Background: an optimization exercise with open tools, aiming at small area, a short achievable clock period and few clock cycles. Do not read the settings as production practice.
Only simulation tests tie the RTL to the original design; equivalence was not proved.
The series may have gaps, and a smaller design here may also do less where the tests do not look.

Run 1, zoomed window:
Region (127, 400) to (147, 420) um. Cells in grey, sequential cells in the stronger grey; small squares are vias.
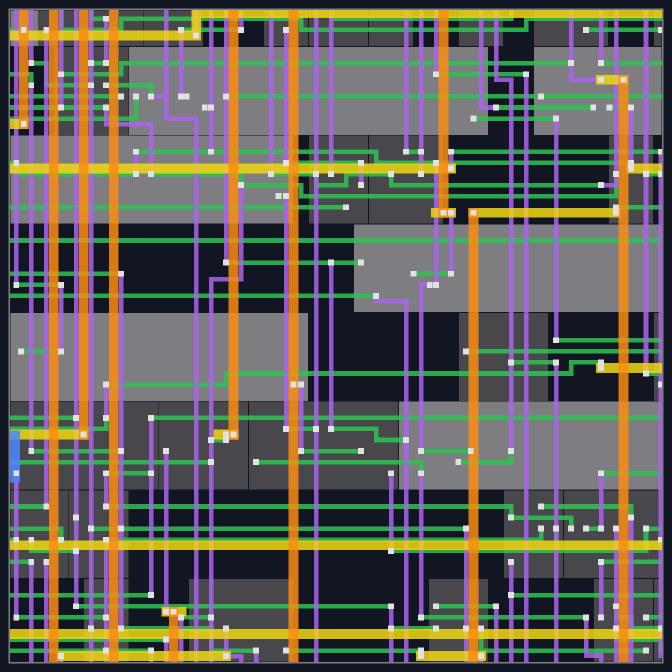
Run 1, placement by cell class:
Scale: 1 px per um.
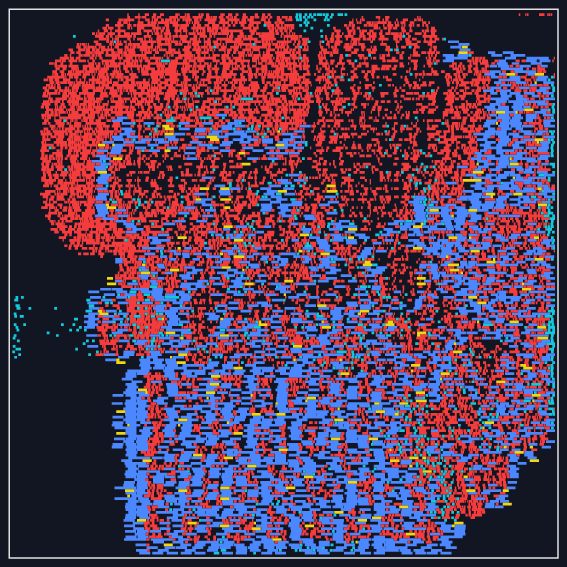
Run 1, cell area per tile:
The die is cut into 27 by 27 equal tiles; dark purple is low, yellow is high, 0 to 100% covered.
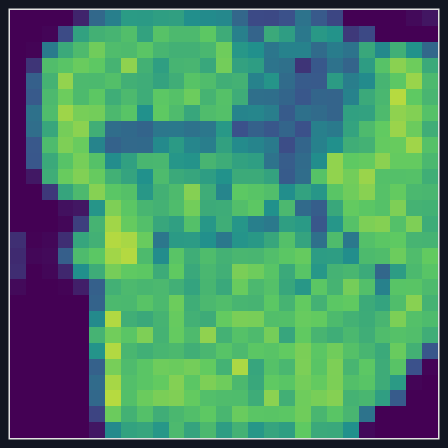
<file path="flow/run.sh">
#!/bin/bash
set -euo pipefail
export BUFFER_PORTS_ARGS="-buffer_cell sky130_fd_sc_hd__buf_4"
bash standard.sh SETUP_SLACK_MARGIN=6 finish > standard.log 2>&1
</file>
<file path="standard.sh">
#!/bin/bash
# synth_recipe.tcl (not shown) runs the flow's synth.tcl, then flattens the netlist and writes it again
# the make line also repeats each setting of config.mk as NAME=value (left out here)
make -C /OpenROAD-flow-scripts/flow DESIGN_CONFIG=/design/flow/config.mk WORK_HOME=/design/flow/orfs CLKGATE_MAP_FILE= SYNTH_SCRIPT=/design/flow/synth_recipe.tcl "${@:-finish}"
</file>
<file path="config.mk">
export PLATFORM = sky130hd
export DESIGN_NAME = riscv_core
export DESIGN_NICKNAME = riscv_core
export VERILOG_FILES = /design/flow/design.v
export SDC_FILE = /design/flow/constraint.sdc
export NUM_CORES = 8
export LEC_CHECK = 0
export CAP_MARGIN = 30
export CORE_MARGIN = 2
export CORE_UTILIZATION = 50
export CTS_CLUSTER_DIAMETER = 80
export CTS_CLUSTER_SIZE = 24
export GPL_ROUTABILITY_DRIVEN = 1
export PLACE_DENSITY = 0.75
export SETUP_SLACK_MARGIN = 5
export SLEW_MARGIN = 30
</file>
<file path="constraint.sdc">
create_clock -name core_clock -period 13.0 [get_ports {clk_i}]
set_input_delay 2.6000 -clock core_clock [delete_from_list [all_inputs] [get_ports {clk_i}]]
set_output_delay 2.6000 -clock core_clock [all_outputs]
set_load 0.01 [all_outputs]
</file>
<file path="design.v">
module riscv_alu
(
     input  [  3:0]  alu_op_i
    ,input  [ 31:0]  alu_a_i
    ,input  [ 31:0]  alu_b_i
    ,output [ 31:0]  alu_p_o
);
reg [31:0]      result_r;
reg [31:16]     shift_right_fill_r;
reg [31:0]      shift_right_1_r;
reg [31:0]      shift_right_2_r;
reg [31:0]      shift_right_4_r;
reg [31:0]      shift_right_8_r;
reg [31:0]      shift_left_1_r;
reg [31:0]      shift_left_2_r;
reg [31:0]      shift_left_4_r;
reg [31:0]      shift_left_8_r;
wire [31:0]     sub_res_w = alu_a_i - alu_b_i;
always @ (alu_op_i or alu_a_i or alu_b_i or sub_res_w)
begin
    shift_right_fill_r = 16'b0;
    shift_right_1_r = 32'b0;
    shift_right_2_r = 32'b0;
    shift_right_4_r = 32'b0;
    shift_right_8_r = 32'b0;
    shift_left_1_r = 32'b0;
    shift_left_2_r = 32'b0;
    shift_left_4_r = 32'b0;
    shift_left_8_r = 32'b0;
    case (alu_op_i)
       4'b0001 :
       begin
            if (alu_b_i[0] == 1'b1)
                shift_left_1_r = {alu_a_i[30:0],1'b0};
            else
                shift_left_1_r = alu_a_i;
            if (alu_b_i[1] == 1'b1)
                shift_left_2_r = {shift_left_1_r[29:0],2'b00};
            else
                shift_left_2_r = shift_left_1_r;
            if (alu_b_i[2] == 1'b1)
                shift_left_4_r = {shift_left_2_r[27:0],4'b0000};
            else
                shift_left_4_r = shift_left_2_r;
            if (alu_b_i[3] == 1'b1)
                shift_left_8_r = {shift_left_4_r[23:0],8'b00000000};
            else
                shift_left_8_r = shift_left_4_r;
            if (alu_b_i[4] == 1'b1)
                result_r = {shift_left_8_r[15:0],16'b0000000000000000};
            else
                result_r = shift_left_8_r;
       end
       4'b0010, 4'b0011:
       begin
            if (alu_a_i[31] == 1'b1 && alu_op_i == 4'b0011)
                shift_right_fill_r = 16'b1111111111111111;
            else
                shift_right_fill_r = 16'b0000000000000000;
            if (alu_b_i[0] == 1'b1)
                shift_right_1_r = {shift_right_fill_r[31], alu_a_i[31:1]};
            else
                shift_right_1_r = alu_a_i;
            if (alu_b_i[1] == 1'b1)
                shift_right_2_r = {shift_right_fill_r[31:30], shift_right_1_r[31:2]};
            else
                shift_right_2_r = shift_right_1_r;
            if (alu_b_i[2] == 1'b1)
                shift_right_4_r = {shift_right_fill_r[31:28], shift_right_2_r[31:4]};
            else
                shift_right_4_r = shift_right_2_r;
            if (alu_b_i[3] == 1'b1)
                shift_right_8_r = {shift_right_fill_r[31:24], shift_right_4_r[31:8]};
            else
                shift_right_8_r = shift_right_4_r;
            if (alu_b_i[4] == 1'b1)
                result_r = {shift_right_fill_r[31:16], shift_right_8_r[31:16]};
            else
                result_r = shift_right_8_r;
       end       
       4'b0100 : 
       begin
            result_r      = (alu_a_i + alu_b_i);
       end
       4'b0110 : 
       begin
            result_r      = sub_res_w;
       end
       4'b0111 : 
       begin
            result_r      = (alu_a_i & alu_b_i);
       end
       4'b1000  : 
       begin
            result_r      = (alu_a_i | alu_b_i);
       end
       4'b1001 : 
       begin
            result_r      = (alu_a_i ^ alu_b_i);
       end
       4'b1010 : 
       begin
            result_r      = (alu_a_i < alu_b_i) ? 32'h1 : 32'h0;
       end
       4'b1011 : 
       begin
            if (alu_a_i[31] != alu_b_i[31])
                result_r  = alu_a_i[31] ? 32'h1 : 32'h0;
            else
                result_r  = sub_res_w[31] ? 32'h1 : 32'h0;            
       end       
       default  : 
       begin
            result_r      = alu_a_i;
       end
    endcase
end
assign alu_p_o    = result_r;
endmodule
module riscv_csr_regfile
#(
     parameter SUPPORT_MTIMECMP    = 1,
     parameter SUPPORT_SUPER       = 0
)
(
     input           clk_i
    ,input           rst_i
    ,input           ext_intr_i
    ,input           timer_intr_i
    ,input [31:0]    cpu_id_i
    ,input [31:0]    misa_i
    ,input [5:0]     exception_i
    ,input [31:0]    exception_pc_i
    ,input [31:0]    exception_addr_i
    ,input           csr_ren_i
    ,input  [11:0]   csr_raddr_i
    ,output [31:0]   csr_rdata_o
    ,input  [11:0]   csr_waddr_i
    ,input  [31:0]   csr_wdata_i
    ,output          csr_branch_o
    ,output [31:0]   csr_target_o
    ,output [1:0]    priv_o
    ,output [31:0]   status_o
    ,output [31:0]   satp_o
    ,output [31:0]   interrupt_o
);
reg [31:0]  csr_mepc_q;
reg [31:0]  csr_mcause_q;
reg [31:0]  csr_sr_q;
reg [31:0]  csr_mtvec_q;
reg [31:0]  csr_mip_q;
reg [31:0]  csr_mie_q;
reg [1:0]   csr_mpriv_q;
reg [31:0]  csr_mcycle_q;
reg [31:0]  csr_mcycle_h_q;
reg [31:0]  csr_mscratch_q;
reg [31:0]  csr_mtval_q;
reg [31:0]  csr_mtimecmp_q;
reg         csr_mtime_ie_q;
reg [31:0]  csr_medeleg_q;
reg [31:0]  csr_mideleg_q;
reg [31:0]  csr_sepc_q;
reg [31:0]  csr_stvec_q;
reg [31:0]  csr_scause_q;
reg [31:0]  csr_stval_q;
reg [31:0]  csr_satp_q;
reg [31:0]  csr_sscratch_q;
reg [31:0] irq_pending_r;
reg [31:0] irq_masked_r;
reg [1:0]  irq_priv_r;
reg        m_enabled_r;
reg [31:0] m_interrupts_r;
reg        s_enabled_r;
reg [31:0] s_interrupts_r;
always @ *
begin
    if (SUPPORT_SUPER)
    begin
        irq_pending_r   = (csr_mip_q & csr_mie_q);
        m_enabled_r     = (csr_mpriv_q < 2'd3) || (csr_mpriv_q == 2'd3 && csr_sr_q[3]);
        s_enabled_r     = (csr_mpriv_q < 2'd1)   || (csr_mpriv_q == 2'd1   && csr_sr_q[1]);
        m_interrupts_r  = m_enabled_r    ? (irq_pending_r & ~csr_mideleg_q) : 32'b0;
        s_interrupts_r  = s_enabled_r    ? (irq_pending_r &  csr_mideleg_q) : 32'b0;
        irq_masked_r    = (|m_interrupts_r) ? m_interrupts_r : s_interrupts_r;
        irq_priv_r      = (|m_interrupts_r) ? 2'd3 : 2'd1;
    end
    else
    begin
        irq_pending_r   = (csr_mip_q & csr_mie_q);
        irq_masked_r    = csr_sr_q[3] ? irq_pending_r : 32'b0;
        irq_priv_r      = 2'd3;
    end
end
reg [1:0] irq_priv_q;
always @ (posedge clk_i or posedge rst_i)
if (rst_i)
    irq_priv_q <= 2'd3;
else if (|irq_masked_r)
    irq_priv_q <= irq_priv_r;
assign interrupt_o = irq_masked_r;
reg csr_mip_upd_q;
always @ (posedge clk_i or posedge rst_i)
if (rst_i)
    csr_mip_upd_q <= 1'b0;
else if ((csr_ren_i && csr_raddr_i == 12'h344) || (csr_ren_i && csr_raddr_i == 12'h144))
    csr_mip_upd_q <= 1'b1;
else if (csr_waddr_i == 12'h344 || csr_waddr_i == 12'h144 || (|exception_i))
    csr_mip_upd_q <= 1'b0;
wire buffer_mip_w = (csr_ren_i && csr_raddr_i == 12'h344) | (csr_ren_i && csr_raddr_i == 12'h144) | csr_mip_upd_q;
reg [31:0] rdata_r;
always @ *
begin
    rdata_r = 32'b0;
    case (csr_raddr_i)
    12'h340: rdata_r = csr_mscratch_q & 32'hFFFFFFFF;
    12'h341:     rdata_r = csr_mepc_q & 32'hFFFFFFFF;
    12'h305:    rdata_r = csr_mtvec_q & 32'hFFFFFFFF;
    12'h342:   rdata_r = csr_mcause_q & 32'h8000000F;
    12'h343:    rdata_r = csr_mtval_q & 32'hFFFFFFFF;
    12'h300:  rdata_r = csr_sr_q & 32'hFFFFFFFF;
    12'h344:      rdata_r = csr_mip_q & ((1 << 11)   | (1 << 9)   |                       (1 << 7) | (1 << 5) |                       (1 << 3)  | (1 << 1));
    12'h304:      rdata_r = csr_mie_q & ((1 << 11)   | (1 << 9)   |                       (1 << 7) | (1 << 5) |                       (1 << 3)  | (1 << 1));
    12'hc00,
    12'hc01:    rdata_r = csr_mcycle_q;
    12'hc81:   rdata_r = csr_mcycle_h_q;
    12'hF14:  rdata_r = cpu_id_i;
    12'h301:     rdata_r = misa_i;
    12'h302:  rdata_r = SUPPORT_SUPER ? (csr_medeleg_q & 32'h0000FFFF) : 32'b0;
    12'h303:  rdata_r = SUPPORT_SUPER ? (csr_mideleg_q & 32'h0000FFFF) : 32'b0;
    12'h7c0: rdata_r = SUPPORT_MTIMECMP ? csr_mtimecmp_q : 32'b0;
    12'h100:  rdata_r = SUPPORT_SUPER ? (csr_sr_q       & ((1 << 0) | (1 << 1) | (1 << 4) | (1 << 5) | (1 << 8) | (1 << 18)))  : 32'b0;
    12'h144:      rdata_r = SUPPORT_SUPER ? (csr_mip_q      & ((1 << 9) | (1 << 5) | (1 << 1)))      : 32'b0;
    12'h104:      rdata_r = SUPPORT_SUPER ? (csr_mie_q      & ((1 << 9) | (1 << 5) | (1 << 1)))      : 32'b0;
    12'h141:     rdata_r = SUPPORT_SUPER ? (csr_sepc_q     & 32'hFFFFFFFF)     : 32'b0;
    12'h105:    rdata_r = SUPPORT_SUPER ? (csr_stvec_q    & 32'hFFFFFFFF)    : 32'b0;
    12'h142:   rdata_r = SUPPORT_SUPER ? (csr_scause_q   & 32'h8000000F)   : 32'b0;
    12'h143:    rdata_r = SUPPORT_SUPER ? (csr_stval_q    & 32'hFFFFFFFF)    : 32'b0;
    12'h180:     rdata_r = SUPPORT_SUPER ? (csr_satp_q     & 32'hFFFFFFFF)     : 32'b0;
    12'h140: rdata_r = SUPPORT_SUPER ? (csr_sscratch_q & 32'hFFFFFFFF) : 32'b0;
    default:       rdata_r = 32'b0;
    endcase
end
assign csr_rdata_o = rdata_r;
assign priv_o      = csr_mpriv_q;
assign status_o    = csr_sr_q;
assign satp_o      = csr_satp_q;
reg [31:0]  csr_mepc_r;
reg [31:0]  csr_mcause_r;
reg [31:0]  csr_mtval_r;
reg [31:0]  csr_sr_r;
reg [31:0]  csr_mtvec_r;
reg [31:0]  csr_mip_r;
reg [31:0]  csr_mie_r;
reg [1:0]   csr_mpriv_r;
reg [31:0]  csr_mcycle_r;
reg [31:0]  csr_mscratch_r;
reg [31:0]  csr_mtimecmp_r;
reg         csr_mtime_ie_r;
reg [31:0]  csr_medeleg_r;
reg [31:0]  csr_mideleg_r;
reg [31:0]  csr_mip_next_q;
reg [31:0]  csr_mip_next_r;
reg [31:0]  csr_sepc_r;
reg [31:0]  csr_stvec_r;
reg [31:0]  csr_scause_r;
reg [31:0]  csr_stval_r;
reg [31:0]  csr_satp_r;
reg [31:0]  csr_sscratch_r;
wire is_exception_w = ((exception_i & 6'h30) == 6'h10);
wire exception_s_w  = SUPPORT_SUPER ? ((csr_mpriv_q <= 2'd1) & is_exception_w & csr_medeleg_q[{1'b0, exception_i[3:0]}]) : 1'b0;
always @ *
begin
    csr_mip_next_r  = csr_mip_next_q;
    csr_mepc_r      = csr_mepc_q;
    csr_sr_r        = csr_sr_q;
    csr_mcause_r    = csr_mcause_q;
    csr_mtval_r     = csr_mtval_q;
    csr_mtvec_r     = csr_mtvec_q;
    csr_mip_r       = csr_mip_q;
    csr_mie_r       = csr_mie_q;
    csr_mpriv_r     = csr_mpriv_q;
    csr_mscratch_r  = csr_mscratch_q;
    csr_mcycle_r    = csr_mcycle_q + 32'd1;
    csr_mtimecmp_r  = csr_mtimecmp_q;
    csr_mtime_ie_r  = csr_mtime_ie_q;
    csr_medeleg_r   = csr_medeleg_q;
    csr_mideleg_r   = csr_mideleg_q;
    csr_sepc_r      = csr_sepc_q;
    csr_stvec_r     = csr_stvec_q;
    csr_scause_r    = csr_scause_q;
    csr_stval_r     = csr_stval_q;
    csr_satp_r      = csr_satp_q;
    csr_sscratch_r  = csr_sscratch_q;
    if ((exception_i & 6'h30) == 6'h20)
    begin
        if (irq_priv_q == 2'd3)
        begin
            csr_sr_r[7] = csr_sr_r[3];
            csr_sr_r[12:11]  = csr_mpriv_q;
            csr_sr_r[3]  = 1'b0;
            csr_mpriv_r          = 2'd3;
            csr_mepc_r           = exception_pc_i;
            csr_mtval_r          = 32'b0;
            if (interrupt_o[3])
                csr_mcause_r = (1 << 31) + 32'd3;
            else if (interrupt_o[7])
                csr_mcause_r = (1 << 31) + 32'd7;
            else if (interrupt_o[11])
                csr_mcause_r = (1 << 31) + 32'd11;
        end
        else
        begin
            csr_sr_r[5] = csr_sr_r[1];
            csr_sr_r[8]  = (csr_mpriv_q == 2'd1);
            csr_sr_r[1]  = 1'b0;
            csr_mpriv_r  = 2'd1;
            csr_sepc_r   = exception_pc_i;
            csr_stval_r  = 32'b0;
            if (interrupt_o[1])
                csr_scause_r = (1 << 31) + 32'd1;
            else if (interrupt_o[5])
                csr_scause_r = (1 << 31) + 32'd5;
            else if (interrupt_o[9])
                csr_scause_r = (1 << 31) + 32'd9;
        end
    end
    else if (exception_i >= 6'h30 && exception_i <= 6'h33)
    begin
        if (exception_i[1:0] == 2'd3)
        begin
            csr_mpriv_r          = csr_sr_r[12:11];
            csr_sr_r[3]  = csr_sr_r[7];
            csr_sr_r[7] = 1'b1;
            csr_sr_r[12:11] = 2'd0;
        end
        else
        begin
            csr_mpriv_r          = csr_sr_r[8] ? 2'd1 : 2'd0;
            csr_sr_r[1]  = csr_sr_r[5];
            csr_sr_r[5] = 1'b1;
            csr_sr_r[8] = 1'b0;
        end
    end
    else if (is_exception_w && exception_s_w)
    begin
        csr_sr_r[5] = csr_sr_r[1];
        csr_sr_r[8]  = (csr_mpriv_q == 2'd1);
        csr_sr_r[1]  = 1'b0;
        csr_mpriv_r  = 2'd1;
        csr_sepc_r   = exception_pc_i;
        case (exception_i)
        6'h10,
        6'h11,
        6'h1c:     csr_stval_r = exception_pc_i;
        6'h12,
        6'h14,
        6'h15,
        6'h16,
        6'h17,
        6'h1d,
        6'h1f:    csr_stval_r = exception_addr_i;
        default:                        csr_stval_r = 32'b0;
        endcase
        csr_scause_r = {28'b0, exception_i[3:0]};
    end
    else if (is_exception_w)
    begin
        csr_sr_r[7] = csr_sr_r[3];
        csr_sr_r[12:11]  = csr_mpriv_q;
        csr_sr_r[3]  = 1'b0;
        csr_mpriv_r  = 2'd3;
        csr_mepc_r   = exception_pc_i;
        case (exception_i)
        6'h10,
        6'h11,
        6'h1c:     csr_mtval_r = exception_pc_i;
        6'h12,
        6'h14,
        6'h15,
        6'h16,
        6'h17,
        6'h1d,
        6'h1f:    csr_mtval_r = exception_addr_i;
        default:                        csr_mtval_r = 32'b0;
        endcase        
        csr_mcause_r = {28'b0, exception_i[3:0]};
    end
    else
    begin
        case (csr_waddr_i)
        12'h340: csr_mscratch_r = csr_wdata_i & 32'hFFFFFFFF;
        12'h341:     csr_mepc_r     = csr_wdata_i & 32'hFFFFFFFF;
        12'h305:    csr_mtvec_r    = csr_wdata_i & 32'hFFFFFFFF;
        12'h342:   csr_mcause_r   = csr_wdata_i & 32'h8000000F;
        12'h343:    csr_mtval_r    = csr_wdata_i & 32'hFFFFFFFF;
        12'h300:  csr_sr_r       = csr_wdata_i & 32'hFFFFFFFF;
        12'h344:      csr_mip_r      = csr_wdata_i & ((1 << 11)   | (1 << 9)   |                       (1 << 7) | (1 << 5) |                       (1 << 3)  | (1 << 1));
        12'h304:      csr_mie_r      = csr_wdata_i & ((1 << 11)   | (1 << 9)   |                       (1 << 7) | (1 << 5) |                       (1 << 3)  | (1 << 1));
        12'h302:  csr_medeleg_r  = csr_wdata_i & 32'h0000FFFF;
        12'h303:  csr_mideleg_r  = csr_wdata_i & 32'h0000FFFF;
        12'h7c0:
        begin
            csr_mtimecmp_r = csr_wdata_i & 32'hFFFFFFFF;
            csr_mtime_ie_r = 1'b1;
        end
        12'h141:     csr_sepc_r     = csr_wdata_i & 32'hFFFFFFFF;
        12'h105:    csr_stvec_r    = csr_wdata_i & 32'hFFFFFFFF;
        12'h142:   csr_scause_r   = csr_wdata_i & 32'h8000000F;
        12'h143:    csr_stval_r    = csr_wdata_i & 32'hFFFFFFFF;
        12'h180:     csr_satp_r     = csr_wdata_i & 32'hFFFFFFFF;
        12'h140: csr_sscratch_r = csr_wdata_i & 32'hFFFFFFFF;
        12'h100:  csr_sr_r       = (csr_sr_r & ~((1 << 0) | (1 << 1) | (1 << 4) | (1 << 5) | (1 << 8) | (1 << 18))) | (csr_wdata_i & ((1 << 0) | (1 << 1) | (1 << 4) | (1 << 5) | (1 << 8) | (1 << 18)));
        12'h144:      csr_mip_r      = (csr_mip_r & ~((1 << 9) | (1 << 5) | (1 << 1))) | (csr_wdata_i & ((1 << 9) | (1 << 5) | (1 << 1)));
        12'h104:      csr_mie_r      = (csr_mie_r & ~((1 << 9) | (1 << 5) | (1 << 1))) | (csr_wdata_i & ((1 << 9) | (1 << 5) | (1 << 1)));
        default:
            ;
        endcase
    end
    if (ext_intr_i   &&  csr_mideleg_q[11]) csr_mip_next_r[9] = 1'b1;
    if (ext_intr_i   && ~csr_mideleg_q[11]) csr_mip_next_r[11] = 1'b1;
    if (timer_intr_i &&  csr_mideleg_q[7]) csr_mip_next_r[5] = 1'b1;
    if (timer_intr_i && ~csr_mideleg_q[7]) csr_mip_next_r[7] = 1'b1;
    if (SUPPORT_MTIMECMP && csr_mcycle_q == csr_mtimecmp_q)
    begin
        if (csr_mideleg_q[7])
            csr_mip_next_r[5] = csr_mtime_ie_q;
        else
            csr_mip_next_r[7] = csr_mtime_ie_q;
        csr_mtime_ie_r  = 1'b0;
    end
    csr_mip_r = csr_mip_r | csr_mip_next_r;
end
always @ (posedge clk_i or posedge rst_i)
if (rst_i)
begin
    csr_mepc_q         <= 32'b0;
    csr_sr_q           <= 32'b0;
    csr_mcause_q       <= 32'b0;
    csr_mtval_q        <= 32'b0;
    csr_mtvec_q        <= 32'b0;
    csr_mip_q          <= 32'b0;
    csr_mie_q          <= 32'b0;
    csr_mpriv_q        <= 2'd3;
    csr_mcycle_q       <= 32'b0;
    csr_mcycle_h_q     <= 32'b0;
    csr_mscratch_q     <= 32'b0;
    csr_mtimecmp_q     <= 32'b0;
    csr_mtime_ie_q     <= 1'b0;
    csr_medeleg_q      <= 32'b0;
    csr_mideleg_q      <= 32'b0;
    csr_sepc_q         <= 32'b0;
    csr_stvec_q        <= 32'b0;
    csr_scause_q       <= 32'b0;
    csr_stval_q        <= 32'b0;
    csr_satp_q         <= 32'b0;
    csr_sscratch_q     <= 32'b0;
    csr_mip_next_q     <= 32'b0;
end
else
begin
    csr_mepc_q         <= csr_mepc_r;
    csr_sr_q           <= csr_sr_r;
    csr_mcause_q       <= csr_mcause_r;
    csr_mtval_q        <= csr_mtval_r;
    csr_mtvec_q        <= csr_mtvec_r;
    csr_mip_q          <= csr_mip_r;
    csr_mie_q          <= csr_mie_r;
    csr_mpriv_q        <= SUPPORT_SUPER ? csr_mpriv_r : 2'd3;
    csr_mcycle_q       <= csr_mcycle_r;
    csr_mscratch_q     <= csr_mscratch_r;
    csr_mtimecmp_q     <= SUPPORT_MTIMECMP ? csr_mtimecmp_r : 32'b0;
    csr_mtime_ie_q     <= SUPPORT_MTIMECMP ? csr_mtime_ie_r : 1'b0;
    csr_medeleg_q      <= SUPPORT_SUPER ? (csr_medeleg_r   & 32'h0000FFFF) : 32'b0;
    csr_mideleg_q      <= SUPPORT_SUPER ? (csr_mideleg_r   & 32'h0000FFFF) : 32'b0;
    csr_sepc_q         <= SUPPORT_SUPER ? (csr_sepc_r     & 32'hFFFFFFFF)     : 32'b0;
    csr_stvec_q        <= SUPPORT_SUPER ? (csr_stvec_r    & 32'hFFFFFFFF)    : 32'b0;
    csr_scause_q       <= SUPPORT_SUPER ? (csr_scause_r   & 32'h8000000F)   : 32'b0;
    csr_stval_q        <= SUPPORT_SUPER ? (csr_stval_r    & 32'hFFFFFFFF)    : 32'b0;
    csr_satp_q         <= SUPPORT_SUPER ? (csr_satp_r     & 32'hFFFFFFFF)     : 32'b0;
    csr_sscratch_q     <= SUPPORT_SUPER ? (csr_sscratch_r & 32'hFFFFFFFF) : 32'b0;
    csr_mip_next_q     <= buffer_mip_w ? csr_mip_next_r : 32'b0;
    if (csr_mcycle_q == 32'hFFFFFFFF)
        csr_mcycle_h_q <= csr_mcycle_h_q + 32'd1;
end
reg        branch_r;
reg [31:0] branch_target_r;
always @ *
begin
    branch_r        = 1'b0;
    branch_target_r = 32'b0;
    if (exception_i == 6'h20)
    begin
        branch_r        = 1'b1;
        branch_target_r = (irq_priv_q == 2'd3) ? csr_mtvec_q : csr_stvec_q;
    end
    else if (exception_i >= 6'h30 && exception_i <= 6'h33)
    begin
        if (exception_i[1:0] == 2'd3)
        begin    
            branch_r        = 1'b1;
            branch_target_r = csr_mepc_q;
        end
        else
        begin
            branch_r        = 1'b1;
            branch_target_r = csr_sepc_q;
        end
    end
    else if (is_exception_w && exception_s_w)
    begin
        branch_r        = 1'b1;
        branch_target_r = csr_stvec_q;
    end
    else if (is_exception_w)
    begin
        branch_r        = 1'b1;
        branch_target_r = csr_mtvec_q;
    end
    else if (exception_i == 6'h34)
    begin
        branch_r        = 1'b1;
        branch_target_r = exception_pc_i + 32'd4;
    end
end
assign csr_branch_o = branch_r;
assign csr_target_o = branch_target_r;
endmodule
module riscv_csr
#(
     parameter SUPPORT_MULDIV   = 1
    ,parameter SUPPORT_SUPER    = 1
)
(
     input           clk_i
    ,input           rst_i
    ,input           intr_i
    ,input           opcode_valid_i
    ,input  [ 31:0]  opcode_opcode_i
    ,input  [ 31:0]  opcode_pc_i
    ,input           opcode_invalid_i
    ,input  [  4:0]  opcode_rd_idx_i
    ,input  [  4:0]  opcode_ra_idx_i
    ,input  [  4:0]  opcode_rb_idx_i
    ,input  [ 31:0]  opcode_ra_operand_i
    ,input  [ 31:0]  operand_ra_e1_i        
    ,input  [ 31:0]  opcode_rb_operand_i
    ,input           csr_writeback_write_i
    ,input  [ 11:0]  csr_writeback_waddr_i
    ,input  [ 31:0]  csr_writeback_wdata_i
    ,input  [  5:0]  csr_writeback_exception_i
    ,input  [ 31:0]  csr_writeback_exception_pc_i
    ,input  [ 31:0]  csr_writeback_exception_addr_i
    ,input  [ 31:0]  cpu_id_i
    ,input  [ 31:0]  reset_vector_i
    ,input           interrupt_inhibit_i
    ,output [ 31:0]  csr_result_e1_value_o
    ,output          csr_result_e1_write_o
    ,output [ 31:0]  csr_result_e1_wdata_o
    ,output [  5:0]  csr_result_e1_exception_o
    ,output          branch_csr_request_o
    ,output [ 31:0]  branch_csr_pc_o
    ,output [  1:0]  branch_csr_priv_o
    ,output          take_interrupt_o
    ,output          ifence_o
    ,output [  1:0]  mmu_priv_d_o
    ,output          mmu_sum_o
    ,output          mmu_mxr_o
    ,output          mmu_flush_o
    ,output [ 31:0]  mmu_satp_o
);
wire ecall_w             = opcode_valid_i && ((opcode_opcode_i & 32'hffffffff)      == 32'h73);
wire ebreak_w            = opcode_valid_i && ((opcode_opcode_i & 32'hffffffff)     == 32'h100073);
wire eret_w              = opcode_valid_i && ((opcode_opcode_i & 32'hcfffffff)       == 32'h200073);
wire [1:0] eret_priv_w   = opcode_opcode_i[29:28];
wire csrrw_w             = opcode_valid_i && ((opcode_opcode_i & 32'h707f)      == 32'h1073);
wire csrrs_w             = opcode_valid_i && ((opcode_opcode_i & 32'h707f)      == 32'h2073);
wire csrrc_w             = opcode_valid_i && ((opcode_opcode_i & 32'h707f)      == 32'h3073);
wire csrrwi_w            = opcode_valid_i && ((opcode_opcode_i & 32'h707f)     == 32'h5073);
wire csrrsi_w            = opcode_valid_i && ((opcode_opcode_i & 32'h707f)     == 32'h6073);
wire csrrci_w            = opcode_valid_i && ((opcode_opcode_i & 32'h707f)     == 32'h7073);
wire wfi_w               = opcode_valid_i && ((opcode_opcode_i & 32'hffff8fff)        == 32'h10500073);
wire fence_w             = opcode_valid_i && ((opcode_opcode_i & 32'h707f)      == 32'hf);
wire sfence_w            = opcode_valid_i && ((opcode_opcode_i & 32'hfe007fff)     == 32'h12000073);
wire ifence_w            = opcode_valid_i && ((opcode_opcode_i & 32'h707f)     == 32'h100f);
wire [1:0]  current_priv_w;
reg [1:0]   csr_priv_r;
reg         csr_readonly_r;
reg         csr_write_r;
reg         set_r;
reg         clr_r;
reg         csr_fault_r;
reg [31:0]  data_r;
always @ *
begin
    set_r           = csrrw_w | csrrs_w | csrrwi_w | csrrsi_w;
    clr_r           = csrrw_w | csrrc_w | csrrwi_w | csrrci_w;
    csr_priv_r      = opcode_opcode_i[29:28];
    csr_readonly_r  = (opcode_opcode_i[31:30] == 2'd3);
    csr_write_r     = (opcode_ra_idx_i != 5'b0) | csrrw_w | csrrwi_w;
    data_r          = (csrrwi_w | 
                       csrrsi_w | 
                       csrrci_w) ?
                            {27'b0, opcode_ra_idx_i} : opcode_ra_operand_i;
    csr_fault_r     = SUPPORT_SUPER ? (opcode_valid_i && (set_r | clr_r) && ((csr_write_r && csr_readonly_r) || (current_priv_w < csr_priv_r))) : 1'b0;
end
wire satp_update_w = (opcode_valid_i && (set_r || clr_r) && csr_write_r && (opcode_opcode_i[31:20] == 12'h180));
wire timer_irq_w = 1'b0;
wire [31:0] misa_w = SUPPORT_MULDIV ? (32'h40000000 | 32'h00000100 | 32'h00001000): (32'h40000000 | 32'h00000100);
wire [31:0] csr_rdata_w;
wire        csr_branch_w;
wire [31:0] csr_target_w;
wire [31:0] interrupt_w;
wire [31:0] status_reg_w;
wire [31:0] satp_reg_w;
riscv_csr_regfile
#( .SUPPORT_MTIMECMP(0)
  ,.SUPPORT_SUPER(SUPPORT_SUPER) )
u_csrfile
(
     .clk_i(clk_i)
    ,.rst_i(rst_i)
    ,.ext_intr_i(intr_i)
    ,.timer_intr_i(timer_irq_w)
    ,.cpu_id_i(cpu_id_i)
    ,.misa_i(misa_w)
    ,.csr_ren_i(opcode_valid_i)
    ,.csr_raddr_i(opcode_opcode_i[31:20])
    ,.csr_rdata_o(csr_rdata_w)
    ,.exception_i(csr_writeback_exception_i)
    ,.exception_pc_i(csr_writeback_exception_pc_i)
    ,.exception_addr_i(csr_writeback_exception_addr_i)
    ,.csr_waddr_i(csr_writeback_write_i ? csr_writeback_waddr_i : 12'b0)
    ,.csr_wdata_i(csr_writeback_wdata_i)
    ,.csr_branch_o(csr_branch_w)
    ,.csr_target_o(csr_target_w)
    ,.priv_o(current_priv_w)
    ,.status_o(status_reg_w)
    ,.satp_o(satp_reg_w)
    ,.interrupt_o(interrupt_w)
);
reg                     rd_valid_e1_q;
reg [ 31:0]             rd_result_e1_q;
reg [ 31:0]             csr_wdata_e1_q;
reg [6-1:0]  exception_e1_q;
wire                    eret_fault_w = eret_w && (current_priv_w < eret_priv_w);
wire set_u_w = ((opcode_opcode_i & 32'h707f)  == 32'h1073)  | ((opcode_opcode_i & 32'h707f)  == 32'h2073) |
               ((opcode_opcode_i & 32'h707f) == 32'h5073) | ((opcode_opcode_i & 32'h707f) == 32'h6073);
wire clr_u_w = ((opcode_opcode_i & 32'h707f)  == 32'h1073)  | ((opcode_opcode_i & 32'h707f)  == 32'h3073) |
               ((opcode_opcode_i & 32'h707f) == 32'h5073) | ((opcode_opcode_i & 32'h707f) == 32'h7073);
wire imm_u_w = ((opcode_opcode_i & 32'h707f) == 32'h5073) |
               ((opcode_opcode_i & 32'h707f) == 32'h6073) |
               ((opcode_opcode_i & 32'h707f) == 32'h7073);
always @ (posedge clk_i or posedge rst_i)
if (rst_i)
begin
    rd_valid_e1_q   <= 1'b0;
    exception_e1_q  <= 6'b0;
end
else if (opcode_valid_i)
begin
    rd_valid_e1_q   <= (set_r || clr_r) && ~csr_fault_r;
    if ((opcode_opcode_i & 32'hffffffff) == 32'h73)
        exception_e1_q  <= 6'h18 + {4'b0, current_priv_w};
    else if (eret_fault_w)
        exception_e1_q  <= 6'h12;
    else if ((opcode_opcode_i & 32'hcfffffff) == 32'h200073)
        exception_e1_q  <= 6'h30 + {4'b0, eret_priv_w};
    else if ((opcode_opcode_i & 32'hffffffff) == 32'h100073)
        exception_e1_q  <= 6'h13;
    else if (opcode_invalid_i || csr_fault_r)
        exception_e1_q  <= 6'h12;
    else if (satp_update_w || ifence_w || sfence_w)
        exception_e1_q  <= 6'h34;
    else
        exception_e1_q  <= 6'b0;
end
else
begin
    rd_valid_e1_q   <= 1'b0;
    exception_e1_q  <= 6'b0;
end
reg        wr_set_e1_q;
reg        wr_clr_e1_q;
reg        wr_imm_e1_q;
reg [4:0]  wr_idx_e1_q;
always @ (posedge clk_i)
begin
    if (opcode_invalid_i || csr_fault_r)
        rd_result_e1_q  <= opcode_opcode_i;
    else
        rd_result_e1_q  <= csr_rdata_w;
    wr_set_e1_q <= set_u_w;
    wr_clr_e1_q <= clr_u_w;
    wr_imm_e1_q <= imm_u_w;
    wr_idx_e1_q <= opcode_ra_idx_i;
end
wire [31:0] data_e1_w = wr_imm_e1_q ? {27'b0, wr_idx_e1_q} : operand_ra_e1_i;
always @ *
begin
    if (wr_set_e1_q && wr_clr_e1_q)
        csr_wdata_e1_q = data_e1_w;
    else if (wr_set_e1_q)
        csr_wdata_e1_q = rd_result_e1_q | data_e1_w;
    else
        csr_wdata_e1_q = rd_result_e1_q & ~data_e1_w;
end
assign csr_result_e1_value_o     = rd_result_e1_q;
assign csr_result_e1_write_o     = rd_valid_e1_q;
assign csr_result_e1_wdata_o     = csr_wdata_e1_q;
assign csr_result_e1_exception_o = exception_e1_q;
reg take_interrupt_q;
always @ (posedge clk_i or posedge rst_i)
if (rst_i)
    take_interrupt_q    <= 1'b0;
else
    take_interrupt_q    <= (|interrupt_w) & ~interrupt_inhibit_i;
assign take_interrupt_o = take_interrupt_q;
reg tlb_flush_q;
always @ (posedge clk_i or posedge rst_i)
if (rst_i)
    tlb_flush_q <= 1'b0;
else
    tlb_flush_q <= satp_update_w || sfence_w;
reg ifence_q;
always @ (posedge clk_i or posedge rst_i)
if (rst_i)
    ifence_q    <= 1'b0;
else
    ifence_q    <= ifence_w;
assign ifence_o = ifence_q;
reg        branch_q;
reg [31:0] branch_target_q;
reg        reset_q;
always @ (posedge clk_i or posedge rst_i)
if (rst_i)
begin
    branch_q        <= 1'b0;
    reset_q         <= 1'b1;
end
else if (reset_q)
begin
    branch_q        <= 1'b1;
    reset_q         <= 1'b0;
end
else
    branch_q        <= csr_branch_w;
always @ (posedge clk_i)
if (reset_q)
    branch_target_q <= reset_vector_i;
else
    branch_target_q <= csr_target_w;
assign branch_csr_request_o = branch_q;
assign branch_csr_pc_o      = branch_target_q;
assign branch_csr_priv_o    = satp_reg_w[31] ? current_priv_w : 2'd3;
assign mmu_priv_d_o     = status_reg_w[17] ? status_reg_w[12:11] : current_priv_w;
assign mmu_satp_o       = satp_reg_w;
assign mmu_flush_o      = tlb_flush_q;
assign mmu_sum_o        = status_reg_w[18];
assign mmu_mxr_o        = status_reg_w[19];
endmodule
module riscv_decoder
(
     input                        valid_i
    ,input                        fetch_fault_i
    ,input                        enable_muldiv_i
    ,input  [31:0]                opcode_i
    ,output                       invalid_o
    ,output                       exec_o
    ,output                       lsu_o
    ,output                       branch_o
    ,output                       mul_o
    ,output                       div_o
    ,output                       csr_o
    ,output                       rd_valid_o
);
wire invalid_w =    valid_i && 
                   ~(((opcode_i & 32'h707f) == 32'h7013)             ||
                    ((opcode_i & 32'h707f) == 32'h13)              ||
                    ((opcode_i & 32'h707f) == 32'h2013)              ||
                    ((opcode_i & 32'h707f) == 32'h3013)            ||
                    ((opcode_i & 32'h707f) == 32'h6013)                ||
                    ((opcode_i & 32'h707f) == 32'h4013)              ||
                    ((opcode_i & 32'hfc00707f) == 32'h1013)              ||
                    ((opcode_i & 32'hfc00707f) == 32'h5013)              ||
                    ((opcode_i & 32'hfc00707f) == 32'h40005013)              ||
                    ((opcode_i & 32'h7f) == 32'h37)                ||
                    ((opcode_i & 32'h7f) == 32'h17)            ||
                    ((opcode_i & 32'hfe00707f) == 32'h33)                ||
                    ((opcode_i & 32'hfe00707f) == 32'h40000033)                ||
                    ((opcode_i & 32'hfe00707f) == 32'h2033)                ||
                    ((opcode_i & 32'hfe00707f) == 32'h3033)              ||
                    ((opcode_i & 32'hfe00707f) == 32'h4033)                ||
                    ((opcode_i & 32'hfe00707f) == 32'h6033)                  ||
                    ((opcode_i & 32'hfe00707f) == 32'h7033)                ||
                    ((opcode_i & 32'hfe00707f) == 32'h1033)                ||
                    ((opcode_i & 32'hfe00707f) == 32'h5033)                ||
                    ((opcode_i & 32'hfe00707f) == 32'h40005033)                ||
                    ((opcode_i & 32'h7f) == 32'h6f)                ||
                    ((opcode_i & 32'h707f) == 32'h67)              ||
                    ((opcode_i & 32'h707f) == 32'h63)                ||
                    ((opcode_i & 32'h707f) == 32'h1063)                ||
                    ((opcode_i & 32'h707f) == 32'h4063)                ||
                    ((opcode_i & 32'h707f) == 32'h5063)                ||
                    ((opcode_i & 32'h707f) == 32'h6063)              ||
                    ((opcode_i & 32'h707f) == 32'h7063)              ||
                    ((opcode_i & 32'h707f) == 32'h3)                  ||
                    ((opcode_i & 32'h707f) == 32'h1003)                  ||
                    ((opcode_i & 32'h707f) == 32'h2003)                  ||
                    ((opcode_i & 32'h707f) == 32'h4003)                ||
                    ((opcode_i & 32'h707f) == 32'h5003)                ||
                    ((opcode_i & 32'h707f) == 32'h6003)                ||
                    ((opcode_i & 32'h707f) == 32'h23)                  ||
                    ((opcode_i & 32'h707f) == 32'h1023)                  ||
                    ((opcode_i & 32'h707f) == 32'h2023)                  ||
                    ((opcode_i & 32'hffffffff) == 32'h73)            ||
                    ((opcode_i & 32'hffffffff) == 32'h100073)          ||
                    ((opcode_i & 32'hcfffffff) == 32'h200073)              ||
                    ((opcode_i & 32'h707f) == 32'h1073)            ||
                    ((opcode_i & 32'h707f) == 32'h2073)            ||
                    ((opcode_i & 32'h707f) == 32'h3073)            ||
                    ((opcode_i & 32'h707f) == 32'h5073)          ||
                    ((opcode_i & 32'h707f) == 32'h6073)          ||
                    ((opcode_i & 32'h707f) == 32'h7073)          ||
                    ((opcode_i & 32'hffff8fff) == 32'h10500073)                ||
                    ((opcode_i & 32'h707f) == 32'hf)            ||
                    ((opcode_i & 32'h707f) == 32'h100f)          ||
                    ((opcode_i & 32'hfe007fff) == 32'h12000073)          ||
                    (enable_muldiv_i && (opcode_i & 32'hfe00707f) == 32'h2000033)       ||
                    (enable_muldiv_i && (opcode_i & 32'hfe00707f) == 32'h2001033)     ||
                    (enable_muldiv_i && (opcode_i & 32'hfe00707f) == 32'h2002033) ||
                    (enable_muldiv_i && (opcode_i & 32'hfe00707f) == 32'h2003033)   ||
                    (enable_muldiv_i && (opcode_i & 32'hfe00707f) == 32'h2004033)       ||
                    (enable_muldiv_i && (opcode_i & 32'hfe00707f) == 32'h2005033)     ||
                    (enable_muldiv_i && (opcode_i & 32'hfe00707f) == 32'h2006033)       ||
                    (enable_muldiv_i && (opcode_i & 32'hfe00707f) == 32'h2007033));
assign invalid_o = invalid_w;
assign rd_valid_o = ((opcode_i & 32'h707f) == 32'h67)     ||
                    ((opcode_i & 32'h7f) == 32'h6f)       ||
                    ((opcode_i & 32'h7f) == 32'h37)       ||
                    ((opcode_i & 32'h7f) == 32'h17)   ||
                    ((opcode_i & 32'h707f) == 32'h13)     ||
                    ((opcode_i & 32'hfc00707f) == 32'h1013)     ||
                    ((opcode_i & 32'h707f) == 32'h2013)     ||
                    ((opcode_i & 32'h707f) == 32'h3013)   ||
                    ((opcode_i & 32'h707f) == 32'h4013)     ||
                    ((opcode_i & 32'hfc00707f) == 32'h5013)     ||
                    ((opcode_i & 32'hfc00707f) == 32'h40005013)     ||
                    ((opcode_i & 32'h707f) == 32'h6013)       ||
                    ((opcode_i & 32'h707f) == 32'h7013)     ||
                    ((opcode_i & 32'hfe00707f) == 32'h33)       ||
                    ((opcode_i & 32'hfe00707f) == 32'h40000033)       ||
                    ((opcode_i & 32'hfe00707f) == 32'h1033)       ||
                    ((opcode_i & 32'hfe00707f) == 32'h2033)       ||
                    ((opcode_i & 32'hfe00707f) == 32'h3033)     ||
                    ((opcode_i & 32'hfe00707f) == 32'h4033)       ||
                    ((opcode_i & 32'hfe00707f) == 32'h5033)       ||
                    ((opcode_i & 32'hfe00707f) == 32'h40005033)       ||
                    ((opcode_i & 32'hfe00707f) == 32'h6033)         ||
                    ((opcode_i & 32'hfe00707f) == 32'h7033)       ||
                    ((opcode_i & 32'h707f) == 32'h3)         ||
                    ((opcode_i & 32'h707f) == 32'h1003)         ||
                    ((opcode_i & 32'h707f) == 32'h2003)         ||
                    ((opcode_i & 32'h707f) == 32'h4003)       ||
                    ((opcode_i & 32'h707f) == 32'h5003)       ||
                    ((opcode_i & 32'h707f) == 32'h6003)       ||
                    ((opcode_i & 32'hfe00707f) == 32'h2000033)       ||
                    ((opcode_i & 32'hfe00707f) == 32'h2001033)     ||
                    ((opcode_i & 32'hfe00707f) == 32'h2002033) ||
                    ((opcode_i & 32'hfe00707f) == 32'h2003033)   ||
                    ((opcode_i & 32'hfe00707f) == 32'h2004033)       ||
                    ((opcode_i & 32'hfe00707f) == 32'h2005033)     ||
                    ((opcode_i & 32'hfe00707f) == 32'h2006033)       ||
                    ((opcode_i & 32'hfe00707f) == 32'h2007033)     ||
                    ((opcode_i & 32'h707f) == 32'h1073)   ||
                    ((opcode_i & 32'h707f) == 32'h2073)   ||
                    ((opcode_i & 32'h707f) == 32'h3073)   ||
                    ((opcode_i & 32'h707f) == 32'h5073) ||
                    ((opcode_i & 32'h707f) == 32'h6073) ||
                    ((opcode_i & 32'h707f) == 32'h7073);
assign exec_o =     ((opcode_i & 32'h707f) == 32'h7013)  ||
                    ((opcode_i & 32'h707f) == 32'h13)  ||
                    ((opcode_i & 32'h707f) == 32'h2013)  ||
                    ((opcode_i & 32'h707f) == 32'h3013)||
                    ((opcode_i & 32'h707f) == 32'h6013)    ||
                    ((opcode_i & 32'h707f) == 32'h4013)  ||
                    ((opcode_i & 32'hfc00707f) == 32'h1013)  ||
                    ((opcode_i & 32'hfc00707f) == 32'h5013)  ||
                    ((opcode_i & 32'hfc00707f) == 32'h40005013)  ||
                    ((opcode_i & 32'h7f) == 32'h37)    ||
                    ((opcode_i & 32'h7f) == 32'h17)||
                    ((opcode_i & 32'hfe00707f) == 32'h33)    ||
                    ((opcode_i & 32'hfe00707f) == 32'h40000033)    ||
                    ((opcode_i & 32'hfe00707f) == 32'h2033)    ||
                    ((opcode_i & 32'hfe00707f) == 32'h3033)  ||
                    ((opcode_i & 32'hfe00707f) == 32'h4033)    ||
                    ((opcode_i & 32'hfe00707f) == 32'h6033)      ||
                    ((opcode_i & 32'hfe00707f) == 32'h7033)    ||
                    ((opcode_i & 32'hfe00707f) == 32'h1033)    ||
                    ((opcode_i & 32'hfe00707f) == 32'h5033)    ||
                    ((opcode_i & 32'hfe00707f) == 32'h40005033);
assign lsu_o =      ((opcode_i & 32'h707f) == 32'h3)   ||
                    ((opcode_i & 32'h707f) == 32'h1003)   ||
                    ((opcode_i & 32'h707f) == 32'h2003)   ||
                    ((opcode_i & 32'h707f) == 32'h4003) ||
                    ((opcode_i & 32'h707f) == 32'h5003) ||
                    ((opcode_i & 32'h707f) == 32'h6003) ||
                    ((opcode_i & 32'h707f) == 32'h23)   ||
                    ((opcode_i & 32'h707f) == 32'h1023)   ||
                    ((opcode_i & 32'h707f) == 32'h2023);
assign branch_o =   ((opcode_i & 32'h7f) == 32'h6f)   ||
                    ((opcode_i & 32'h707f) == 32'h67) ||
                    ((opcode_i & 32'h707f) == 32'h63)   ||
                    ((opcode_i & 32'h707f) == 32'h1063)   ||
                    ((opcode_i & 32'h707f) == 32'h4063)   ||
                    ((opcode_i & 32'h707f) == 32'h5063)   ||
                    ((opcode_i & 32'h707f) == 32'h6063) ||
                    ((opcode_i & 32'h707f) == 32'h7063);
assign mul_o =      enable_muldiv_i &&
                    (((opcode_i & 32'hfe00707f) == 32'h2000033)    ||
                    ((opcode_i & 32'hfe00707f) == 32'h2001033)   ||
                    ((opcode_i & 32'hfe00707f) == 32'h2002033) ||
                    ((opcode_i & 32'hfe00707f) == 32'h2003033));
assign div_o =      enable_muldiv_i &&
                    (((opcode_i & 32'hfe00707f) == 32'h2004033) ||
                    ((opcode_i & 32'hfe00707f) == 32'h2005033) ||
                    ((opcode_i & 32'hfe00707f) == 32'h2006033) ||
                    ((opcode_i & 32'hfe00707f) == 32'h2007033));
assign csr_o =      ((opcode_i & 32'hffffffff) == 32'h73)            ||
                    ((opcode_i & 32'hffffffff) == 32'h100073)          ||
                    ((opcode_i & 32'hcfffffff) == 32'h200073)              ||
                    ((opcode_i & 32'h707f) == 32'h1073)            ||
                    ((opcode_i & 32'h707f) == 32'h2073)            ||
                    ((opcode_i & 32'h707f) == 32'h3073)            ||
                    ((opcode_i & 32'h707f) == 32'h5073)          ||
                    ((opcode_i & 32'h707f) == 32'h6073)          ||
                    ((opcode_i & 32'h707f) == 32'h7073)          ||
                    ((opcode_i & 32'hffff8fff) == 32'h10500073)                ||
                    ((opcode_i & 32'h707f) == 32'hf)            ||
                    ((opcode_i & 32'h707f) == 32'h100f)          ||
                    ((opcode_i & 32'hfe007fff) == 32'h12000073)          ||
                    invalid_w || fetch_fault_i;
endmodule
module riscv_decode
#(
     parameter SUPPORT_MULDIV   = 1
    ,parameter EXTRA_DECODE_STAGE = 0
)
(
     input           clk_i
    ,input           rst_i
    ,input           fetch_in_valid_i
    ,input  [ 31:0]  fetch_in_instr_i
    ,input  [ 31:0]  fetch_in_pc_i
    ,input           fetch_in_fault_fetch_i
    ,input           fetch_in_fault_page_i
    ,input           fetch_out_accept_i
    ,input           squash_decode_i
    ,output          fetch_in_accept_o
    ,output          fetch_out_valid_o
    ,output [ 31:0]  fetch_out_instr_o
    ,output [ 31:0]  fetch_out_pc_o
    ,output          fetch_out_fault_fetch_o
    ,output          fetch_out_fault_page_o
    ,output          fetch_out_instr_exec_o
    ,output          fetch_out_instr_lsu_o
    ,output          fetch_out_instr_branch_o
    ,output          fetch_out_instr_mul_o
    ,output          fetch_out_instr_div_o
    ,output          fetch_out_instr_csr_o
    ,output          fetch_out_instr_rd_valid_o
    ,output          fetch_out_instr_invalid_o
    ,output [ 31:0]  fetch_out_instr_raw_o       
);
wire        enable_muldiv_w     = SUPPORT_MULDIV;
generate
if (EXTRA_DECODE_STAGE)
begin
    wire [31:0] fetch_in_instr_w = (fetch_in_fault_page_i | fetch_in_fault_fetch_i) ? 32'b0 : fetch_in_instr_i;
    reg [66:0]  buffer_q;
    always @(posedge clk_i or posedge rst_i)
    if (rst_i)
        buffer_q <= 67'b0;
    else if (squash_decode_i)
        buffer_q <= 67'b0;
    else if (fetch_out_accept_i || !fetch_out_valid_o)
        buffer_q <= {fetch_in_valid_i, fetch_in_fault_page_i, fetch_in_fault_fetch_i, fetch_in_instr_w, fetch_in_pc_i};
    assign {fetch_out_valid_o,
            fetch_out_fault_page_o,
            fetch_out_fault_fetch_o,
            fetch_out_instr_o,
            fetch_out_pc_o} = buffer_q;
    riscv_decoder
    u_dec
    (
         .valid_i(fetch_out_valid_o)
        ,.fetch_fault_i(fetch_out_fault_page_o | fetch_out_fault_fetch_o)
        ,.enable_muldiv_i(enable_muldiv_w)
        ,.opcode_i(fetch_out_instr_o)
        ,.invalid_o(fetch_out_instr_invalid_o)
        ,.exec_o(fetch_out_instr_exec_o)
        ,.lsu_o(fetch_out_instr_lsu_o)
        ,.branch_o(fetch_out_instr_branch_o)
        ,.mul_o(fetch_out_instr_mul_o)
        ,.div_o(fetch_out_instr_div_o)
        ,.csr_o(fetch_out_instr_csr_o)
        ,.rd_valid_o(fetch_out_instr_rd_valid_o)
    );
    assign fetch_in_accept_o        = fetch_out_accept_i;
end
else
begin
    wire [31:0] fetch_in_instr_w = (fetch_in_fault_page_i | fetch_in_fault_fetch_i) ? 32'b0 : fetch_in_instr_i;
    riscv_decoder
    u_dec
    (
         .valid_i(fetch_in_valid_i)
        ,.fetch_fault_i(fetch_in_fault_fetch_i | fetch_in_fault_page_i)
        ,.enable_muldiv_i(enable_muldiv_w)
        ,.opcode_i(fetch_out_instr_o)
        ,.invalid_o(fetch_out_instr_invalid_o)
        ,.exec_o(fetch_out_instr_exec_o)
        ,.lsu_o(fetch_out_instr_lsu_o)
        ,.branch_o(fetch_out_instr_branch_o)
        ,.mul_o(fetch_out_instr_mul_o)
        ,.div_o(fetch_out_instr_div_o)
        ,.csr_o(fetch_out_instr_csr_o)
        ,.rd_valid_o(fetch_out_instr_rd_valid_o)
    );
    assign fetch_out_valid_o        = fetch_in_valid_i;
    assign fetch_out_pc_o           = fetch_in_pc_i;
    assign fetch_out_instr_o        = fetch_in_instr_w;
    assign fetch_out_fault_page_o   = fetch_in_fault_page_i;
    assign fetch_out_fault_fetch_o  = fetch_in_fault_fetch_i;
    assign fetch_out_instr_raw_o    = fetch_in_instr_i;
    assign fetch_in_accept_o        = fetch_out_accept_i;
end
endgenerate
endmodule
module riscv_divider
(
     input           clk_i
    ,input           rst_i
    ,input           opcode_valid_i
    ,input  [ 31:0]  opcode_opcode_i
    ,input  [ 31:0]  opcode_pc_i
    ,input           opcode_invalid_i
    ,input  [  4:0]  opcode_rd_idx_i
    ,input  [  4:0]  opcode_ra_idx_i
    ,input  [  4:0]  opcode_rb_idx_i
    ,input  [ 31:0]  opcode_ra_operand_i
    ,input  [ 31:0]  opcode_rb_operand_i
    ,input  [ 31:0]  operand_a_e1_i         
    ,input  [ 31:0]  operand_b_e1_i
    ,output          writeback_valid_o
    ,output [ 31:0]  writeback_value_o
);
wire div_rem_inst_w     = ((opcode_opcode_i & 32'hfe00707f) == 32'h2004033)  ||
                          ((opcode_opcode_i & 32'hfe00707f) == 32'h2005033) ||
                          ((opcode_opcode_i & 32'hfe00707f) == 32'h2006033)  ||
                          ((opcode_opcode_i & 32'hfe00707f) == 32'h2007033);
wire signed_operation_w = ((opcode_opcode_i & 32'hfe00707f) == 32'h2004033) || ((opcode_opcode_i & 32'hfe00707f) == 32'h2006033);
wire div_operation_w    = ((opcode_opcode_i & 32'hfe00707f) == 32'h2004033) || ((opcode_opcode_i & 32'hfe00707f) == 32'h2005033);
wire div_start_w        = opcode_valid_i & div_rem_inst_w;
reg         busy_q;
reg         first_q;      
reg  [5:0]  cnt_q;        
reg         div_inst_q;
reg         signed_q;
reg         invert_res_q;
reg  [31:0] rem_q;        
reg  [31:0] nq_q;         
reg         valid_q;
reg  [31:0] wb_result_q;
wire div_complete_w = busy_q & (cnt_q == 6'd32);
wire        a_neg_w = first_q & signed_q & operand_a_e1_i[31];
wire [31:0] a_abs_w = a_neg_w ? (32'b0 - operand_a_e1_i) : operand_a_e1_i;
wire        a_top_w = a_neg_w ? (operand_a_e1_i[30:0] == 31'b0) : operand_a_e1_i[31];
wire [31:0] n_w     = first_q ? a_abs_w : nq_q;
wire        n_top_w = first_q ? a_top_w : nq_q[31];
wire [31:0] r_w     = first_q ? 32'b0 : rem_q;
wire        d_neg_w = signed_q & operand_b_e1_i[31];
wire [32:0] shl_w   = {r_w, n_top_w};
wire [33:0] sub_w   = {1'b0, shl_w} + (d_neg_w ? {{2{1'b1}}, operand_b_e1_i} : {2'b11, ~operand_b_e1_i}) + {33'b0, ~d_neg_w};
wire        ge_w    = ~sub_w[33];
always @ (posedge clk_i or posedge rst_i)
if (rst_i)
begin
    busy_q       <= 1'b0;
    first_q      <= 1'b0;
    cnt_q        <= 6'd0;
    div_inst_q   <= 1'b0;
    signed_q     <= 1'b0;
    invert_res_q <= 1'b0;
end
else if (div_start_w)
begin
    busy_q       <= 1'b1;
    first_q      <= 1'b1;
    cnt_q        <= 6'd0;
    div_inst_q   <= div_operation_w;
    signed_q     <= signed_operation_w;
end
else if (div_complete_w)
    busy_q       <= 1'b0;
else if (busy_q)
begin
    if (first_q)
        invert_res_q <= signed_q && (div_inst_q ? ((operand_a_e1_i[31] != operand_b_e1_i[31]) && |operand_b_e1_i)
                                                : operand_a_e1_i[31]);
    first_q      <= 1'b0;
    cnt_q        <= cnt_q + 6'd1;
end
always @ (posedge clk_i)
begin
    rem_q <= ge_w ? sub_w[31:0] : shl_w[31:0];
    nq_q  <= {n_w[30:0], ge_w};    
end
wire [31:0] res_w = div_inst_q ? nq_q : rem_q;
always @ (posedge clk_i or posedge rst_i)
if (rst_i)
    valid_q <= 1'b0;
else
    valid_q <= div_complete_w;
always @ (posedge clk_i)
if (div_complete_w)
    wb_result_q <= invert_res_q ? (32'b0 - res_w) : res_w;
assign writeback_valid_o = valid_q;
assign writeback_value_o = wb_result_q;
endmodule
module riscv_exec
(
     input           clk_i
    ,input           rst_i
    ,input           opcode_valid_i
    ,input  [ 31:0]  opcode_opcode_i
    ,input  [ 31:0]  opcode_pc_i
    ,input           opcode_invalid_i
    ,input  [  4:0]  opcode_rd_idx_i
    ,input  [  4:0]  opcode_ra_idx_i
    ,input  [  4:0]  opcode_rb_idx_i
    ,input  [ 31:0]  opcode_ra_operand_i
    ,input  [ 31:0]  opcode_rb_operand_i
    ,input           hold_i
    ,input           opcode_fault_i         
    ,output          branch_e1_fire_o       
    ,output          branch_e1_taken_o      
    ,output [ 31:0]  branch_e1_pc_o
    ,output [ 31:0]  writeback_value_o
    ,output [ 31:0]  operand_a_e1_o         
    ,output [ 31:0]  operand_b_e1_o
);
wire inst_jal_w  = ((opcode_opcode_i & 32'h7f) == 32'h6f);
wire inst_jalr_w = ((opcode_opcode_i & 32'h707f) == 32'h67);
wire inst_muldiv_w = (opcode_opcode_i[6:0] == 7'b0110011) && (opcode_opcode_i[31:25] == 7'b0000001);
wire inst_bxx_w  = ((opcode_opcode_i & 32'h707f) == 32'h63) ||
                   ((opcode_opcode_i & 32'h707f) == 32'h1063) ||
                   ((opcode_opcode_i & 32'h707f) == 32'h4063) ||
                   ((opcode_opcode_i & 32'h707f) == 32'h5063) ||
                   ((opcode_opcode_i & 32'h707f) == 32'h6063) ||
                   ((opcode_opcode_i & 32'h707f) == 32'h7063);
reg [3:0]  alu_func_r;
reg        a_pc_r;         
reg        a_imm_r;        
reg        b_i_r;          
reg        b_u_r;          
reg        b_four_r;       
reg        sel_a_r;        
reg        sel_b_r;        
always @ *
begin
    alu_func_r     = 4'b0000;
    a_pc_r         = 1'b0;
    a_imm_r        = 1'b0;
    b_i_r          = 1'b0;
    b_u_r          = 1'b0;
    b_four_r       = 1'b0;
    sel_a_r        = 1'b0;
    sel_b_r        = 1'b0;
    if ((opcode_opcode_i & 32'hfe00707f) == 32'h33)  
    begin
        alu_func_r     = 4'b0100;
        sel_a_r        = 1'b1;
        sel_b_r        = 1'b1;
    end
    else if ((opcode_opcode_i & 32'hfe00707f) == 32'h7033)  
    begin
        alu_func_r     = 4'b0111;
        sel_a_r        = 1'b1;
        sel_b_r        = 1'b1;
    end
    else if ((opcode_opcode_i & 32'hfe00707f) == 32'h6033)  
    begin
        alu_func_r     = 4'b1000;
        sel_a_r        = 1'b1;
        sel_b_r        = 1'b1;
    end
    else if ((opcode_opcode_i & 32'hfe00707f) == 32'h1033)  
    begin
        alu_func_r     = 4'b0001;
        sel_a_r        = 1'b1;
        sel_b_r        = 1'b1;
    end
    else if ((opcode_opcode_i & 32'hfe00707f) == 32'h40005033)  
    begin
        alu_func_r     = 4'b0011;
        sel_a_r        = 1'b1;
        sel_b_r        = 1'b1;
    end
    else if ((opcode_opcode_i & 32'hfe00707f) == 32'h5033)  
    begin
        alu_func_r     = 4'b0010;
        sel_a_r        = 1'b1;
        sel_b_r        = 1'b1;
    end
    else if ((opcode_opcode_i & 32'hfe00707f) == 32'h40000033)  
    begin
        alu_func_r     = 4'b0110;
        sel_a_r        = 1'b1;
        sel_b_r        = 1'b1;
    end
    else if ((opcode_opcode_i & 32'hfe00707f) == 32'h4033)  
    begin
        alu_func_r     = 4'b1001;
        sel_a_r        = 1'b1;
        sel_b_r        = 1'b1;
    end
    else if ((opcode_opcode_i & 32'hfe00707f) == 32'h2033)  
    begin
        alu_func_r     = 4'b1011;
        sel_a_r        = 1'b1;
        sel_b_r        = 1'b1;
    end
    else if ((opcode_opcode_i & 32'hfe00707f) == 32'h3033)  
    begin
        alu_func_r     = 4'b1010;
        sel_a_r        = 1'b1;
        sel_b_r        = 1'b1;
    end
    else if ((opcode_opcode_i & 32'h707f) == 32'h13)  
    begin
        alu_func_r     = 4'b0100;
        sel_a_r        = 1'b1;
        b_i_r          = 1'b1;
    end
    else if ((opcode_opcode_i & 32'h707f) == 32'h7013)  
    begin
        alu_func_r     = 4'b0111;
        sel_a_r        = 1'b1;
        b_i_r          = 1'b1;
    end
    else if ((opcode_opcode_i & 32'h707f) == 32'h2013)  
    begin
        alu_func_r     = 4'b1011;
        sel_a_r        = 1'b1;
        b_i_r          = 1'b1;
    end
    else if ((opcode_opcode_i & 32'h707f) == 32'h3013)  
    begin
        alu_func_r     = 4'b1010;
        sel_a_r        = 1'b1;
        b_i_r          = 1'b1;
    end
    else if ((opcode_opcode_i & 32'h707f) == 32'h6013)  
    begin
        alu_func_r     = 4'b1000;
        sel_a_r        = 1'b1;
        b_i_r          = 1'b1;
    end
    else if ((opcode_opcode_i & 32'h707f) == 32'h4013)  
    begin
        alu_func_r     = 4'b1001;
        sel_a_r        = 1'b1;
        b_i_r          = 1'b1;
    end
    else if ((opcode_opcode_i & 32'hfc00707f) == 32'h1013)  
    begin
        alu_func_r     = 4'b0001;
        sel_a_r        = 1'b1;
        b_i_r          = 1'b1;    
    end
    else if ((opcode_opcode_i & 32'hfc00707f) == 32'h5013)  
    begin
        alu_func_r     = 4'b0010;
        sel_a_r        = 1'b1;
        b_i_r          = 1'b1;    
    end
    else if ((opcode_opcode_i & 32'hfc00707f) == 32'h40005013)  
    begin
        alu_func_r     = 4'b0011;
        sel_a_r        = 1'b1;
        b_i_r          = 1'b1;    
    end
    else if ((opcode_opcode_i & 32'h7f) == 32'h37)  
    begin
        a_imm_r  = 1'b1;
    end
    else if ((opcode_opcode_i & 32'h7f) == 32'h17)  
    begin
        alu_func_r     = 4'b0100;
        a_pc_r   = 1'b1;
        b_u_r    = 1'b1;
    end
    else if (inst_jal_w || inst_jalr_w)  
    begin
        alu_func_r     = 4'b0100;
        a_pc_r   = 1'b1;
        b_four_r = 1'b1;
    end
    else if (inst_bxx_w || inst_muldiv_w)  
    begin                                  
        sel_a_r        = 1'b1;
        sel_b_r        = 1'b1;
    end
end
reg [3:0]  alu_func_q;
reg        a_pc_q;
reg        a_imm_q;
reg        b_i_q;
reg        b_u_q;
reg        b_four_q;
reg [31:12] imm_hi_q;      
reg [31:0] pc_q;
reg        sel_a_q;
reg        sel_b_q;
reg        br_jal_q;
reg        br_jalr_q;
reg        br_bxx_q;
reg [31:0] ra_q;           
reg [31:0] rb_q;
reg [5:0]  br_kind_q;      
reg [11:7]  imm_lo_q;      
reg        fresh_q;
always @ (posedge clk_i)
if (~hold_i)
begin
    alu_func_q <= alu_func_r;
    a_pc_q     <= a_pc_r;
    a_imm_q    <= a_imm_r;
    b_i_q      <= b_i_r;
    b_u_q      <= b_u_r;
    b_four_q   <= b_four_r;
    imm_hi_q   <= opcode_opcode_i[31:12];
    pc_q       <= opcode_pc_i;
    sel_a_q    <= sel_a_r;
    sel_b_q    <= sel_b_r;
    ra_q       <= opcode_ra_operand_i;
    rb_q       <= opcode_rb_operand_i;
    imm_lo_q   <= opcode_opcode_i[11:7];
end
always @ (posedge clk_i or posedge rst_i)
if (rst_i)
begin
    br_jal_q  <= 1'b0;
    br_jalr_q <= 1'b0;
    br_bxx_q  <= 1'b0;
    br_kind_q <= 6'b0;
    fresh_q   <= 1'b0;
end
else
begin
    if (~hold_i)
    begin
        br_jal_q  <= opcode_valid_i & ~opcode_fault_i & inst_jal_w;
        br_jalr_q <= opcode_valid_i & ~opcode_fault_i & inst_jalr_w;
        br_bxx_q  <= opcode_valid_i & ~opcode_fault_i & inst_bxx_w;
        br_kind_q <= {6{opcode_valid_i & ~opcode_fault_i & inst_bxx_w}} &
                     {opcode_opcode_i[14:12] == 3'b111, opcode_opcode_i[14:12] == 3'b110,
                      opcode_opcode_i[14:12] == 3'b101, opcode_opcode_i[14:12] == 3'b100,
                      opcode_opcode_i[14:12] == 3'b001, opcode_opcode_i[14:12] == 3'b000};
    end
    fresh_q <= opcode_valid_i;
end
wire [31:0]  alu_a_w = sel_a_q ? ra_q :
                       ({32{a_pc_q}} & pc_q) | ({32{a_imm_q}} & {imm_hi_q, 12'b0});
wire [31:0]  alu_b_w = sel_b_q ? rb_q :
                       ({32{b_i_q}} & {{20{imm_hi_q[31]}}, imm_hi_q[31:20]}) |
                       ({32{b_u_q}} & {imm_hi_q, 12'b0}) |
                       {29'b0, b_four_q, 2'b0};
wire [31:0]  alu_p_w;
riscv_alu
u_alu
(
    .alu_op_i(alu_func_q),
    .alu_a_i(alu_a_w),
    .alu_b_i(alu_b_w),
    .alu_p_o(alu_p_w)
);
assign writeback_value_o = alu_p_w;
assign operand_a_e1_o    = ra_q;
assign operand_b_e1_o    = rb_q;
function [1:0] cmp_lt_eq;    
    input [31:0] a;
    input [31:0] b;
    reg [31:0] lt0, eq0;
    reg [15:0] lt1, eq1;
    reg [7:0]  lt2, eq2;
    reg [3:0]  lt3, eq3;
    reg [1:0]  lt4, eq4;
    integer k;
begin
    lt0 = ~a & b;
    eq0 = ~(a ^ b);
    for (k = 0; k < 16; k = k + 1) begin lt1[k] = lt0[2*k+1] | (eq0[2*k+1] & lt0[2*k]); eq1[k] = eq0[2*k+1] & eq0[2*k]; end
    for (k = 0; k < 8;  k = k + 1) begin lt2[k] = lt1[2*k+1] | (eq1[2*k+1] & lt1[2*k]); eq2[k] = eq1[2*k+1] & eq1[2*k]; end
    for (k = 0; k < 4;  k = k + 1) begin lt3[k] = lt2[2*k+1] | (eq2[2*k+1] & lt2[2*k]); eq3[k] = eq2[2*k+1] & eq2[2*k]; end
    for (k = 0; k < 2;  k = k + 1) begin lt4[k] = lt3[2*k+1] | (eq3[2*k+1] & lt3[2*k]); eq4[k] = eq3[2*k+1] & eq3[2*k]; end
    cmp_lt_eq = {lt4[1] | (eq4[1] & lt4[0]), eq4[1] & eq4[0]};
end
endfunction
wire [1:0] cmp_u_w   = cmp_lt_eq(ra_q, rb_q);
wire [1:0] cmp_s_w   = cmp_lt_eq({~ra_q[31], ra_q[30:0]}, {~rb_q[31], rb_q[30:0]});
wire       cmp_eq_w  = cmp_u_w[0];
wire       cmp_ltu_w = cmp_u_w[1];
wire       cmp_lt_w  = cmp_s_w[1];
wire cond_w = (br_kind_q[0] &  cmp_eq_w)  | (br_kind_q[1] & ~cmp_eq_w) |
              (br_kind_q[2] &  cmp_lt_w)  | (br_kind_q[3] & ~cmp_lt_w) |
              (br_kind_q[4] &  cmp_ltu_w) | (br_kind_q[5] & ~cmp_ltu_w);
wire [31:0] jalr_target_w = ra_q + {{20{imm_hi_q[31]}}, imm_hi_q[31:20]};
wire        taken_w       = br_jal_q | br_jalr_q | cond_w;
assign branch_e1_taken_o = taken_w;
assign branch_e1_fire_o  = fresh_q & taken_w;
wire [31:0] bimm_e1_w     = {{19{imm_hi_q[31]}}, imm_hi_q[31], imm_lo_q[7], imm_hi_q[30:25], imm_lo_q[11:8], 1'b0};
wire [31:0] jimm_e1_w     = {{12{imm_hi_q[31]}}, imm_hi_q[19:12], imm_hi_q[20], imm_hi_q[30:25], imm_hi_q[24:21], 1'b0};
wire [31:0] pc_target_w   = pc_q + (br_jal_q ? jimm_e1_w : bimm_e1_w);
assign branch_e1_pc_o    = br_jalr_q ? {jalr_target_w[31:1], 1'b0} : pc_target_w;
endmodule
module riscv_fetch
#(
     parameter SUPPORT_MMU      = 1
)
(
     input           clk_i
    ,input           rst_i
    ,input           fetch_accept_i
    ,input           icache_accept_i
    ,input           icache_valid_i
    ,input           icache_error_i
    ,input  [ 31:0]  icache_inst_i
    ,input           icache_page_fault_i
    ,input           fetch_invalidate_i
    ,input           branch_request_i        
    ,input  [ 31:0]  branch_pc_i
    ,input  [  1:0]  branch_priv_i
    ,input           branch_e1_i             
    ,input  [ 31:0]  branch_e1_pc_i
    ,output          fetch_valid_o
    ,output          fetch_valid_nb_o        
    ,output          skid_valid_o            
    ,output          drop_nb_o               
    ,output [ 31:0]  skid_instr_o
    ,output          skid_fault_o
    ,input           fetch_accept_nb_i       
    ,output [ 31:0]  fetch_instr_o
    ,output [ 31:0]  fetch_pc_o
    ,output          fetch_fault_fetch_o
    ,output          fetch_fault_page_o
    ,output          icache_rd_o
    ,output          icache_flush_o
    ,output          icache_invalidate_o
    ,output [ 31:0]  icache_pc_o
    ,output [  1:0]  icache_priv_o
    ,output          squash_decode_o
);
reg         active_q;
wire        icache_busy_w;
wire        stall_w       = !fetch_accept_i || icache_busy_w || !icache_accept_i;
reg         branch_q;
reg [31:0]  branch_pc_q;
reg [1:0]   branch_priv_q;
wire        branch_w      = branch_e1_i | branch_q;
wire [31:0] branch_pc_w   = branch_e1_i ? branch_e1_pc_i : branch_pc_q;
wire [1:0]  branch_priv_w = branch_priv_q;
always @ (posedge clk_i or posedge rst_i)
if (rst_i)
begin
    branch_q       <= 1'b0;
    branch_priv_q  <= 2'd3;
end
else if (branch_request_i)
begin
    branch_q       <= 1'b1;
    branch_priv_q  <= branch_priv_i;
end
else if (icache_rd_o && icache_accept_i)
    branch_q       <= 1'b0;
else if (branch_e1_i)
    branch_q       <= 1'b1;
always @ (posedge clk_i)
if (branch_request_i)
    branch_pc_q    <= branch_pc_i;
else if (!(icache_rd_o && icache_accept_i) && branch_e1_i)
    branch_pc_q    <= branch_e1_pc_i;
assign squash_decode_o    = branch_request_i;
always @ (posedge clk_i or posedge rst_i)
if (rst_i)
    active_q    <= 1'b0;
else if (branch_w && ~stall_w)
    active_q    <= 1'b1;
reg stall_q;
always @ (posedge clk_i or posedge rst_i)
if (rst_i)
    stall_q    <= 1'b0;
else
    stall_q    <= stall_w;
reg icache_fetch_q;
reg icache_invalidate_q;
always @ (posedge clk_i or posedge rst_i)
if (rst_i)
    icache_fetch_q <= 1'b0;
else if (icache_rd_o && icache_accept_i)
    icache_fetch_q <= 1'b1;
else if (icache_valid_i)
    icache_fetch_q <= 1'b0;
always @ (posedge clk_i or posedge rst_i)
if (rst_i)
    icache_invalidate_q <= 1'b0;
else if (icache_invalidate_o && !icache_accept_i)
    icache_invalidate_q <= 1'b1;
else
    icache_invalidate_q <= 1'b0;
reg [31:0]  pc_f_q;
reg [31:0]  pc_d_q;
wire [31:0] icache_pc_w;
wire [1:0]  icache_priv_w;
wire        fetch_resp_drop_w;
always @ (posedge clk_i)
if (branch_w && ~stall_w)
    pc_f_q  <= branch_pc_w;
else if (!stall_w)
    pc_f_q  <= {icache_pc_w[31:2],2'b0} + 32'd4;
reg [1:0] priv_f_q;
reg       branch_d_q;
always @ (posedge clk_i or posedge rst_i)
if (rst_i)
    priv_f_q  <= 2'd3;
else if (branch_w && ~stall_w)
    priv_f_q  <= branch_priv_w;
always @ (posedge clk_i or posedge rst_i)
if (rst_i)
    branch_d_q  <= 1'b0;
else if (branch_w && ~stall_w)
    branch_d_q  <= 1'b1;
else if (!stall_w)
    branch_d_q  <= 1'b0;
assign icache_pc_w       = pc_f_q;
assign icache_priv_w     = priv_f_q;
assign fetch_resp_drop_w = branch_w | branch_d_q;
always @ (posedge clk_i)
if (icache_rd_o && icache_accept_i)
    pc_d_q <= icache_pc_w;
assign icache_rd_o         = active_q & (branch_e1_i | fetch_accept_nb_i) & !icache_busy_w;
assign icache_pc_o         = {icache_pc_w[31:2],2'b0};
assign icache_priv_o       = icache_priv_w;
assign icache_flush_o      = fetch_invalidate_i | icache_invalidate_q;
assign icache_invalidate_o = 1'b0;
assign icache_busy_w       =  icache_fetch_q && !icache_valid_i;
reg [65:0]  skid_buffer_q;
reg         skid_valid_q;
always @ (posedge clk_i or posedge rst_i)
if (rst_i)
    skid_valid_q  <= 1'b0;
else if (fetch_valid_o && !fetch_accept_i)
    skid_valid_q  <= 1'b1;
else
    skid_valid_q  <= 1'b0;
always @ (posedge clk_i)
    skid_buffer_q <= {fetch_fault_page_o, fetch_fault_fetch_o, fetch_pc_o, fetch_instr_o};
assign fetch_valid_o       = (icache_valid_i || skid_valid_q) & !fetch_resp_drop_w;
assign fetch_valid_nb_o    = (icache_valid_i || skid_valid_q) & !(branch_q | branch_d_q);
assign skid_valid_o        = skid_valid_q;
assign drop_nb_o           = branch_q | branch_d_q;
assign skid_instr_o        = skid_buffer_q[31:0];
assign skid_fault_o        = skid_buffer_q[64] | skid_buffer_q[65];
assign fetch_pc_o          = skid_valid_q ? skid_buffer_q[63:32] : {pc_d_q[31:2],2'b0};
assign fetch_instr_o       = skid_valid_q ? skid_buffer_q[31:0]  : icache_inst_i;
assign fetch_fault_fetch_o = skid_valid_q ? skid_buffer_q[64] : icache_error_i;
assign fetch_fault_page_o  = skid_valid_q ? skid_buffer_q[65] : icache_page_fault_i;
endmodule
module riscv_lsu
#(
     parameter MEM_CACHE_ADDR_MIN = 32'h80000000
    ,parameter MEM_CACHE_ADDR_MAX = 32'h8fffffff
)
(
     input           clk_i
    ,input           rst_i
    ,input           opcode_valid_i
    ,input  [ 31:0]  opcode_opcode_i
    ,input  [ 31:0]  opcode_pc_i
    ,input           opcode_invalid_i
    ,input  [  4:0]  opcode_rd_idx_i
    ,input  [  4:0]  opcode_ra_idx_i
    ,input  [  4:0]  opcode_rb_idx_i
    ,input  [ 31:0]  opcode_ra_operand_i
    ,input  [ 31:0]  opcode_rb_operand_i
    ,input  [ 31:0]  mem_data_rd_i
    ,input           mem_accept_i
    ,input           mem_ack_i
    ,input           mem_error_i
    ,input  [ 10:0]  mem_resp_tag_i
    ,input           mem_load_fault_i
    ,input           mem_store_fault_i
    ,output [ 31:0]  mem_addr_o
    ,output [ 31:0]  mem_data_wr_o
    ,output          mem_rd_o
    ,output [  3:0]  mem_wr_o
    ,output          mem_cacheable_o
    ,output [ 10:0]  mem_req_tag_o
    ,output          mem_invalidate_o
    ,output          mem_writeback_o
    ,output          mem_flush_o
    ,output          writeback_valid_o
    ,output [ 31:0]  writeback_value_o
    ,output [  5:0]  writeback_exception_o
    ,output          stall_o
);
wire [ 31:0] mem_addr_q;
wire [ 31:0] mem_data_wr_q;
wire         mem_rd_q;
wire [  3:0] mem_wr_q;
wire         mem_cacheable_q;
wire         mem_invalidate_q;
wire         mem_writeback_q;
wire         mem_flush_q;
wire         mem_unaligned_e1_w;
reg          mem_unaligned_e2_q;
reg          mem_load_q;
reg          mem_xb_q;
reg          mem_xh_q;
reg          mem_ls_q;
reg pending_lsu_e2_q;
wire issue_lsu_e1_w    = (mem_rd_o || (|mem_wr_o) || mem_writeback_o || mem_invalidate_o || mem_flush_o) && mem_accept_i;
wire complete_ok_e2_w  = mem_ack_i & ~mem_error_i;
wire complete_err_e2_w = mem_ack_i & mem_error_i;
always @ (posedge clk_i or posedge rst_i)
if (rst_i)
    pending_lsu_e2_q <= 1'b0;
else if (issue_lsu_e1_w)
    pending_lsu_e2_q <= 1'b1;
else if (complete_ok_e2_w || complete_err_e2_w)
    pending_lsu_e2_q <= 1'b0;
wire delay_lsu_e2_w = pending_lsu_e2_q && !complete_ok_e2_w;
always @ (posedge clk_i or posedge rst_i)
if (rst_i)
    mem_unaligned_e2_q <= 1'b0;
else
    mem_unaligned_e2_q <= mem_unaligned_e1_w & ~delay_lsu_e2_w;
wire load_inst_w = (((opcode_opcode_i & 32'h707f) == 32'h3)  || 
                    ((opcode_opcode_i & 32'h707f) == 32'h1003)  || 
                    ((opcode_opcode_i & 32'h707f) == 32'h2003)  || 
                    ((opcode_opcode_i & 32'h707f) == 32'h4003) || 
                    ((opcode_opcode_i & 32'h707f) == 32'h5003) || 
                    ((opcode_opcode_i & 32'h707f) == 32'h6003));
wire load_signed_inst_w = (((opcode_opcode_i & 32'h707f) == 32'h3)  || 
                           ((opcode_opcode_i & 32'h707f) == 32'h1003)  || 
                           ((opcode_opcode_i & 32'h707f) == 32'h2003));
wire store_inst_w = (((opcode_opcode_i & 32'h707f) == 32'h23)  || 
                     ((opcode_opcode_i & 32'h707f) == 32'h1023)  || 
                     ((opcode_opcode_i & 32'h707f) == 32'h2023));
wire req_lb_w = ((opcode_opcode_i & 32'h707f) == 32'h3) || ((opcode_opcode_i & 32'h707f) == 32'h4003);
wire req_lh_w = ((opcode_opcode_i & 32'h707f) == 32'h1003) || ((opcode_opcode_i & 32'h707f) == 32'h5003);
wire req_lw_w = ((opcode_opcode_i & 32'h707f) == 32'h2003) || ((opcode_opcode_i & 32'h707f) == 32'h6003);
wire req_sb_w = ((opcode_opcode_i & 32'h707f) == 32'h23);
wire req_sh_w = ((opcode_opcode_i & 32'h707f) == 32'h1023);
wire req_sw_w = ((opcode_opcode_i & 32'h707f) == 32'h2023);
wire req_sw_lw_w = ((opcode_opcode_i & 32'h707f) == 32'h2023) || ((opcode_opcode_i & 32'h707f) == 32'h2003) || ((opcode_opcode_i & 32'h707f) == 32'h6003);
wire req_sh_lh_w = ((opcode_opcode_i & 32'h707f) == 32'h1023) || ((opcode_opcode_i & 32'h707f) == 32'h1003) || ((opcode_opcode_i & 32'h707f) == 32'h5003);
reg [31:0]  ra_q;
reg [11:0]  imm_q;
reg [31:0]  rb_q;
reg         valid_q;
reg         sw_lw_q;
reg         sh_lh_q;
reg         ld_q;
reg         st_w_q;
reg         st_h_q;
reg         st_b_q;
reg [2:0]   cop_q;       
wire        csrrw_w = ((opcode_opcode_i & 32'h707f) == 32'h1073);
wire dcache_flush_w      = csrrw_w && (opcode_opcode_i[31:20] == 12'h3a0);
wire dcache_writeback_w  = csrrw_w && (opcode_opcode_i[31:20] == 12'h3a1);
wire dcache_invalidate_w = csrrw_w && (opcode_opcode_i[31:20] == 12'h3a2);
function [12:0] add12;
    input [11:0] a;
    input [11:0] b;
    reg [11:0] g, p, g1, p1, g2, p2, g3, p3, g4;
    integer k;
begin
    g = a & b;
    p = a ^ b;
    for (k = 0; k < 12; k = k + 1) begin g1[k] = (k >= 1) ? (g[k]  | (p[k]  & g[k-1]))  : g[k];  p1[k] = (k >= 1) ? (p[k]  & p[k-1])  : p[k];  end
    for (k = 0; k < 12; k = k + 1) begin g2[k] = (k >= 2) ? (g1[k] | (p1[k] & g1[k-2])) : g1[k]; p2[k] = (k >= 2) ? (p1[k] & p1[k-2]) : p1[k]; end
    for (k = 0; k < 12; k = k + 1) begin g3[k] = (k >= 4) ? (g2[k] | (p2[k] & g2[k-4])) : g2[k]; p3[k] = (k >= 4) ? (p2[k] & p2[k-4]) : p2[k]; end
    for (k = 0; k < 12; k = k + 1) begin g4[k] = (k >= 8) ? (g3[k] | (p3[k] & g3[k-8])) : g3[k]; end
    add12 = {g4[11], p ^ {g4[10:0], 1'b0}};
end
endfunction
wire [12:0] addr_lo_w  = add12(ra_q[11:0], imm_q);
wire [19:0] addr_hp1_w = ra_q[31:12] + 20'd1;
wire [19:0] addr_hm1_w = ra_q[31:12] - 20'd1;
wire [1:0]  addr_hsel_w = {imm_q[11], addr_lo_w[12]};    
wire [19:0] addr_hi_w  = (addr_hsel_w == 2'b01) ? addr_hp1_w :
                         (addr_hsel_w == 2'b10) ? addr_hm1_w : ra_q[31:12];
wire [31:0] mem_addr_w = {addr_hi_w, addr_lo_w[11:0]};
assign mem_unaligned_e1_w = (sw_lw_q && (mem_addr_w[1:0] != 2'b0)) || (sh_lh_q && mem_addr_w[0]);
assign mem_rd_q = ld_q && !mem_unaligned_e1_w;
reg [31:0]  mem_data_r;
reg [3:0]   mem_wr_r;
always @ *
begin
    mem_data_r = 32'b0;
    mem_wr_r   = 4'b0;
    if (st_w_q && !mem_unaligned_e1_w)
    begin
        mem_data_r  = rb_q;
        mem_wr_r    = 4'hF;
    end
    else if (st_h_q && !mem_unaligned_e1_w)
    begin
        case (mem_addr_w[1:0])
        2'h2 :
        begin
            mem_data_r  = {rb_q[15:0],16'h0000};
            mem_wr_r    = 4'b1100;
        end
        default :
        begin
            mem_data_r  = {16'h0000,rb_q[15:0]};
            mem_wr_r    = 4'b0011;
        end
        endcase
    end
    else if (st_b_q)
    begin
        case (mem_addr_w[1:0])
        2'h3 :
        begin
            mem_data_r  = {rb_q[7:0],24'h000000};
            mem_wr_r    = 4'b1000;
        end
        2'h2 :
        begin
            mem_data_r  = {{8'h00,rb_q[7:0]},16'h0000};
            mem_wr_r    = 4'b0100;
        end
        2'h1 :
        begin
            mem_data_r  = {{16'h0000,rb_q[7:0]},8'h00};
            mem_wr_r    = 4'b0010;
        end
        default :
        begin
            mem_data_r  = {24'h000000,rb_q[7:0]};
            mem_wr_r    = 4'b0001;
        end
        endcase
    end
end
assign mem_addr_q       = mem_addr_w;
assign mem_data_wr_q    = mem_data_r;
assign mem_wr_q         = mem_wr_r;
assign mem_flush_q      = cop_q[0];
assign mem_writeback_q  = cop_q[1];
assign mem_invalidate_q = cop_q[2];
wire [3:0]  cache_top_w  = MEM_CACHE_ADDR_MIN[31:28];
wire        top_eq_w     = (ra_q[31:28] == cache_top_w);
wire        top_eq_m1_w  = (ra_q[31:28] == cache_top_w - 4'd1);
wire        top_eq_p1_w  = (ra_q[31:28] == cache_top_w + 4'd1);
wire        in_range_p1_w = (&ra_q[27:12]) ? top_eq_m1_w : top_eq_w;    
wire        in_range_m1_w = (~|ra_q[27:12]) ? top_eq_p1_w : top_eq_w;   
wire        in_range_w = (addr_hsel_w == 2'b01) ? in_range_p1_w :
                         (addr_hsel_w == 2'b10) ? in_range_m1_w : top_eq_w;
assign mem_cacheable_q  = in_range_w || (|cop_q);
wire lsu_clear_w = complete_err_e2_w || mem_unaligned_e2_q;
wire lsu_hold_w  = ((mem_rd_q || (|mem_wr_q) || mem_unaligned_e1_w) && delay_lsu_e2_w) ||
                   ((mem_writeback_o || mem_invalidate_o || mem_flush_o || mem_rd_o || mem_wr_o != 4'b0) && !mem_accept_i);
always @ (posedge clk_i or posedge rst_i)
if (rst_i)
begin
    valid_q            <= 1'b0;
    sw_lw_q            <= 1'b0;
    sh_lh_q            <= 1'b0;
    ld_q               <= 1'b0;
    st_w_q             <= 1'b0;
    st_h_q             <= 1'b0;
    st_b_q             <= 1'b0;
    cop_q              <= 3'b0;
    mem_load_q         <= 1'b0;
    mem_xb_q           <= 1'b0;
    mem_xh_q           <= 1'b0;
    mem_ls_q           <= 1'b0;
end
else if (lsu_clear_w)
begin
    valid_q            <= 1'b0;
    sw_lw_q            <= 1'b0;
    sh_lh_q            <= 1'b0;
    ld_q               <= 1'b0;
    st_w_q             <= 1'b0;
    st_h_q             <= 1'b0;
    st_b_q             <= 1'b0;
    cop_q              <= 3'b0;
    mem_load_q         <= 1'b0;
    mem_xb_q           <= 1'b0;
    mem_xh_q           <= 1'b0;
    mem_ls_q           <= 1'b0;
end
else if (!lsu_hold_w)
begin
    valid_q            <= opcode_valid_i;
    sw_lw_q            <= opcode_valid_i && req_sw_lw_w;
    sh_lh_q            <= opcode_valid_i && req_sh_lh_w && !req_sw_lw_w;
    ld_q               <= opcode_valid_i && load_inst_w;
    st_w_q             <= opcode_valid_i && ((opcode_opcode_i & 32'h707f) == 32'h2023);
    st_h_q             <= opcode_valid_i && ((opcode_opcode_i & 32'h707f) == 32'h1023);
    st_b_q             <= opcode_valid_i && ((opcode_opcode_i & 32'h707f) == 32'h23);
    cop_q              <= {opcode_valid_i & dcache_invalidate_w, opcode_valid_i & dcache_writeback_w, opcode_valid_i & dcache_flush_w};
    mem_load_q         <= opcode_valid_i && load_inst_w;
    mem_xb_q           <= req_lb_w | req_sb_w;
    mem_xh_q           <= req_lh_w | req_sh_w;
    mem_ls_q           <= load_signed_inst_w;
end
always @ (posedge clk_i)
if (!lsu_clear_w && !lsu_hold_w)
begin
    ra_q  <= opcode_ra_operand_i;
    rb_q  <= opcode_rb_operand_i;
    imm_q <= (opcode_valid_i && csrrw_w)     ? 12'b0 :
             (opcode_valid_i && load_inst_w) ? opcode_opcode_i[31:20] :
                                               {opcode_opcode_i[31:25], opcode_opcode_i[11:7]};
end
assign mem_addr_o       = {mem_addr_q[31:2], 2'b0};
assign mem_data_wr_o    = mem_data_wr_q;
assign mem_rd_o         = mem_rd_q & ~delay_lsu_e2_w;
assign mem_wr_o         = mem_wr_q & ~{4{delay_lsu_e2_w}};
assign mem_cacheable_o  = mem_cacheable_q;
assign mem_req_tag_o    = 11'b0;
assign mem_invalidate_o = mem_invalidate_q;
assign mem_writeback_o  = mem_writeback_q;
assign mem_flush_o      = mem_flush_q;
assign stall_o          = ((mem_writeback_o || mem_invalidate_o || mem_flush_o || mem_rd_o || mem_wr_o != 4'b0) && !mem_accept_i) || delay_lsu_e2_w || mem_unaligned_e1_w;
wire        resp_load_w;
wire [31:0] resp_addr_w;
wire        resp_byte_w;
wire        resp_half_w;
wire        resp_signed_w;
riscv_lsu_fifo
#(
     .WIDTH(36)
    ,.DEPTH(2)
    ,.ADDR_W(1)
)
u_lsu_request
(
     .clk_i(clk_i)
    ,.rst_i(rst_i)
    ,.push_i(((mem_rd_o || (|mem_wr_o) || mem_writeback_o || mem_invalidate_o || mem_flush_o) && mem_accept_i) || (mem_unaligned_e1_w && ~delay_lsu_e2_w))
    ,.data_in_i({mem_addr_q, mem_ls_q, mem_xh_q, mem_xb_q, mem_load_q})
    ,.accept_o()
    ,.valid_o()
    ,.data_out_o({resp_addr_w, resp_signed_w, resp_half_w, resp_byte_w, resp_load_w})
    ,.pop_i(mem_ack_i || mem_unaligned_e2_q)
);
reg [1:0]  addr_lsb_r;
reg        load_byte_r;
reg        load_half_r;
reg        load_signed_r;
reg [31:0] wb_result_r;
always @ *
begin
    wb_result_r   = 32'b0;
    addr_lsb_r    = resp_addr_w[1:0];
    load_byte_r   = resp_byte_w;
    load_half_r   = resp_half_w;
    load_signed_r = resp_signed_w;
    if ((mem_ack_i && mem_error_i) || mem_unaligned_e2_q)
        wb_result_r = resp_addr_w;
    else if (mem_ack_i && resp_load_w)
    begin
        if (load_byte_r)
        begin
            case (addr_lsb_r[1:0])
            2'h3: wb_result_r = {24'b0, mem_data_rd_i[31:24]};
            2'h2: wb_result_r = {24'b0, mem_data_rd_i[23:16]};
            2'h1: wb_result_r = {24'b0, mem_data_rd_i[15:8]};
            2'h0: wb_result_r = {24'b0, mem_data_rd_i[7:0]};
            endcase
            if (load_signed_r && wb_result_r[7])
                wb_result_r = {24'hFFFFFF, wb_result_r[7:0]};
        end
        else if (load_half_r)
        begin
            if (addr_lsb_r[1])
                wb_result_r = {16'b0, mem_data_rd_i[31:16]};
            else
                wb_result_r = {16'b0, mem_data_rd_i[15:0]};
            if (load_signed_r && wb_result_r[15])
                wb_result_r = {16'hFFFF, wb_result_r[15:0]};
        end
        else
            wb_result_r = mem_data_rd_i;
    end
end
assign writeback_valid_o    = mem_ack_i | mem_unaligned_e2_q;
assign writeback_value_o    = wb_result_r;
wire fault_load_align_w     = mem_unaligned_e2_q & resp_load_w;
wire fault_store_align_w    = mem_unaligned_e2_q & ~resp_load_w;
wire fault_load_bus_w       = mem_error_i &&  resp_load_w;
wire fault_store_bus_w      = mem_error_i && ~resp_load_w;
wire fault_load_page_w      = mem_error_i && mem_load_fault_i;
wire fault_store_page_w     = mem_error_i && mem_store_fault_i;
assign writeback_exception_o         = fault_load_align_w  ? 6'h14:
                                       fault_store_align_w ? 6'h16:
                                       fault_load_page_w   ? 6'h1d:
                                       fault_store_page_w  ? 6'h1f:
                                       fault_load_bus_w    ? 6'h15:
                                       fault_store_bus_w   ? 6'h17:
                                       6'b0;
endmodule 
module riscv_lsu_fifo
#(
    parameter WIDTH   = 8,
    parameter DEPTH   = 4,
    parameter ADDR_W  = 2
)
(
     input               clk_i
    ,input               rst_i
    ,input  [WIDTH-1:0]  data_in_i
    ,input               push_i
    ,input               pop_i
    ,output [WIDTH-1:0]  data_out_o
    ,output              accept_o
    ,output              valid_o
);
localparam COUNT_W = ADDR_W + 1;
reg [WIDTH-1:0]   ram_q[DEPTH-1:0];
reg [ADDR_W-1:0]  rd_ptr_q;
reg [ADDR_W-1:0]  wr_ptr_q;
reg [COUNT_W-1:0] count_q;
integer i;
always @ (posedge clk_i or posedge rst_i)
if (rst_i)
begin
    count_q   <= {(COUNT_W) {1'b0}};
    rd_ptr_q  <= {(ADDR_W) {1'b0}};
    wr_ptr_q  <= {(ADDR_W) {1'b0}};
end
else
begin
    if (push_i & accept_o)
        wr_ptr_q        <= wr_ptr_q + 1;
    if (pop_i & valid_o)
        rd_ptr_q      <= rd_ptr_q + 1;
    if ((push_i & accept_o) & ~(pop_i & valid_o))
        count_q <= count_q + 1;
    else if (~(push_i & accept_o) & (pop_i & valid_o))
        count_q <= count_q - 1;
end
/*verilator lint_off WIDTH*/
assign valid_o       = (count_q != 0);
assign accept_o      = (count_q != DEPTH);
/*verilator lint_on WIDTH*/
assign data_out_o    = ram_q[rd_ptr_q];
always @ (posedge clk_i)
if (push_i & accept_o)
    ram_q[wr_ptr_q] <= data_in_i;
endmodule
module riscv_mmu
#(
     parameter MEM_CACHE_ADDR_MIN = 32'h80000000
    ,parameter MEM_CACHE_ADDR_MAX = 32'h8fffffff
    ,parameter SUPPORT_MMU      = 1
)
(
     input           clk_i
    ,input           rst_i
    ,input  [  1:0]  priv_d_i
    ,input           sum_i
    ,input           mxr_i
    ,input           flush_i
    ,input  [ 31:0]  satp_i
    ,input           fetch_in_rd_i
    ,input           fetch_in_flush_i
    ,input           fetch_in_invalidate_i
    ,input  [ 31:0]  fetch_in_pc_i
    ,input  [  1:0]  fetch_in_priv_i
    ,input           fetch_out_accept_i
    ,input           fetch_out_valid_i
    ,input           fetch_out_error_i
    ,input  [ 31:0]  fetch_out_inst_i
    ,input  [ 31:0]  lsu_in_addr_i
    ,input  [ 31:0]  lsu_in_data_wr_i
    ,input           lsu_in_rd_i
    ,input  [  3:0]  lsu_in_wr_i
    ,input           lsu_in_cacheable_i
    ,input  [ 10:0]  lsu_in_req_tag_i
    ,input           lsu_in_invalidate_i
    ,input           lsu_in_writeback_i
    ,input           lsu_in_flush_i
    ,input  [ 31:0]  lsu_out_data_rd_i
    ,input           lsu_out_accept_i
    ,input           lsu_out_ack_i
    ,input           lsu_out_error_i
    ,input  [ 10:0]  lsu_out_resp_tag_i
    ,output          fetch_in_accept_o
    ,output          fetch_in_valid_o
    ,output          fetch_in_error_o
    ,output [ 31:0]  fetch_in_inst_o
    ,output          fetch_out_rd_o
    ,output          fetch_out_flush_o
    ,output          fetch_out_invalidate_o
    ,output [ 31:0]  fetch_out_pc_o
    ,output          fetch_in_fault_o
    ,output [ 31:0]  lsu_in_data_rd_o
    ,output          lsu_in_accept_o
    ,output          lsu_in_ack_o
    ,output          lsu_in_error_o
    ,output [ 10:0]  lsu_in_resp_tag_o
    ,output [ 31:0]  lsu_out_addr_o
    ,output [ 31:0]  lsu_out_data_wr_o
    ,output          lsu_out_rd_o
    ,output [  3:0]  lsu_out_wr_o
    ,output          lsu_out_cacheable_o
    ,output [ 10:0]  lsu_out_req_tag_o
    ,output          lsu_out_invalidate_o
    ,output          lsu_out_writeback_o
    ,output          lsu_out_flush_o
    ,output          lsu_in_load_fault_o
    ,output          lsu_in_store_fault_o
);
localparam  STATE_W            = 2;
localparam  STATE_IDLE         = 0;
localparam  STATE_LEVEL_FIRST  = 1;
localparam  STATE_LEVEL_SECOND = 2;
localparam  STATE_UPDATE       = 3;
generate
if (SUPPORT_MMU)
begin
    reg [STATE_W-1:0] state_q;
    wire              idle_w = (state_q == STATE_IDLE);
    wire        resp_mmu_w   = (lsu_out_resp_tag_i[9:7] == 3'b111);
    wire        resp_valid_w = resp_mmu_w & lsu_out_ack_i;
    wire        resp_error_w = resp_mmu_w & lsu_out_error_i;
    wire [31:0] resp_data_w  = lsu_out_data_rd_i;
    wire        cpu_accept_w;
    reg       load_q;
    reg [3:0] store_q;
    always @ (posedge clk_i or posedge rst_i)
    if (rst_i)
        load_q <= 1'b0;
    else if (lsu_in_rd_i)
        load_q <= ~lsu_in_accept_o;
    always @ (posedge clk_i or posedge rst_i)
    if (rst_i)
        store_q <= 4'b0;
    else if (|lsu_in_wr_i)
        store_q <= lsu_in_accept_o ? 4'b0 : lsu_in_wr_i;
    wire       load_w  = lsu_in_rd_i | load_q;
    wire [3:0] store_w = lsu_in_wr_i | store_q;
    reg [31:0] lsu_in_addr_q;
    always @ (posedge clk_i or posedge rst_i)
    if (rst_i)
        lsu_in_addr_q <= 32'b0;
    else if (load_w || (|store_w))
        lsu_in_addr_q <= lsu_in_addr_i;
    wire [31:0] lsu_addr_w = (load_w || (|store_w)) ? lsu_in_addr_i : lsu_in_addr_q;
    wire        itlb_hit_w;
    wire        dtlb_hit_w;
    reg         dtlb_req_q;
    wire        vm_enable_w = satp_i[31];
    wire [31:0] ptbr_w      = {satp_i[19:0], 12'b0};
    wire        ifetch_vm_w = (fetch_in_priv_i != 2'd3);
    wire        dfetch_vm_w = (priv_d_i != 2'd3);
    wire        supervisor_i_w = (fetch_in_priv_i == 2'd1);
    wire        supervisor_d_w = (priv_d_i == 2'd1);
    wire        vm_i_enable_w = (ifetch_vm_w);
    wire        vm_d_enable_w = (vm_enable_w & dfetch_vm_w);
    wire        itlb_miss_w = fetch_in_rd_i & vm_i_enable_w & ~itlb_hit_w;
    wire        dtlb_miss_w = (load_w || (|store_w)) & vm_d_enable_w & ~dtlb_hit_w;
    wire [31:0] request_addr_w = idle_w ? 
                                (dtlb_miss_w ? lsu_addr_w : fetch_in_pc_i) :
                                 dtlb_req_q ? lsu_addr_w : fetch_in_pc_i;
    reg [31:0]  pte_addr_q;
    reg [31:0]  pte_entry_q;
    reg [31:0]  virt_addr_q;
    wire [31:0] pte_ppn_w   = {10'b0, resp_data_w[31:10]};
    wire [9:0]  pte_flags_w = resp_data_w[9:0];
    always @ (posedge clk_i or posedge rst_i)
    if (rst_i)
    begin
        pte_addr_q  <= 32'b0;
        pte_entry_q <= 32'b0;
        virt_addr_q <= 32'b0;
        dtlb_req_q  <= 1'b0;
        state_q     <= STATE_IDLE;
    end
    else
    begin
        if (state_q == STATE_IDLE && (itlb_miss_w || dtlb_miss_w))
        begin
            pte_addr_q  <= ptbr_w + {20'b0, request_addr_w[31:22], 2'b0};
            virt_addr_q <= request_addr_w;
            dtlb_req_q  <= dtlb_miss_w;
            state_q     <= STATE_LEVEL_FIRST;
        end
        else if (state_q == STATE_LEVEL_FIRST && resp_valid_w)
        begin
            if (resp_error_w || !resp_data_w[0])
            begin
                pte_entry_q <= 32'b0;
                state_q     <= STATE_UPDATE;
            end
            else if (!(resp_data_w[1] || resp_data_w[2] || resp_data_w[3]))
            begin
                pte_addr_q  <= {resp_data_w[29:10], 12'b0} + {20'b0, request_addr_w[21:12], 2'b0};
                state_q     <= STATE_LEVEL_SECOND;
            end
            else
            begin
                pte_entry_q <= ((pte_ppn_w | {22'b0, request_addr_w[21:12]}) << (10 + 2)) | {22'b0, pte_flags_w};
                state_q     <= STATE_UPDATE;
            end
        end
        else if (state_q == STATE_LEVEL_SECOND && resp_valid_w)
        begin
            if (resp_data_w[0])
            begin
                pte_entry_q <= (pte_ppn_w << (10 + 2)) | {22'b0, pte_flags_w};
                state_q     <= STATE_UPDATE;
            end
            else
            begin
                pte_entry_q <= 32'b0;
                state_q     <= STATE_UPDATE;
            end
        end
        else if (state_q == STATE_UPDATE)
        begin
            state_q    <= STATE_IDLE;
        end
    end
    reg         itlb_valid_q;
    reg [31:12] itlb_va_addr_q;
    reg [31:0]  itlb_entry_q;
    always @ (posedge clk_i or posedge rst_i)
    if (rst_i)
        itlb_valid_q <= 1'b0;
    else if (flush_i)
        itlb_valid_q <= 1'b0;
    else if (state_q == STATE_UPDATE && !dtlb_req_q)
        itlb_valid_q <= (itlb_va_addr_q == fetch_in_pc_i[31:12]);  
    else if (state_q != STATE_IDLE && !dtlb_req_q)
        itlb_valid_q <= 1'b0;
    always @ (posedge clk_i or posedge rst_i)
    if (rst_i)
    begin
        itlb_va_addr_q <= 20'b0;
        itlb_entry_q   <= 32'b0;
    end
    else if (state_q == STATE_UPDATE && !dtlb_req_q)
    begin
        itlb_va_addr_q <= virt_addr_q[31:12];
        itlb_entry_q   <= pte_entry_q;
    end
    assign itlb_hit_w   = fetch_in_rd_i & itlb_valid_q & (itlb_va_addr_q == fetch_in_pc_i[31:12]);
    reg pc_fault_r;
    always @ *
    begin
        pc_fault_r = 1'b0;
        if (vm_i_enable_w && itlb_hit_w)
        begin
            if (supervisor_i_w)
            begin
                if (itlb_entry_q[4])
                    pc_fault_r = 1'b1;
                else
                    pc_fault_r = ~itlb_entry_q[3];
            end
            else
                pc_fault_r = (~itlb_entry_q[3]) | (~itlb_entry_q[4]);
        end
    end
    reg pc_fault_q;
    always @ (posedge clk_i or posedge rst_i)
    if (rst_i)
        pc_fault_q <= 1'b0;
    else
        pc_fault_q <= pc_fault_r;
    assign fetch_out_rd_o         = (~vm_i_enable_w & fetch_in_rd_i) || (itlb_hit_w & ~pc_fault_r);
    assign fetch_out_pc_o         = vm_i_enable_w ? {itlb_entry_q[31:12], fetch_in_pc_i[11:0]} : fetch_in_pc_i;
    assign fetch_out_flush_o      = fetch_in_flush_i;
    assign fetch_out_invalidate_o = fetch_in_invalidate_i;  
    assign fetch_in_accept_o      = (~vm_i_enable_w & fetch_out_accept_i) | (vm_i_enable_w & itlb_hit_w & fetch_out_accept_i) | pc_fault_r;
    assign fetch_in_valid_o       = fetch_out_valid_i | pc_fault_q;
    assign fetch_in_error_o       = fetch_out_valid_i & fetch_out_error_i;
    assign fetch_in_fault_o       = pc_fault_q;
    assign fetch_in_inst_o        = fetch_out_inst_i;
    reg         dtlb_valid_q;
    reg [31:12] dtlb_va_addr_q;
    reg [31:0]  dtlb_entry_q;
    always @ (posedge clk_i or posedge rst_i)
    if (rst_i)
        dtlb_valid_q <= 1'b0;
    else if (flush_i)
        dtlb_valid_q <= 1'b0;
    else if (state_q == STATE_UPDATE && dtlb_req_q)
        dtlb_valid_q <= 1'b1;
    always @ (posedge clk_i or posedge rst_i)
    if (rst_i)
    begin
        dtlb_va_addr_q <= 20'b0;
        dtlb_entry_q   <= 32'b0;
    end
    else if (state_q == STATE_UPDATE && dtlb_req_q)
    begin
        dtlb_va_addr_q <= virt_addr_q[31:12];
        dtlb_entry_q   <= pte_entry_q;
    end
    assign dtlb_hit_w   = dtlb_valid_q & (dtlb_va_addr_q == lsu_addr_w[31:12]);
    reg load_fault_r;
    always @ *
    begin
        load_fault_r = 1'b0;
        if (vm_d_enable_w && load_w && dtlb_hit_w)
        begin
            if (supervisor_d_w)
            begin
                if (dtlb_entry_q[4] && !sum_i)
                    load_fault_r = 1'b1;
                else
                    load_fault_r = ~(dtlb_entry_q[1] | (mxr_i & dtlb_entry_q[3]));
            end
            else
                load_fault_r = (~dtlb_entry_q[1]) | (~dtlb_entry_q[4]);
        end
    end
    reg store_fault_r;
    always @ *
    begin
        store_fault_r = 1'b0;
        if (vm_d_enable_w && (|store_w) && dtlb_hit_w)
        begin
            if (supervisor_d_w)
            begin
                if (dtlb_entry_q[4] && !sum_i)
                    store_fault_r = 1'b1;
                else
                    store_fault_r = (~dtlb_entry_q[1]) | (~dtlb_entry_q[2]);
            end
            else
                store_fault_r = (~dtlb_entry_q[1]) | (~dtlb_entry_q[2]) | (~dtlb_entry_q[4]);
        end
    end
    reg store_fault_q;
    reg load_fault_q;
    always @ (posedge clk_i or posedge rst_i)
    if (rst_i)
        store_fault_q <= 1'b0;
    else
        store_fault_q <= store_fault_r;
    always @ (posedge clk_i or posedge rst_i)
    if (rst_i)
        load_fault_q <= 1'b0;
    else
        load_fault_q <= load_fault_r;   
    wire        lsu_out_rd_w         = vm_d_enable_w ? (load_w  & dtlb_hit_w & ~load_fault_r)       : lsu_in_rd_i;
    wire [3:0]  lsu_out_wr_w         = vm_d_enable_w ? (store_w & {4{dtlb_hit_w & ~store_fault_r}}) : lsu_in_wr_i;
    wire [31:0] lsu_out_addr_w       = vm_d_enable_w ? {dtlb_entry_q[31:12], lsu_addr_w[11:0]}      : lsu_addr_w;
    wire [31:0] lsu_out_data_wr_w    = lsu_in_data_wr_i;
    wire        lsu_out_invalidate_w = lsu_in_invalidate_i;
    wire        lsu_out_writeback_w  = lsu_in_writeback_i;
    reg         lsu_out_cacheable_r;
    always @ *
    begin
/*verilator lint_off UNSIGNED*/
/*verilator lint_off CMPCONST*/
        if (lsu_in_invalidate_i || lsu_in_writeback_i || lsu_in_flush_i)
            lsu_out_cacheable_r = 1'b1;
        else
            lsu_out_cacheable_r = (lsu_out_addr_w >= MEM_CACHE_ADDR_MIN && lsu_out_addr_w <= MEM_CACHE_ADDR_MAX);
/*verilator lint_on CMPCONST*/
/*verilator lint_on UNSIGNED*/
    end
    wire [10:0] lsu_out_req_tag_w    = lsu_in_req_tag_i;
    wire        lsu_out_flush_w      = lsu_in_flush_i;
    assign lsu_in_ack_o         = (lsu_out_ack_i & ~resp_mmu_w) | store_fault_q | load_fault_q;
    assign lsu_in_resp_tag_o    = lsu_out_resp_tag_i;
    assign lsu_in_error_o       = (lsu_out_error_i & ~resp_mmu_w) | store_fault_q | load_fault_q;
    assign lsu_in_data_rd_o     = lsu_out_data_rd_i;
    assign lsu_in_store_fault_o = store_fault_q;
    assign lsu_in_load_fault_o  = load_fault_q;
    assign lsu_in_accept_o      = (~vm_d_enable_w & cpu_accept_w) | (vm_d_enable_w & dtlb_hit_w & cpu_accept_w) | store_fault_r | load_fault_r;
    reg mem_req_q;
    wire mmu_accept_w;
    always @ (posedge clk_i or posedge rst_i)
    if (rst_i)
        mem_req_q <= 1'b0;
    else if (state_q == STATE_IDLE && (itlb_miss_w || dtlb_miss_w))
        mem_req_q <= 1'b1;
    else if (state_q == STATE_LEVEL_FIRST && resp_valid_w && !resp_error_w && resp_data_w[0] && (!(resp_data_w[1] || resp_data_w[2] || resp_data_w[3])))
        mem_req_q <= 1'b1;    
    else if (mmu_accept_w)
        mem_req_q <= 1'b0;
    reg  read_hold_q;
    reg  src_mmu_q;
    wire src_mmu_w = read_hold_q ? src_mmu_q : mem_req_q;
    always @ (posedge clk_i or posedge rst_i)
    if (rst_i)
    begin
        read_hold_q  <= 1'b0;
        src_mmu_q    <= 1'b0;
    end
    else if ((lsu_out_rd_o || (|lsu_out_wr_o)) && !lsu_out_accept_i)
    begin
        read_hold_q  <= 1'b1;
        src_mmu_q    <= src_mmu_w;
    end
    else if (lsu_out_accept_i)
        read_hold_q  <= 1'b0;
    assign mmu_accept_w         = src_mmu_w  & lsu_out_accept_i;
    assign cpu_accept_w         = ~src_mmu_w & lsu_out_accept_i;
    assign lsu_out_rd_o         = src_mmu_w ? mem_req_q  : lsu_out_rd_w;
    assign lsu_out_wr_o         = src_mmu_w ? 4'b0       : lsu_out_wr_w;
    assign lsu_out_addr_o       = src_mmu_w ? pte_addr_q : lsu_out_addr_w;
    assign lsu_out_data_wr_o    = lsu_out_data_wr_w;
    assign lsu_out_invalidate_o = src_mmu_w ? 1'b0 : lsu_out_invalidate_w;
    assign lsu_out_writeback_o  = src_mmu_w ? 1'b0 : lsu_out_writeback_w;
    assign lsu_out_cacheable_o  = src_mmu_w ? 1'b1 : lsu_out_cacheable_r;
    assign lsu_out_req_tag_o    = src_mmu_w ? {1'b0, 3'b111, 7'b0} : lsu_out_req_tag_w;
    assign lsu_out_flush_o      = src_mmu_w ? 1'b0 : lsu_out_flush_w;
end
else
begin
    assign fetch_out_rd_o         = fetch_in_rd_i;
    assign fetch_out_pc_o         = fetch_in_pc_i;
    assign fetch_out_flush_o      = fetch_in_flush_i;
    assign fetch_out_invalidate_o = fetch_in_invalidate_i;
    assign fetch_in_accept_o      = fetch_out_accept_i;
    assign fetch_in_valid_o       = fetch_out_valid_i;
    assign fetch_in_error_o       = fetch_out_error_i;
    assign fetch_in_fault_o       = 1'b0;
    assign fetch_in_inst_o        = fetch_out_inst_i;
    assign lsu_out_rd_o           = lsu_in_rd_i;
    assign lsu_out_wr_o           = lsu_in_wr_i;
    assign lsu_out_addr_o         = lsu_in_addr_i;
    assign lsu_out_data_wr_o      = lsu_in_data_wr_i;
    assign lsu_out_invalidate_o   = lsu_in_invalidate_i;
    assign lsu_out_writeback_o    = lsu_in_writeback_i;
    assign lsu_out_cacheable_o    = lsu_in_cacheable_i;
    assign lsu_out_req_tag_o      = lsu_in_req_tag_i;
    assign lsu_out_flush_o        = lsu_in_flush_i;
    assign lsu_in_ack_o           = lsu_out_ack_i;
    assign lsu_in_resp_tag_o      = lsu_out_resp_tag_i;
    assign lsu_in_error_o         = lsu_out_error_i;
    assign lsu_in_data_rd_o       = lsu_out_data_rd_i;
    assign lsu_in_store_fault_o   = 1'b0;
    assign lsu_in_load_fault_o    = 1'b0;
    assign lsu_in_accept_o        = lsu_out_accept_i;
end
endgenerate
endmodule
module riscv_multiplier
(
     input           clk_i
    ,input           rst_i
    ,input           opcode_valid_i
    ,input  [ 31:0]  opcode_opcode_i
    ,input  [ 31:0]  opcode_pc_i
    ,input           opcode_invalid_i
    ,input  [  4:0]  opcode_rd_idx_i
    ,input  [  4:0]  opcode_ra_idx_i
    ,input  [  4:0]  opcode_rb_idx_i
    ,input  [ 31:0]  opcode_ra_operand_i
    ,input  [ 31:0]  opcode_rb_operand_i
    ,input           hold_i
    ,input  [ 31:0]  operand_a_e1_i         
    ,input  [ 31:0]  operand_b_e1_i
    ,output [ 31:0]  writeback_value_o
);
localparam MULT_STAGES = 2;  
reg [32:0]   operand_a_e1_q;
reg [32:0]   operand_b_e1_q;
reg          mulhi_sel_e1_q;
reg  [32:0]  operand_b_r;
reg  [32:0]  operand_a_r;
reg  [31:0]  result_r;
wire mult_inst_w    = ((opcode_opcode_i & 32'hfe00707f) == 32'h2000033)        || 
                      ((opcode_opcode_i & 32'hfe00707f) == 32'h2001033)      ||
                      ((opcode_opcode_i & 32'hfe00707f) == 32'h2002033)  ||
                      ((opcode_opcode_i & 32'hfe00707f) == 32'h2003033);
reg a_signed_e1_q;
reg b_signed_e1_q;
always @(posedge clk_i)
if (~hold_i)
begin
    a_signed_e1_q  <= ((opcode_opcode_i & 32'hfe00707f) == 32'h2002033) || ((opcode_opcode_i & 32'hfe00707f) == 32'h2001033);
    b_signed_e1_q  <= ((opcode_opcode_i & 32'hfe00707f) == 32'h2001033);
    mulhi_sel_e1_q <= ~((opcode_opcode_i & 32'hfe00707f) == 32'h2000033);
end
always @ *
begin
    operand_a_e1_q = {a_signed_e1_q & operand_a_e1_i[31], operand_a_e1_i};
    operand_b_e1_q = {b_signed_e1_q & operand_b_e1_i[31], operand_b_e1_i};
end
wire [63:0] csa_sum_w;
wire [63:0] csa_carry_w;
riscv_mul_csa
u_csa
(
     .a_i(operand_a_e1_q)
    ,.b_i(operand_b_e1_q)
    ,.sum_o(csa_sum_w)
    ,.carry_o(csa_carry_w)
);
reg  [63:0] sum_q;
reg  [63:0] carry_q;
reg         mulhi_sel_e2_q;
always @(posedge clk_i)
if (~hold_i)
begin
    sum_q          <= csa_sum_w;
    carry_q        <= csa_carry_w;
    mulhi_sel_e2_q <= mulhi_sel_e1_q;
end
wire [63:0] prod_w = sum_q + carry_q;
always @ *
begin
    result_r = mulhi_sel_e2_q ? prod_w[63:32] : prod_w[31:0];
end
assign writeback_value_o  = result_r;
endmodule
module riscv_mul_csa
(
     input  [32:0]  a_i        
    ,input  [32:0]  b_i        
    ,output [63:0]  sum_o
    ,output [63:0]  carry_o
);
wire [33:0] b_w = {b_i[32], b_i};           
wire [33:0] a1_w = {a_i[32], a_i};          
wire [33:0] a2_w = {a_i, 1'b0};             
reg [63:0] row_r [0:17];
integer i;
reg [2:0]  trip;
reg [33:0] m;
reg        neg;
reg [63:0] k;
always @ *
begin
    for (i = 0; i < 18; i = i + 1)
        row_r[i] = 64'b0;
    for (i = 0; i < 17; i = i + 1)
    begin
        trip = {b_w[2*i+1], b_w[2*i], (i == 0) ? 1'b0 : b_w[2*i-1]};
        case (trip)
        3'b001, 3'b010: begin m = a1_w;  neg = 1'b0; end
        3'b011:         begin m = a2_w;  neg = 1'b0; end
        3'b100:         begin m = a2_w;  neg = 1'b1; end
        3'b101, 3'b110: begin m = a1_w;  neg = 1'b1; end
        default:        begin m = 34'b0; neg = 1'b0; end
        endcase
        if (neg)
            m = ~m;
        row_r[i] = row_r[i] | ({30'b0, ~m[33], m[32:0]} << (2*i));
        if (i < 16)
            row_r[i+1] = row_r[i+1] | ({63'b0, neg} << (2*i));
        else
            row_r[17] = row_r[17] | ({63'b0, neg} << (2*i));
    end
    k = 64'b0;
    for (i = 0; i < 17; i = i + 1)
        k = k - (64'd1 << (33 + 2*i));
    row_r[17] = row_r[17] | k;
end
function [127:0] csa;
    input [63:0] x, y, z;
begin
    csa = {((x & y) | (x & z) | (y & z)) << 1, x ^ y ^ z};
end
endfunction
wire [127:0] l1_0 = csa(row_r[0],  row_r[1],  row_r[2]);
wire [127:0] l1_1 = csa(row_r[3],  row_r[4],  row_r[5]);
wire [127:0] l1_2 = csa(row_r[6],  row_r[7],  row_r[8]);
wire [127:0] l1_3 = csa(row_r[9],  row_r[10], row_r[11]);
wire [127:0] l1_4 = csa(row_r[12], row_r[13], row_r[14]);
wire [127:0] l1_5 = csa(row_r[15], row_r[16], row_r[17]);
wire [127:0] l2_0 = csa(l1_0[63:0], l1_0[127:64], l1_1[63:0]);
wire [127:0] l2_1 = csa(l1_1[127:64], l1_2[63:0], l1_2[127:64]);
wire [127:0] l2_2 = csa(l1_3[63:0], l1_3[127:64], l1_4[63:0]);
wire [127:0] l2_3 = csa(l1_4[127:64], l1_5[63:0], l1_5[127:64]);
wire [127:0] l3_0 = csa(l2_0[63:0], l2_0[127:64], l2_1[63:0]);
wire [127:0] l3_1 = csa(l2_1[127:64], l2_2[63:0], l2_2[127:64]);
wire [127:0] l4_0 = csa(l3_0[63:0], l3_0[127:64], l3_1[63:0]);
wire [127:0] l4_1 = csa(l3_1[127:64], l2_3[63:0], l2_3[127:64]);
wire [127:0] l5_0 = csa(l4_0[63:0], l4_0[127:64], l4_1[63:0]);
wire [127:0] l6_0 = csa(l5_0[63:0], l5_0[127:64], l4_1[127:64]);
assign sum_o   = l6_0[63:0];
assign carry_o = l6_0[127:64];
endmodule
module riscv_pipe_ctrl
#(
     parameter SUPPORT_LOAD_BYPASS = 1
    ,parameter SUPPORT_MUL_BYPASS  = 1
)
(
     input           clk_i
    ,input           rst_i
    ,input           issue_valid_i
    ,input           issue_accept_i
    ,input           issue_stall_i
    ,input           issue_lsu_i
    ,input           issue_csr_i
    ,input           issue_div_i
    ,input           issue_mul_i
    ,input           issue_branch_i
    ,input           issue_rd_valid_i
    ,input  [4:0]    issue_rd_i
    ,input  [5:0]    issue_exception_i
    ,input           take_interrupt_i
    ,input           branch_e1_taken_i       
    ,input [31:0]    branch_e1_target_i
    ,input [31:0]    issue_pc_i
    ,input [31:0]    issue_opcode_i
    ,input [31:0]    issue_operand_ra_i
    ,input [31:0]    issue_operand_rb_i
    ,input [31:0]    alu_result_e1_i
    ,input [ 31:0]   csr_result_value_e1_i
    ,input           csr_result_write_e1_i
    ,input [ 31:0]   csr_result_wdata_e1_i
    ,input [  5:0]   csr_result_exception_e1_i
    ,output          load_e1_o
    ,output          store_e1_o
    ,output          mul_e1_o
    ,output          branch_e1_o
    ,output [  4:0]  rd_e1_o
    ,output [31:0]   pc_e1_o
    ,output [31:0]   opcode_e1_o
    ,output [31:0]   operand_ra_e1_o
    ,output [31:0]   operand_rb_e1_o
    ,input           mem_complete_i
    ,input [31:0]    mem_result_e2_i
    ,input  [5:0]    mem_exception_e2_i
    ,input [31:0]    mul_result_e2_i
    ,output          load_e2_o
    ,output          mul_e2_o
    ,output [  4:0]  rd_e2_o
    ,output [31:0]   result_e2_o
    ,input           div_complete_i
    ,input  [31:0]   div_result_i
    ,output          valid_wb_o
    ,output          csr_wb_o
    ,output [  4:0]  rd_wb_o
    ,output [31:0]   result_wb_o
    ,output [31:0]   pc_wb_o
    ,output [31:0]   opcode_wb_o
    ,output [31:0]   operand_ra_wb_o
    ,output [31:0]   operand_rb_wb_o
    ,output [5:0]    exception_wb_o
    ,output          csr_write_wb_o
    ,output [11:0]   csr_waddr_wb_o
    ,output [31:0]   csr_wdata_wb_o
    ,output          stall_o
    ,output          squash_e1_e2_o
    ,input           squash_e1_e2_i
    ,input           squash_wb_i
);
wire squash_e1_e2_w;
reg                     valid_e1_q;
reg [10-1:0]     ctrl_e1_q;
reg [31:0]              pc_e1_q;
reg [31:0]              opcode_e1_q;
reg [31:0]              operand_ra_e1_q;
reg [31:0]              operand_rb_e1_q;
reg [6-1:0]  exception_e1_q;
always @ (posedge clk_i or posedge rst_i)
if (rst_i)
begin
    valid_e1_q      <= 1'b0;
    ctrl_e1_q       <= 10'b0;
    exception_e1_q  <= 6'b0;
end
else if (issue_stall_i)
    ;
else if ((issue_valid_i && issue_accept_i) && ~(squash_e1_e2_o || squash_e1_e2_i))
begin
    valid_e1_q                  <= 1'b1;
    ctrl_e1_q[0]      <= ~(issue_lsu_i | issue_csr_i | issue_div_i | issue_mul_i);
    ctrl_e1_q[1]     <= issue_lsu_i &  issue_rd_valid_i & ~take_interrupt_i;  
    ctrl_e1_q[2]    <= issue_lsu_i & ~issue_rd_valid_i & ~take_interrupt_i;
    ctrl_e1_q[3]      <= issue_csr_i & ~take_interrupt_i;
    ctrl_e1_q[4]      <= issue_div_i & ~take_interrupt_i;
    ctrl_e1_q[5]      <= issue_mul_i & ~take_interrupt_i;
    ctrl_e1_q[6]   <= issue_branch_i & ~take_interrupt_i;
    ctrl_e1_q[7] <= issue_rd_valid_i & ~take_interrupt_i;
    ctrl_e1_q[8]     <= take_interrupt_i;
    ctrl_e1_q[9] <= 1'b1;
    exception_e1_q  <= issue_exception_i;
end
else
begin
    valid_e1_q      <= 1'b0;
    ctrl_e1_q       <= 10'b0;
    exception_e1_q  <= 6'b0;
end
always @ (posedge clk_i)
if (!issue_stall_i)
begin
    pc_e1_q         <= issue_pc_i;
    opcode_e1_q     <= issue_opcode_i;
    operand_ra_e1_q <= issue_operand_ra_i;
    operand_rb_e1_q <= issue_operand_rb_i;
end
wire                    branch_misaligned_e1_w = valid_e1_q && branch_e1_taken_i && (branch_e1_target_i[1:0] != 2'b0);
wire [6-1:0] exception_e1_w = (|exception_e1_q)      ? exception_e1_q :
                                         branch_misaligned_e1_w ? 6'h10 : 6'b0;
wire   alu_e1_w        = ctrl_e1_q[0];
assign load_e1_o       = ctrl_e1_q[1];
assign store_e1_o      = ctrl_e1_q[2];
wire   csr_e1_w        = ctrl_e1_q[3];
wire   div_e1_w        = ctrl_e1_q[4];
assign mul_e1_o        = ctrl_e1_q[5];
assign branch_e1_o     = ctrl_e1_q[6];
assign rd_e1_o         = {5{ctrl_e1_q[7]}} & opcode_e1_q[11:7];
assign pc_e1_o         = pc_e1_q;
assign opcode_e1_o     = opcode_e1_q;
assign operand_ra_e1_o = operand_ra_e1_q;
assign operand_rb_e1_o = operand_rb_e1_q;
reg                     valid_e2_q;
reg [10-1:0]     ctrl_e2_q;
reg                     csr_wr_e2_q;
reg [31:0]              csr_wdata_e2_q;
reg [31:0]              result_e2_q;
reg [31:0]              pc_e2_q;
reg [31:0]              opcode_e2_q;
reg [31:0]              operand_ra_e2_q;
reg [31:0]              operand_rb_e2_q;
reg [6-1:0]  exception_e2_q;
always @ (posedge clk_i or posedge rst_i)
if (rst_i)
begin
    valid_e2_q      <= 1'b0;
    ctrl_e2_q       <= 10'b0;
    csr_wr_e2_q     <= 1'b0;
    exception_e2_q  <= 6'b0;
end
else if (issue_stall_i)
    ;
else if (squash_e1_e2_o || squash_e1_e2_i)
begin
    valid_e2_q      <= 1'b0;
    ctrl_e2_q       <= 10'b0;
    csr_wr_e2_q     <= 1'b0;
    exception_e2_q  <= 6'b0;
end
else
begin
    valid_e2_q      <= valid_e1_q;
    ctrl_e2_q       <= ctrl_e1_q;
    csr_wr_e2_q     <= csr_result_write_e1_i;
    if (ctrl_e1_q[8])
        exception_e2_q  <= 6'h20;
    else if (|exception_e1_w)
    begin
        valid_e2_q      <= 1'b0;
        exception_e2_q  <= exception_e1_w;
    end
    else
        exception_e2_q  <= csr_result_exception_e1_i;
end
always @ (posedge clk_i)
begin
    csr_wdata_e2_q  <= csr_result_wdata_e1_i;
    csr_wdata_wb_q  <= csr_wdata_e2_q;
end
always @ (posedge clk_i)
if (!issue_stall_i)
begin
    pc_e2_q         <= pc_e1_q;
    opcode_e2_q     <= opcode_e1_q;
    operand_ra_e2_q <= operand_ra_e1_q;
    operand_rb_e2_q <= operand_rb_e1_q;
    if (ctrl_e1_q[4])
        result_e2_q <= div_result_i;
    else if (ctrl_e1_q[3])
        result_e2_q <= csr_result_value_e1_i;
    else
        result_e2_q <= alu_result_e1_i;
end
reg [31:0] result_e2_r;
wire valid_e2_w      = valid_e2_q & ~issue_stall_i;
always @ *
begin
    result_e2_r = result_e2_q;
    if (SUPPORT_LOAD_BYPASS && valid_e2_q && (ctrl_e2_q[1] || ctrl_e2_q[2]))
        result_e2_r = mem_result_e2_i;
    else if (SUPPORT_MUL_BYPASS && valid_e2_q && ctrl_e2_q[5])
        result_e2_r = mul_result_e2_i;
end
wire   load_store_e2_w = ctrl_e2_q[1] | ctrl_e2_q[2];
assign load_e2_o       = ctrl_e2_q[1];
assign mul_e2_o        = ctrl_e2_q[5];
assign rd_e2_o         = {5{(valid_e2_q && ctrl_e2_q[7])}} & opcode_e2_q[11:7];
assign result_e2_o     = result_e2_r;
assign stall_o         = (ctrl_e1_q[4] && ~div_complete_i) || ((ctrl_e2_q[1] | ctrl_e2_q[2]) & ~mem_complete_i);
reg [6-1:0] exception_e2_r;
always @ *
begin
    if (valid_e2_q && (ctrl_e2_q[1] || ctrl_e2_q[2]) && mem_complete_i)
        exception_e2_r = mem_exception_e2_i;
    else
        exception_e2_r = exception_e2_q;
end
assign squash_e1_e2_w = |exception_e2_r;
reg squash_e1_e2_q;
always @ (posedge clk_i or posedge rst_i)
if (rst_i)
    squash_e1_e2_q <= 1'b0;
else if (~issue_stall_i)
    squash_e1_e2_q <= squash_e1_e2_w;
assign squash_e1_e2_o = squash_e1_e2_w | squash_e1_e2_q;
reg                     valid_wb_q;
reg [10-1:0]     ctrl_wb_q;
reg                     csr_wr_wb_q;
reg [31:0]              csr_wdata_wb_q;
reg [31:0]              result_wb_q;
reg [31:0]              pc_wb_q;
reg [31:0]              opcode_wb_q;
reg [31:0]              operand_ra_wb_q;
reg [31:0]              operand_rb_wb_q;
reg [6-1:0]  exception_wb_q;
always @ (posedge clk_i or posedge rst_i)
if (rst_i)
begin
    valid_wb_q      <= 1'b0;
    ctrl_wb_q       <= 10'b0;
    csr_wr_wb_q     <= 1'b0;
    exception_wb_q  <= 6'b0;
end
else if (issue_stall_i)
    ;
else if (squash_wb_i)
begin
    valid_wb_q      <= 1'b0;
    ctrl_wb_q       <= 10'b0;
    csr_wr_wb_q     <= 1'b0;
    exception_wb_q  <= 6'b0;
end
else
begin
    case (exception_e2_r)
    6'h14,
    6'h15,
    6'h16,
    6'h17,
    6'h1d,
    6'h1f:
        valid_wb_q      <= 1'b0;
    default:
        valid_wb_q      <= valid_e2_q;
    endcase
    csr_wr_wb_q     <= csr_wr_e2_q;   
    if (|exception_e2_r)
        ctrl_wb_q       <= ctrl_e2_q & ~(1 << 7);
    else
        ctrl_wb_q       <= ctrl_e2_q;
    exception_wb_q  <= exception_e2_r;
end
always @ (posedge clk_i)
if (!issue_stall_i)
begin
    pc_wb_q         <= pc_e2_q;
    opcode_wb_q     <= opcode_e2_q;
    operand_ra_wb_q <= operand_ra_e2_q;
    operand_rb_wb_q <= operand_rb_e2_q;
    if (valid_e2_w && (ctrl_e2_q[1] || ctrl_e2_q[2]))
        result_wb_q <= mem_result_e2_i;
    else if (valid_e2_w && ctrl_e2_q[5])
        result_wb_q <= mul_result_e2_i;
    else
        result_wb_q <= result_e2_q;
end
wire complete_wb_w     = ctrl_wb_q[9] & ~issue_stall_i;
assign valid_wb_o      = valid_wb_q & ~issue_stall_i;
assign csr_wb_o        = ctrl_wb_q[3] & ~issue_stall_i;  
assign rd_wb_o         = {5{(valid_wb_q && ctrl_wb_q[7])}} & opcode_wb_q[11:7];
assign result_wb_o     = result_wb_q;
assign pc_wb_o         = pc_wb_q;
assign opcode_wb_o     = opcode_wb_q;
assign operand_ra_wb_o = operand_ra_wb_q;
assign operand_rb_wb_o = operand_rb_wb_q;
assign exception_wb_o  = exception_wb_q;
assign csr_write_wb_o  = csr_wr_wb_q;
assign csr_waddr_wb_o  = opcode_wb_q[31:20];
assign csr_wdata_wb_o  = csr_wdata_wb_q;
endmodule
module riscv_regfile
#(
     parameter SUPPORT_REGFILE_XILINX = 0
)
(
     input           clk_i
    ,input           rst_i
    ,input  [  4:0]  rd0_i
    ,input  [ 31:0]  rd0_value_i
    ,input  [  4:0]  ra0_i
    ,input  [  4:0]  rb0_i
    ,output [ 31:0]  ra0_value_o
    ,output [ 31:0]  rb0_value_o
);
generate
if (SUPPORT_REGFILE_XILINX)
begin: REGFILE_XILINX_SINGLE
    riscv_xilinx_2r1w
    u_reg
    (
         .clk_i(clk_i)
        ,.rst_i(rst_i)
        ,.rd0_i(rd0_i)
        ,.rd0_value_i(rd0_value_i)
        ,.ra_i(ra0_i)
        ,.rb_i(rb0_i)
        ,.ra_value_o(ra0_value_o)
        ,.rb_value_o(rb0_value_o)
    );
end
else
begin: REGFILE
    reg [31:0] reg_r1_q;
    reg [31:0] reg_r2_q;
    reg [31:0] reg_r3_q;
    reg [31:0] reg_r4_q;
    reg [31:0] reg_r5_q;
    reg [31:0] reg_r6_q;
    reg [31:0] reg_r7_q;
    reg [31:0] reg_r8_q;
    reg [31:0] reg_r9_q;
    reg [31:0] reg_r10_q;
    reg [31:0] reg_r11_q;
    reg [31:0] reg_r12_q;
    reg [31:0] reg_r13_q;
    reg [31:0] reg_r14_q;
    reg [31:0] reg_r15_q;
    reg [31:0] reg_r16_q;
    reg [31:0] reg_r17_q;
    reg [31:0] reg_r18_q;
    reg [31:0] reg_r19_q;
    reg [31:0] reg_r20_q;
    reg [31:0] reg_r21_q;
    reg [31:0] reg_r22_q;
    reg [31:0] reg_r23_q;
    reg [31:0] reg_r24_q;
    reg [31:0] reg_r25_q;
    reg [31:0] reg_r26_q;
    reg [31:0] reg_r27_q;
    reg [31:0] reg_r28_q;
    reg [31:0] reg_r29_q;
    reg [31:0] reg_r30_q;
    reg [31:0] reg_r31_q;
    wire [31:0] x0_zero_w = 32'b0;
    wire [31:0] x1_ra_w   = reg_r1_q;
    wire [31:0] x2_sp_w   = reg_r2_q;
    wire [31:0] x3_gp_w   = reg_r3_q;
    wire [31:0] x4_tp_w   = reg_r4_q;
    wire [31:0] x5_t0_w   = reg_r5_q;
    wire [31:0] x6_t1_w   = reg_r6_q;
    wire [31:0] x7_t2_w   = reg_r7_q;
    wire [31:0] x8_s0_w   = reg_r8_q;
    wire [31:0] x9_s1_w   = reg_r9_q;
    wire [31:0] x10_a0_w  = reg_r10_q;
    wire [31:0] x11_a1_w  = reg_r11_q;
    wire [31:0] x12_a2_w  = reg_r12_q;
    wire [31:0] x13_a3_w  = reg_r13_q;
    wire [31:0] x14_a4_w  = reg_r14_q;
    wire [31:0] x15_a5_w  = reg_r15_q;
    wire [31:0] x16_a6_w  = reg_r16_q;
    wire [31:0] x17_a7_w  = reg_r17_q;
    wire [31:0] x18_s2_w  = reg_r18_q;
    wire [31:0] x19_s3_w  = reg_r19_q;
    wire [31:0] x20_s4_w  = reg_r20_q;
    wire [31:0] x21_s5_w  = reg_r21_q;
    wire [31:0] x22_s6_w  = reg_r22_q;
    wire [31:0] x23_s7_w  = reg_r23_q;
    wire [31:0] x24_s8_w  = reg_r24_q;
    wire [31:0] x25_s9_w  = reg_r25_q;
    wire [31:0] x26_s10_w = reg_r26_q;
    wire [31:0] x27_s11_w = reg_r27_q;
    wire [31:0] x28_t3_w  = reg_r28_q;
    wire [31:0] x29_t4_w  = reg_r29_q;
    wire [31:0] x30_t5_w  = reg_r30_q;
    wire [31:0] x31_t6_w  = reg_r31_q;
    reg [31:1] written_q;
    always @ (posedge clk_i or posedge rst_i)
    if (rst_i)
        written_q <= 31'b0;
    else if (rd0_i != 5'd0)
        written_q[rd0_i] <= 1'b1;
    always @ (posedge clk_i )
    begin
        if      (rd0_i == 5'd1) reg_r1_q <= rd0_value_i;
        if      (rd0_i == 5'd2) reg_r2_q <= rd0_value_i;
        if      (rd0_i == 5'd3) reg_r3_q <= rd0_value_i;
        if      (rd0_i == 5'd4) reg_r4_q <= rd0_value_i;
        if      (rd0_i == 5'd5) reg_r5_q <= rd0_value_i;
        if      (rd0_i == 5'd6) reg_r6_q <= rd0_value_i;
        if      (rd0_i == 5'd7) reg_r7_q <= rd0_value_i;
        if      (rd0_i == 5'd8) reg_r8_q <= rd0_value_i;
        if      (rd0_i == 5'd9) reg_r9_q <= rd0_value_i;
        if      (rd0_i == 5'd10) reg_r10_q <= rd0_value_i;
        if      (rd0_i == 5'd11) reg_r11_q <= rd0_value_i;
        if      (rd0_i == 5'd12) reg_r12_q <= rd0_value_i;
        if      (rd0_i == 5'd13) reg_r13_q <= rd0_value_i;
        if      (rd0_i == 5'd14) reg_r14_q <= rd0_value_i;
        if      (rd0_i == 5'd15) reg_r15_q <= rd0_value_i;
        if      (rd0_i == 5'd16) reg_r16_q <= rd0_value_i;
        if      (rd0_i == 5'd17) reg_r17_q <= rd0_value_i;
        if      (rd0_i == 5'd18) reg_r18_q <= rd0_value_i;
        if      (rd0_i == 5'd19) reg_r19_q <= rd0_value_i;
        if      (rd0_i == 5'd20) reg_r20_q <= rd0_value_i;
        if      (rd0_i == 5'd21) reg_r21_q <= rd0_value_i;
        if      (rd0_i == 5'd22) reg_r22_q <= rd0_value_i;
        if      (rd0_i == 5'd23) reg_r23_q <= rd0_value_i;
        if      (rd0_i == 5'd24) reg_r24_q <= rd0_value_i;
        if      (rd0_i == 5'd25) reg_r25_q <= rd0_value_i;
        if      (rd0_i == 5'd26) reg_r26_q <= rd0_value_i;
        if      (rd0_i == 5'd27) reg_r27_q <= rd0_value_i;
        if      (rd0_i == 5'd28) reg_r28_q <= rd0_value_i;
        if      (rd0_i == 5'd29) reg_r29_q <= rd0_value_i;
        if      (rd0_i == 5'd30) reg_r30_q <= rd0_value_i;
        if      (rd0_i == 5'd31) reg_r31_q <= rd0_value_i;
    end
    reg [31:0] ra0_value_r;
    reg [31:0] rb0_value_r;
    always @ *
    begin
        case (ra0_i)
        5'd1: ra0_value_r = reg_r1_q;
        5'd2: ra0_value_r = reg_r2_q;
        5'd3: ra0_value_r = reg_r3_q;
        5'd4: ra0_value_r = reg_r4_q;
        5'd5: ra0_value_r = reg_r5_q;
        5'd6: ra0_value_r = reg_r6_q;
        5'd7: ra0_value_r = reg_r7_q;
        5'd8: ra0_value_r = reg_r8_q;
        5'd9: ra0_value_r = reg_r9_q;
        5'd10: ra0_value_r = reg_r10_q;
        5'd11: ra0_value_r = reg_r11_q;
        5'd12: ra0_value_r = reg_r12_q;
        5'd13: ra0_value_r = reg_r13_q;
        5'd14: ra0_value_r = reg_r14_q;
        5'd15: ra0_value_r = reg_r15_q;
        5'd16: ra0_value_r = reg_r16_q;
        5'd17: ra0_value_r = reg_r17_q;
        5'd18: ra0_value_r = reg_r18_q;
        5'd19: ra0_value_r = reg_r19_q;
        5'd20: ra0_value_r = reg_r20_q;
        5'd21: ra0_value_r = reg_r21_q;
        5'd22: ra0_value_r = reg_r22_q;
        5'd23: ra0_value_r = reg_r23_q;
        5'd24: ra0_value_r = reg_r24_q;
        5'd25: ra0_value_r = reg_r25_q;
        5'd26: ra0_value_r = reg_r26_q;
        5'd27: ra0_value_r = reg_r27_q;
        5'd28: ra0_value_r = reg_r28_q;
        5'd29: ra0_value_r = reg_r29_q;
        5'd30: ra0_value_r = reg_r30_q;
        5'd31: ra0_value_r = reg_r31_q;
        default : ra0_value_r = 32'h00000000;
        endcase
        case (rb0_i)
        5'd1: rb0_value_r = reg_r1_q;
        5'd2: rb0_value_r = reg_r2_q;
        5'd3: rb0_value_r = reg_r3_q;
        5'd4: rb0_value_r = reg_r4_q;
        5'd5: rb0_value_r = reg_r5_q;
        5'd6: rb0_value_r = reg_r6_q;
        5'd7: rb0_value_r = reg_r7_q;
        5'd8: rb0_value_r = reg_r8_q;
        5'd9: rb0_value_r = reg_r9_q;
        5'd10: rb0_value_r = reg_r10_q;
        5'd11: rb0_value_r = reg_r11_q;
        5'd12: rb0_value_r = reg_r12_q;
        5'd13: rb0_value_r = reg_r13_q;
        5'd14: rb0_value_r = reg_r14_q;
        5'd15: rb0_value_r = reg_r15_q;
        5'd16: rb0_value_r = reg_r16_q;
        5'd17: rb0_value_r = reg_r17_q;
        5'd18: rb0_value_r = reg_r18_q;
        5'd19: rb0_value_r = reg_r19_q;
        5'd20: rb0_value_r = reg_r20_q;
        5'd21: rb0_value_r = reg_r21_q;
        5'd22: rb0_value_r = reg_r22_q;
        5'd23: rb0_value_r = reg_r23_q;
        5'd24: rb0_value_r = reg_r24_q;
        5'd25: rb0_value_r = reg_r25_q;
        5'd26: rb0_value_r = reg_r26_q;
        5'd27: rb0_value_r = reg_r27_q;
        5'd28: rb0_value_r = reg_r28_q;
        5'd29: rb0_value_r = reg_r29_q;
        5'd30: rb0_value_r = reg_r30_q;
        5'd31: rb0_value_r = reg_r31_q;
        default : rb0_value_r = 32'h00000000;
        endcase
    end
    wire [31:0] written_w = {written_q, 1'b0};
    assign ra0_value_o = written_w[ra0_i] ? ra0_value_r : 32'b0;
    assign rb0_value_o = written_w[rb0_i] ? rb0_value_r : 32'b0;
end
endgenerate
endmodule
module riscv_issue
#(
     parameter SUPPORT_MULDIV   = 1
    ,parameter SUPPORT_DUAL_ISSUE = 1
    ,parameter SUPPORT_LOAD_BYPASS = 1
    ,parameter SUPPORT_MUL_BYPASS = 1
    ,parameter SUPPORT_REGFILE_XILINX = 0
)
(
     input           clk_i
    ,input           rst_i
    ,input           fetch_valid_i
    ,input  [ 31:0]  fetch_instr_i
    ,input  [ 31:0]  fetch_pc_i
    ,input           fetch_fault_fetch_i
    ,input           fetch_fault_page_i
    ,input           fetch_instr_exec_i
    ,input           fetch_instr_lsu_i
    ,input           fetch_instr_branch_i
    ,input           fetch_instr_mul_i
    ,input           fetch_instr_div_i
    ,input           fetch_instr_csr_i
    ,input           fetch_instr_rd_valid_i
    ,input           fetch_instr_invalid_i
    ,input  [ 31:0]  fetch_instr_raw_i
    ,input           fetch_skid_valid_i      
    ,input           fetch_drop_nb_i
    ,input           fetch_port_valid_i
    ,input  [ 31:0]  fetch_skid_instr_i
    ,input           fetch_skid_fault_i
    ,input  [ 31:0]  fetch_port_instr_i
    ,input           fetch_port_fault_i
    ,input           branch_e1_taken_i
    ,input  [ 31:0]  branch_e1_pc_i
    ,input           branch_csr_request_i
    ,input  [ 31:0]  branch_csr_pc_i
    ,input  [  1:0]  branch_csr_priv_i
    ,input  [ 31:0]  writeback_exec_value_i
    ,input           writeback_mem_valid_i
    ,input  [ 31:0]  writeback_mem_value_i
    ,input  [  5:0]  writeback_mem_exception_i
    ,input  [ 31:0]  writeback_mul_value_i
    ,input           writeback_div_valid_i
    ,input  [ 31:0]  writeback_div_value_i
    ,input  [ 31:0]  csr_result_e1_value_i
    ,input           csr_result_e1_write_i
    ,input  [ 31:0]  csr_result_e1_wdata_i
    ,input  [  5:0]  csr_result_e1_exception_i
    ,input           lsu_stall_i
    ,input           take_interrupt_i
    ,output          fetch_accept_o
    ,input           fetch_valid_nb_i        
    ,output          fetch_accept_nb_o       
    ,output          branch_request_o
    ,output [ 31:0]  branch_pc_o
    ,output [  1:0]  branch_priv_o
    ,output          exec_opcode_valid_o
    ,output          lsu_opcode_valid_o
    ,output          csr_opcode_valid_o
    ,output          mul_opcode_valid_o
    ,output          div_opcode_valid_o
    ,output [ 31:0]  opcode_opcode_o
    ,output          opcode_fault_o
    ,output [ 31:0]  opcode_pc_o
    ,output          opcode_invalid_o
    ,output [  4:0]  opcode_rd_idx_o
    ,output [  4:0]  opcode_ra_idx_o
    ,output [  4:0]  opcode_rb_idx_o
    ,output [ 31:0]  opcode_ra_operand_o
    ,output [ 31:0]  opcode_rb_operand_o
    ,output [ 31:0]  lsu_opcode_opcode_o
    ,output [ 31:0]  lsu_opcode_pc_o
    ,output          lsu_opcode_invalid_o
    ,output [  4:0]  lsu_opcode_rd_idx_o
    ,output [  4:0]  lsu_opcode_ra_idx_o
    ,output [  4:0]  lsu_opcode_rb_idx_o
    ,output [ 31:0]  lsu_opcode_ra_operand_o
    ,output [ 31:0]  lsu_opcode_rb_operand_o
    ,output [ 31:0]  mul_opcode_opcode_o
    ,output [ 31:0]  mul_opcode_pc_o
    ,output          mul_opcode_invalid_o
    ,output [  4:0]  mul_opcode_rd_idx_o
    ,output [  4:0]  mul_opcode_ra_idx_o
    ,output [  4:0]  mul_opcode_rb_idx_o
    ,output [ 31:0]  mul_opcode_ra_operand_o
    ,output [ 31:0]  mul_opcode_rb_operand_o
    ,output [ 31:0]  csr_opcode_opcode_o
    ,output [ 31:0]  csr_opcode_pc_o
    ,output          csr_opcode_invalid_o
    ,output [  4:0]  csr_opcode_rd_idx_o
    ,output [  4:0]  csr_opcode_ra_idx_o
    ,output [  4:0]  csr_opcode_rb_idx_o
    ,output [ 31:0]  csr_opcode_ra_operand_o
    ,output [ 31:0]  csr_opcode_rb_operand_o
    ,output          csr_writeback_write_o
    ,output [ 11:0]  csr_writeback_waddr_o
    ,output [ 31:0]  csr_writeback_wdata_o
    ,output [  5:0]  csr_writeback_exception_o
    ,output [ 31:0]  csr_writeback_exception_pc_o
    ,output [ 31:0]  csr_writeback_exception_addr_o
    ,output          exec_hold_o
    ,output          mul_hold_o
    ,output          interrupt_inhibit_o
);
wire enable_muldiv_w     = SUPPORT_MULDIV;
wire enable_mul_bypass_w = SUPPORT_MUL_BYPASS;
wire stall_w;
wire squash_w;
reg [1:0] priv_x_q;
always @ (posedge clk_i or posedge rst_i)
if (rst_i)
    priv_x_q <= 2'd3;
else if (branch_csr_request_i)
    priv_x_q <= branch_csr_priv_i;
wire opcode_valid_w = fetch_valid_i & ~squash_w & ~branch_csr_request_i;
assign branch_request_o     = branch_csr_request_i;
assign branch_pc_o          = branch_csr_pc_i;
assign branch_priv_o        = branch_csr_request_i ? branch_csr_priv_i : priv_x_q;
wire [4:0] issue_ra_idx_w   = fetch_instr_raw_i[19:15];
wire [4:0] issue_rb_idx_w   = fetch_instr_raw_i[24:20];
wire [4:0] issue_rd_idx_w   = fetch_instr_raw_i[11:7];
wire       issue_sb_alloc_w = fetch_instr_rd_valid_i;
wire       issue_exec_w     = fetch_instr_exec_i;
wire       issue_lsu_w      = fetch_instr_lsu_i;
wire       issue_branch_w   = fetch_instr_branch_i;
wire       issue_mul_w      = fetch_instr_mul_i;
wire       issue_div_w      = fetch_instr_div_i;
wire       issue_csr_w      = fetch_instr_csr_i;
wire       issue_invalid_w  = fetch_instr_invalid_i;
wire        pipe_squash_e1_e2_w;
reg         opcode_issue_r;
reg         opcode_accept_r;
wire        pipe_stall_raw_w;
wire        pipe_load_e1_w;
wire        pipe_store_e1_w;
wire        pipe_mul_e1_w;
wire        pipe_branch_e1_w;
wire [4:0]  pipe_rd_e1_w;
wire [31:0] pipe_pc_e1_w;
wire [31:0] pipe_opcode_e1_w;
wire [31:0] pipe_operand_ra_e1_w;
wire [31:0] pipe_operand_rb_e1_w;
wire        pipe_load_e2_w;
wire        pipe_mul_e2_w;
wire [4:0]  pipe_rd_e2_w;
wire [31:0] pipe_result_e2_w;
wire        pipe_valid_wb_w;
wire        pipe_csr_wb_w;
wire [4:0]  pipe_rd_wb_w;
wire [31:0] pipe_result_wb_w;
wire [31:0] pipe_pc_wb_w;
wire [31:0] pipe_opc_wb_w;
wire [31:0] pipe_ra_val_wb_w;
wire [31:0] pipe_rb_val_wb_w;
wire [6-1:0] pipe_exception_wb_w;
wire [6-1:0] issue_fault_w = fetch_fault_fetch_i ? 6'h11:
                                        fetch_fault_page_i  ? 6'h1c: 6'b0;
riscv_pipe_ctrl
#( 
     .SUPPORT_LOAD_BYPASS(SUPPORT_LOAD_BYPASS)
    ,.SUPPORT_MUL_BYPASS(SUPPORT_MUL_BYPASS)
)
u_pipe_ctrl
(
     .clk_i(clk_i)
    ,.rst_i(rst_i)    
    ,.issue_valid_i(opcode_issue_r)
    ,.issue_accept_i(opcode_accept_r)
    ,.issue_stall_i(stall_w)
    ,.issue_lsu_i(issue_lsu_w)
    ,.issue_csr_i(issue_csr_w)
    ,.issue_div_i(issue_div_w)
    ,.issue_mul_i(issue_mul_w)
    ,.issue_branch_i(issue_branch_w)
    ,.issue_rd_valid_i(issue_sb_alloc_w)
    ,.issue_rd_i(issue_rd_idx_w)
    ,.issue_exception_i(issue_fault_w)
    ,.issue_pc_i(opcode_pc_o)
    ,.issue_opcode_i(opcode_opcode_o)
    ,.issue_operand_ra_i(opcode_ra_operand_o)
    ,.issue_operand_rb_i(opcode_rb_operand_o)
    ,.branch_e1_taken_i(branch_e1_taken_i)
    ,.branch_e1_target_i(branch_e1_pc_i)
    ,.take_interrupt_i(take_interrupt_i)
    ,.alu_result_e1_i(writeback_exec_value_i)
    ,.csr_result_value_e1_i(csr_result_e1_value_i)
    ,.csr_result_write_e1_i(csr_result_e1_write_i)
    ,.csr_result_wdata_e1_i(csr_result_e1_wdata_i)
    ,.csr_result_exception_e1_i(csr_result_e1_exception_i)
    ,.load_e1_o(pipe_load_e1_w)
    ,.store_e1_o(pipe_store_e1_w)
    ,.mul_e1_o(pipe_mul_e1_w)
    ,.branch_e1_o(pipe_branch_e1_w)
    ,.rd_e1_o(pipe_rd_e1_w)
    ,.pc_e1_o(pipe_pc_e1_w)
    ,.opcode_e1_o(pipe_opcode_e1_w)
    ,.operand_ra_e1_o(pipe_operand_ra_e1_w)
    ,.operand_rb_e1_o(pipe_operand_rb_e1_w)
    ,.mem_complete_i(writeback_mem_valid_i)
    ,.mem_result_e2_i(writeback_mem_value_i)
    ,.mem_exception_e2_i(writeback_mem_exception_i)
    ,.mul_result_e2_i(writeback_mul_value_i)
    ,.load_e2_o(pipe_load_e2_w)
    ,.mul_e2_o(pipe_mul_e2_w)
    ,.rd_e2_o(pipe_rd_e2_w)
    ,.result_e2_o(pipe_result_e2_w)
    ,.stall_o(pipe_stall_raw_w)
    ,.squash_e1_e2_o(pipe_squash_e1_e2_w)
    ,.squash_e1_e2_i(1'b0)
    ,.squash_wb_i(1'b0)
    ,.div_complete_i(writeback_div_valid_i)
    ,.div_result_i(writeback_div_value_i)
    ,.valid_wb_o(pipe_valid_wb_w)
    ,.csr_wb_o(pipe_csr_wb_w)
    ,.rd_wb_o(pipe_rd_wb_w)
    ,.result_wb_o(pipe_result_wb_w)
    ,.pc_wb_o(pipe_pc_wb_w)
    ,.opcode_wb_o(pipe_opc_wb_w)
    ,.operand_ra_wb_o(pipe_ra_val_wb_w)
    ,.operand_rb_wb_o(pipe_rb_val_wb_w)
    ,.exception_wb_o(pipe_exception_wb_w)
    ,.csr_write_wb_o(csr_writeback_write_o)
    ,.csr_waddr_wb_o(csr_writeback_waddr_o)
    ,.csr_wdata_wb_o(csr_writeback_wdata_o)   
);
assign exec_hold_o = stall_w;
assign mul_hold_o  = stall_w;
assign csr_writeback_exception_o      = pipe_exception_wb_w;
assign csr_writeback_exception_pc_o   = pipe_pc_wb_w;
assign csr_writeback_exception_addr_o = pipe_result_wb_w;
reg div_pending_q;
reg csr_pending_q;
always @ (posedge clk_i or posedge rst_i)
if (rst_i)
    div_pending_q <= 1'b0;
else if (pipe_squash_e1_e2_w)
    div_pending_q <= 1'b0;
else if (div_opcode_valid_o && issue_div_w)
    div_pending_q <= 1'b1;
else if (writeback_div_valid_i)
    div_pending_q <= 1'b0;
always @ (posedge clk_i or posedge rst_i)
if (rst_i)
    csr_pending_q <= 1'b0;
else if (pipe_squash_e1_e2_w)
    csr_pending_q <= 1'b0;
else if (csr_opcode_valid_o && issue_csr_w)
    csr_pending_q <= 1'b1;
else if (pipe_csr_wb_w)
    csr_pending_q <= 1'b0;
assign squash_w = pipe_squash_e1_e2_w;
wire       issue_fault_any_w = fetch_fault_fetch_i | fetch_fault_page_i;
function hazard;
    input [31:0] raw;
    input        fault;
    input        sb_e1;         
    input        ls_e1;         
    input [4:0]  rd_e1;
    reg [6:0] opc;
    reg [2:0] f3;
    reg [6:0] f7;
    reg       elb;
    reg [4:0] ra, rb, rd;
begin
    opc = raw[6:0]; f3 = raw[14:12]; f7 = raw[31:25];
    elb = (opc == 7'b0110111) ||                                        
          (opc == 7'b0010111) ||                                        
          (opc == 7'b1101111) ||                                        
          ((opc == 7'b1100111) && (f3 == 3'b000)) ||                    
          ((opc == 7'b1100011) && (f3[2:1] != 2'b01)) ||                
          ((opc == 7'b0000011) && (f3[1:0] != 2'b11)) ||                
          ((opc == 7'b0100011) && !f3[2] && (f3[1:0] != 2'b11)) ||      
          ((opc == 7'b0010011) && ((f3[1:0] != 2'b01) ||
                                   (f7[6:1] == 6'b000000) ||
                                   ((f3 == 3'b101) && (f7[6:1] == 6'b010000)))) ||  
          ((opc == 7'b0110011) && ((f7 == 7'b0000000) ||
                                   ((f7 == 7'b0100000) && ((f3 == 3'b000) || (f3 == 3'b101)))));  
    ra = raw[19:15] & {5{~fault}};
    rb = raw[24:20] & {5{~fault}};
    rd = raw[11:7]  & {5{~fault}};
    hazard = (sb_e1 & ((ra == rd_e1) | (rb == rd_e1) | (rd == rd_e1))) |
             (ls_e1 & (fault | ~elb));
end
endfunction
wire hz_skid_w = hazard(fetch_skid_instr_i, fetch_skid_fault_i, pipe_load_e1_w | pipe_mul_e1_w,
                        pipe_load_e1_w | pipe_store_e1_w, pipe_rd_e1_w);
wire hz_port_w = hazard(fetch_port_instr_i, fetch_port_fault_i, pipe_load_e1_w | pipe_mul_e1_w,
                        pipe_load_e1_w | pipe_store_e1_w, pipe_rd_e1_w);
wire hz_any_w  = fetch_skid_valid_i ? hz_skid_w : hz_port_w;
wire hz_sb_w   = hz_any_w;
wire hz_cls_w  = 1'b0;
wire       issue_blocked_w = lsu_stall_i | stall_w | div_pending_q | csr_pending_q;
always @ *
begin
    opcode_issue_r  = opcode_valid_w & ~issue_blocked_w & ~hz_sb_w & ~hz_cls_w;
    opcode_accept_r = opcode_issue_r;
end
assign lsu_opcode_valid_o   = opcode_issue_r & ~take_interrupt_i;
assign exec_opcode_valid_o  = opcode_issue_r;
assign mul_opcode_valid_o   = enable_muldiv_w & opcode_issue_r;
assign div_opcode_valid_o   = enable_muldiv_w & opcode_issue_r;
assign interrupt_inhibit_o  = csr_pending_q || issue_csr_w;
assign fetch_accept_o       = opcode_valid_w ? (opcode_accept_r & ~take_interrupt_i) : 1'b1;
wire accept_k_w             = ~fetch_drop_nb_i & ~squash_w & ~branch_csr_request_i;
wire accept_q_w             = ~issue_blocked_w & ~take_interrupt_i;
wire accept_skid_w          = ~accept_k_w | (accept_q_w & ~hz_skid_w);
wire accept_port_w          = ~(fetch_port_valid_i & accept_k_w) | (accept_q_w & ~hz_port_w);
assign fetch_accept_nb_o    = fetch_skid_valid_i ? accept_skid_w : accept_port_w;
assign stall_w              = pipe_stall_raw_w;
wire [31:0] issue_ra_value_w;
wire [31:0] issue_rb_value_w;
wire [31:0] issue_b_ra_value_w;
wire [31:0] issue_b_rb_value_w;
riscv_regfile
#(
     .SUPPORT_REGFILE_XILINX(SUPPORT_REGFILE_XILINX)
)
u_regfile
(
    .clk_i(clk_i),
    .rst_i(rst_i),
    .rd0_i(pipe_rd_wb_w),
    .rd0_value_i(pipe_result_wb_w),
    .ra0_i(issue_ra_idx_w),
    .rb0_i(issue_rb_idx_w),
    .ra0_value_o(issue_ra_value_w),
    .rb0_value_o(issue_rb_value_w)
);
assign opcode_opcode_o = fetch_instr_raw_i;
assign opcode_fault_o  = issue_fault_any_w;
assign opcode_pc_o     = fetch_pc_i;
assign opcode_rd_idx_o = issue_rd_idx_w;
assign opcode_ra_idx_o = issue_ra_idx_w;
assign opcode_rb_idx_o = issue_rb_idx_w;
assign opcode_invalid_o= 1'b0; 
reg [31:0] issue_ra_value_r;
reg [31:0] issue_rb_value_r;
always @ *
begin
    issue_ra_value_r = issue_ra_value_w;
    issue_rb_value_r = issue_rb_value_w;
    if (pipe_rd_wb_w == issue_ra_idx_w)
        issue_ra_value_r = pipe_result_wb_w;
    if (pipe_rd_wb_w == issue_rb_idx_w)
        issue_rb_value_r = pipe_result_wb_w;
    if (pipe_rd_e2_w == issue_ra_idx_w)
        issue_ra_value_r = pipe_result_e2_w;
    if (pipe_rd_e2_w == issue_rb_idx_w)
        issue_rb_value_r = pipe_result_e2_w;
    if (pipe_rd_e1_w == issue_ra_idx_w)
        issue_ra_value_r = writeback_exec_value_i;
    if (pipe_rd_e1_w == issue_rb_idx_w)
        issue_rb_value_r = writeback_exec_value_i;
    if (issue_ra_idx_w == 5'b0)
        issue_ra_value_r = 32'b0;
    if (issue_rb_idx_w == 5'b0)
        issue_rb_value_r = 32'b0;
end
assign opcode_ra_operand_o = issue_ra_value_r;
assign opcode_rb_operand_o = issue_rb_value_r;
assign lsu_opcode_opcode_o      = fetch_instr_i;
assign lsu_opcode_pc_o          = opcode_pc_o;
assign lsu_opcode_rd_idx_o      = opcode_rd_idx_o;
assign lsu_opcode_ra_idx_o      = opcode_ra_idx_o;
assign lsu_opcode_rb_idx_o      = opcode_rb_idx_o;
assign lsu_opcode_ra_operand_o  = opcode_ra_operand_o;
assign lsu_opcode_rb_operand_o  = opcode_rb_operand_o;
assign lsu_opcode_invalid_o     = 1'b0;
assign mul_opcode_opcode_o      = opcode_opcode_o;
assign mul_opcode_pc_o          = opcode_pc_o;
assign mul_opcode_rd_idx_o      = opcode_rd_idx_o;
assign mul_opcode_ra_idx_o      = opcode_ra_idx_o;
assign mul_opcode_rb_idx_o      = opcode_rb_idx_o;
assign mul_opcode_ra_operand_o  = opcode_ra_operand_o;
assign mul_opcode_rb_operand_o  = opcode_rb_operand_o;
assign mul_opcode_invalid_o     = 1'b0;
assign csr_opcode_valid_o       = opcode_issue_r & ~take_interrupt_i;
assign csr_opcode_opcode_o      = fetch_instr_i;
assign csr_opcode_pc_o          = opcode_pc_o;
assign csr_opcode_rd_idx_o      = opcode_rd_idx_o;
assign csr_opcode_ra_idx_o      = opcode_ra_idx_o;
assign csr_opcode_rb_idx_o      = opcode_rb_idx_o;
assign csr_opcode_ra_operand_o  = opcode_ra_operand_o;
assign csr_opcode_rb_operand_o  = opcode_rb_operand_o;
assign csr_opcode_invalid_o     = issue_invalid_w;    
endmodule
module riscv_core
#(
     parameter SUPPORT_MULDIV   = 1
    ,parameter SUPPORT_SUPER    = 0
    ,parameter SUPPORT_MMU      = 0
    ,parameter SUPPORT_LOAD_BYPASS = 1
    ,parameter SUPPORT_MUL_BYPASS = 1
    ,parameter SUPPORT_REGFILE_XILINX = 0
    ,parameter EXTRA_DECODE_STAGE = 0
    ,parameter MEM_CACHE_ADDR_MIN = 32'h80000000
    ,parameter MEM_CACHE_ADDR_MAX = 32'h8fffffff
)
(
     input           clk_i
    ,input           rst_i
    ,input  [ 31:0]  mem_d_data_rd_i
    ,input           mem_d_accept_i
    ,input           mem_d_ack_i
    ,input           mem_d_error_i
    ,input  [ 10:0]  mem_d_resp_tag_i
    ,input           mem_i_accept_i
    ,input           mem_i_valid_i
    ,input           mem_i_error_i
    ,input  [ 31:0]  mem_i_inst_i
    ,input           intr_i
    ,input  [ 31:0]  reset_vector_i
    ,input  [ 31:0]  cpu_id_i
    ,output [ 31:0]  mem_d_addr_o
    ,output [ 31:0]  mem_d_data_wr_o
    ,output          mem_d_rd_o
    ,output [  3:0]  mem_d_wr_o
    ,output          mem_d_cacheable_o
    ,output [ 10:0]  mem_d_req_tag_o
    ,output          mem_d_invalidate_o
    ,output          mem_d_writeback_o
    ,output          mem_d_flush_o
    ,output          mem_i_rd_o
    ,output          mem_i_flush_o
    ,output          mem_i_invalidate_o
    ,output [ 31:0]  mem_i_pc_o
);
wire           mmu_lsu_writeback_w;
wire  [  1:0]  fetch_in_priv_w;
wire  [  4:0]  mul_opcode_rd_idx_w;
wire           mmu_flush_w;
wire  [ 31:0]  lsu_opcode_pc_w;
wire           fetch_accept_w;
wire  [  4:0]  csr_opcode_rd_idx_w;
wire  [ 31:0]  branch_exec_source_w;
wire  [ 31:0]  csr_opcode_rb_operand_w;
wire  [ 31:0]  writeback_div_value_w;
wire           csr_opcode_valid_w;
wire           branch_csr_request_w;
wire  [ 31:0]  mmu_ifetch_inst_w;
wire  [ 31:0]  opcode_pc_w;
wire  [  4:0]  opcode_rb_idx_w;
wire           mmu_lsu_error_w;
wire           mul_opcode_valid_w;
wire           mmu_mxr_w;
wire  [  1:0]  branch_d_exec_priv_w;
wire           mmu_ifetch_valid_w;
wire           csr_opcode_invalid_w;
wire  [  5:0]  csr_writeback_exception_w;
wire           fetch_instr_mul_w;
wire           branch_exec_is_ret_w;
wire  [ 31:0]  csr_writeback_exception_addr_w;
wire  [  3:0]  mmu_lsu_wr_w;
wire           fetch_in_fault_w;
wire           branch_request_w;
wire  [ 31:0]  csr_opcode_pc_w;
wire           writeback_mem_valid_w;
wire  [  5:0]  csr_result_e1_exception_w;
wire  [ 31:0]  branch_csr_pc_w;
wire  [ 31:0]  mmu_lsu_data_wr_w;
wire           fetch_fault_page_w;
wire  [ 10:0]  mmu_lsu_resp_tag_w;
wire  [ 10:0]  mmu_lsu_req_tag_w;
wire  [ 31:0]  opcode_ra_operand_w;
wire           squash_decode_w;
wire           fetch_dec_fault_page_w;
wire  [ 31:0]  mul_opcode_opcode_w;
wire           exec_hold_w;
wire           fetch_instr_invalid_w;
wire  [ 31:0]  branch_pc_w;
wire  [  4:0]  mul_opcode_ra_idx_w;
wire  [  4:0]  csr_opcode_rb_idx_w;
wire           lsu_stall_w;
wire           branch_exec_is_not_taken_w;
wire  [ 31:0]  branch_exec_pc_w;
wire  [ 31:0]  opcode_opcode_w;
wire  [ 31:0]  mul_opcode_pc_w;
wire           branch_d_exec_request_w;
wire  [ 31:0]  mul_opcode_ra_operand_w;
wire           branch_exec_is_taken_w;
wire           fetch_dec_fault_fetch_w;
wire           fetch_dec_valid_w;
wire           fetch_fault_fetch_w;
wire           lsu_opcode_invalid_w;
wire  [ 31:0]  mmu_lsu_addr_w;
wire           mul_hold_w;
wire           mmu_ifetch_accept_w;
wire           mmu_lsu_ack_w;
wire  [ 31:0]  fetch_pc_w;
wire           mmu_ifetch_invalidate_w;
wire  [ 31:0]  mul_opcode_rb_operand_w;
wire  [  1:0]  branch_csr_priv_w;
wire           branch_exec_request_w;
wire  [ 31:0]  lsu_opcode_ra_operand_w;
wire           div_opcode_valid_w;
wire  [  1:0]  branch_priv_w;
wire           mmu_lsu_rd_w;
wire  [ 31:0]  fetch_dec_pc_w;
wire           interrupt_inhibit_w;
wire           mmu_ifetch_error_w;
wire  [  5:0]  writeback_mem_exception_w;
wire           fetch_instr_lsu_w;
wire  [  1:0]  mmu_priv_d_w;
wire  [  4:0]  opcode_ra_idx_w;
wire  [ 31:0]  csr_opcode_ra_operand_w;
wire  [ 31:0]  writeback_mem_value_w;
wire           writeback_div_valid_w;
wire  [  4:0]  mul_opcode_rb_idx_w;
wire           opcode_invalid_w;
wire           fetch_instr_branch_w;
wire  [ 31:0]  mmu_ifetch_pc_w;
wire           mmu_ifetch_rd_w;
wire           mmu_ifetch_flush_w;
wire  [  4:0]  lsu_opcode_rd_idx_w;
wire  [ 31:0]  lsu_opcode_opcode_w;
wire           mmu_load_fault_w;
wire  [ 31:0]  mmu_satp_w;
wire  [ 31:0]  csr_result_e1_wdata_w;
wire  [ 31:0]  opcode_rb_operand_w;
wire           mmu_lsu_invalidate_w;
wire           fetch_dec_accept_w;
wire  [  4:0]  csr_opcode_ra_idx_w;
wire           ifence_w;
wire           fetch_instr_exec_w;
wire  [  4:0]  opcode_rd_idx_w;
wire  [ 31:0]  csr_writeback_wdata_w;
wire           csr_writeback_write_w;
wire           take_interrupt_w;
wire  [ 31:0]  csr_result_e1_value_w;
wire  [ 31:0]  branch_d_exec_pc_w;
wire           fetch_valid_w;
wire  [ 11:0]  csr_writeback_waddr_w;
wire           branch_exec_is_jmp_w;
wire           mmu_lsu_cacheable_w;
wire           fetch_instr_csr_w;
wire           lsu_opcode_valid_w;
wire  [ 31:0]  fetch_dec_instr_w;
wire           csr_result_e1_write_w;
wire  [ 31:0]  csr_opcode_opcode_w;
wire           fetch_instr_div_w;
wire  [ 31:0]  fetch_instr_w;
wire           mul_opcode_invalid_w;
wire           fetch_instr_rd_valid_w;
wire  [ 31:0]  mmu_lsu_data_rd_w;
wire           exec_opcode_valid_w;
wire  [ 31:0]  writeback_mul_value_w;
wire           mmu_lsu_flush_w;
wire  [  4:0]  lsu_opcode_rb_idx_w;
wire           mmu_lsu_accept_w;
wire  [ 31:0]  lsu_opcode_rb_operand_w;
wire           mmu_sum_w;
wire  [ 31:0]  writeback_exec_value_w;
wire  [  4:0]  lsu_opcode_ra_idx_w;
wire  [ 31:0]  csr_writeback_exception_pc_w;
wire           mmu_store_fault_w;
wire           branch_exec_is_call_w;
wire           branch_e1_fire_w;
wire           branch_e1_taken_w;
wire  [ 31:0]  branch_e1_pc_w;
wire  [ 31:0]  exec_operand_a_e1_w;
wire  [ 31:0]  fetch_instr_raw_w;
wire           opcode_fault_w;
wire           fetch_valid_nb_w;
wire           fetch_skid_valid_w;
wire           fetch_drop_nb_w;
wire  [ 31:0]  fetch_skid_instr_w;
wire           fetch_skid_fault_w;
wire           fetch_accept_nb_w;
wire  [ 31:0]  exec_operand_b_e1_w;
riscv_exec
u_exec
(
     .clk_i(clk_i)
    ,.rst_i(rst_i)
    ,.opcode_valid_i(exec_opcode_valid_w)
    ,.opcode_opcode_i(opcode_opcode_w)
    ,.opcode_pc_i(opcode_pc_w)
    ,.opcode_invalid_i(opcode_invalid_w)
    ,.opcode_rd_idx_i(opcode_rd_idx_w)
    ,.opcode_ra_idx_i(opcode_ra_idx_w)
    ,.opcode_rb_idx_i(opcode_rb_idx_w)
    ,.opcode_ra_operand_i(opcode_ra_operand_w)
    ,.opcode_rb_operand_i(opcode_rb_operand_w)
    ,.hold_i(exec_hold_w)
    ,.opcode_fault_i(opcode_fault_w)
    ,.branch_e1_fire_o(branch_e1_fire_w)
    ,.branch_e1_taken_o(branch_e1_taken_w)
    ,.branch_e1_pc_o(branch_e1_pc_w)
    ,.operand_a_e1_o(exec_operand_a_e1_w)
    ,.operand_b_e1_o(exec_operand_b_e1_w)
    ,.writeback_value_o(writeback_exec_value_w)
);
riscv_decode
#(
     .EXTRA_DECODE_STAGE(EXTRA_DECODE_STAGE)
    ,.SUPPORT_MULDIV(SUPPORT_MULDIV)
)
u_decode
(
     .clk_i(clk_i)
    ,.rst_i(rst_i)
    ,.fetch_in_valid_i(fetch_dec_valid_w)
    ,.fetch_in_instr_i(fetch_dec_instr_w)
    ,.fetch_in_pc_i(fetch_dec_pc_w)
    ,.fetch_in_fault_fetch_i(fetch_dec_fault_fetch_w)
    ,.fetch_in_fault_page_i(fetch_dec_fault_page_w)
    ,.fetch_out_accept_i(fetch_accept_w)
    ,.squash_decode_i(squash_decode_w)
    ,.fetch_in_accept_o(fetch_dec_accept_w)
    ,.fetch_out_valid_o(fetch_valid_w)
    ,.fetch_out_instr_o(fetch_instr_w)
    ,.fetch_out_pc_o(fetch_pc_w)
    ,.fetch_out_fault_fetch_o(fetch_fault_fetch_w)
    ,.fetch_out_fault_page_o(fetch_fault_page_w)
    ,.fetch_out_instr_exec_o(fetch_instr_exec_w)
    ,.fetch_out_instr_lsu_o(fetch_instr_lsu_w)
    ,.fetch_out_instr_branch_o(fetch_instr_branch_w)
    ,.fetch_out_instr_mul_o(fetch_instr_mul_w)
    ,.fetch_out_instr_div_o(fetch_instr_div_w)
    ,.fetch_out_instr_csr_o(fetch_instr_csr_w)
    ,.fetch_out_instr_rd_valid_o(fetch_instr_rd_valid_w)
    ,.fetch_out_instr_invalid_o(fetch_instr_invalid_w)
    ,.fetch_out_instr_raw_o(fetch_instr_raw_w)
);
riscv_mmu
#(
     .MEM_CACHE_ADDR_MAX(MEM_CACHE_ADDR_MAX)
    ,.SUPPORT_MMU(SUPPORT_MMU)
    ,.MEM_CACHE_ADDR_MIN(MEM_CACHE_ADDR_MIN)
)
u_mmu
(
     .clk_i(clk_i)
    ,.rst_i(rst_i)
    ,.priv_d_i(mmu_priv_d_w)
    ,.sum_i(mmu_sum_w)
    ,.mxr_i(mmu_mxr_w)
    ,.flush_i(mmu_flush_w)
    ,.satp_i(mmu_satp_w)
    ,.fetch_in_rd_i(mmu_ifetch_rd_w)
    ,.fetch_in_flush_i(mmu_ifetch_flush_w)
    ,.fetch_in_invalidate_i(mmu_ifetch_invalidate_w)
    ,.fetch_in_pc_i(mmu_ifetch_pc_w)
    ,.fetch_in_priv_i(fetch_in_priv_w)
    ,.fetch_out_accept_i(mem_i_accept_i)
    ,.fetch_out_valid_i(mem_i_valid_i)
    ,.fetch_out_error_i(mem_i_error_i)
    ,.fetch_out_inst_i(mem_i_inst_i)
    ,.lsu_in_addr_i(mmu_lsu_addr_w)
    ,.lsu_in_data_wr_i(mmu_lsu_data_wr_w)
    ,.lsu_in_rd_i(mmu_lsu_rd_w)
    ,.lsu_in_wr_i(mmu_lsu_wr_w)
    ,.lsu_in_cacheable_i(mmu_lsu_cacheable_w)
    ,.lsu_in_req_tag_i(mmu_lsu_req_tag_w)
    ,.lsu_in_invalidate_i(mmu_lsu_invalidate_w)
    ,.lsu_in_writeback_i(mmu_lsu_writeback_w)
    ,.lsu_in_flush_i(mmu_lsu_flush_w)
    ,.lsu_out_data_rd_i(mem_d_data_rd_i)
    ,.lsu_out_accept_i(mem_d_accept_i)
    ,.lsu_out_ack_i(mem_d_ack_i)
    ,.lsu_out_error_i(mem_d_error_i)
    ,.lsu_out_resp_tag_i(mem_d_resp_tag_i)
    ,.fetch_in_accept_o(mmu_ifetch_accept_w)
    ,.fetch_in_valid_o(mmu_ifetch_valid_w)
    ,.fetch_in_error_o(mmu_ifetch_error_w)
    ,.fetch_in_inst_o(mmu_ifetch_inst_w)
    ,.fetch_out_rd_o(mem_i_rd_o)
    ,.fetch_out_flush_o(mem_i_flush_o)
    ,.fetch_out_invalidate_o(mem_i_invalidate_o)
    ,.fetch_out_pc_o(mem_i_pc_o)
    ,.fetch_in_fault_o(fetch_in_fault_w)
    ,.lsu_in_data_rd_o(mmu_lsu_data_rd_w)
    ,.lsu_in_accept_o(mmu_lsu_accept_w)
    ,.lsu_in_ack_o(mmu_lsu_ack_w)
    ,.lsu_in_error_o(mmu_lsu_error_w)
    ,.lsu_in_resp_tag_o(mmu_lsu_resp_tag_w)
    ,.lsu_out_addr_o(mem_d_addr_o)
    ,.lsu_out_data_wr_o(mem_d_data_wr_o)
    ,.lsu_out_rd_o(mem_d_rd_o)
    ,.lsu_out_wr_o(mem_d_wr_o)
    ,.lsu_out_cacheable_o(mem_d_cacheable_o)
    ,.lsu_out_req_tag_o(mem_d_req_tag_o)
    ,.lsu_out_invalidate_o(mem_d_invalidate_o)
    ,.lsu_out_writeback_o(mem_d_writeback_o)
    ,.lsu_out_flush_o(mem_d_flush_o)
    ,.lsu_in_load_fault_o(mmu_load_fault_w)
    ,.lsu_in_store_fault_o(mmu_store_fault_w)
);
riscv_lsu
#(
     .MEM_CACHE_ADDR_MAX(MEM_CACHE_ADDR_MAX)
    ,.MEM_CACHE_ADDR_MIN(MEM_CACHE_ADDR_MIN)
)
u_lsu
(
     .clk_i(clk_i)
    ,.rst_i(rst_i)
    ,.opcode_valid_i(lsu_opcode_valid_w)
    ,.opcode_opcode_i(lsu_opcode_opcode_w)
    ,.opcode_pc_i(lsu_opcode_pc_w)
    ,.opcode_invalid_i(lsu_opcode_invalid_w)
    ,.opcode_rd_idx_i(lsu_opcode_rd_idx_w)
    ,.opcode_ra_idx_i(lsu_opcode_ra_idx_w)
    ,.opcode_rb_idx_i(lsu_opcode_rb_idx_w)
    ,.opcode_ra_operand_i(lsu_opcode_ra_operand_w)
    ,.opcode_rb_operand_i(lsu_opcode_rb_operand_w)
    ,.mem_data_rd_i(mmu_lsu_data_rd_w)
    ,.mem_accept_i(mmu_lsu_accept_w)
    ,.mem_ack_i(mmu_lsu_ack_w)
    ,.mem_error_i(mmu_lsu_error_w)
    ,.mem_resp_tag_i(mmu_lsu_resp_tag_w)
    ,.mem_load_fault_i(mmu_load_fault_w)
    ,.mem_store_fault_i(mmu_store_fault_w)
    ,.mem_addr_o(mmu_lsu_addr_w)
    ,.mem_data_wr_o(mmu_lsu_data_wr_w)
    ,.mem_rd_o(mmu_lsu_rd_w)
    ,.mem_wr_o(mmu_lsu_wr_w)
    ,.mem_cacheable_o(mmu_lsu_cacheable_w)
    ,.mem_req_tag_o(mmu_lsu_req_tag_w)
    ,.mem_invalidate_o(mmu_lsu_invalidate_w)
    ,.mem_writeback_o(mmu_lsu_writeback_w)
    ,.mem_flush_o(mmu_lsu_flush_w)
    ,.writeback_valid_o(writeback_mem_valid_w)
    ,.writeback_value_o(writeback_mem_value_w)
    ,.writeback_exception_o(writeback_mem_exception_w)
    ,.stall_o(lsu_stall_w)
);
riscv_csr
#(
     .SUPPORT_SUPER(SUPPORT_SUPER)
    ,.SUPPORT_MULDIV(SUPPORT_MULDIV)
)
u_csr
(
     .clk_i(clk_i)
    ,.rst_i(rst_i)
    ,.intr_i(intr_i)
    ,.opcode_valid_i(csr_opcode_valid_w)
    ,.opcode_opcode_i(csr_opcode_opcode_w)
    ,.opcode_pc_i(csr_opcode_pc_w)
    ,.opcode_invalid_i(csr_opcode_invalid_w)
    ,.opcode_rd_idx_i(csr_opcode_rd_idx_w)
    ,.opcode_ra_idx_i(csr_opcode_ra_idx_w)
    ,.opcode_rb_idx_i(csr_opcode_rb_idx_w)
    ,.opcode_ra_operand_i(csr_opcode_ra_operand_w)
    ,.operand_ra_e1_i(exec_operand_a_e1_w)
    ,.opcode_rb_operand_i(csr_opcode_rb_operand_w)
    ,.csr_writeback_write_i(csr_writeback_write_w)
    ,.csr_writeback_waddr_i(csr_writeback_waddr_w)
    ,.csr_writeback_wdata_i(csr_writeback_wdata_w)
    ,.csr_writeback_exception_i(csr_writeback_exception_w)
    ,.csr_writeback_exception_pc_i(csr_writeback_exception_pc_w)
    ,.csr_writeback_exception_addr_i(csr_writeback_exception_addr_w)
    ,.cpu_id_i(cpu_id_i)
    ,.reset_vector_i(reset_vector_i)
    ,.interrupt_inhibit_i(interrupt_inhibit_w)
    ,.csr_result_e1_value_o(csr_result_e1_value_w)
    ,.csr_result_e1_write_o(csr_result_e1_write_w)
    ,.csr_result_e1_wdata_o(csr_result_e1_wdata_w)
    ,.csr_result_e1_exception_o(csr_result_e1_exception_w)
    ,.branch_csr_request_o(branch_csr_request_w)
    ,.branch_csr_pc_o(branch_csr_pc_w)
    ,.branch_csr_priv_o(branch_csr_priv_w)
    ,.take_interrupt_o(take_interrupt_w)
    ,.ifence_o(ifence_w)
    ,.mmu_priv_d_o(mmu_priv_d_w)
    ,.mmu_sum_o(mmu_sum_w)
    ,.mmu_mxr_o(mmu_mxr_w)
    ,.mmu_flush_o(mmu_flush_w)
    ,.mmu_satp_o(mmu_satp_w)
);
riscv_multiplier
u_mul
(
     .clk_i(clk_i)
    ,.rst_i(rst_i)
    ,.opcode_valid_i(mul_opcode_valid_w)
    ,.opcode_opcode_i(mul_opcode_opcode_w)
    ,.opcode_pc_i(mul_opcode_pc_w)
    ,.opcode_invalid_i(mul_opcode_invalid_w)
    ,.opcode_rd_idx_i(mul_opcode_rd_idx_w)
    ,.opcode_ra_idx_i(mul_opcode_ra_idx_w)
    ,.opcode_rb_idx_i(mul_opcode_rb_idx_w)
    ,.opcode_ra_operand_i(mul_opcode_ra_operand_w)
    ,.opcode_rb_operand_i(mul_opcode_rb_operand_w)
    ,.hold_i(mul_hold_w)
    ,.operand_a_e1_i(exec_operand_a_e1_w)
    ,.operand_b_e1_i(exec_operand_b_e1_w)
    ,.writeback_value_o(writeback_mul_value_w)
);
riscv_divider
u_div
(
     .clk_i(clk_i)
    ,.rst_i(rst_i)
    ,.opcode_valid_i(div_opcode_valid_w)
    ,.opcode_opcode_i(csr_opcode_opcode_w)
    ,.opcode_pc_i(opcode_pc_w)
    ,.opcode_invalid_i(opcode_invalid_w)
    ,.opcode_rd_idx_i(opcode_rd_idx_w)
    ,.opcode_ra_idx_i(opcode_ra_idx_w)
    ,.opcode_rb_idx_i(opcode_rb_idx_w)
    ,.opcode_ra_operand_i(opcode_ra_operand_w)
    ,.opcode_rb_operand_i(opcode_rb_operand_w)
    ,.operand_a_e1_i(exec_operand_a_e1_w)
    ,.operand_b_e1_i(exec_operand_b_e1_w)
    ,.writeback_valid_o(writeback_div_valid_w)
    ,.writeback_value_o(writeback_div_value_w)
);
riscv_issue
#(
     .SUPPORT_REGFILE_XILINX(SUPPORT_REGFILE_XILINX)
    ,.SUPPORT_LOAD_BYPASS(SUPPORT_LOAD_BYPASS)
    ,.SUPPORT_MULDIV(SUPPORT_MULDIV)
    ,.SUPPORT_MUL_BYPASS(SUPPORT_MUL_BYPASS)
    ,.SUPPORT_DUAL_ISSUE(1)
)
u_issue
(
     .clk_i(clk_i)
    ,.rst_i(rst_i)
    ,.fetch_valid_i(fetch_valid_w)
    ,.fetch_instr_i(fetch_instr_w)
    ,.fetch_pc_i(fetch_pc_w)
    ,.fetch_fault_fetch_i(fetch_fault_fetch_w)
    ,.fetch_fault_page_i(fetch_fault_page_w)
    ,.fetch_instr_exec_i(fetch_instr_exec_w)
    ,.fetch_instr_lsu_i(fetch_instr_lsu_w)
    ,.fetch_instr_branch_i(fetch_instr_branch_w)
    ,.fetch_instr_mul_i(fetch_instr_mul_w)
    ,.fetch_instr_div_i(fetch_instr_div_w)
    ,.fetch_instr_csr_i(fetch_instr_csr_w)
    ,.fetch_instr_rd_valid_i(fetch_instr_rd_valid_w)
    ,.fetch_instr_invalid_i(fetch_instr_invalid_w)
    ,.fetch_instr_raw_i(fetch_instr_raw_w)
    ,.fetch_skid_valid_i(fetch_skid_valid_w)
    ,.fetch_drop_nb_i(fetch_drop_nb_w)
    ,.fetch_port_valid_i(mem_i_valid_i)
    ,.fetch_skid_instr_i(fetch_skid_instr_w)
    ,.fetch_skid_fault_i(fetch_skid_fault_w)
    ,.fetch_port_instr_i(mem_i_inst_i)
    ,.fetch_port_fault_i(mem_i_error_i)
    ,.branch_e1_taken_i(branch_e1_taken_w)
    ,.branch_e1_pc_i(branch_e1_pc_w)
    ,.branch_csr_request_i(branch_csr_request_w)
    ,.branch_csr_pc_i(branch_csr_pc_w)
    ,.branch_csr_priv_i(branch_csr_priv_w)
    ,.writeback_exec_value_i(writeback_exec_value_w)
    ,.writeback_mem_valid_i(writeback_mem_valid_w)
    ,.writeback_mem_value_i(writeback_mem_value_w)
    ,.writeback_mem_exception_i(writeback_mem_exception_w)
    ,.writeback_mul_value_i(writeback_mul_value_w)
    ,.writeback_div_valid_i(writeback_div_valid_w)
    ,.writeback_div_value_i(writeback_div_value_w)
    ,.csr_result_e1_value_i(csr_result_e1_value_w)
    ,.csr_result_e1_write_i(csr_result_e1_write_w)
    ,.csr_result_e1_wdata_i(csr_result_e1_wdata_w)
    ,.csr_result_e1_exception_i(csr_result_e1_exception_w)
    ,.lsu_stall_i(lsu_stall_w)
    ,.take_interrupt_i(take_interrupt_w)
    ,.fetch_accept_o(fetch_accept_w)
    ,.fetch_valid_nb_i(fetch_valid_nb_w)
    ,.fetch_accept_nb_o(fetch_accept_nb_w)
    ,.branch_request_o(branch_request_w)
    ,.branch_pc_o(branch_pc_w)
    ,.branch_priv_o(branch_priv_w)
    ,.exec_opcode_valid_o(exec_opcode_valid_w)
    ,.lsu_opcode_valid_o(lsu_opcode_valid_w)
    ,.csr_opcode_valid_o(csr_opcode_valid_w)
    ,.mul_opcode_valid_o(mul_opcode_valid_w)
    ,.div_opcode_valid_o(div_opcode_valid_w)
    ,.opcode_opcode_o(opcode_opcode_w)
    ,.opcode_fault_o(opcode_fault_w)
    ,.opcode_pc_o(opcode_pc_w)
    ,.opcode_invalid_o(opcode_invalid_w)
    ,.opcode_rd_idx_o(opcode_rd_idx_w)
    ,.opcode_ra_idx_o(opcode_ra_idx_w)
    ,.opcode_rb_idx_o(opcode_rb_idx_w)
    ,.opcode_ra_operand_o(opcode_ra_operand_w)
    ,.opcode_rb_operand_o(opcode_rb_operand_w)
    ,.lsu_opcode_opcode_o(lsu_opcode_opcode_w)
    ,.lsu_opcode_pc_o(lsu_opcode_pc_w)
    ,.lsu_opcode_invalid_o(lsu_opcode_invalid_w)
    ,.lsu_opcode_rd_idx_o(lsu_opcode_rd_idx_w)
    ,.lsu_opcode_ra_idx_o(lsu_opcode_ra_idx_w)
    ,.lsu_opcode_rb_idx_o(lsu_opcode_rb_idx_w)
    ,.lsu_opcode_ra_operand_o(lsu_opcode_ra_operand_w)
    ,.lsu_opcode_rb_operand_o(lsu_opcode_rb_operand_w)
    ,.mul_opcode_opcode_o(mul_opcode_opcode_w)
    ,.mul_opcode_pc_o(mul_opcode_pc_w)
    ,.mul_opcode_invalid_o(mul_opcode_invalid_w)
    ,.mul_opcode_rd_idx_o(mul_opcode_rd_idx_w)
    ,.mul_opcode_ra_idx_o(mul_opcode_ra_idx_w)
    ,.mul_opcode_rb_idx_o(mul_opcode_rb_idx_w)
    ,.mul_opcode_ra_operand_o(mul_opcode_ra_operand_w)
    ,.mul_opcode_rb_operand_o(mul_opcode_rb_operand_w)
    ,.csr_opcode_opcode_o(csr_opcode_opcode_w)
    ,.csr_opcode_pc_o(csr_opcode_pc_w)
    ,.csr_opcode_invalid_o(csr_opcode_invalid_w)
    ,.csr_opcode_rd_idx_o(csr_opcode_rd_idx_w)
    ,.csr_opcode_ra_idx_o(csr_opcode_ra_idx_w)
    ,.csr_opcode_rb_idx_o(csr_opcode_rb_idx_w)
    ,.csr_opcode_ra_operand_o(csr_opcode_ra_operand_w)
    ,.csr_opcode_rb_operand_o(csr_opcode_rb_operand_w)
    ,.csr_writeback_write_o(csr_writeback_write_w)
    ,.csr_writeback_waddr_o(csr_writeback_waddr_w)
    ,.csr_writeback_wdata_o(csr_writeback_wdata_w)
    ,.csr_writeback_exception_o(csr_writeback_exception_w)
    ,.csr_writeback_exception_pc_o(csr_writeback_exception_pc_w)
    ,.csr_writeback_exception_addr_o(csr_writeback_exception_addr_w)
    ,.exec_hold_o(exec_hold_w)
    ,.mul_hold_o(mul_hold_w)
    ,.interrupt_inhibit_o(interrupt_inhibit_w)
);
riscv_fetch
#(
     .SUPPORT_MMU(SUPPORT_MMU)
)
u_fetch
(
     .clk_i(clk_i)
    ,.rst_i(rst_i)
    ,.fetch_accept_i(fetch_dec_accept_w)
    ,.icache_accept_i(mmu_ifetch_accept_w)
    ,.icache_valid_i(mmu_ifetch_valid_w)
    ,.icache_error_i(mmu_ifetch_error_w)
    ,.icache_inst_i(mmu_ifetch_inst_w)
    ,.icache_page_fault_i(fetch_in_fault_w)
    ,.fetch_invalidate_i(ifence_w)
    ,.branch_request_i(branch_request_w)
    ,.branch_pc_i(branch_pc_w)
    ,.branch_priv_i(branch_priv_w)
    ,.branch_e1_i(branch_e1_fire_w)
    ,.branch_e1_pc_i(branch_e1_pc_w)
    ,.fetch_valid_o(fetch_dec_valid_w)
    ,.fetch_valid_nb_o(fetch_valid_nb_w)
    ,.skid_valid_o(fetch_skid_valid_w)
    ,.drop_nb_o(fetch_drop_nb_w)
    ,.skid_instr_o(fetch_skid_instr_w)
    ,.skid_fault_o(fetch_skid_fault_w)
    ,.fetch_accept_nb_i(fetch_accept_nb_w)
    ,.fetch_instr_o(fetch_dec_instr_w)
    ,.fetch_pc_o(fetch_dec_pc_w)
    ,.fetch_fault_fetch_o(fetch_dec_fault_fetch_w)
    ,.fetch_fault_page_o(fetch_dec_fault_page_w)
    ,.icache_rd_o(mmu_ifetch_rd_w)
    ,.icache_flush_o(mmu_ifetch_flush_w)
    ,.icache_invalidate_o(mmu_ifetch_invalidate_w)
    ,.icache_pc_o(mmu_ifetch_pc_w)
    ,.icache_priv_o(fetch_in_priv_w)
    ,.squash_decode_o(squash_decode_w)
);
endmodule
</file>
==> metrics.md, run 1 <==
| Metric | Value |
|---|---|
| Status | `complete, no violations` |
| Post-synthesis sequential area ratio | `43.9%` |
| CP max stage cell | `or4_4` |
| Synth unique cells | `99` |
| CTS clk-pin slew, worst paths | `100 ps` |
| Final net count | `15.4k` |
| Setup crit start kind | `flop` |
| Port bufs | `237` |
| Antenna Cells | `58` |
| Setup ws final | `5530 ps` |
| Delay-heaviest family, CP | `simple AND/OR/NAND/NOR gates` |
| TritonCTS clock tree | `yes` |
| CTS Sinks | `2,306` |
| Resize count post-CTS | `105` |
| Top sig layer | `met5` |
| Reg2reg setup slack | `6160 ps` |
| Repair and plain buffers | `846` |
| WL per Instance | `37.3 um` |
| Met3 routed WL | `123,000 um` |
| Final Cycle Share | `57.4%` |
| CLK BUF | `164` |
| Multi-input gates | `10.3k` |
| Placer Congestion | `1.09` |
| WP data required | `10,400 ps` |
| Final hold vios | `0` |
| GR peak layer | `met2` |
| Synth area leader | `edfxtp_1` |
| Vias in the first global route | `123k` |
| Synth top area share | `34.2%` |
| Setup WS pre-CTS | `4960 ps` |
| Most frequent cells in the layout | `edfxtp_1 (1,681), nor2_1 (1,184), nand2_1 (967), a22oi_1 (887), buf_4 (789)` |
| Dpl hpwl | `458,000 um` |
| M2 GR Usage | `58.5%` |
| # Taps | `3,919` |
| Slew headroom | `16.2%` |
| Buffer share of cell area | `4.21%` |
| Syn Inst Count | `14.5k` |
| Area occupied by multi-input gates | `77,500 sq um` |
| Number of buffers created by CTS | `121` |
| Max-area cell class | `multi-input gates` |
| Wire length on met1 | `230,000 um` |
| Worst Hold Endpoint | `u_issue.u_pipe_ctrl.csr_wdata_wb_q[30]$_DFF_P_` |
| Commonest cells in the synthesized netlist | `edfxtp_1 (1,681), nor2_1 (1,270), nand2_1 (970)` |
| TNS Setup | `0 ps` |
| Worst path max stage delay | `600 ps` |
| Met2 wire len | `261,000 um` |
| Routed Antenna Nets | `0` |
| Crit path capture | `mem_d_cacheable_o` |
| Via count | `136k` |
| Most common cell after layout, fill and taps aside | `edfxtp_1` |
| Hold Path Stages | `0` |
| Post-cts hold buffer count | `0` |
| Worst-path fanout max | `4` |
| Bufs on Longest Clock Path | `3` |
| Vias per std cell | `7.39` |
| Area delta synth->final | `9.04%` |
| Least-Margin Pin Slew | `1250 ps` |
| GRT met3 Usage | `20.4%` |
| Worst Reg-to-Reg Cells | `14` |
| Most frequent CP cell | `or3_4` |
| Fmax | `0.134 GHz` |
| Final min period | `7470 ps` |
| Clock skew | `95.5 ps` |
| Placed cell areas | `155,000 sq um` |
| Die area | `299,000 sq um` |
| Fill count | `25.5k` |
| Hold_sp | `u_issue.u_pipe_ctrl.csr_wdata_e2_q[30]$_DFF_P_` |
| Die Y | `547 um` |
| Share of layout cells above drive strength 1 | `11.8%` |
| Layout clock area frac | `2.45%` |
| DR iter-0 viols | `30.6k` |
| Seq area share | `40.3%` |
| GR Layer Usage met1 | `55.0%` |
| DRT Pass-1 Iters | `31` |
| Bufs and invs on worst path | `1` |
| Crit end category | `primary output` |
| Pin count of the biggest net entering global routing | `158` |
| Synthesized area | `148,000 sq um` |
| CTS H-Tree Depth | `3` |
| Hold WS | `326 ps` |
| Top cells by area, synth | `edfxtp_1 (34%), fa_1 (6.4%), dfrtp_1 (6.2%)` |
| Post-synth EDFFs | `1,681` |
| RR Endpoint | `u_issue.u_pipe_ctrl.result_e2_q[19]$_DFFE_PN_` |
| Global-route wire length before repair | `940,000 um` |
| Crit path launch | `u_lsu.ra_q[18]$_DFFE_PP_` |
| Worst Path Arrival | `4870 ps` |
| Post-synth top flop | `edfxtp_1` |
| Post-CTS setup buffer count | `54` |
| FFs w/ async S/R, synth | `15.9%` |
| RSZ-0062 raised after global routing | `true` |
| Clk latency of the worst-skew pair | `920 ps` |
| Synthesized area per cell | `10.2 sq um` |
| Setup CP Type | `flop to primary output` |
| Maxcap violations | `0` |
| Count leader, synth | `edfxtp_1` |
| Crit path depth | `11` |
| Grt total ovfl | `0` |
| Slew Viols, Final | `0` |
| Final Cell Area | `161,000 sq um` |
| Worst r2r src | `u_exec.ra_q[9]$_DFFE_PN_` |
| Worst path cell trace | `or4_4 -> or3_4 -> or3_4 -> or3_4 -> or2_4 -> nor4_4 -> nand3_1 -> o21ai_1 -> a21oi_1 -> o211ai_1 -> buf_4` |
| Seq cells | `2,306` |
| CTS root buffer | `clkbuf_16` |
| Invs w/o clock | `736` |
| HP Class | `flop to flop` |
| Seq cells post-synth | `2,306` |
| Ports | `267` |
| Yosys warning total | `14` |
| # DRC | `0` |
| Tot GR Track Use | `44.0%` |
| Initial antenna violation count | `73` |
| Final setup viols | `0` |
| Multi-input gate share of the layout cell area | `48.2%` |
| Reg area | `64,800 sq um` |
| Drt total wl | `685,000 um` |
| Die X | `547 um` |
Testbench counts for the RTL of run 1, summed over its fixed seeds: cycles 592,794.
Back to the opening pictures, 'zoomed window':
Key: metal 2 = purple; metal 1 = green; metal 5 = blue; metal 4 = orange; metal 3 = yellow
Most frequent: edfxtp_1 (5), a21oi_1 (3), o21ai_0 (3). 21 logic cells have their middle in the window. Sequential cells in the window: 5. Netlist names of flops here include u_mul.carry_q (3), u_mul.sum_q (2).

Back to the opening pictures, 'placement by cell class':
Key: flops = blue [cells 2,306, share of their area 42%]; clock drivers and dummy loads = yellow [cells 210, share of their area 2.5%]; other buffers and delay cells = cyan [cells 846, share of their area 4.3%]; combinational and other logic = red [cells 11,013, share of their area 52%]
post-layout util: 54.8%
site row count: 199

Back to the opening pictures, 'cell area per tile':
17% of the tiles are over 75% full. The mean over all tiles is 52%. 14% of the tiles are nearly empty. The emptiest ninth of the die: south-west. The fullest tile reaches 89%.
core box area: 294,000 sq um
Initial Util: 50.2%

run 1: kinds of logic (layout without fill, tap and decap cells):
group	count (synthesis)	after routing	share of synthesized area, %
other	1	75	0.00254
AND/OR/NAND/NOR	3668	3668	11.4
adder cells (fa/ha/maj)	948	948	10.4
multiplexers	591	591	4.32
AO/OA/AOI/OAI	4144	4144	19.6
flip-flops	2306	2306	43.9
XOR/XNOR	909	909	5.40
buffers and inverters	1883	1792	4.90
run 1: stage by stage:
step                util, %  cells
detailed placement     52.7  17980
floorplan                 -  14466
global route           54.7  18305
global placement       52.7  17976
CTS                    54.4  18246
finish                 54.8  18352
run 1: flip-flops by register name (all words and copies together), names as in the netlist, 57 cells and up, named ones only:
| signal | cells |
|---|---|
| u_mul.carry_q | 57 |
| u_mul.sum_q | 64 |
| u_fetch.skid_buffer_q | 66 |
| u_lsu.u_lsu_request.ram_q | 72 |
==> inputs of run 2 (changes only) <==
--- a/config.mk
+++ b/config.mk
@@ -12,5 +12,4 @@
 export CTS_CLUSTER_SIZE = 24
 export GPL_ROUTABILITY_DRIVEN = 1
-export PLACE_DENSITY = 0.75
 export SETUP_SLACK_MARGIN = 5
 export SLEW_MARGIN = 30
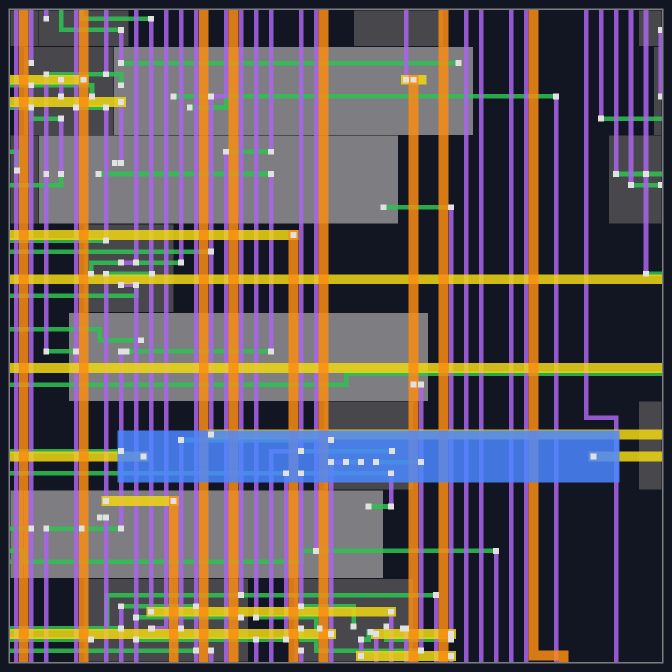
Run 2: zoomed window
Region (127, 400) to (147, 420) um. Cells in grey, sequential cells in the stronger grey; small squares are vias.
Key: metal 3 = yellow; metal 5 = blue; metal 2 = purple; metal 1 = green; metal 4 = orange
11 logic cells have their middle in the window. Sequential cells in the window: 4. Most frequent: a22oi_1 (4), edfxtp_1 (4).

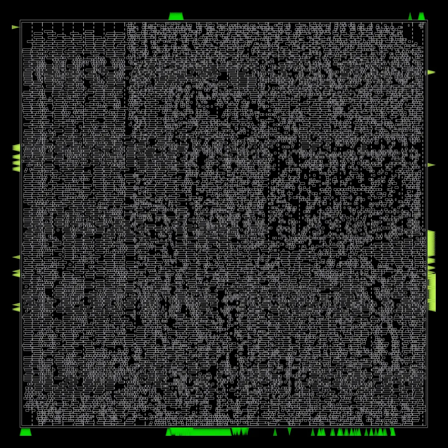
Run 2: placement view
Seq cells: 2,306
Seq area share: 40.0%
fill count: 25.5k

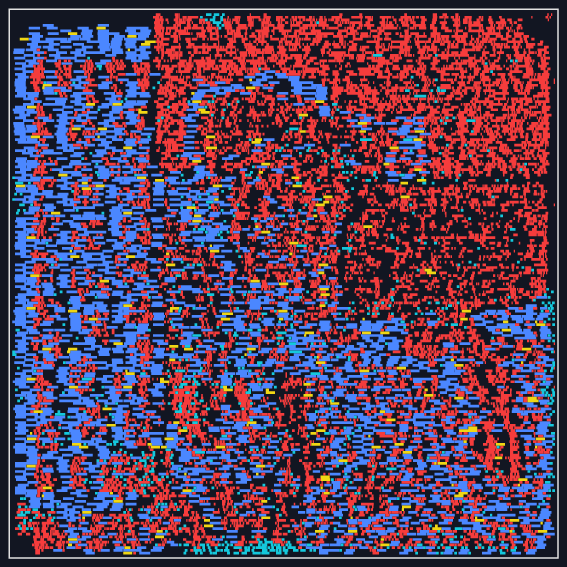
Run 2: placement by cell class
Scale: 1 px per um.
Key: flops = blue [cells 2,306, share of their area 41%]; clock drivers and dummy loads = yellow [cells 228, share of their area 2.9%]; other buffers and delay cells = cyan [cells 881, share of their area 4.6%]; combinational and other logic = red [cells 11,013, share of their area 51%]
post-layout util: 55.1%
Final Cell Area: 162,000 sq um

==> run 2 against run 1 <==
Effect of this change:
- largest cell class unchanged
- wire length rose by 7.4%
- critical path depth rose by 2
- core utilization rose by 0.35 points
- fmax fell by 0.15%
- area after synthesis did not move
- worst setup slack got worse by 12 ps
- hold slack improved by 8.6 ps
==> metrics.md, run 2 <==
| Metric | Value |
|---|---|
| WL per Instance | `40.0 um (was 37.3 um)` |
| Pin count of the biggest net entering global routing | `164 (was 158)` |
| Bufs and invs on worst path | `2 (was 1)` |
| Most frequent cells in the layout | `edfxtp_1 (1,681), nor2_1 (1,184), nand2_1 (968), a22oi_1 (887), buf_4 (810) (was edfxtp_1 (1,681), nor2_1 (1,184), nand2_1 (967), a22oi_1 (887), buf_4 (789))` |
| TNS Setup | `0 ps (unchanged)` |
| Clk latency of the worst-skew pair | `950 ps (was 920 ps)` |
| TritonCTS clock tree | `yes (unchanged)` |
| Port bufs | `237 (unchanged)` |
| Slew Viols, Final | `0 (unchanged)` |
| Commonest cells in the synthesized netlist | `edfxtp_1 (1,681), nor2_1 (1,270), nand2_1 (970) (unchanged)` |
| RSZ-0062 raised after global routing | `true (unchanged)` |
| DRT Pass-1 Iters | `30 (was 31)` |
| Setup CP Type | `flop to primary output (unchanged)` |
| Syn Inst Count | `14.5k (unchanged)` |
| Synth area leader | `edfxtp_1 (unchanged)` |
| Slew headroom | `15.7% (was 16.2%)` |
| # DRC | `0 (unchanged)` |
| Top reg by flops | `u_lsu.u_lsu_request.ram_q (unchanged)` |
| Top sig layer | `met5 (unchanged)` |
| GRT met3 Usage | `16.9% (was 20.4%)` |
| Final setup viols | `0 (unchanged)` |
| Initial Util | `50.2% (unchanged)` |
| Synthesized area | `148,000 sq um (unchanged)` |
| Status | `complete, no violations (unchanged)` |
| Worst Reg-to-Reg Cells | `13 (was 14)` |
| FFs w/ async S/R, synth | `15.9% (unchanged)` |
| Most frequent CP cell | `nand2_1 (was or3_4)` |
| Worst path cell trace | `ha_1 -> nand2_1 -> nor4_2 -> o21ai_0 -> nand2_1 -> o311a_1 -> or4b_4 -> mux2_4 -> o31ai_1 -> buf_4 -> and4_4 -> nor2_4 -> buf_6 (was or4_4 -> or3_4 -> or3_4 -> or3_4 -> or2_4 -> nor4_4 -> nand3_1 -> o21ai_1 -> a21oi_1 -> o211ai_1 -> buf_4)` |
| Die X | `547 um (unchanged)` |
| Seq cells post-synth | `2,306 (unchanged)` |
| Max FFs per register | `72 (unchanged)` |
| CP max stage cell | `edfxtp_1 (was or4_4)` |
| Worst Hold Endpoint | `u_issue.u_pipe_ctrl.csr_wdata_wb_q[21]$_DFF_P_ (was u_issue.u_pipe_ctrl.csr_wdata_wb_q[30]$_DFF_P_)` |
| Tot GR Track Use | `47.4% (was 44.0%)` |
| CTS clk-pin slew, worst paths | `100 ps (about the same)` |
| Crit path depth | `13 (was 11)` |
| Grt total ovfl | `0 (unchanged)` |
| Top Registers | `u_lsu.u_lsu_request.ram_q: 72 flops, u_fetch.skid_buffer_q: 66 flops, u_mul.sum_q: 64 flops (unchanged)` |
| Post-synthesis sequential area ratio | `43.9% (unchanged)` |
| DR iter-0 viols | `25.4k (was 30.6k)` |
| Least-Margin Pin Slew | `1230 ps (was 1250 ps)` |
| Worst-path fanout max | `4 (unchanged)` |
| RR Endpoint | `u_mul.sum_q[29]$_DFFE_PN_ (was u_issue.u_pipe_ctrl.result_e2_q[19]$_DFFE_PN_)` |
| Met2 wire len | `301,000 um (was 261,000 um)` |
| GR peak layer | `met2 (unchanged)` |
| Final net count | `15.4k (about the same)` |
| Resize count post-CTS | `116 (was 105)` |
| Routed Antenna Nets | `0 (unchanged)` |
| Ports | `267 (unchanged)` |
| Final min period | `7480 ps (was 7470 ps)` |
| Setup crit start kind | `flop (unchanged)` |
| Yosys warning total | `14 (unchanged)` |
| Post-synth EDFFs | `1,681 (unchanged)` |
| Fmax | `0.134 GHz (about the same)` |
| Worst r2r src | `u_exec.rb_q[13]$_DFFE_PN_ (was u_exec.ra_q[9]$_DFFE_PN_)` |
| Die Y | `547 um (unchanged)` |
| Area delta synth->final | `9.74% (was 9.04%)` |
| HP Class | `flop to flop (unchanged)` |
| CTS Sinks | `2,306 (unchanged)` |
| Wire length on met1 | `260,000 um (was 230,000 um)` |
| CTS H-Tree Depth | `4 (was 3)` |
| Delay-heaviest family, CP | `simple AND/OR/NAND/NOR gates (unchanged)` |
| Die area | `299,000 sq um (unchanged)` |
| Crit path launch | `u_exec.rb_q[13]$_DFFE_PN_ (was u_lsu.ra_q[18]$_DFFE_PP_)` |
| Most common cell after layout, fill and taps aside | `edfxtp_1 (unchanged)` |
| Site row count | `199 (unchanged)` |
| Reg2reg setup slack | `6100 ps (was 6160 ps)` |
| Worst Path Arrival | `4880 ps (was 4870 ps)` |
| Synthesized area per cell | `10.2 sq um (unchanged)` |
| Final hold vios | `0 (unchanged)` |
| Via count | `134k (was 136k)` |
| Drt total wl | `736,000 um (was 685,000 um)` |
| CTS root buffer | `clkbuf_16 (unchanged)` |
| GR Layer Usage met1 | `60.1% (was 55.0%)` |
| Met3 routed WL | `109,000 um (was 123,000 um)` |
| Dpl hpwl | `503,000 um (was 458,000 um)` |
| Hold Path Stages | `0 (unchanged)` |
| Final Cycle Share | `57.5% (was 57.4%)` |
| Core box area | `294,000 sq um (unchanged)` |
| Post-synth top flop | `edfxtp_1 (unchanged)` |
| M2 GR Usage | `67.2% (was 58.5%)` |
-- run 2: cell counts after synthesis --
No cell type changed its count.
-- run 2: stage by stage --
| stage | instance area, sq um | utilization [%] | worst slack [ps] |
|---|---|---|---|
| after global placement | 155000 | 52.8 | 4970 |
| after CTS | 161000 | 54.8 | 5510 |
| after floorplan | 148000 | - | 5490 |
| final | 162000 | 55.1 | 5520 |
| after detailed placement | 155000 | 52.9 | 4970 |
| after global routing | 162000 | 55.1 | 5560 |
-- run 2: cell families after synthesis --
| family | share of synthesized area, % |
|---|---|
| AOI/OAI and AO/OA | 19.6 |
| and+or+nand+nor | 11.4 |
| DFF | 43.9 |
| buffers and inverters | 4.90 |
| adders and majority gates | 10.4 |
| xor gates and xnor gates | 5.40 |
| muxes | 4.32 |
| other | 0.00254 |
-- run 2: final cells by class --
| class | instances | area (sq um) |
|---|---|---|
| fill | 25499 | 132000 |
| clock buffer | 165 | 3680 |
| multi-input combinational | 10277 | 77500 |
| antenna | 39 | 97.6 |
| tap | 3919 | 4900 |
| clock inverter | 63 | 857 |
| sequential | 2306 | 64800 |
| inverter | 736 | 2810 |
| timing repair buffer | 881 | 7210 |
==> inputs of run 3 (changes only) <==
--- a/config.mk
+++ b/config.mk
@@ -8,5 +8,5 @@
 export CAP_MARGIN = 30
 export CORE_MARGIN = 2
-export CORE_UTILIZATION = 50
+export CORE_UTILIZATION = 55
 export CTS_CLUSTER_DIAMETER = 80
 export CTS_CLUSTER_SIZE = 24
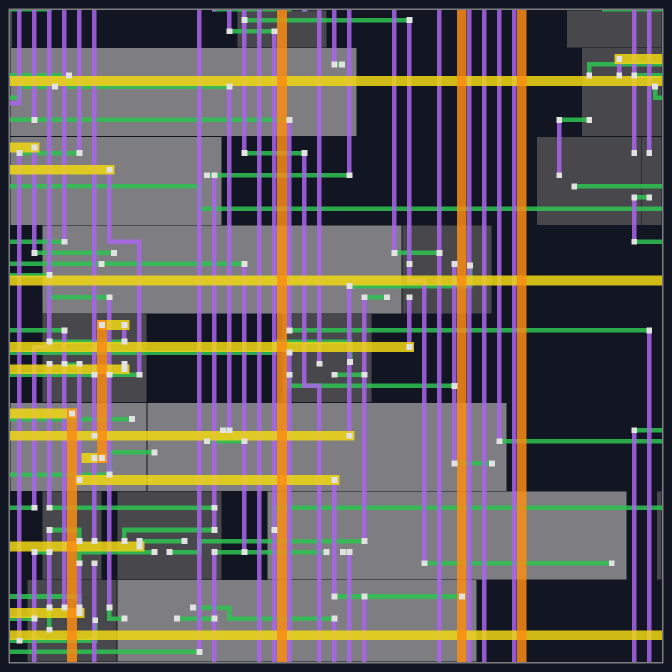
Run 3: zoomed window
Region (120, 381) to (140, 401) um. Cells in grey, sequential cells in the stronger grey; small squares are vias.
Key: metal 4 = orange; metal 1 = green; metal 3 = yellow; metal 2 = purple
Netlist names of flops here include u_issue.u_regfile.REGFILE.reg_r11_q (2). 14 logic cells have their middle in the window. Sequential cells in the window: 6. Most frequent: edfxtp_1 (6), a22oi_1 (4).

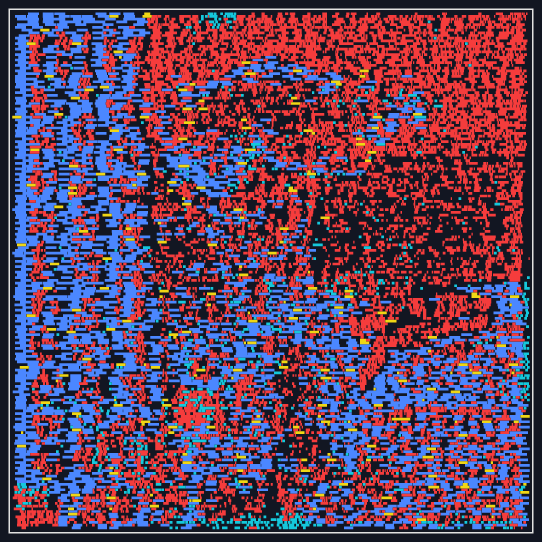
Run 3: placement by cell class
Scale: 1 px per um.
Key: combinational and other logic = red [cells 11,013, share of their area 51%]; flops = blue [cells 2,306, share of their area 41%]; other buffers and delay cells = cyan [cells 858, share of their area 4.5%]; clock drivers and dummy loads = yellow [cells 231, share of their area 3.0%]
Final Cell Area: 161,000 sq um
Seq area share: 40.2%
site row count: 190

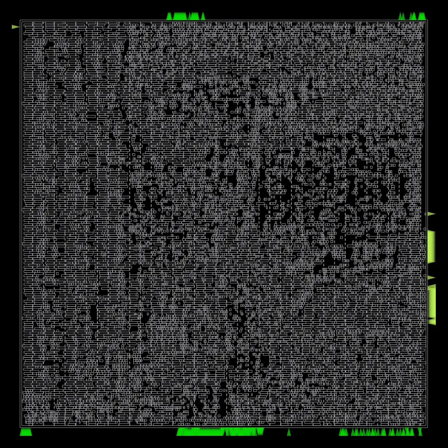
Run 3: placement view
fill count: 22.1k
# Taps: 3,552
Non-Filler Instances: 18.0k
core box area: 267,000 sq um

==> run 3 against run 2 <==
Effect of this change:
- register-to-register slack worse by 90 ps
- flip-flop and latch count stayed put
- non-clock buffer count is 23 lower
- highest routed layer unchanged
==> metrics.md, run 3 <==
| Metric | Value |
|---|---|
| Fmax | `0.134 GHz (about the same)` |
| Resize count post-CTS | `109 (was 116)` |
| Post-Synth XOR/XNOR Area | `5.40% (unchanged)` |
| Synthesized area | `148,000 sq um (unchanged)` |
| Number of buffers created by CTS | `142 (was 141)` |
| Grt total ovfl | `0 (unchanged)` |
| Crit path depth | `15 (was 13)` |
| Top Registers | `u_lsu.u_lsu_request.ram_q: 72 flops, u_fetch.skid_buffer_q: 66 flops, u_mul.sum_q: 64 flops (unchanged)` |
| Most frequent CP cell | `a21o_1 (was nand2_1)` |
| Ports | `267 (unchanged)` |
| Tot GR Track Use | `51.0% (was 47.4%)` |
| Placer Congestion | `1.10 (was 1.06)` |
| Worst path cell trace | `buf_12 -> inv_1 -> buf_8 -> ha_1 -> a21o_1 -> a21o_1 -> a221oi_2 -> a21oi_2 -> or4b_4 -> mux2_4 -> o31ai_2 -> buf_4 -> and4_4 -> nor2_4 -> buf_6 (was ha_1 -> nand2_1 -> nor4_2 -> o21ai_0 -> nand2_1 -> o311a_1 -> or4b_4 -> mux2_4 -> o31ai_1 -> buf_4 -> and4_4 -> nor2_4 -> buf_6)` |
| Worst-path fanout max | `6 (was 4)` |
| Wire length on met1 | `245,000 um (was 260,000 um)` |
| Status | `complete, no violations (unchanged)` |
| Main combinational cell family by area after synthesis | `compound AO/OA/AOI/OAI gates (unchanged)` |
| Synth area leader | `edfxtp_1 (unchanged)` |
| Post-synthesis sequential area ratio | `43.9% (unchanged)` |
| Initial antenna violation count | `71 (was 74)` |
| RSZ-0062 raised after global routing | `true (unchanged)` |
| Post-synth top flop | `edfxtp_1 (unchanged)` |
| Final net count | `15.4k (about the same)` |
| # DRC | `0 (unchanged)` |
| GR peak layer | `met2 (unchanged)` |
| DRT Pass-1 Iters | `10 (was 30)` |
| Post-cts hold buffer count | `0 (unchanged)` |
| Global-route wire length before repair | `977,000 um (was 998,000 um)` |
| Final Cycle Share | `57.3% (was 57.5%)` |
| Setup crit start kind | `flop (unchanged)` |
| Clk latency of the worst-skew pair | `920 ps (was 950 ps)` |
| Final min period | `7440 ps (was 7480 ps)` |
| Post-synthesis mux area share | `4.32% (unchanged)` |
| WP data required | `10,400 ps (about the same)` |
| Syn Inst Count | `14.5k (unchanged)` |
| Top reg by flops | `u_lsu.u_lsu_request.ram_q (unchanged)` |
| M2 GR Usage | `70.6% (was 67.2%)` |
| Post-synth EDFFs | `1,681 (unchanged)` |
| Routed Antenna Nets | `0 (unchanged)` |
| Dpl hpwl | `488,000 um (was 503,000 um)` |
| Bufs on Longest Clock Path | `4 (unchanged)` |
| Die area | `272,000 sq um (was 299,000 sq um)` |
| Crit end category | `primary output (unchanged)` |
| TNS Setup | `0 ps (unchanged)` |
| GRT met3 Usage | `19.8% (was 16.9%)` |
| Drt total wl | `717,000 um (was 736,000 um)` |
| WL per Instance | `39.8 um (was 40.0 um)` |
| Setup CP Type | `flop to primary output (unchanged)` |
| RR Endpoint | `u_exec.ra_q[0]$_DFFE_PN_ (was u_mul.sum_q[29]$_DFFE_PN_)` |
| FFs w/ async S/R, synth | `15.9% (unchanged)` |
| Die X | `522 um (was 547 um)` |
| Top sig layer | `met5 (unchanged)` |
| Most common cell after layout, fill and taps aside | `edfxtp_1 (unchanged)` |
| Final hold vios | `0 (unchanged)` |
| Delay-heaviest family, CP | `compound AO/OA/AOI/OAI gates (was simple AND/OR/NAND/NOR gates)` |
| Compound-Gate Fraction of Synth Area | `19.6% (unchanged)` |
| HP Class | `flop to flop (unchanged)` |
| TritonCTS clock tree | `yes (unchanged)` |
| CTS clk-pin slew, worst paths | `90 ps (was 100 ps)` |
| CP max stage cell | `or4b_4 (was edfxtp_1)` |
| Least-Margin Pin Slew | `1180 ps (was 1230 ps)` |
| Post-Synth Simple-Gate Area | `11.4% (unchanged)` |
| Clock skew | `103 ps (was 111 ps)` |
| Vias per std cell | `7.52 (was 7.31)` |
| Final setup viols | `0 (unchanged)` |
| Hold_sp | `u_issue.u_pipe_ctrl.csr_wdata_e2_q[18]$_DFF_P_ (was u_issue.u_pipe_ctrl.csr_wdata_e2_q[21]$_DFF_P_)` |
| Crit path launch | `u_exec.ra_q[25]$_DFFE_PN_ (was u_exec.rb_q[13]$_DFFE_PN_)` |
| DR iter-0 viols | `26.8k (was 25.4k)` |
| Share of layout cells above drive strength 1 | `12.2% (about the same)` |
| GR Layer Usage met1 | `64.3% (was 60.1%)` |
| Synthesized area per cell | `10.2 sq um (unchanged)` |
| Reg2reg setup slack | `6010 ps (was 6100 ps)` |
| Commonest cells in the synthesized netlist | `edfxtp_1 (1,681), nor2_1 (1,270), nand2_1 (970) (unchanged)` |
| Worst Hold Endpoint | `u_issue.u_pipe_ctrl.csr_wdata_wb_q[18]$_DFF_P_ (was u_issue.u_pipe_ctrl.csr_wdata_wb_q[21]$_DFF_P_)` |
| Maxcap violations | `0 (unchanged)` |
| Initial Util | `55.2% (was 50.2%)` |
| Most frequent cells in the layout | `edfxtp_1 (1,681), nor2_1 (1,184), nand2_1 (967), a22oi_1 (888), buf_4 (783) (was edfxtp_1 (1,681), nor2_1 (1,184), nand2_1 (968), a22oi_1 (887), buf_4 (810))` |
| Worst path max stage delay | `590 ps (was 930 ps)` |
| Count leader, synth | `edfxtp_1 (unchanged)` |
| Yosys warning total | `14 (unchanged)` |
| Via count | `135k (was 134k)` |
| Max FFs per register | `72 (unchanged)` |
| Worst r2r src | `u_exec.sel_a_q$_SDFFCE_PP1N_ (was u_exec.rb_q[13]$_DFFE_PN_)` |
| Post-Synth Adder-Cell Area | `10.4% (unchanged)` |
| Worst Path Arrival | `4840 ps (was 4880 ps)` |
| Die Y | `522 um (was 547 um)` |
| CTS root buffer | `clkbuf_16 (unchanged)` |
| Pin count of the biggest net entering global routing | `154 (was 164)` |
| Synth top area share | `34.2% (unchanged)` |
| Hold Path Stages | `0 (unchanged)` |
| Top cells by area, synth | `edfxtp_1 (34%), fa_1 (6.4%), dfrtp_1 (6.2%) (unchanged)` |
| CTS H-Tree Depth | `4 (unchanged)` |
| Port bufs | `237 (unchanged)` |
| Vias in the first global route | `124k (about the same)` |
| Bufs and invs on worst path | `5 (was 2)` |
| Placed cell count | `17.6k (was 18.0k)` |
| Met2 wire len | `288,000 um (was 301,000 um)` |
| Area delta synth->final | `9.43% (was 9.74%)` |
| Worst Reg-to-Reg Cells | `25 (was 13)` |
run 3: cell types whose count changed in the layout (fill, tap and decap cells not counted), sizes merged:
cell	before	now
inv	751	739
buf	873	848
diode	39	51
bufbuf	2	1
clkbuf	171	178
clkinvlp	13	16
bufinv	2	7
clkinv	33	36
run 3: cell type report:
class	count	area (sq um)	share of cell area [%]
antenna	51	128	0.0791
clock buffer	169	3740	2.31
clock inverter	62	892	0.553
inverter	736	2820	1.75
multi-input combinational	10277	77600	48.1
sequential	2306	64800	40.2
tap	3552	4440	2.75
timing repair buffer	858	6990	4.33
run 3: through the flow:
step                      worst slack [ps]  area, sq um  util (%)  hold WS, ps
after CTS                             5550       160000      59.9          334
final                                 5560       161000      60.4          335
after global routing                  5560       161000      60.3          340
after detailed placement              4910       155000      57.8          313
after global placement                4720       154000      57.7          316
after floorplan                       5490       148000         -          310
==> inputs of run 4 (changes only) <==
--- a/config.mk
+++ b/config.mk
@@ -12,4 +12,5 @@
 export CTS_CLUSTER_SIZE = 24
 export GPL_ROUTABILITY_DRIVEN = 1
+export PLACE_DENSITY = 0.75
 export SETUP_SLACK_MARGIN = 5
 export SLEW_MARGIN = 30
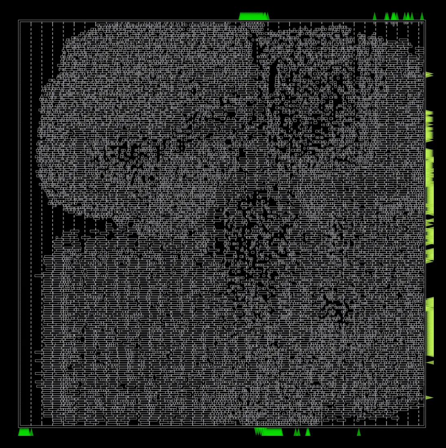
Run 4: placement view
Non-Filler Instances: 18.0k
post-layout util: 60.5%
fill count: 22.0k

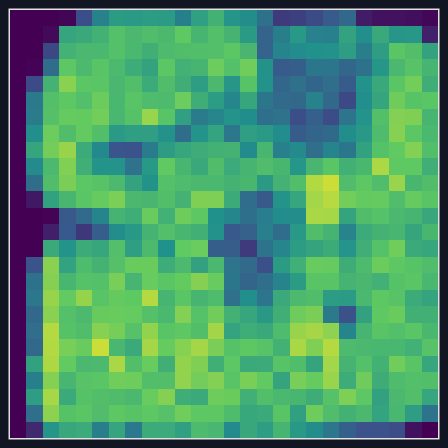
Run 4: cell area per tile
The die is cut into 26 by 26 equal tiles; dark purple is low, yellow is high, 0 to 100% covered.
5.6% of the tiles are nearly empty. 18% of the tiles are over 75% full. The fullest tile reaches 92%. The mean over all tiles is 58%.
Initial Util: 55.2%

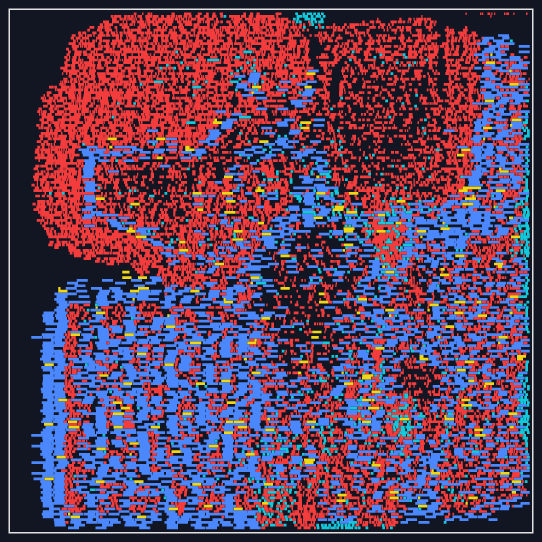
Run 4: placement by cell class
Scale: 1 px per um.
Key: clock drivers and dummy loads = yellow [cells 225, share of their area 2.9%]; combinational and other logic = red [cells 11,013, share of their area 51%]; flops = blue [cells 2,306, share of their area 41%]; other buffers and delay cells = cyan [cells 885, share of their area 4.6%]
Final Cell Area: 162,000 sq um
Seq area share: 40.1%

==> run 4 against run 3 <==
Effect of this change:
- flip-flop and latch count stayed put
- die area stayed put
- fmax shrank 2.7%
- critical path depth decreased by 1
- register-to-register slack got worse by 320 ps
- non-clock buffer count rose by 27
- count of clock-buffer cells in the layout down 9
- cell count increased by 0.11%
==> metrics.md, run 4 <==
| Metric | Value |
|---|---|
| Status | `complete, no violations (unchanged)` |
| Final hold vios | `0 (unchanged)` |
| CTS clk-pin slew, worst paths | `100 ps (was 90 ps)` |
| Top Registers | `u_lsu.u_lsu_request.ram_q: 72 flops, u_fetch.skid_buffer_q: 66 flops, u_mul.sum_q: 64 flops (unchanged)` |
| Final Cycle Share | `58.9% (was 57.3%)` |
| Slew Viols, Final | `0 (unchanged)` |
| Multi-input gates | `10.3k (unchanged)` |
| Fmax | `0.131 GHz (was 0.134 GHz)` |
| Max FFs per register | `72 (unchanged)` |
| Initial antenna violation count | `61 (was 71)` |
| Core box area | `267,000 sq um (unchanged)` |
| Post-synthesis mux area share | `4.32% (unchanged)` |
| Post-synth top flop | `edfxtp_1 (unchanged)` |
| Invs w/o clock | `736 (unchanged)` |
| Via count | `136k (was 135k)` |
| Top cells by area, synth | `edfxtp_1 (34%), fa_1 (6.4%), dfrtp_1 (6.2%) (unchanged)` |
| Post-synth EDFFs | `1,681 (unchanged)` |
| Area occupied by multi-input gates | `77,600 sq um (about the same)` |
| Worst-path fanout max | `5 (was 6)` |
| Die Y | `522 um (unchanged)` |
| Setup crit start kind | `flop (unchanged)` |
| Synth unique cells | `99 (unchanged)` |
| FFs w/ async S/R, synth | `15.9% (unchanged)` |
| Post-Synth Simple-Gate Area | `11.4% (unchanged)` |
| Final net count | `15.4k (about the same)` |
| Antenna Cells | `50 (was 51)` |
| Pin count of the biggest net entering global routing | `153 (was 154)` |
| Share of layout cells above drive strength 1 | `12.3% (was 12.2%)` |
| Layout clock area frac | `2.85% (was 2.87%)` |
| Seq cells | `2,306 (unchanged)` |
| Bufs and invs on worst path | `3 (was 5)` |
| CTS Sinks | `2,306 (unchanged)` |
| Delay-heaviest family, CP | `compound AO/OA/AOI/OAI gates (unchanged)` |
| Worst Reg-to-Reg Cells | `14 (was 25)` |
| # DRC | `0 (unchanged)` |
| Reg area | `64,800 sq um (about the same)` |
| Die X | `522 um (unchanged)` |
| Vias per std cell | `7.56 (was 7.52)` |
| Synthesized area | `148,000 sq um (unchanged)` |
| Crit path depth | `14 (was 15)` |
| Worst path max stage delay | `830 ps (was 590 ps)` |
| Die area | `272,000 sq um (unchanged)` |
| Global-route wire length before repair | `951,000 um (was 977,000 um)` |
| Tot GR Track Use | `49.4% (was 51.0%)` |
| Reg2reg setup slack | `5690 ps (was 6010 ps)` |
| Most frequent cells in the layout | `edfxtp_1 (1,681), nor2_1 (1,189), nand2_1 (961), a22oi_1 (887), buf_4 (796) (was edfxtp_1 (1,681), nor2_1 (1,184), nand2_1 (967), a22oi_1 (888), buf_4 (783))` |
| Hold_sp | `u_issue.u_pipe_ctrl.csr_wdata_e2_q[5]$_DFF_P_ (was u_issue.u_pipe_ctrl.csr_wdata_e2_q[18]$_DFF_P_)` |
| Area delta synth->final | `9.59% (was 9.43%)` |
| Top reg by flops | `u_lsu.u_lsu_request.ram_q (unchanged)` |
| Setup ws final | `5350 ps (was 5560 ps)` |
| Main combinational cell family by area after synthesis | `compound AO/OA/AOI/OAI gates (unchanged)` |
| HP Class | `flop to flop (unchanged)` |
| Bufs on Longest Clock Path | `3 (was 4)` |
| Site row count | `190 (unchanged)` |
| Placed cell count | `17.6k (about the same)` |
| Setup CP Type | `flop to primary output (unchanged)` |
| Repair and plain buffers | `885 (was 858)` |
| Routed Antenna Nets | `0 (unchanged)` |
| Number of buffers created by CTS | `134 (was 142)` |
| Multi-input gate share of the layout cell area | `48.0% (was 48.1%)` |
| Max-area cell class | `multi-input gates (unchanged)` |
| CP max stage cell | `edfxtp_1 (was or4b_4)` |
| Post-Synth XOR/XNOR Area | `5.40% (unchanged)` |
| Hold WS | `327 ps (was 335 ps)` |
| Setup WS pre-CTS | `5140 ps (was 4910 ps)` |
| DRT Pass-1 Iters | `14 (was 10)` |
[run 4: cell types whose count changed in the layout (fill, tap and decap cells not counted), moves of 7 or more]
cell       change
buf_12         -8
buf_4         +13
buf_6         +25
clkbuf_8       -7
clkinv_16     +12
clkinv_8       -9
inv_6          -9
nor2_2         -9
nor3_1        -13
nor3_2        +10
nor4_1         +7
nor4_2         -7
[run 4: timing repair]
action | 4_1_cts | 5_1_grt
resized for setup | 106 | 122
pin swaps | 43 | 51
gates cloned | 3 | 5
endpoints found under the setup margin | 40 | 79
setup buffers | 99 | 44
endpoints found under the hold margin | 0 | 0
[run 4: routing by layer]
metal  part of all wire, %  wire length (um)  global-route usage (%)
met1                    32            225000                    59.8
met2                    39            273000                    67.4
met3                    17            118000                    21.2
met4                    11             79000                    41.5
met5                  0.18              1280                    2.04
[run 4: worst register-to-register path: stages (launching register included)]
cell and delay [ps]:
edfxtp_1 940, a21oi_1 180, o21a_2 430, inv_2 740, ha_1 400, o21ai_0 150, o21ai_0 830, a2111oi_1 310
o32ai_1 680, a21oi_1 270, a221oi_1 330, a21oi_1 170, o32ai_1 1010, o21ai_0 290, mux2_2 340
==> inputs of run 5 (changes only) <==
--- a/design.v
+++ b/design.v
@@ -2399,7 +2399,11 @@
     mulhi_sel_e1_q <= ~((opcode_opcode_i & 32'hfe00707f) == 32'h2000033);
 end
+reg [31:0] mul_a_e1_q;
+always @(posedge clk_i)
+if (~hold_i && mult_inst_w)
+    mul_a_e1_q <= opcode_ra_operand_i;
 always @ *
 begin
-    operand_a_e1_q = {a_signed_e1_q & operand_a_e1_i[31], operand_a_e1_i};
+    operand_a_e1_q = {a_signed_e1_q & mul_a_e1_q[31], mul_a_e1_q};
     operand_b_e1_q = {b_signed_e1_q & operand_b_e1_i[31], operand_b_e1_i};
 end
--- a/config.mk
+++ b/config.mk
@@ -8,9 +8,8 @@
 export CAP_MARGIN = 30
 export CORE_MARGIN = 2
-export CORE_UTILIZATION = 55
+export CORE_UTILIZATION = 50
 export CTS_CLUSTER_DIAMETER = 80
 export CTS_CLUSTER_SIZE = 24
 export GPL_ROUTABILITY_DRIVEN = 1
-export PLACE_DENSITY = 0.75
 export SETUP_SLACK_MARGIN = 5
 export SLEW_MARGIN = 30
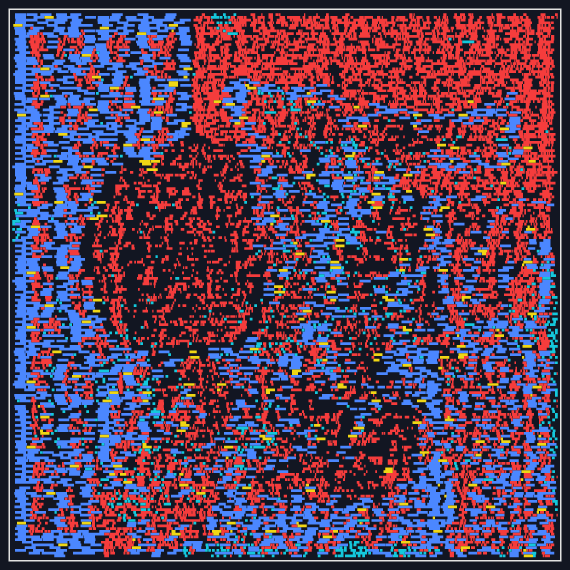
Run 5: placement by cell class
Scale: 1 px per um.
Key: other buffers and delay cells = cyan [cells 844, share of their area 4.3%]; flops = blue [cells 2,338, share of their area 41%]; clock drivers and dummy loads = yellow [cells 243, share of their area 3.1%]; combinational and other logic = red [cells 11,083, share of their area 51%]
site row count: 200
post-layout util: 55.2%

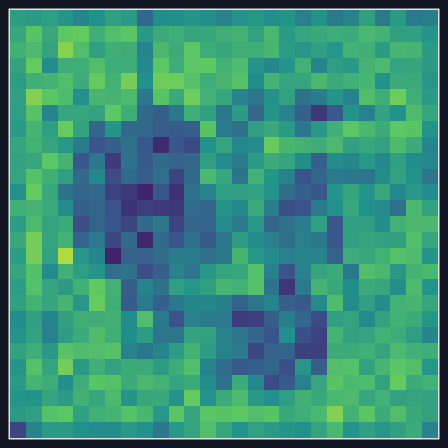
Run 5: cell area per tile
The die is cut into 27 by 27 equal tiles; dark purple is low, yellow is high, 0 to 100% covered.
3.0% of the tiles are over 75% full. The fullest tile reaches 88%. The mean over all tiles is 53%.
Initial Util: 50.2%
core box area: 297,000 sq um

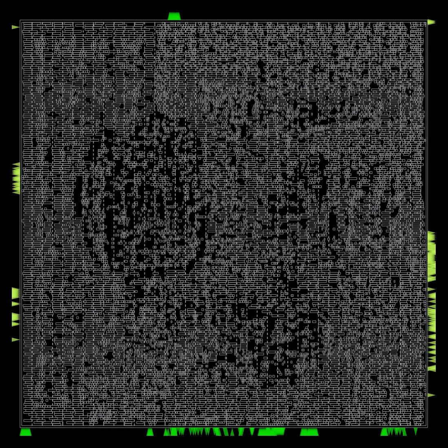
Run 5: placement view
fill count: 25.7k
Non-Filler Instances: 18.5k
Seq area share: 40.2%
# Taps: 3,939

==> run 5 against run 4 <==
Effect of this change:
- non-clock buffer count shrank 41
- area after synthesis up 1.0%
- die area rose by 11%
- fmax increased by 4.2%
==> metrics.md, run 5 <==
| Metric | Value |
|---|---|
| Status | `complete, no violations (unchanged)` |
| Count leader, synth | `edfxtp_1 (unchanged)` |
| HP Class | `flop to flop (unchanged)` |
| Multi-input gates | `10.3k (about the same)` |
| Crit path launch | `u_exec.ra_q[1]$_DFFE_PN_ (was u_exec.rb_q[5]$_DFFE_PN_)` |
| TritonCTS clock tree | `yes (unchanged)` |
| GRT met3 Usage | `19.7% (was 21.2%)` |
| Commonest cells in the synthesized netlist | `edfxtp_1 (1,713), nor2_1 (1,274), nand2_1 (959) (was edfxtp_1 (1,681), nor2_1 (1,270), nand2_1 (970))` |
| Least-Margin Pin Slew | `1230 ps (was 1240 ps)` |
| Initial antenna violation count | `97 (was 61)` |
| Area occupied by multi-input gates | `78,300 sq um (was 77,600 sq um)` |
| Worst path cell trace | `clkinvlp_4 -> ha_4 -> a21oi_2 -> o221ai_2 -> nand2_1 -> o211ai_1 -> a211oi_4 -> mux2_4 -> o31a_4 -> buf_12 -> nor4_4 -> nor2_1 -> buf_4 (was ha_1 -> a21o_1 -> a21o_1 -> a21oi_1 -> nor4_1 -> o311a_1 -> or4b_4 -> mux2_4 -> o31ai_1 -> buf_4 -> and4_1 -> buf_6 -> nor2_4 -> buf_6)` |
| Slew headroom | `18.3% (was 16.4%)` |
| Setup ws final | `5650 ps (was 5350 ps)` |
| Most common cell after layout, fill and taps aside | `edfxtp_1 (unchanged)` |
| Die area | `302,000 sq um (was 272,000 sq um)` |
| Resize count post-CTS | `136 (was 106)` |
| Placed cell count | `18.1k (was 17.6k)` |
| RSZ-0062 raised after global routing | `true (unchanged)` |
| Max-area cell class | `multi-input gates (unchanged)` |
| Top cells by area, synth | `edfxtp_1 (35%), fa_1 (6.3%), dfrtp_1 (6.1%) (was edfxtp_1 (34%), fa_1 (6.4%), dfrtp_1 (6.2%))` |
| Global-route wire length before repair | `1,030,000 um (was 951,000 um)` |
| Fmax | `0.136 GHz (was 0.131 GHz)` |
| Via count | `137k (was 136k)` |
| Placer Congestion | `1.06 (was 1.12)` |
| Seq cells post-synth | `2,338 (was 2,306)` |
| TNS Setup | `0 ps (unchanged)` |
| Setup CP Type | `flop to primary output (unchanged)` |
| Crit path depth | `13 (was 14)` |
| Top Registers | `u_lsu.u_lsu_request.ram_q: 72 flops, u_fetch.skid_buffer_q: 66 flops, u_mul.sum_q: 64 flops (unchanged)` |
| Routed Antenna Nets | `0 (unchanged)` |
| RR Endpoint | `u_lsu.rb_q[27]$_DFFE_PP_ (was u_issue.u_pipe_ctrl.result_e2_q[21]$_DFFE_PN_)` |
| Worst-path fanout max | `4 (was 5)` |
| Setup WS pre-CTS | `4760 ps (was 5140 ps)` |
| Final Cycle Share | `56.5% (was 58.9%)` |
| Multi-input gate share of the layout cell area | `47.8% (was 48.0%)` |
| Crit end category | `primary output (unchanged)` |
| CTS clk-pin slew, worst paths | `100 ps (about the same)` |
| Tot GR Track Use | `48.9% (was 49.4%)` |
| Hold_sp | `u_issue.u_pipe_ctrl.csr_wdata_e2_q[8]$_DFF_P_ (was u_issue.u_pipe_ctrl.csr_wdata_e2_q[5]$_DFF_P_)` |
| Synth top area share | `34.5% (was 34.2%)` |
| Grt total ovfl | `0 (unchanged)` |
| Bufs on Longest Clock Path | `4 (was 3)` |
| Synthesized area | `149,000 sq um (was 148,000 sq um)` |
| Clk latency of the worst-skew pair | `970 ps (was 930 ps)` |
| Bufs and invs on worst path | `3 (unchanged)` |
| Synth area leader | `edfxtp_1 (unchanged)` |
| DRT Pass-1 Iters | `14 (unchanged)` |
| Worst path max stage delay | `580 ps (was 830 ps)` |
| Final hold vios | `0 (unchanged)` |
| Drt total wl | `764,000 um (was 697,000 um)` |
| FFs w/ async S/R, synth | `15.7% (was 15.9%)` |
| Delay-heaviest family, CP | `compound AO/OA/AOI/OAI gates (unchanged)` |
| Clock skew | `110 ps (was 90.6 ps)` |
| GR Layer Usage met1 | `63.6% (was 59.8%)` |
| Slew Viols, Final | `0 (unchanged)` |
| Yosys warning total | `14 (unchanged)` |
| Vias in the first global route | `126k (was 123k)` |
| Post-synth top flop | `edfxtp_1 (unchanged)` |
| Repair and plain buffers | `844 (was 885)` |
| Die X | `550 um (was 522 um)` |
| Worst Hold Endpoint | `u_issue.u_pipe_ctrl.csr_wdata_wb_q[8]$_DFF_P_ (was u_issue.u_pipe_ctrl.csr_wdata_wb_q[5]$_DFF_P_)` |
| Post-synth EDFFs | `1,713 (was 1,681)` |
| Reg2reg setup slack | `5940 ps (was 5690 ps)` |
| CTS H-Tree Depth | `4 (unchanged)` |
| Post-cts hold buffer count | `0 (unchanged)` |
| GR peak layer | `met2 (unchanged)` |
| Placed cell areas | `157,000 sq um (was 154,000 sq um)` |
| Final min period | `7350 ps (was 7650 ps)` |
| DR iter-0 viols | `28.5k (was 30.1k)` |
| Vias per std cell | `7.41 (was 7.56)` |
| Post-CTS setup buffer count | `62 (was 99)` |
| Final net count | `15.5k (was 15.4k)` |
| Worst Path Arrival | `4750 ps (was 5050 ps)` |
| WL per Instance | `41.3 um (was 38.7 um)` |
| CP max stage cell | `a211oi_4 (was edfxtp_1)` |
| Buffer share of cell area | `4.17% (was 4.46%)` |
| Worst Reg-to-Reg Cells | `13 (was 14)` |
| Post-synthesis sequential area ratio | `44.1% (was 43.9%)` |
| # DRC | `0 (unchanged)` |
| Antenna Cells | `45 (was 50)` |
| Die Y | `550 um (was 522 um)` |
| Final setup viols | `0 (unchanged)` |
| Ports | `267 (unchanged)` |
| Port bufs | `237 (unchanged)` |
| Share of layout cells above drive strength 1 | `12.2% (was 12.3%)` |
| Pin count of the biggest net entering global routing | `161 (was 153)` |
| CLK BUF | `167 (was 160)` |
| Dpl hpwl | `535,000 um (was 463,000 um)` |
| Setup crit start kind | `flop (unchanged)` |
| Area delta synth->final | `9.90% (was 9.59%)` |
| M2 GR Usage | `67.5% (was 67.4%)` |
| Worst r2r src | `u_fetch.skid_valid_q$_DFF_PP0_ (was u_exec.imm_hi_q[22]$_DFFE_PN_)` |
| Top reg by flops | `u_lsu.u_lsu_request.ram_q (unchanged)` |
| Invs w/o clock | `759 (was 736)` |
| Hold WS | `319 ps (was 327 ps)` |
| Seq cells | `2,338 (was 2,306)` |
| Max FFs per register | `72 (unchanged)` |
| CTS Sinks | `2,338 (was 2,306)` |
| WP data required | `10,400 ps (about the same)` |
| CTS root buffer | `clkbuf_16 (unchanged)` |
| Hold Path Stages | `0 (unchanged)` |
| Layout clock area frac | `3.03% (was 2.85%)` |
| Maxcap violations | `0 (unchanged)` |
| Synth unique cells | `103 (was 99)` |
| Final Cell Area | `164,000 sq um (was 162,000 sq um)` |
| Most frequent cells in the layout | `edfxtp_1 (1,713), nor2_1 (1,221), nand2_1 (953), a22oi_1 (823), buf_4 (794) (was edfxtp_1 (1,681), nor2_1 (1,189), nand2_1 (961), a22oi_1 (887), buf_4 (796))` |
| Reg area | `65,800 sq um (was 64,800 sq um)` |
| Synthesized area per cell | `10.3 sq um (was 10.2 sq um)` |
| Syn Inst Count | `14.5k (about the same)` |
| Number of buffers created by CTS | `149 (was 134)` |
| Crit path capture | `mem_i_rd_o (unchanged)` |
Testbench counts for the RTL of run 5, summed over its fixed seeds: cycles 592,794.
==> run 5: cell count changes after synthesis, moves of 32 or more <==
cell,previous run,this run
clkbuf_1,910,838
and2_1,61,103
a21oi_1,593,667
a221oi_1,246,319
nor2b_1,81,115
a22oi_1,890,828
buf_2,35,106
nor4_1,114,64
o21ai_0,804,727
edfxtp_1,1681,1713
nor3_1,244,194
buf_1,173,122
==> run 5: metal layers <==
| metal | wire, um | vias to the layer above |
|---|---|---|
| met5 | 589 | - |
| met1 | 274000 | 67017 |
| met4 | 61400 | 86 |
| met3 | 123000 | 3159 |
| met2 | 304000 | 12948 |
| li1 | - | 53748 |
==> run 5: cell families (layout without fill, tap and decap cells) <==
| group | after synthesis | count (layout) | share of synthesized area [%] |
|---|---|---|---|
| AO/OA/AOI/OAI | 4211 | 4211 | 19.8 |
| XOR/XNOR | 909 | 909 | 5.34 |
| adder cells (fa/ha/maj) | 948 | 948 | 10.3 |
| buffers and inverters | 1882 | 1846 | 4.99 |
| flip-flops | 2338 | 2338 | 44.1 |
| multiplexers | 536 | 536 | 3.91 |
| other | 1 | 62 | 0.00252 |
| AND/OR/NAND/NOR | 3703 | 3703 | 11.5 |
==> inputs of run 6 (changes only) <==
--- a/config.mk
+++ b/config.mk
@@ -12,4 +12,5 @@
 export CTS_CLUSTER_SIZE = 24
 export GPL_ROUTABILITY_DRIVEN = 1
+export PLACE_DENSITY = 0.75
 export SETUP_SLACK_MARGIN = 5
 export SLEW_MARGIN = 30
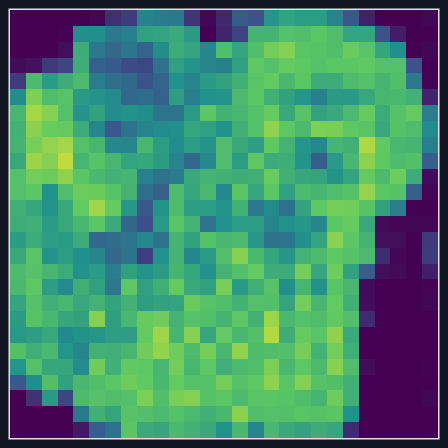
Run 6: cell area per tile
The die is cut into 27 by 27 equal tiles; dark purple is low, yellow is high, 0 to 100% covered.
The mean over all tiles is 52%. The fullest tile reaches 90%. The emptiest ninth of the die: south-east. 12% of the tiles are nearly empty. The densest ninth of the die: south. 12% of the tiles are over 75% full.
post-layout util: 54.5%

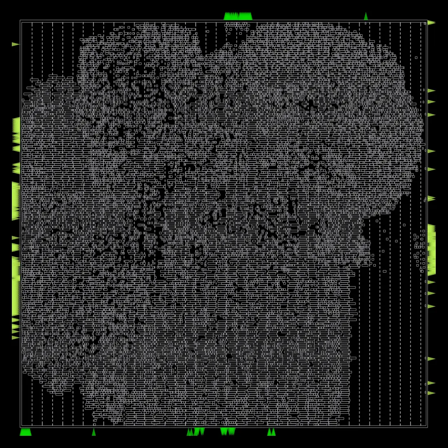
Run 6: placement view
Seq area share: 40.7%
fill count: 26.1k
Seq cells: 2,338
Non-Filler Instances: 18.4k

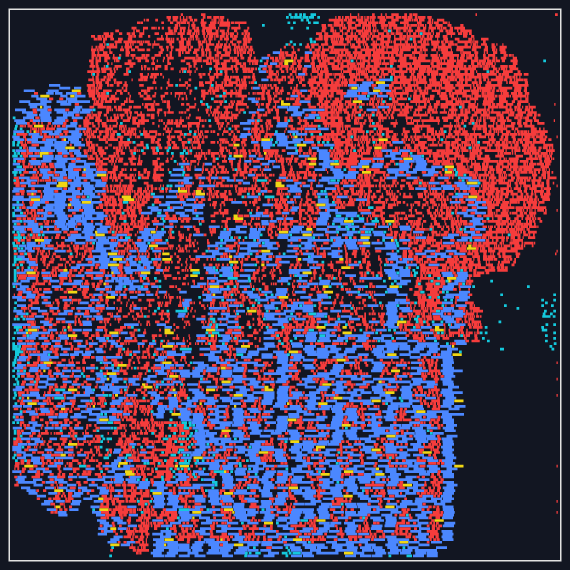
Run 6: placement by cell class
Scale: 1 px per um.
Key: other buffers and delay cells = cyan [cells 763, share of their area 3.9%]; clock drivers and dummy loads = yellow [cells 216, share of their area 2.6%]; combinational and other logic = red [cells 11,084, share of their area 51%]; flops = blue [cells 2,338, share of their area 42%]
Final Cell Area: 162,000 sq um

==> run 6 against run 5 <==
Effect of this change:
- via count decreased by 1.3%
- sequential share of layout area rose by 0.52 points
- wire length shrank 11%
- flip-flop and latch count unchanged
- non-clock buffer count fell by 81
- highest routed layer unchanged
- clock skew fell by 47 ps
- now fails the layout checks on max-capacitance violations
==> metrics.md, run 6 <==
| Metric | Value |
|---|---|
| Site row count | `200 (unchanged)` |
| DR iter-0 viols | `28.7k (was 28.5k)` |
| Worst path max stage delay | `300 ps (was 580 ps)` |
| # DRC | `0 (unchanged)` |
| Die X | `550 um (unchanged)` |
| Routed Antenna Nets | `0 (unchanged)` |
| Synth top area share | `34.5% (unchanged)` |
| Grt total ovfl | `0 (unchanged)` |
| Die Y | `550 um (unchanged)` |
| Synth area leader | `edfxtp_1 (unchanged)` |
| Post-synthesis mux area share | `3.91% (unchanged)` |
| Die area | `302,000 sq um (unchanged)` |
| CP max stage cell | `a211o_1 (was a211oi_4)` |
| Max FFs per register | `72 (unchanged)` |
| Delay-heaviest family, CP | `compound AO/OA/AOI/OAI gates (unchanged)` |
| Worst Reg-to-Reg Cells | `22 (was 13)` |
| Syn Inst Count | `14.5k (unchanged)` |
| Worst path cell trace | `buf_4 -> nor3b_2 -> o21ai_0 -> a211o_1 -> a311o_1 -> a211oi_2 -> o2111ai_2 -> a21oi_2 -> nor4_2 -> buf_4 -> nor2_2 -> buf_4 (was clkinvlp_4 -> ha_4 -> a21oi_2 -> o221ai_2 -> nand2_1 -> o211ai_1 -> a211oi_4 -> mux2_4 -> o31a_4 -> buf_12 -> nor4_4 -> nor2_1 -> buf_4)` |
| GR peak layer | `met2 (unchanged)` |
| Met3 routed WL | `113,000 um (was 123,000 um)` |
| Area delta synth->final | `8.49% (was 9.90%)` |
| Vias in the first global route | `123k (was 126k)` |
| Maxcap violations | `1 (was 0)` |
| Synthesized area | `149,000 sq um (unchanged)` |
| HP Class | `flop to flop (unchanged)` |
| Final setup viols | `0 (unchanged)` |
| TritonCTS clock tree | `yes (unchanged)` |
| Count leader, synth | `edfxtp_1 (unchanged)` |
| Top cells by area, synth | `edfxtp_1 (35%), fa_1 (6.3%), dfrtp_1 (6.1%) (unchanged)` |
| Synth unique cells | `103 (unchanged)` |
| Failed Checks | `max-capacitance violations` |
| Bufs and invs on worst path | `3 (unchanged)` |
| RSZ-0062 raised after global routing | `true (unchanged)` |
| Crit end category | `primary output (unchanged)` |
| Crit path capture | `mem_i_rd_o (unchanged)` |
| FFs w/ async S/R, synth | `15.7% (unchanged)` |
| Post-synth EDFFs | `1,713 (unchanged)` |
| Final hold vios | `0 (unchanged)` |
| Yosys warning total | `14 (unchanged)` |
| Worst Hold Endpoint | `u_issue.u_pipe_ctrl.csr_wdata_wb_q[16]$_DFF_P_ (was u_issue.u_pipe_ctrl.csr_wdata_wb_q[8]$_DFF_P_)` |
| Main combinational cell family by area after synthesis | `compound AO/OA/AOI/OAI gates (unchanged)` |
| DRT Pass-1 Iters | `12 (was 14)` |
| M2 GR Usage | `60.1% (was 67.5%)` |
| Post-Synth Simple-Gate Area | `11.5% (unchanged)` |
| Port bufs | `237 (unchanged)` |
| Most common cell after layout, fill and taps aside | `edfxtp_1 (unchanged)` |
| Setup CP Type | `input pin to primary output (was flop to primary output)` |
| GRT met3 Usage | `17.9% (was 19.7%)` |
| Seq cells post-synth | `2,338 (unchanged)` |
| Pin count of the biggest net entering global routing | `181 (was 161)` |
| GR Layer Usage met1 | `55.8% (was 63.6%)` |
| Vias per std cell | `7.35 (was 7.41)` |
| Post-synthesis sequential area ratio | `44.1% (unchanged)` |
| TNS Setup | `0 ps (unchanged)` |
| Dpl hpwl | `458,000 um (was 535,000 um)` |
| Share of layout cells above drive strength 1 | `11.0% (was 12.2%)` |
| Top reg by flops | `u_lsu.u_lsu_request.ram_q (unchanged)` |
| Global-route wire length before repair | `943,000 um (was 1,030,000 um)` |
| Clock skew | `63.2 ps (was 110 ps)` |
| Setup crit start kind | `input pin (was flop)` |
| Compound-Gate Fraction of Synth Area | `19.8% (unchanged)` |
| CTS Sinks | `2,338 (unchanged)` |
| Post-cts hold buffer count | `0 (unchanged)` |
| Status | `complete, but fails checks (was complete, no violations)` |
| Slew Viols, Final | `2 (was 0)` |
| Met2 wire len | `269,000 um (was 304,000 um)` |
| Tot GR Track Use | `43.9% (was 48.9%)` |
| Post-Synth XOR/XNOR Area | `5.34% (unchanged)` |
| WL per Instance | `37.1 um (was 41.3 um)` |
| Least-Margin Pin Slew | `1550 ps (was 1230 ps)` |
| Most frequent cells in the layout | `edfxtp_1 (1,713), nor2_1 (1,226), nand2_1 (955), a22oi_1 (825), inv_1 (743) (was edfxtp_1 (1,713), nor2_1 (1,221), nand2_1 (953), a22oi_1 (823), buf_4 (794))` |
| Worst Path Arrival | `4880 ps (was 4750 ps)` |
| Post-synth top flop | `edfxtp_1 (unchanged)` |
| Synthesized area per cell | `10.3 sq um (unchanged)` |
| Initial Util | `50.2% (unchanged)` |
| Via count | `135k (was 137k)` |
| Number of buffers created by CTS | `130 (was 149)` |
| Commonest cells in the synthesized netlist | `edfxtp_1 (1,713), nor2_1 (1,274), nand2_1 (959) (unchanged)` |
| CTS root buffer | `clkbuf_16 (unchanged)` |
| Drt total wl | `683,000 um (was 764,000 um)` |
| WP data required | `10,400 ps (about the same)` |
| Worst r2r src | `u_exec.rb_q[10]$_DFFE_PN_ (was u_fetch.skid_valid_q$_DFF_PP0_)` |
| Final net count | `15.4k (was 15.5k)` |
| Slew headroom | `-4.13% (was 18.3%)` |
| Top Registers | `u_lsu.u_lsu_request.ram_q: 72 flops, u_fetch.skid_buffer_q: 66 flops, u_mul.sum_q: 64 flops (unchanged)` |
| Wire length on met1 | `235,000 um (was 274,000 um)` |
| Reg2reg setup slack | `6110 ps (was 5940 ps)` |
| Most frequent CP cell | `buf_4` |
| RR Endpoint | `u_exec.ra_q[31]$_DFFE_PN_ (was u_lsu.rb_q[27]$_DFFE_PP_)` |
| Crit path launch | `mem_i_inst_i[5] (was u_exec.ra_q[1]$_DFFE_PN_)` |
| Worst-path fanout max | `7 (was 4)` |
| Initial antenna violation count | `58 (was 97)` |
| Bufs on Longest Clock Path | `3 (was 4)` |
| Placer Congestion | `1.06 (about the same)` |
| Core box area | `297,000 sq um (unchanged)` |
| CTS clk-pin slew, worst paths | `90 ps (was 100 ps)` |
| Ports | `267 (unchanged)` |
| CTS H-Tree Depth | `4 (unchanged)` |
| Clk latency of the worst-skew pair | `900 ps (was 970 ps)` |
| Top sig layer | `met5 (unchanged)` |
| Final min period | `7480 ps (was 7350 ps)` |
| Final Cycle Share | `57.6% (was 56.5%)` |
| Post-Synth Adder-Cell Area | `10.3% (unchanged)` |
| Hold Path Stages | `0 (unchanged)` |
| Fmax | `0.134 GHz (was 0.136 GHz)` |
| Crit path depth | `12 (was 13)` |
| Hold_sp | `u_issue.u_pipe_ctrl.csr_wdata_e2_q[16]$_DFF_P_ (was u_issue.u_pipe_ctrl.csr_wdata_e2_q[8]$_DFF_P_)` |
[run 6: changes by cell type in the layout (fill, tap and decap cells not counted), sizes merged, moves of 3 or more]
| cell | change |
|---|---|
| inv | -3 |
| clkinv | -18 |
| clkbuf | -5 |
| buf | -75 |
| diode | +7 |
| clkinvlp | -3 |
| bufbuf | -4 |
[run 6: stage by stage]
stage | setup slack [ps] | instance area [sq um] | hold slack [ps] | instances
floorplan | 5490 | 149000 | 310 | 14544
global placement | 4870 | 156000 | 312 | 18062
detailed placement | 4840 | 156000 | 312 | 18066
CTS | 5590 | 161000 | 318 | 18318
global route | 5470 | 162000 | 335 | 18345
finish | 5520 | 162000 | 329 | 18392
[run 6: final cells by class]
class / instances / area, sq um
Sequential cell: 2338 / 65800
Fill cell: 26083 / 135000
Inverter: 759 / 2860
Timing Repair Buffer: 763 / 6070
Tap cell: 3939 / 4930
Multi-Input combinational cell: 10325 / 77800
Clock buffer: 164 / 3450
Clock inverter: 52 / 687
Antenna cell: 52 / 130
[run 6: what timing repair did]
item,in CTS,in global routing
setup buffers,34,12
pin swaps,24,17
gates resized for setup,66,45
setup endpoints to repair,46,43
gates cloned,2,1
==> inputs of run 7 (changes only) <==
--- a/config.mk
+++ b/config.mk
@@ -8,9 +8,8 @@
 export CAP_MARGIN = 30
 export CORE_MARGIN = 2
-export CORE_UTILIZATION = 50
+export CORE_UTILIZATION = 55
 export CTS_CLUSTER_DIAMETER = 80
 export CTS_CLUSTER_SIZE = 24
 export GPL_ROUTABILITY_DRIVEN = 1
-export PLACE_DENSITY = 0.75
 export SETUP_SLACK_MARGIN = 5
 export SLEW_MARGIN = 30
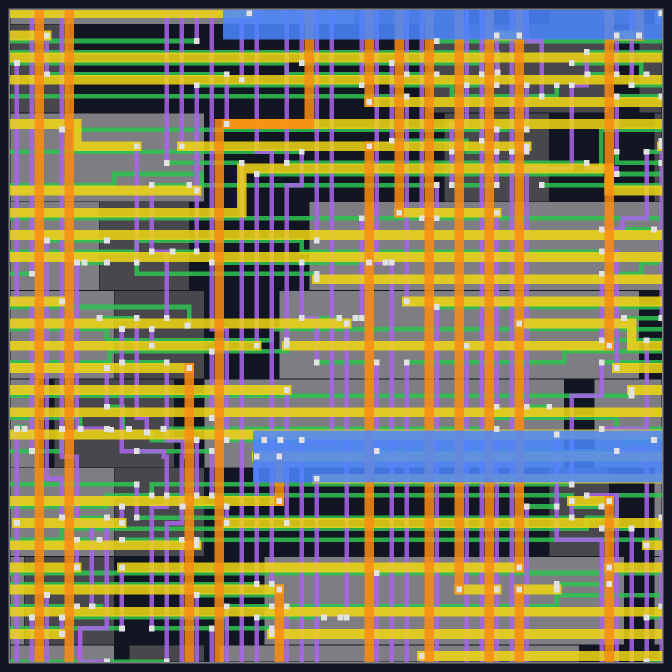
Run 7: zoomed window
Region (121, 383) to (141, 403) um. Cells in grey, sequential cells in the stronger grey; small squares are vias.
Key: metal 5 = blue; metal 4 = orange; metal 3 = yellow; metal 2 = purple; metal 1 = green
Sequential cells in the window: 5. 14 logic cells have their middle in the window. Most frequent: a22oi_1 (6), edfxtp_1 (5).

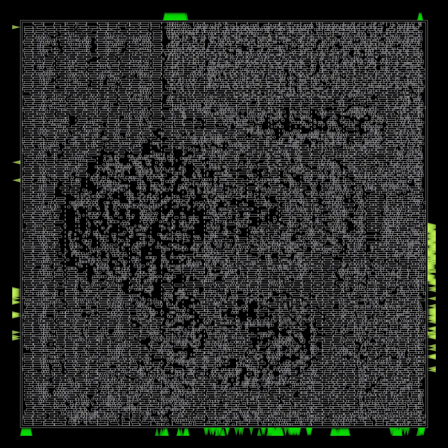
Run 7: placement view
post-layout util: 60.2%
fill count: 22.2k

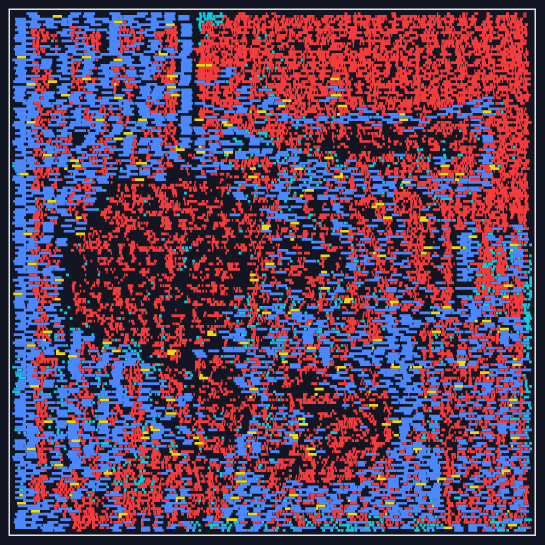
Run 7: placement by cell class
Scale: 1 px per um.
Key: combinational and other logic = red [cells 11,083, share of their area 51%]; flops = blue [cells 2,338, share of their area 42%]; other buffers and delay cells = cyan [cells 843, share of their area 4.2%]; clock drivers and dummy loads = yellow [cells 236, share of their area 2.9%]
core box area: 270,000 sq um
Seq area share: 40.5%

==> run 7 against run 6 <==
Effect of this change:
- now clean on timing, DRC and antenna
- flip-flop and latch count unchanged
- cell count decreased by 1.4%
- sequential share of layout area decreased by 0.22 points
- synthesized cell count unchanged
- core utilization increased by 5.7 points
- die area decreased by 9.0%
- fmax decreased by 1.2%
- hold slack improved by 2.5 ps
- wire length increased by 7.3%
==> metrics.md, run 7 <==
| Metric | Value |
|---|---|
| Die area | `275,000 sq um (was 302,000 sq um)` |
| Met3 routed WL | `126,000 um (was 113,000 um)` |
| Worst Path Arrival | `4970 ps (was 4880 ps)` |
| Bufs and invs on worst path | `3 (unchanged)` |
| Status | `complete, no violations (was complete, but fails checks)` |
| Grt total ovfl | `0 (unchanged)` |
| Setup WS pre-CTS | `4730 ps (was 4840 ps)` |
| Post-synth EDFFs | `1,713 (unchanged)` |
| Seq cells post-synth | `2,338 (unchanged)` |
| Top sig layer | `met5 (unchanged)` |
| Synth area leader | `edfxtp_1 (unchanged)` |
| CTS H-Tree Depth | `4 (unchanged)` |
| Worst r2r src | `u_exec.sel_b_q$_SDFFCE_PP1N_ (was u_exec.rb_q[10]$_DFFE_PN_)` |
| Most frequent CP cell | `buf_6 (was buf_4)` |
| Vias per std cell | `7.63 (was 7.35)` |
| CP max stage cell | `edfxtp_1 (was a211o_1)` |
| Setup crit start kind | `flop (was input pin)` |
| Clk latency of the worst-skew pair | `920 ps (was 900 ps)` |
| Tot GR Track Use | `51.5% (was 43.9%)` |
| Wire length on met1 | `250,000 um (was 235,000 um)` |
| Share of layout cells above drive strength 1 | `12.0% (was 11.0%)` |
| Hold WS | `331 ps (was 329 ps)` |
| Fmax | `0.132 GHz (was 0.134 GHz)` |
| Main combinational cell family by area after synthesis | `compound AO/OA/AOI/OAI gates (unchanged)` |
| Top Registers | `u_lsu.u_lsu_request.ram_q: 72 flops, u_fetch.skid_buffer_q: 66 flops, u_mul.sum_q: 64 flops (unchanged)` |
| Initial Util | `55.2% (was 50.2%)` |
| GR peak layer | `met2 (unchanged)` |
| FFs w/ async S/R, synth | `15.7% (unchanged)` |
| Post-Synth Adder-Cell Area | `10.3% (unchanged)` |
| Placer Congestion | `1.13 (was 1.06)` |
| Final min period | `7570 ps (was 7480 ps)` |
| Delay-heaviest family, CP | `simple AND/OR/NAND/NOR gates (was compound AO/OA/AOI/OAI gates)` |
| WP data required | `10,400 ps (about the same)` |
| Final hold vios | `0 (unchanged)` |
| Site row count | `191 (was 200)` |
| Worst-path fanout max | `30 (was 7)` |
| Post-synthesis sequential area ratio | `44.1% (unchanged)` |
| TritonCTS clock tree | `yes (unchanged)` |
| TNS Setup | `0 ps (unchanged)` |
| Final net count | `15.5k (was 15.4k)` |
| DRT Pass-1 Iters | `17 (was 12)` |
| Post-cts hold buffer count | `0 (unchanged)` |
| # DRC | `0 (unchanged)` |
| Least-Margin Pin Slew | `1270 ps (was 1550 ps)` |
| Die X | `525 um (was 550 um)` |
| Port bufs | `237 (unchanged)` |
| CTS clk-pin slew, worst paths | `90 ps (about the same)` |
| Crit end category | `primary output (unchanged)` |
| Placed cell areas | `156,000 sq um (about the same)` |
| Compound-Gate Fraction of Synth Area | `19.8% (unchanged)` |
| Area delta synth->final | `9.08% (was 8.49%)` |
| Final Cell Area | `163,000 sq um (was 162,000 sq um)` |
| Worst path max stage delay | `600 ps (was 300 ps)` |
| Non-Filler Instances | `18.1k (was 18.4k)` |
| WL per Instance | `40.4 um (was 37.1 um)` |
| Met2 wire len | `286,000 um (was 269,000 um)` |
| Count leader, synth | `edfxtp_1 (unchanged)` |
| Maxcap violations | `0 (was 1)` |
| Routed Antenna Nets | `0 (unchanged)` |
| Final Cycle Share | `58.2% (was 57.6%)` |
| Pin count of the biggest net entering global routing | `172 (was 181)` |
| Yosys warning total | `14 (unchanged)` |
| Most frequent cells in the layout | `edfxtp_1 (1,713), nor2_1 (1,227), nand2_1 (953), a22oi_1 (825), buf_4 (790) (was edfxtp_1 (1,713), nor2_1 (1,226), nand2_1 (955), a22oi_1 (825), inv_1 (743))` |
| Max FFs per register | `72 (unchanged)` |
| Slew headroom | `14.4% (was -4.13%)` |
| HP Class | `flop to flop (unchanged)` |
| Synthesized area | `149,000 sq um (unchanged)` |
| Most common cell after layout, fill and taps aside | `edfxtp_1 (unchanged)` |
| GRT met3 Usage | `23.2% (was 17.9%)` |
| Syn Inst Count | `14.5k (unchanged)` |
| Vias in the first global route | `127k (was 123k)` |
| M2 GR Usage | `69.6% (was 60.1%)` |
| Global-route wire length before repair | `1,000,000 um (was 943,000 um)` |
| Initial antenna violation count | `92 (was 58)` |
| Synth unique cells | `103 (unchanged)` |
| Number of buffers created by CTS | `144 (was 130)` |
| RSZ-0062 raised after global routing | `true (unchanged)` |
run 7: cell counts after synthesis:
Identical to the previous run, type by type.
run 7: worst paths after layout:
kind,depth (start not counted),slack (ps),end
setup / recovery,13,5430,mem_i_rd_o
hold / removal,0,330,u_issue.u_pipe_ctrl.csr_wdata_wb_q[4]$_DFF_P_
setup reg to reg,17,6050,u_lsu.ra_q[23]$_DFFE_PP_
hold reg to reg,0,330,u_issue.u_pipe_ctrl.csr_wdata_wb_q[4]$_DFF_P_
max in group asynchronous,5,9720,u_fetch.skid_valid_q$_DFF_PP0_
min in group asynchronous,3,1710,u_csr.u_csrfile.csr_sr_q[18]$_DFFE_PP0P_
run 7: area by class of cell:
type                    count  area, sq um  area share (%)
well taps                3570         4470            2.75
multi-input cells       10324        78000            48.0
clock inverters            65          858           0.528
diodes                     58          145          0.0893
flip-flops and latches   2338        65800            40.5
repair buffers            843         6590            4.05
clock buffers             171         3790            2.33
inverters                 759         2870            1.77
run 7: repair_timing:
item / in CTS / in global routing
setup buffers: 51 / 21
pin swaps: 44 / 33
resized for setup: 116 / 45
gates cloned: 1 / 0
endpoints found under the setup margin: 56 / 46
==> inputs of run 8 (changes only) <==
--- a/config.mk
+++ b/config.mk
@@ -6,10 +6,11 @@
 export NUM_CORES = 8
 export LEC_CHECK = 0
-export CAP_MARGIN = 30
+export CAP_MARGIN = 35
 export CORE_MARGIN = 2
-export CORE_UTILIZATION = 55
+export CORE_UTILIZATION = 50
 export CTS_CLUSTER_DIAMETER = 80
 export CTS_CLUSTER_SIZE = 24
 export GPL_ROUTABILITY_DRIVEN = 1
+export PLACE_DENSITY = 0.75
 export SETUP_SLACK_MARGIN = 5
-export SLEW_MARGIN = 30
+export SLEW_MARGIN = 35
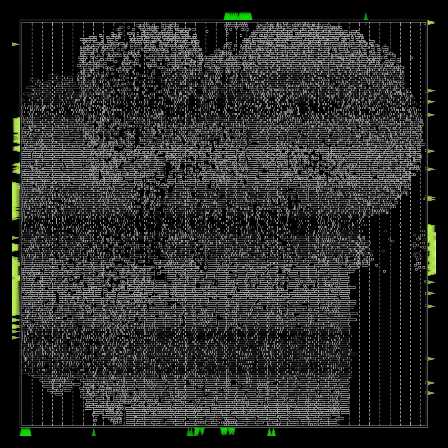
Run 8: placement view
core box area: 297,000 sq um
fill count: 26.0k
post-layout util: 54.5%
Seq area share: 40.6%
Non-Filler Instances: 18.4k

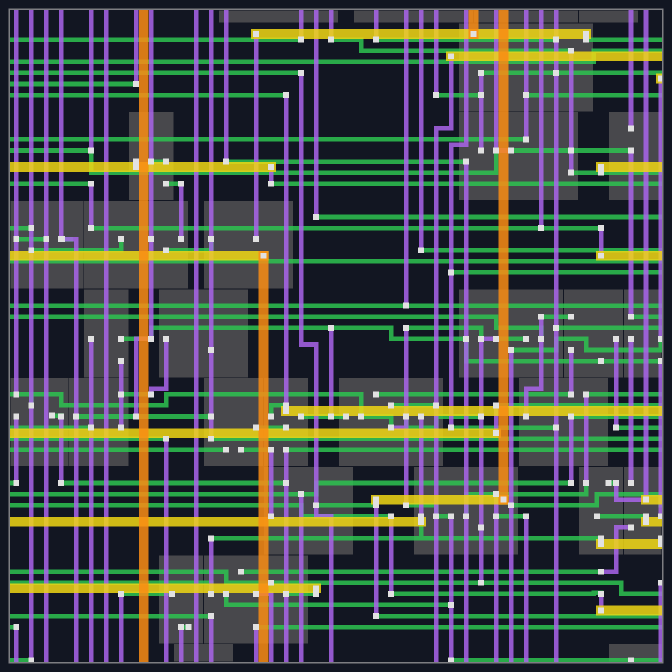
Run 8: zoomed window
Region (127, 402) to (147, 422) um. Cells in grey, sequential cells in the stronger grey; small squares are vias.
Key: metal 3 = yellow; metal 1 = green; metal 2 = purple; metal 4 = orange
22 logic cells have their middle in the window. Most frequent: a221oi_1 (4), buf_4 (4), nand2_1 (3). Sequential cells in the window: 0.

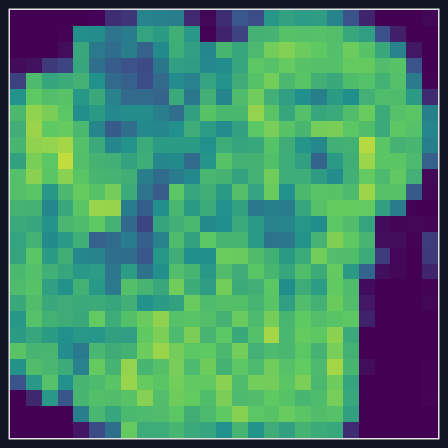
Run 8: cell area per tile
The die is cut into 27 by 27 equal tiles; dark purple is low, yellow is high, 0 to 100% covered.
The densest ninth of the die: south. 13% of the tiles are over 75% full. The fullest tile reaches 91%. The emptiest ninth of the die: south-east.

==> run 8 against run 7 <==
Effect of this change:
- wire length decreased by 6.8%
- highest routed layer unchanged
- sequential share of layout area increased by 0.17 points
- fmax increased by 1.3%
- cell area decreased by 0.42%
- non-clock buffer count decreased by 58
- register-to-register slack improved by 200 ps
- critical path type is now input pin to primary output
- via count decreased by 2.7%
- first-iteration DRC count decreased by 5.5%
- synthesized cell count unchanged
==> metrics.md, run 8 <==
| Metric | Value |
|---|---|
| Setup WS pre-CTS | `4870 ps (was 4730 ps)` |
| Most common cell after layout, fill and taps aside | `edfxtp_1 (unchanged)` |
| Status | `complete, no violations (unchanged)` |
| Placer Congestion | `1.06 (was 1.13)` |
| Post-synth EDFFs | `1,713 (unchanged)` |
| Top reg by flops | `u_lsu.u_lsu_request.ram_q (unchanged)` |
| Resize count post-CTS | `68 (was 116)` |
| Area delta synth->final | `8.62% (was 9.08%)` |
| Initial Util | `50.2% (was 55.2%)` |
| # DRC | `0 (unchanged)` |
| Top cells by area, synth | `edfxtp_1 (35%), fa_1 (6.3%), dfrtp_1 (6.1%) (unchanged)` |
| Final setup viols | `0 (unchanged)` |
| CTS clk-pin slew, worst paths | `90 ps (about the same)` |
| CTS H-Tree Depth | `3 (was 4)` |
| Vias in the first global route | `123k (was 127k)` |
| Worst r2r src | `u_exec.imm_hi_q[22]$_DFFE_PN_ (was u_exec.sel_b_q$_SDFFCE_PP1N_)` |
| Post-synthesis sequential area ratio | `44.1% (unchanged)` |
| Crit path depth | `12 (was 13)` |
| Yosys warning total | `14 (unchanged)` |
| Via count | `135k (was 138k)` |
| Worst Path Arrival | `4880 ps (was 4970 ps)` |
| FFs w/ async S/R, synth | `15.7% (unchanged)` |
| Synthesized area | `149,000 sq um (unchanged)` |
| Hold_sp | `u_issue.u_pipe_ctrl.csr_wdata_e2_q[29]$_DFF_P_ (was u_issue.u_pipe_ctrl.csr_wdata_e2_q[4]$_DFF_P_)` |
| Crit path capture | `mem_i_rd_o (unchanged)` |
| Initial antenna violation count | `57 (was 92)` |
| Post-cts hold buffer count | `0 (unchanged)` |
| DR iter-0 viols | `28.5k (was 30.2k)` |
| Placed cell count | `18.1k (was 17.8k)` |
| Grt total ovfl | `0 (unchanged)` |
| Seq cells post-synth | `2,338 (unchanged)` |
| DRT Pass-1 Iters | `17 (unchanged)` |
| Fmax | `0.134 GHz (was 0.132 GHz)` |
| TNS Setup | `0 ps (unchanged)` |
| Main combinational cell family by area after synthesis | `compound AO/OA/AOI/OAI gates (unchanged)` |
| Tot GR Track Use | `43.8% (was 51.5%)` |
| RR Endpoint | `u_mul.mul_a_e1_q[31]$_DFFE_PP_ (was u_lsu.ra_q[23]$_DFFE_PP_)` |
| Max FFs per register | `72 (unchanged)` |
| Top sig layer | `met5 (unchanged)` |
| Bufs on Longest Clock Path | `3 (was 4)` |
| Worst path max stage delay | `310 ps (was 600 ps)` |
| Most frequent CP cell | `buf_4 (was buf_6)` |
| TritonCTS clock tree | `yes (unchanged)` |
| Setup crit start kind | `input pin (was flop)` |
| Synth area leader | `edfxtp_1 (unchanged)` |
| Synth unique cells | `103 (unchanged)` |
| WL per Instance | `37.1 um (was 40.4 um)` |
| Post-Synth Adder-Cell Area | `10.3% (unchanged)` |
| Synth top area share | `34.5% (unchanged)` |
| Reg2reg setup slack | `6250 ps (was 6050 ps)` |
| Synthesized area per cell | `10.3 sq um (unchanged)` |
| Bufs and invs on worst path | `3 (unchanged)` |
| Worst-path fanout max | `7 (was 30)` |
| Clock skew | `133 ps (was 72.0 ps)` |
| Final Cycle Share | `57.5% (was 58.2%)` |
| HP Class | `flop to flop (unchanged)` |
==> run 8: area by class of cell <==
type | count | area, sq um
antenna | 44 | 110
clock buffer | 165 | 3300
clock inverter | 41 | 664
fill | 25975 | 135000
inverter | 759 | 2860
multi-input combinational | 10324 | 77800
sequential | 2338 | 65800
tap | 3939 | 4930
timing repair buffer | 785 | 6400
==> run 8: worst min-delay path by stage <==
stage / end / cells past startpoint
floorplan: u_issue.u_pipe_ctrl.csr_wdata_wb_q[0]$_DFF_P_ / 0
global placement: u_issue.u_pipe_ctrl.csr_wdata_wb_q[31]$_DFF_P_ / 0
CTS: u_issue.u_pipe_ctrl.csr_wdata_wb_q[29]$_DFF_P_ / 0
finish: u_issue.u_pipe_ctrl.csr_wdata_wb_q[29]$_DFF_P_ / 0
detailed placement: u_issue.u_pipe_ctrl.csr_wdata_wb_q[3]$_DFF_P_ / 0
global route: u_issue.u_pipe_ctrl.csr_wdata_wb_q[29]$_DFF_P_ / 0
==> run 8: per-layer routing <==
metal  vias to the layer above  global-route usage [%]
li1                      53615                       -
met1                     64485                    55.3
met2                     13028                    59.9
met3                      3336                    18.9
met4                        36                    31.3
met5                         -                   0.235

## Gallery

Cell area per tile.
shot_01.png
The die is cut into 26 by 26 equal tiles; dark purple is low, yellow is high, 0 to 100% covered.
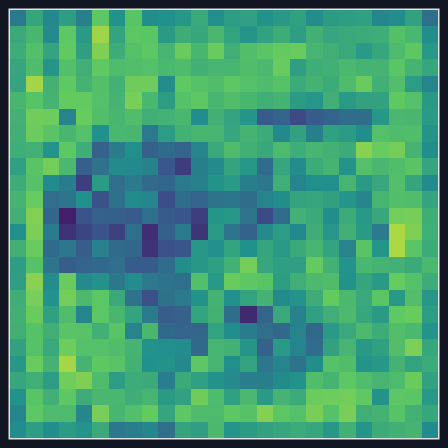
shot_02.png
The die is cut into 26 by 26 equal tiles; dark purple is low, yellow is high, 0 to 100% covered.
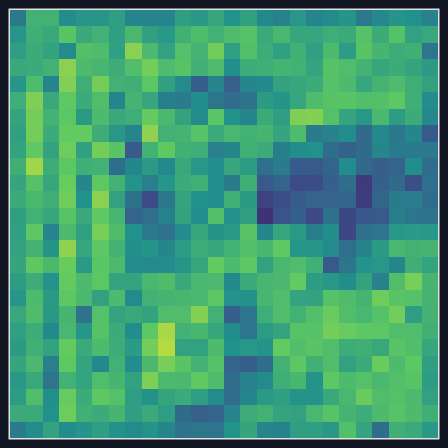
shot_03.png
The die is cut into 27 by 27 equal tiles; dark purple is low, yellow is high, 0 to 100% covered.
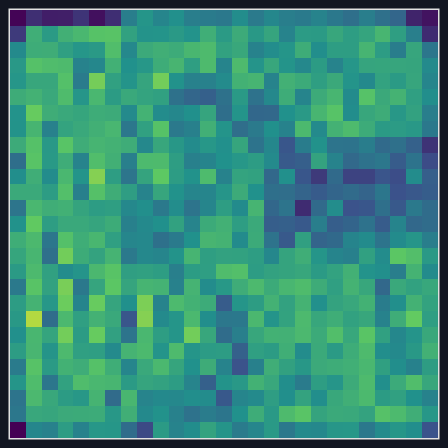
shot_02.png -> run 3
shot_01.png -> run 7
shot_03.png -> run 2

Key to shot_01.png:
The mean over all tiles is 57%. The fullest tile reaches 88%. 9.2% of the tiles are over 75% full.


==> gallery <==
Zoomed window.
image #1
Region (127, 402) to (147, 422) um. Cells in grey, sequential cells in the stronger grey; small squares are vias.
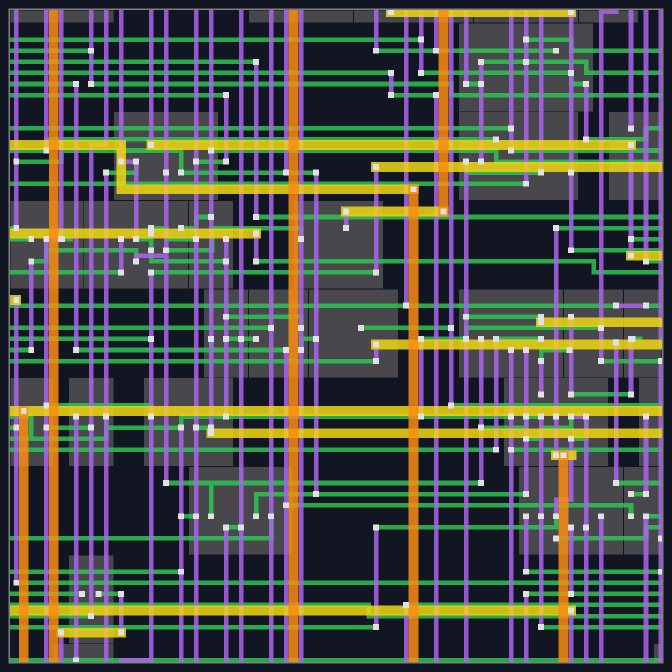
image #2
Region (127, 402) to (147, 422) um. Cells in grey, sequential cells in the stronger grey; small squares are vias.
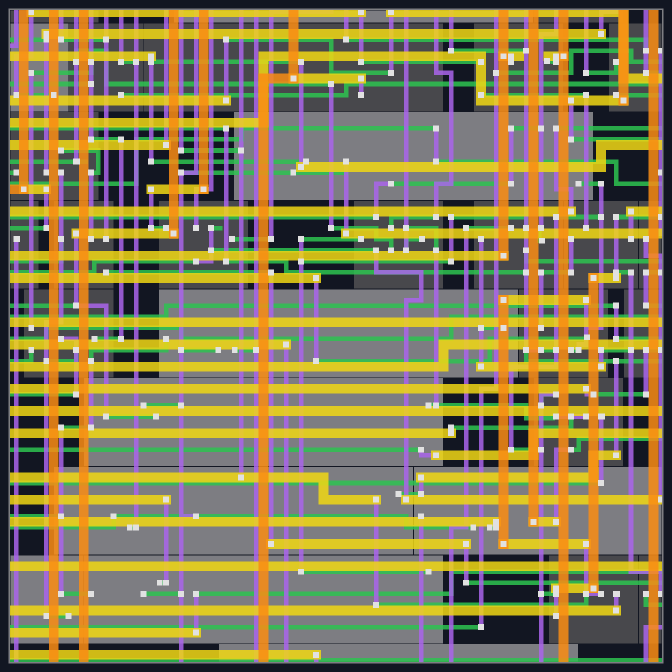
image #3
Region (120, 381) to (140, 401) um. Cells in grey, sequential cells in the stronger grey; small squares are vias.
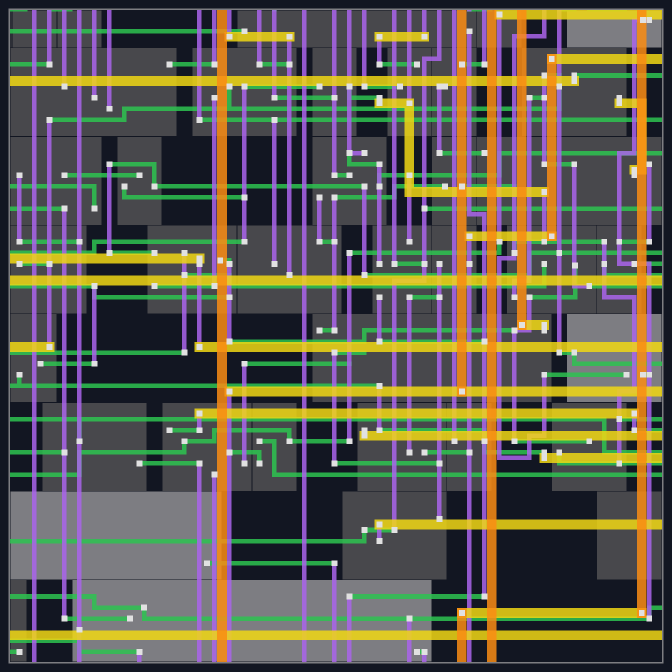
| picture | from |
|---|---|
| image #1 | run 6 |
| image #2 | run 5 |
| image #3 | run 4 |

Key to image #3:
Key: metal 4 = orange; metal 2 = purple; metal 1 = green; metal 3 = yellow
Most frequent: xnor2_1 (5), nor2_1 (4). 29 logic cells have their middle in the window. Netlist names of flops here include u_mul.carry_q (1), u_mul.sum_q (1). Sequential cells in the window: 2.

## re-timing with driven ports
No port has a modelled driver above. Below, the same layouts with a new extraction and two added sets of constraints.
Step 1: set_driving_cell puts a clkbuf_16 on clk_i and a buf_2 on each other input, an assumption about the parent block.
Step 2 also shifts input and output timing later by t, the mid clock arrival at the registers, as if the neighbouring blocks saw the same clock.
Slacks: ideal / step 1 / step 2; pairs: ideal / step 1.
run	t, ns	setup slack, ns	worst register clock-pin slew, ns	worst slew at a driven data input, ns
run 1	0.985	5.533 / 5.415 / 4.918	0.11 / 0.11	0.23
run 2	1.011	5.521 / 5.409 / 4.859	0.11 / 0.11	0.16
run 3	0.990	5.556 / 5.442 / 5.000	0.11 / 0.11	0.11
run 4	0.996	5.346 / 5.232 / 4.982	0.10 / 0.10	0.22
run 5	1.019	5.653 / 5.511 / 4.916	0.11 / 0.11	0.22
run 6	0.983	5.518 / 5.338 / 4.956	0.11 / 0.11	0.24
run 7	0.996	5.430 / 5.319 / 5.054	0.10 / 0.10	0.24
run 8	0.965	5.525 / 5.296 / 4.748	0.11 / 0.11	0.26
For run 8, which loses most, drivers alone change the setup slack by -0.229 ns; drivers and shift together by -0.777 ns.
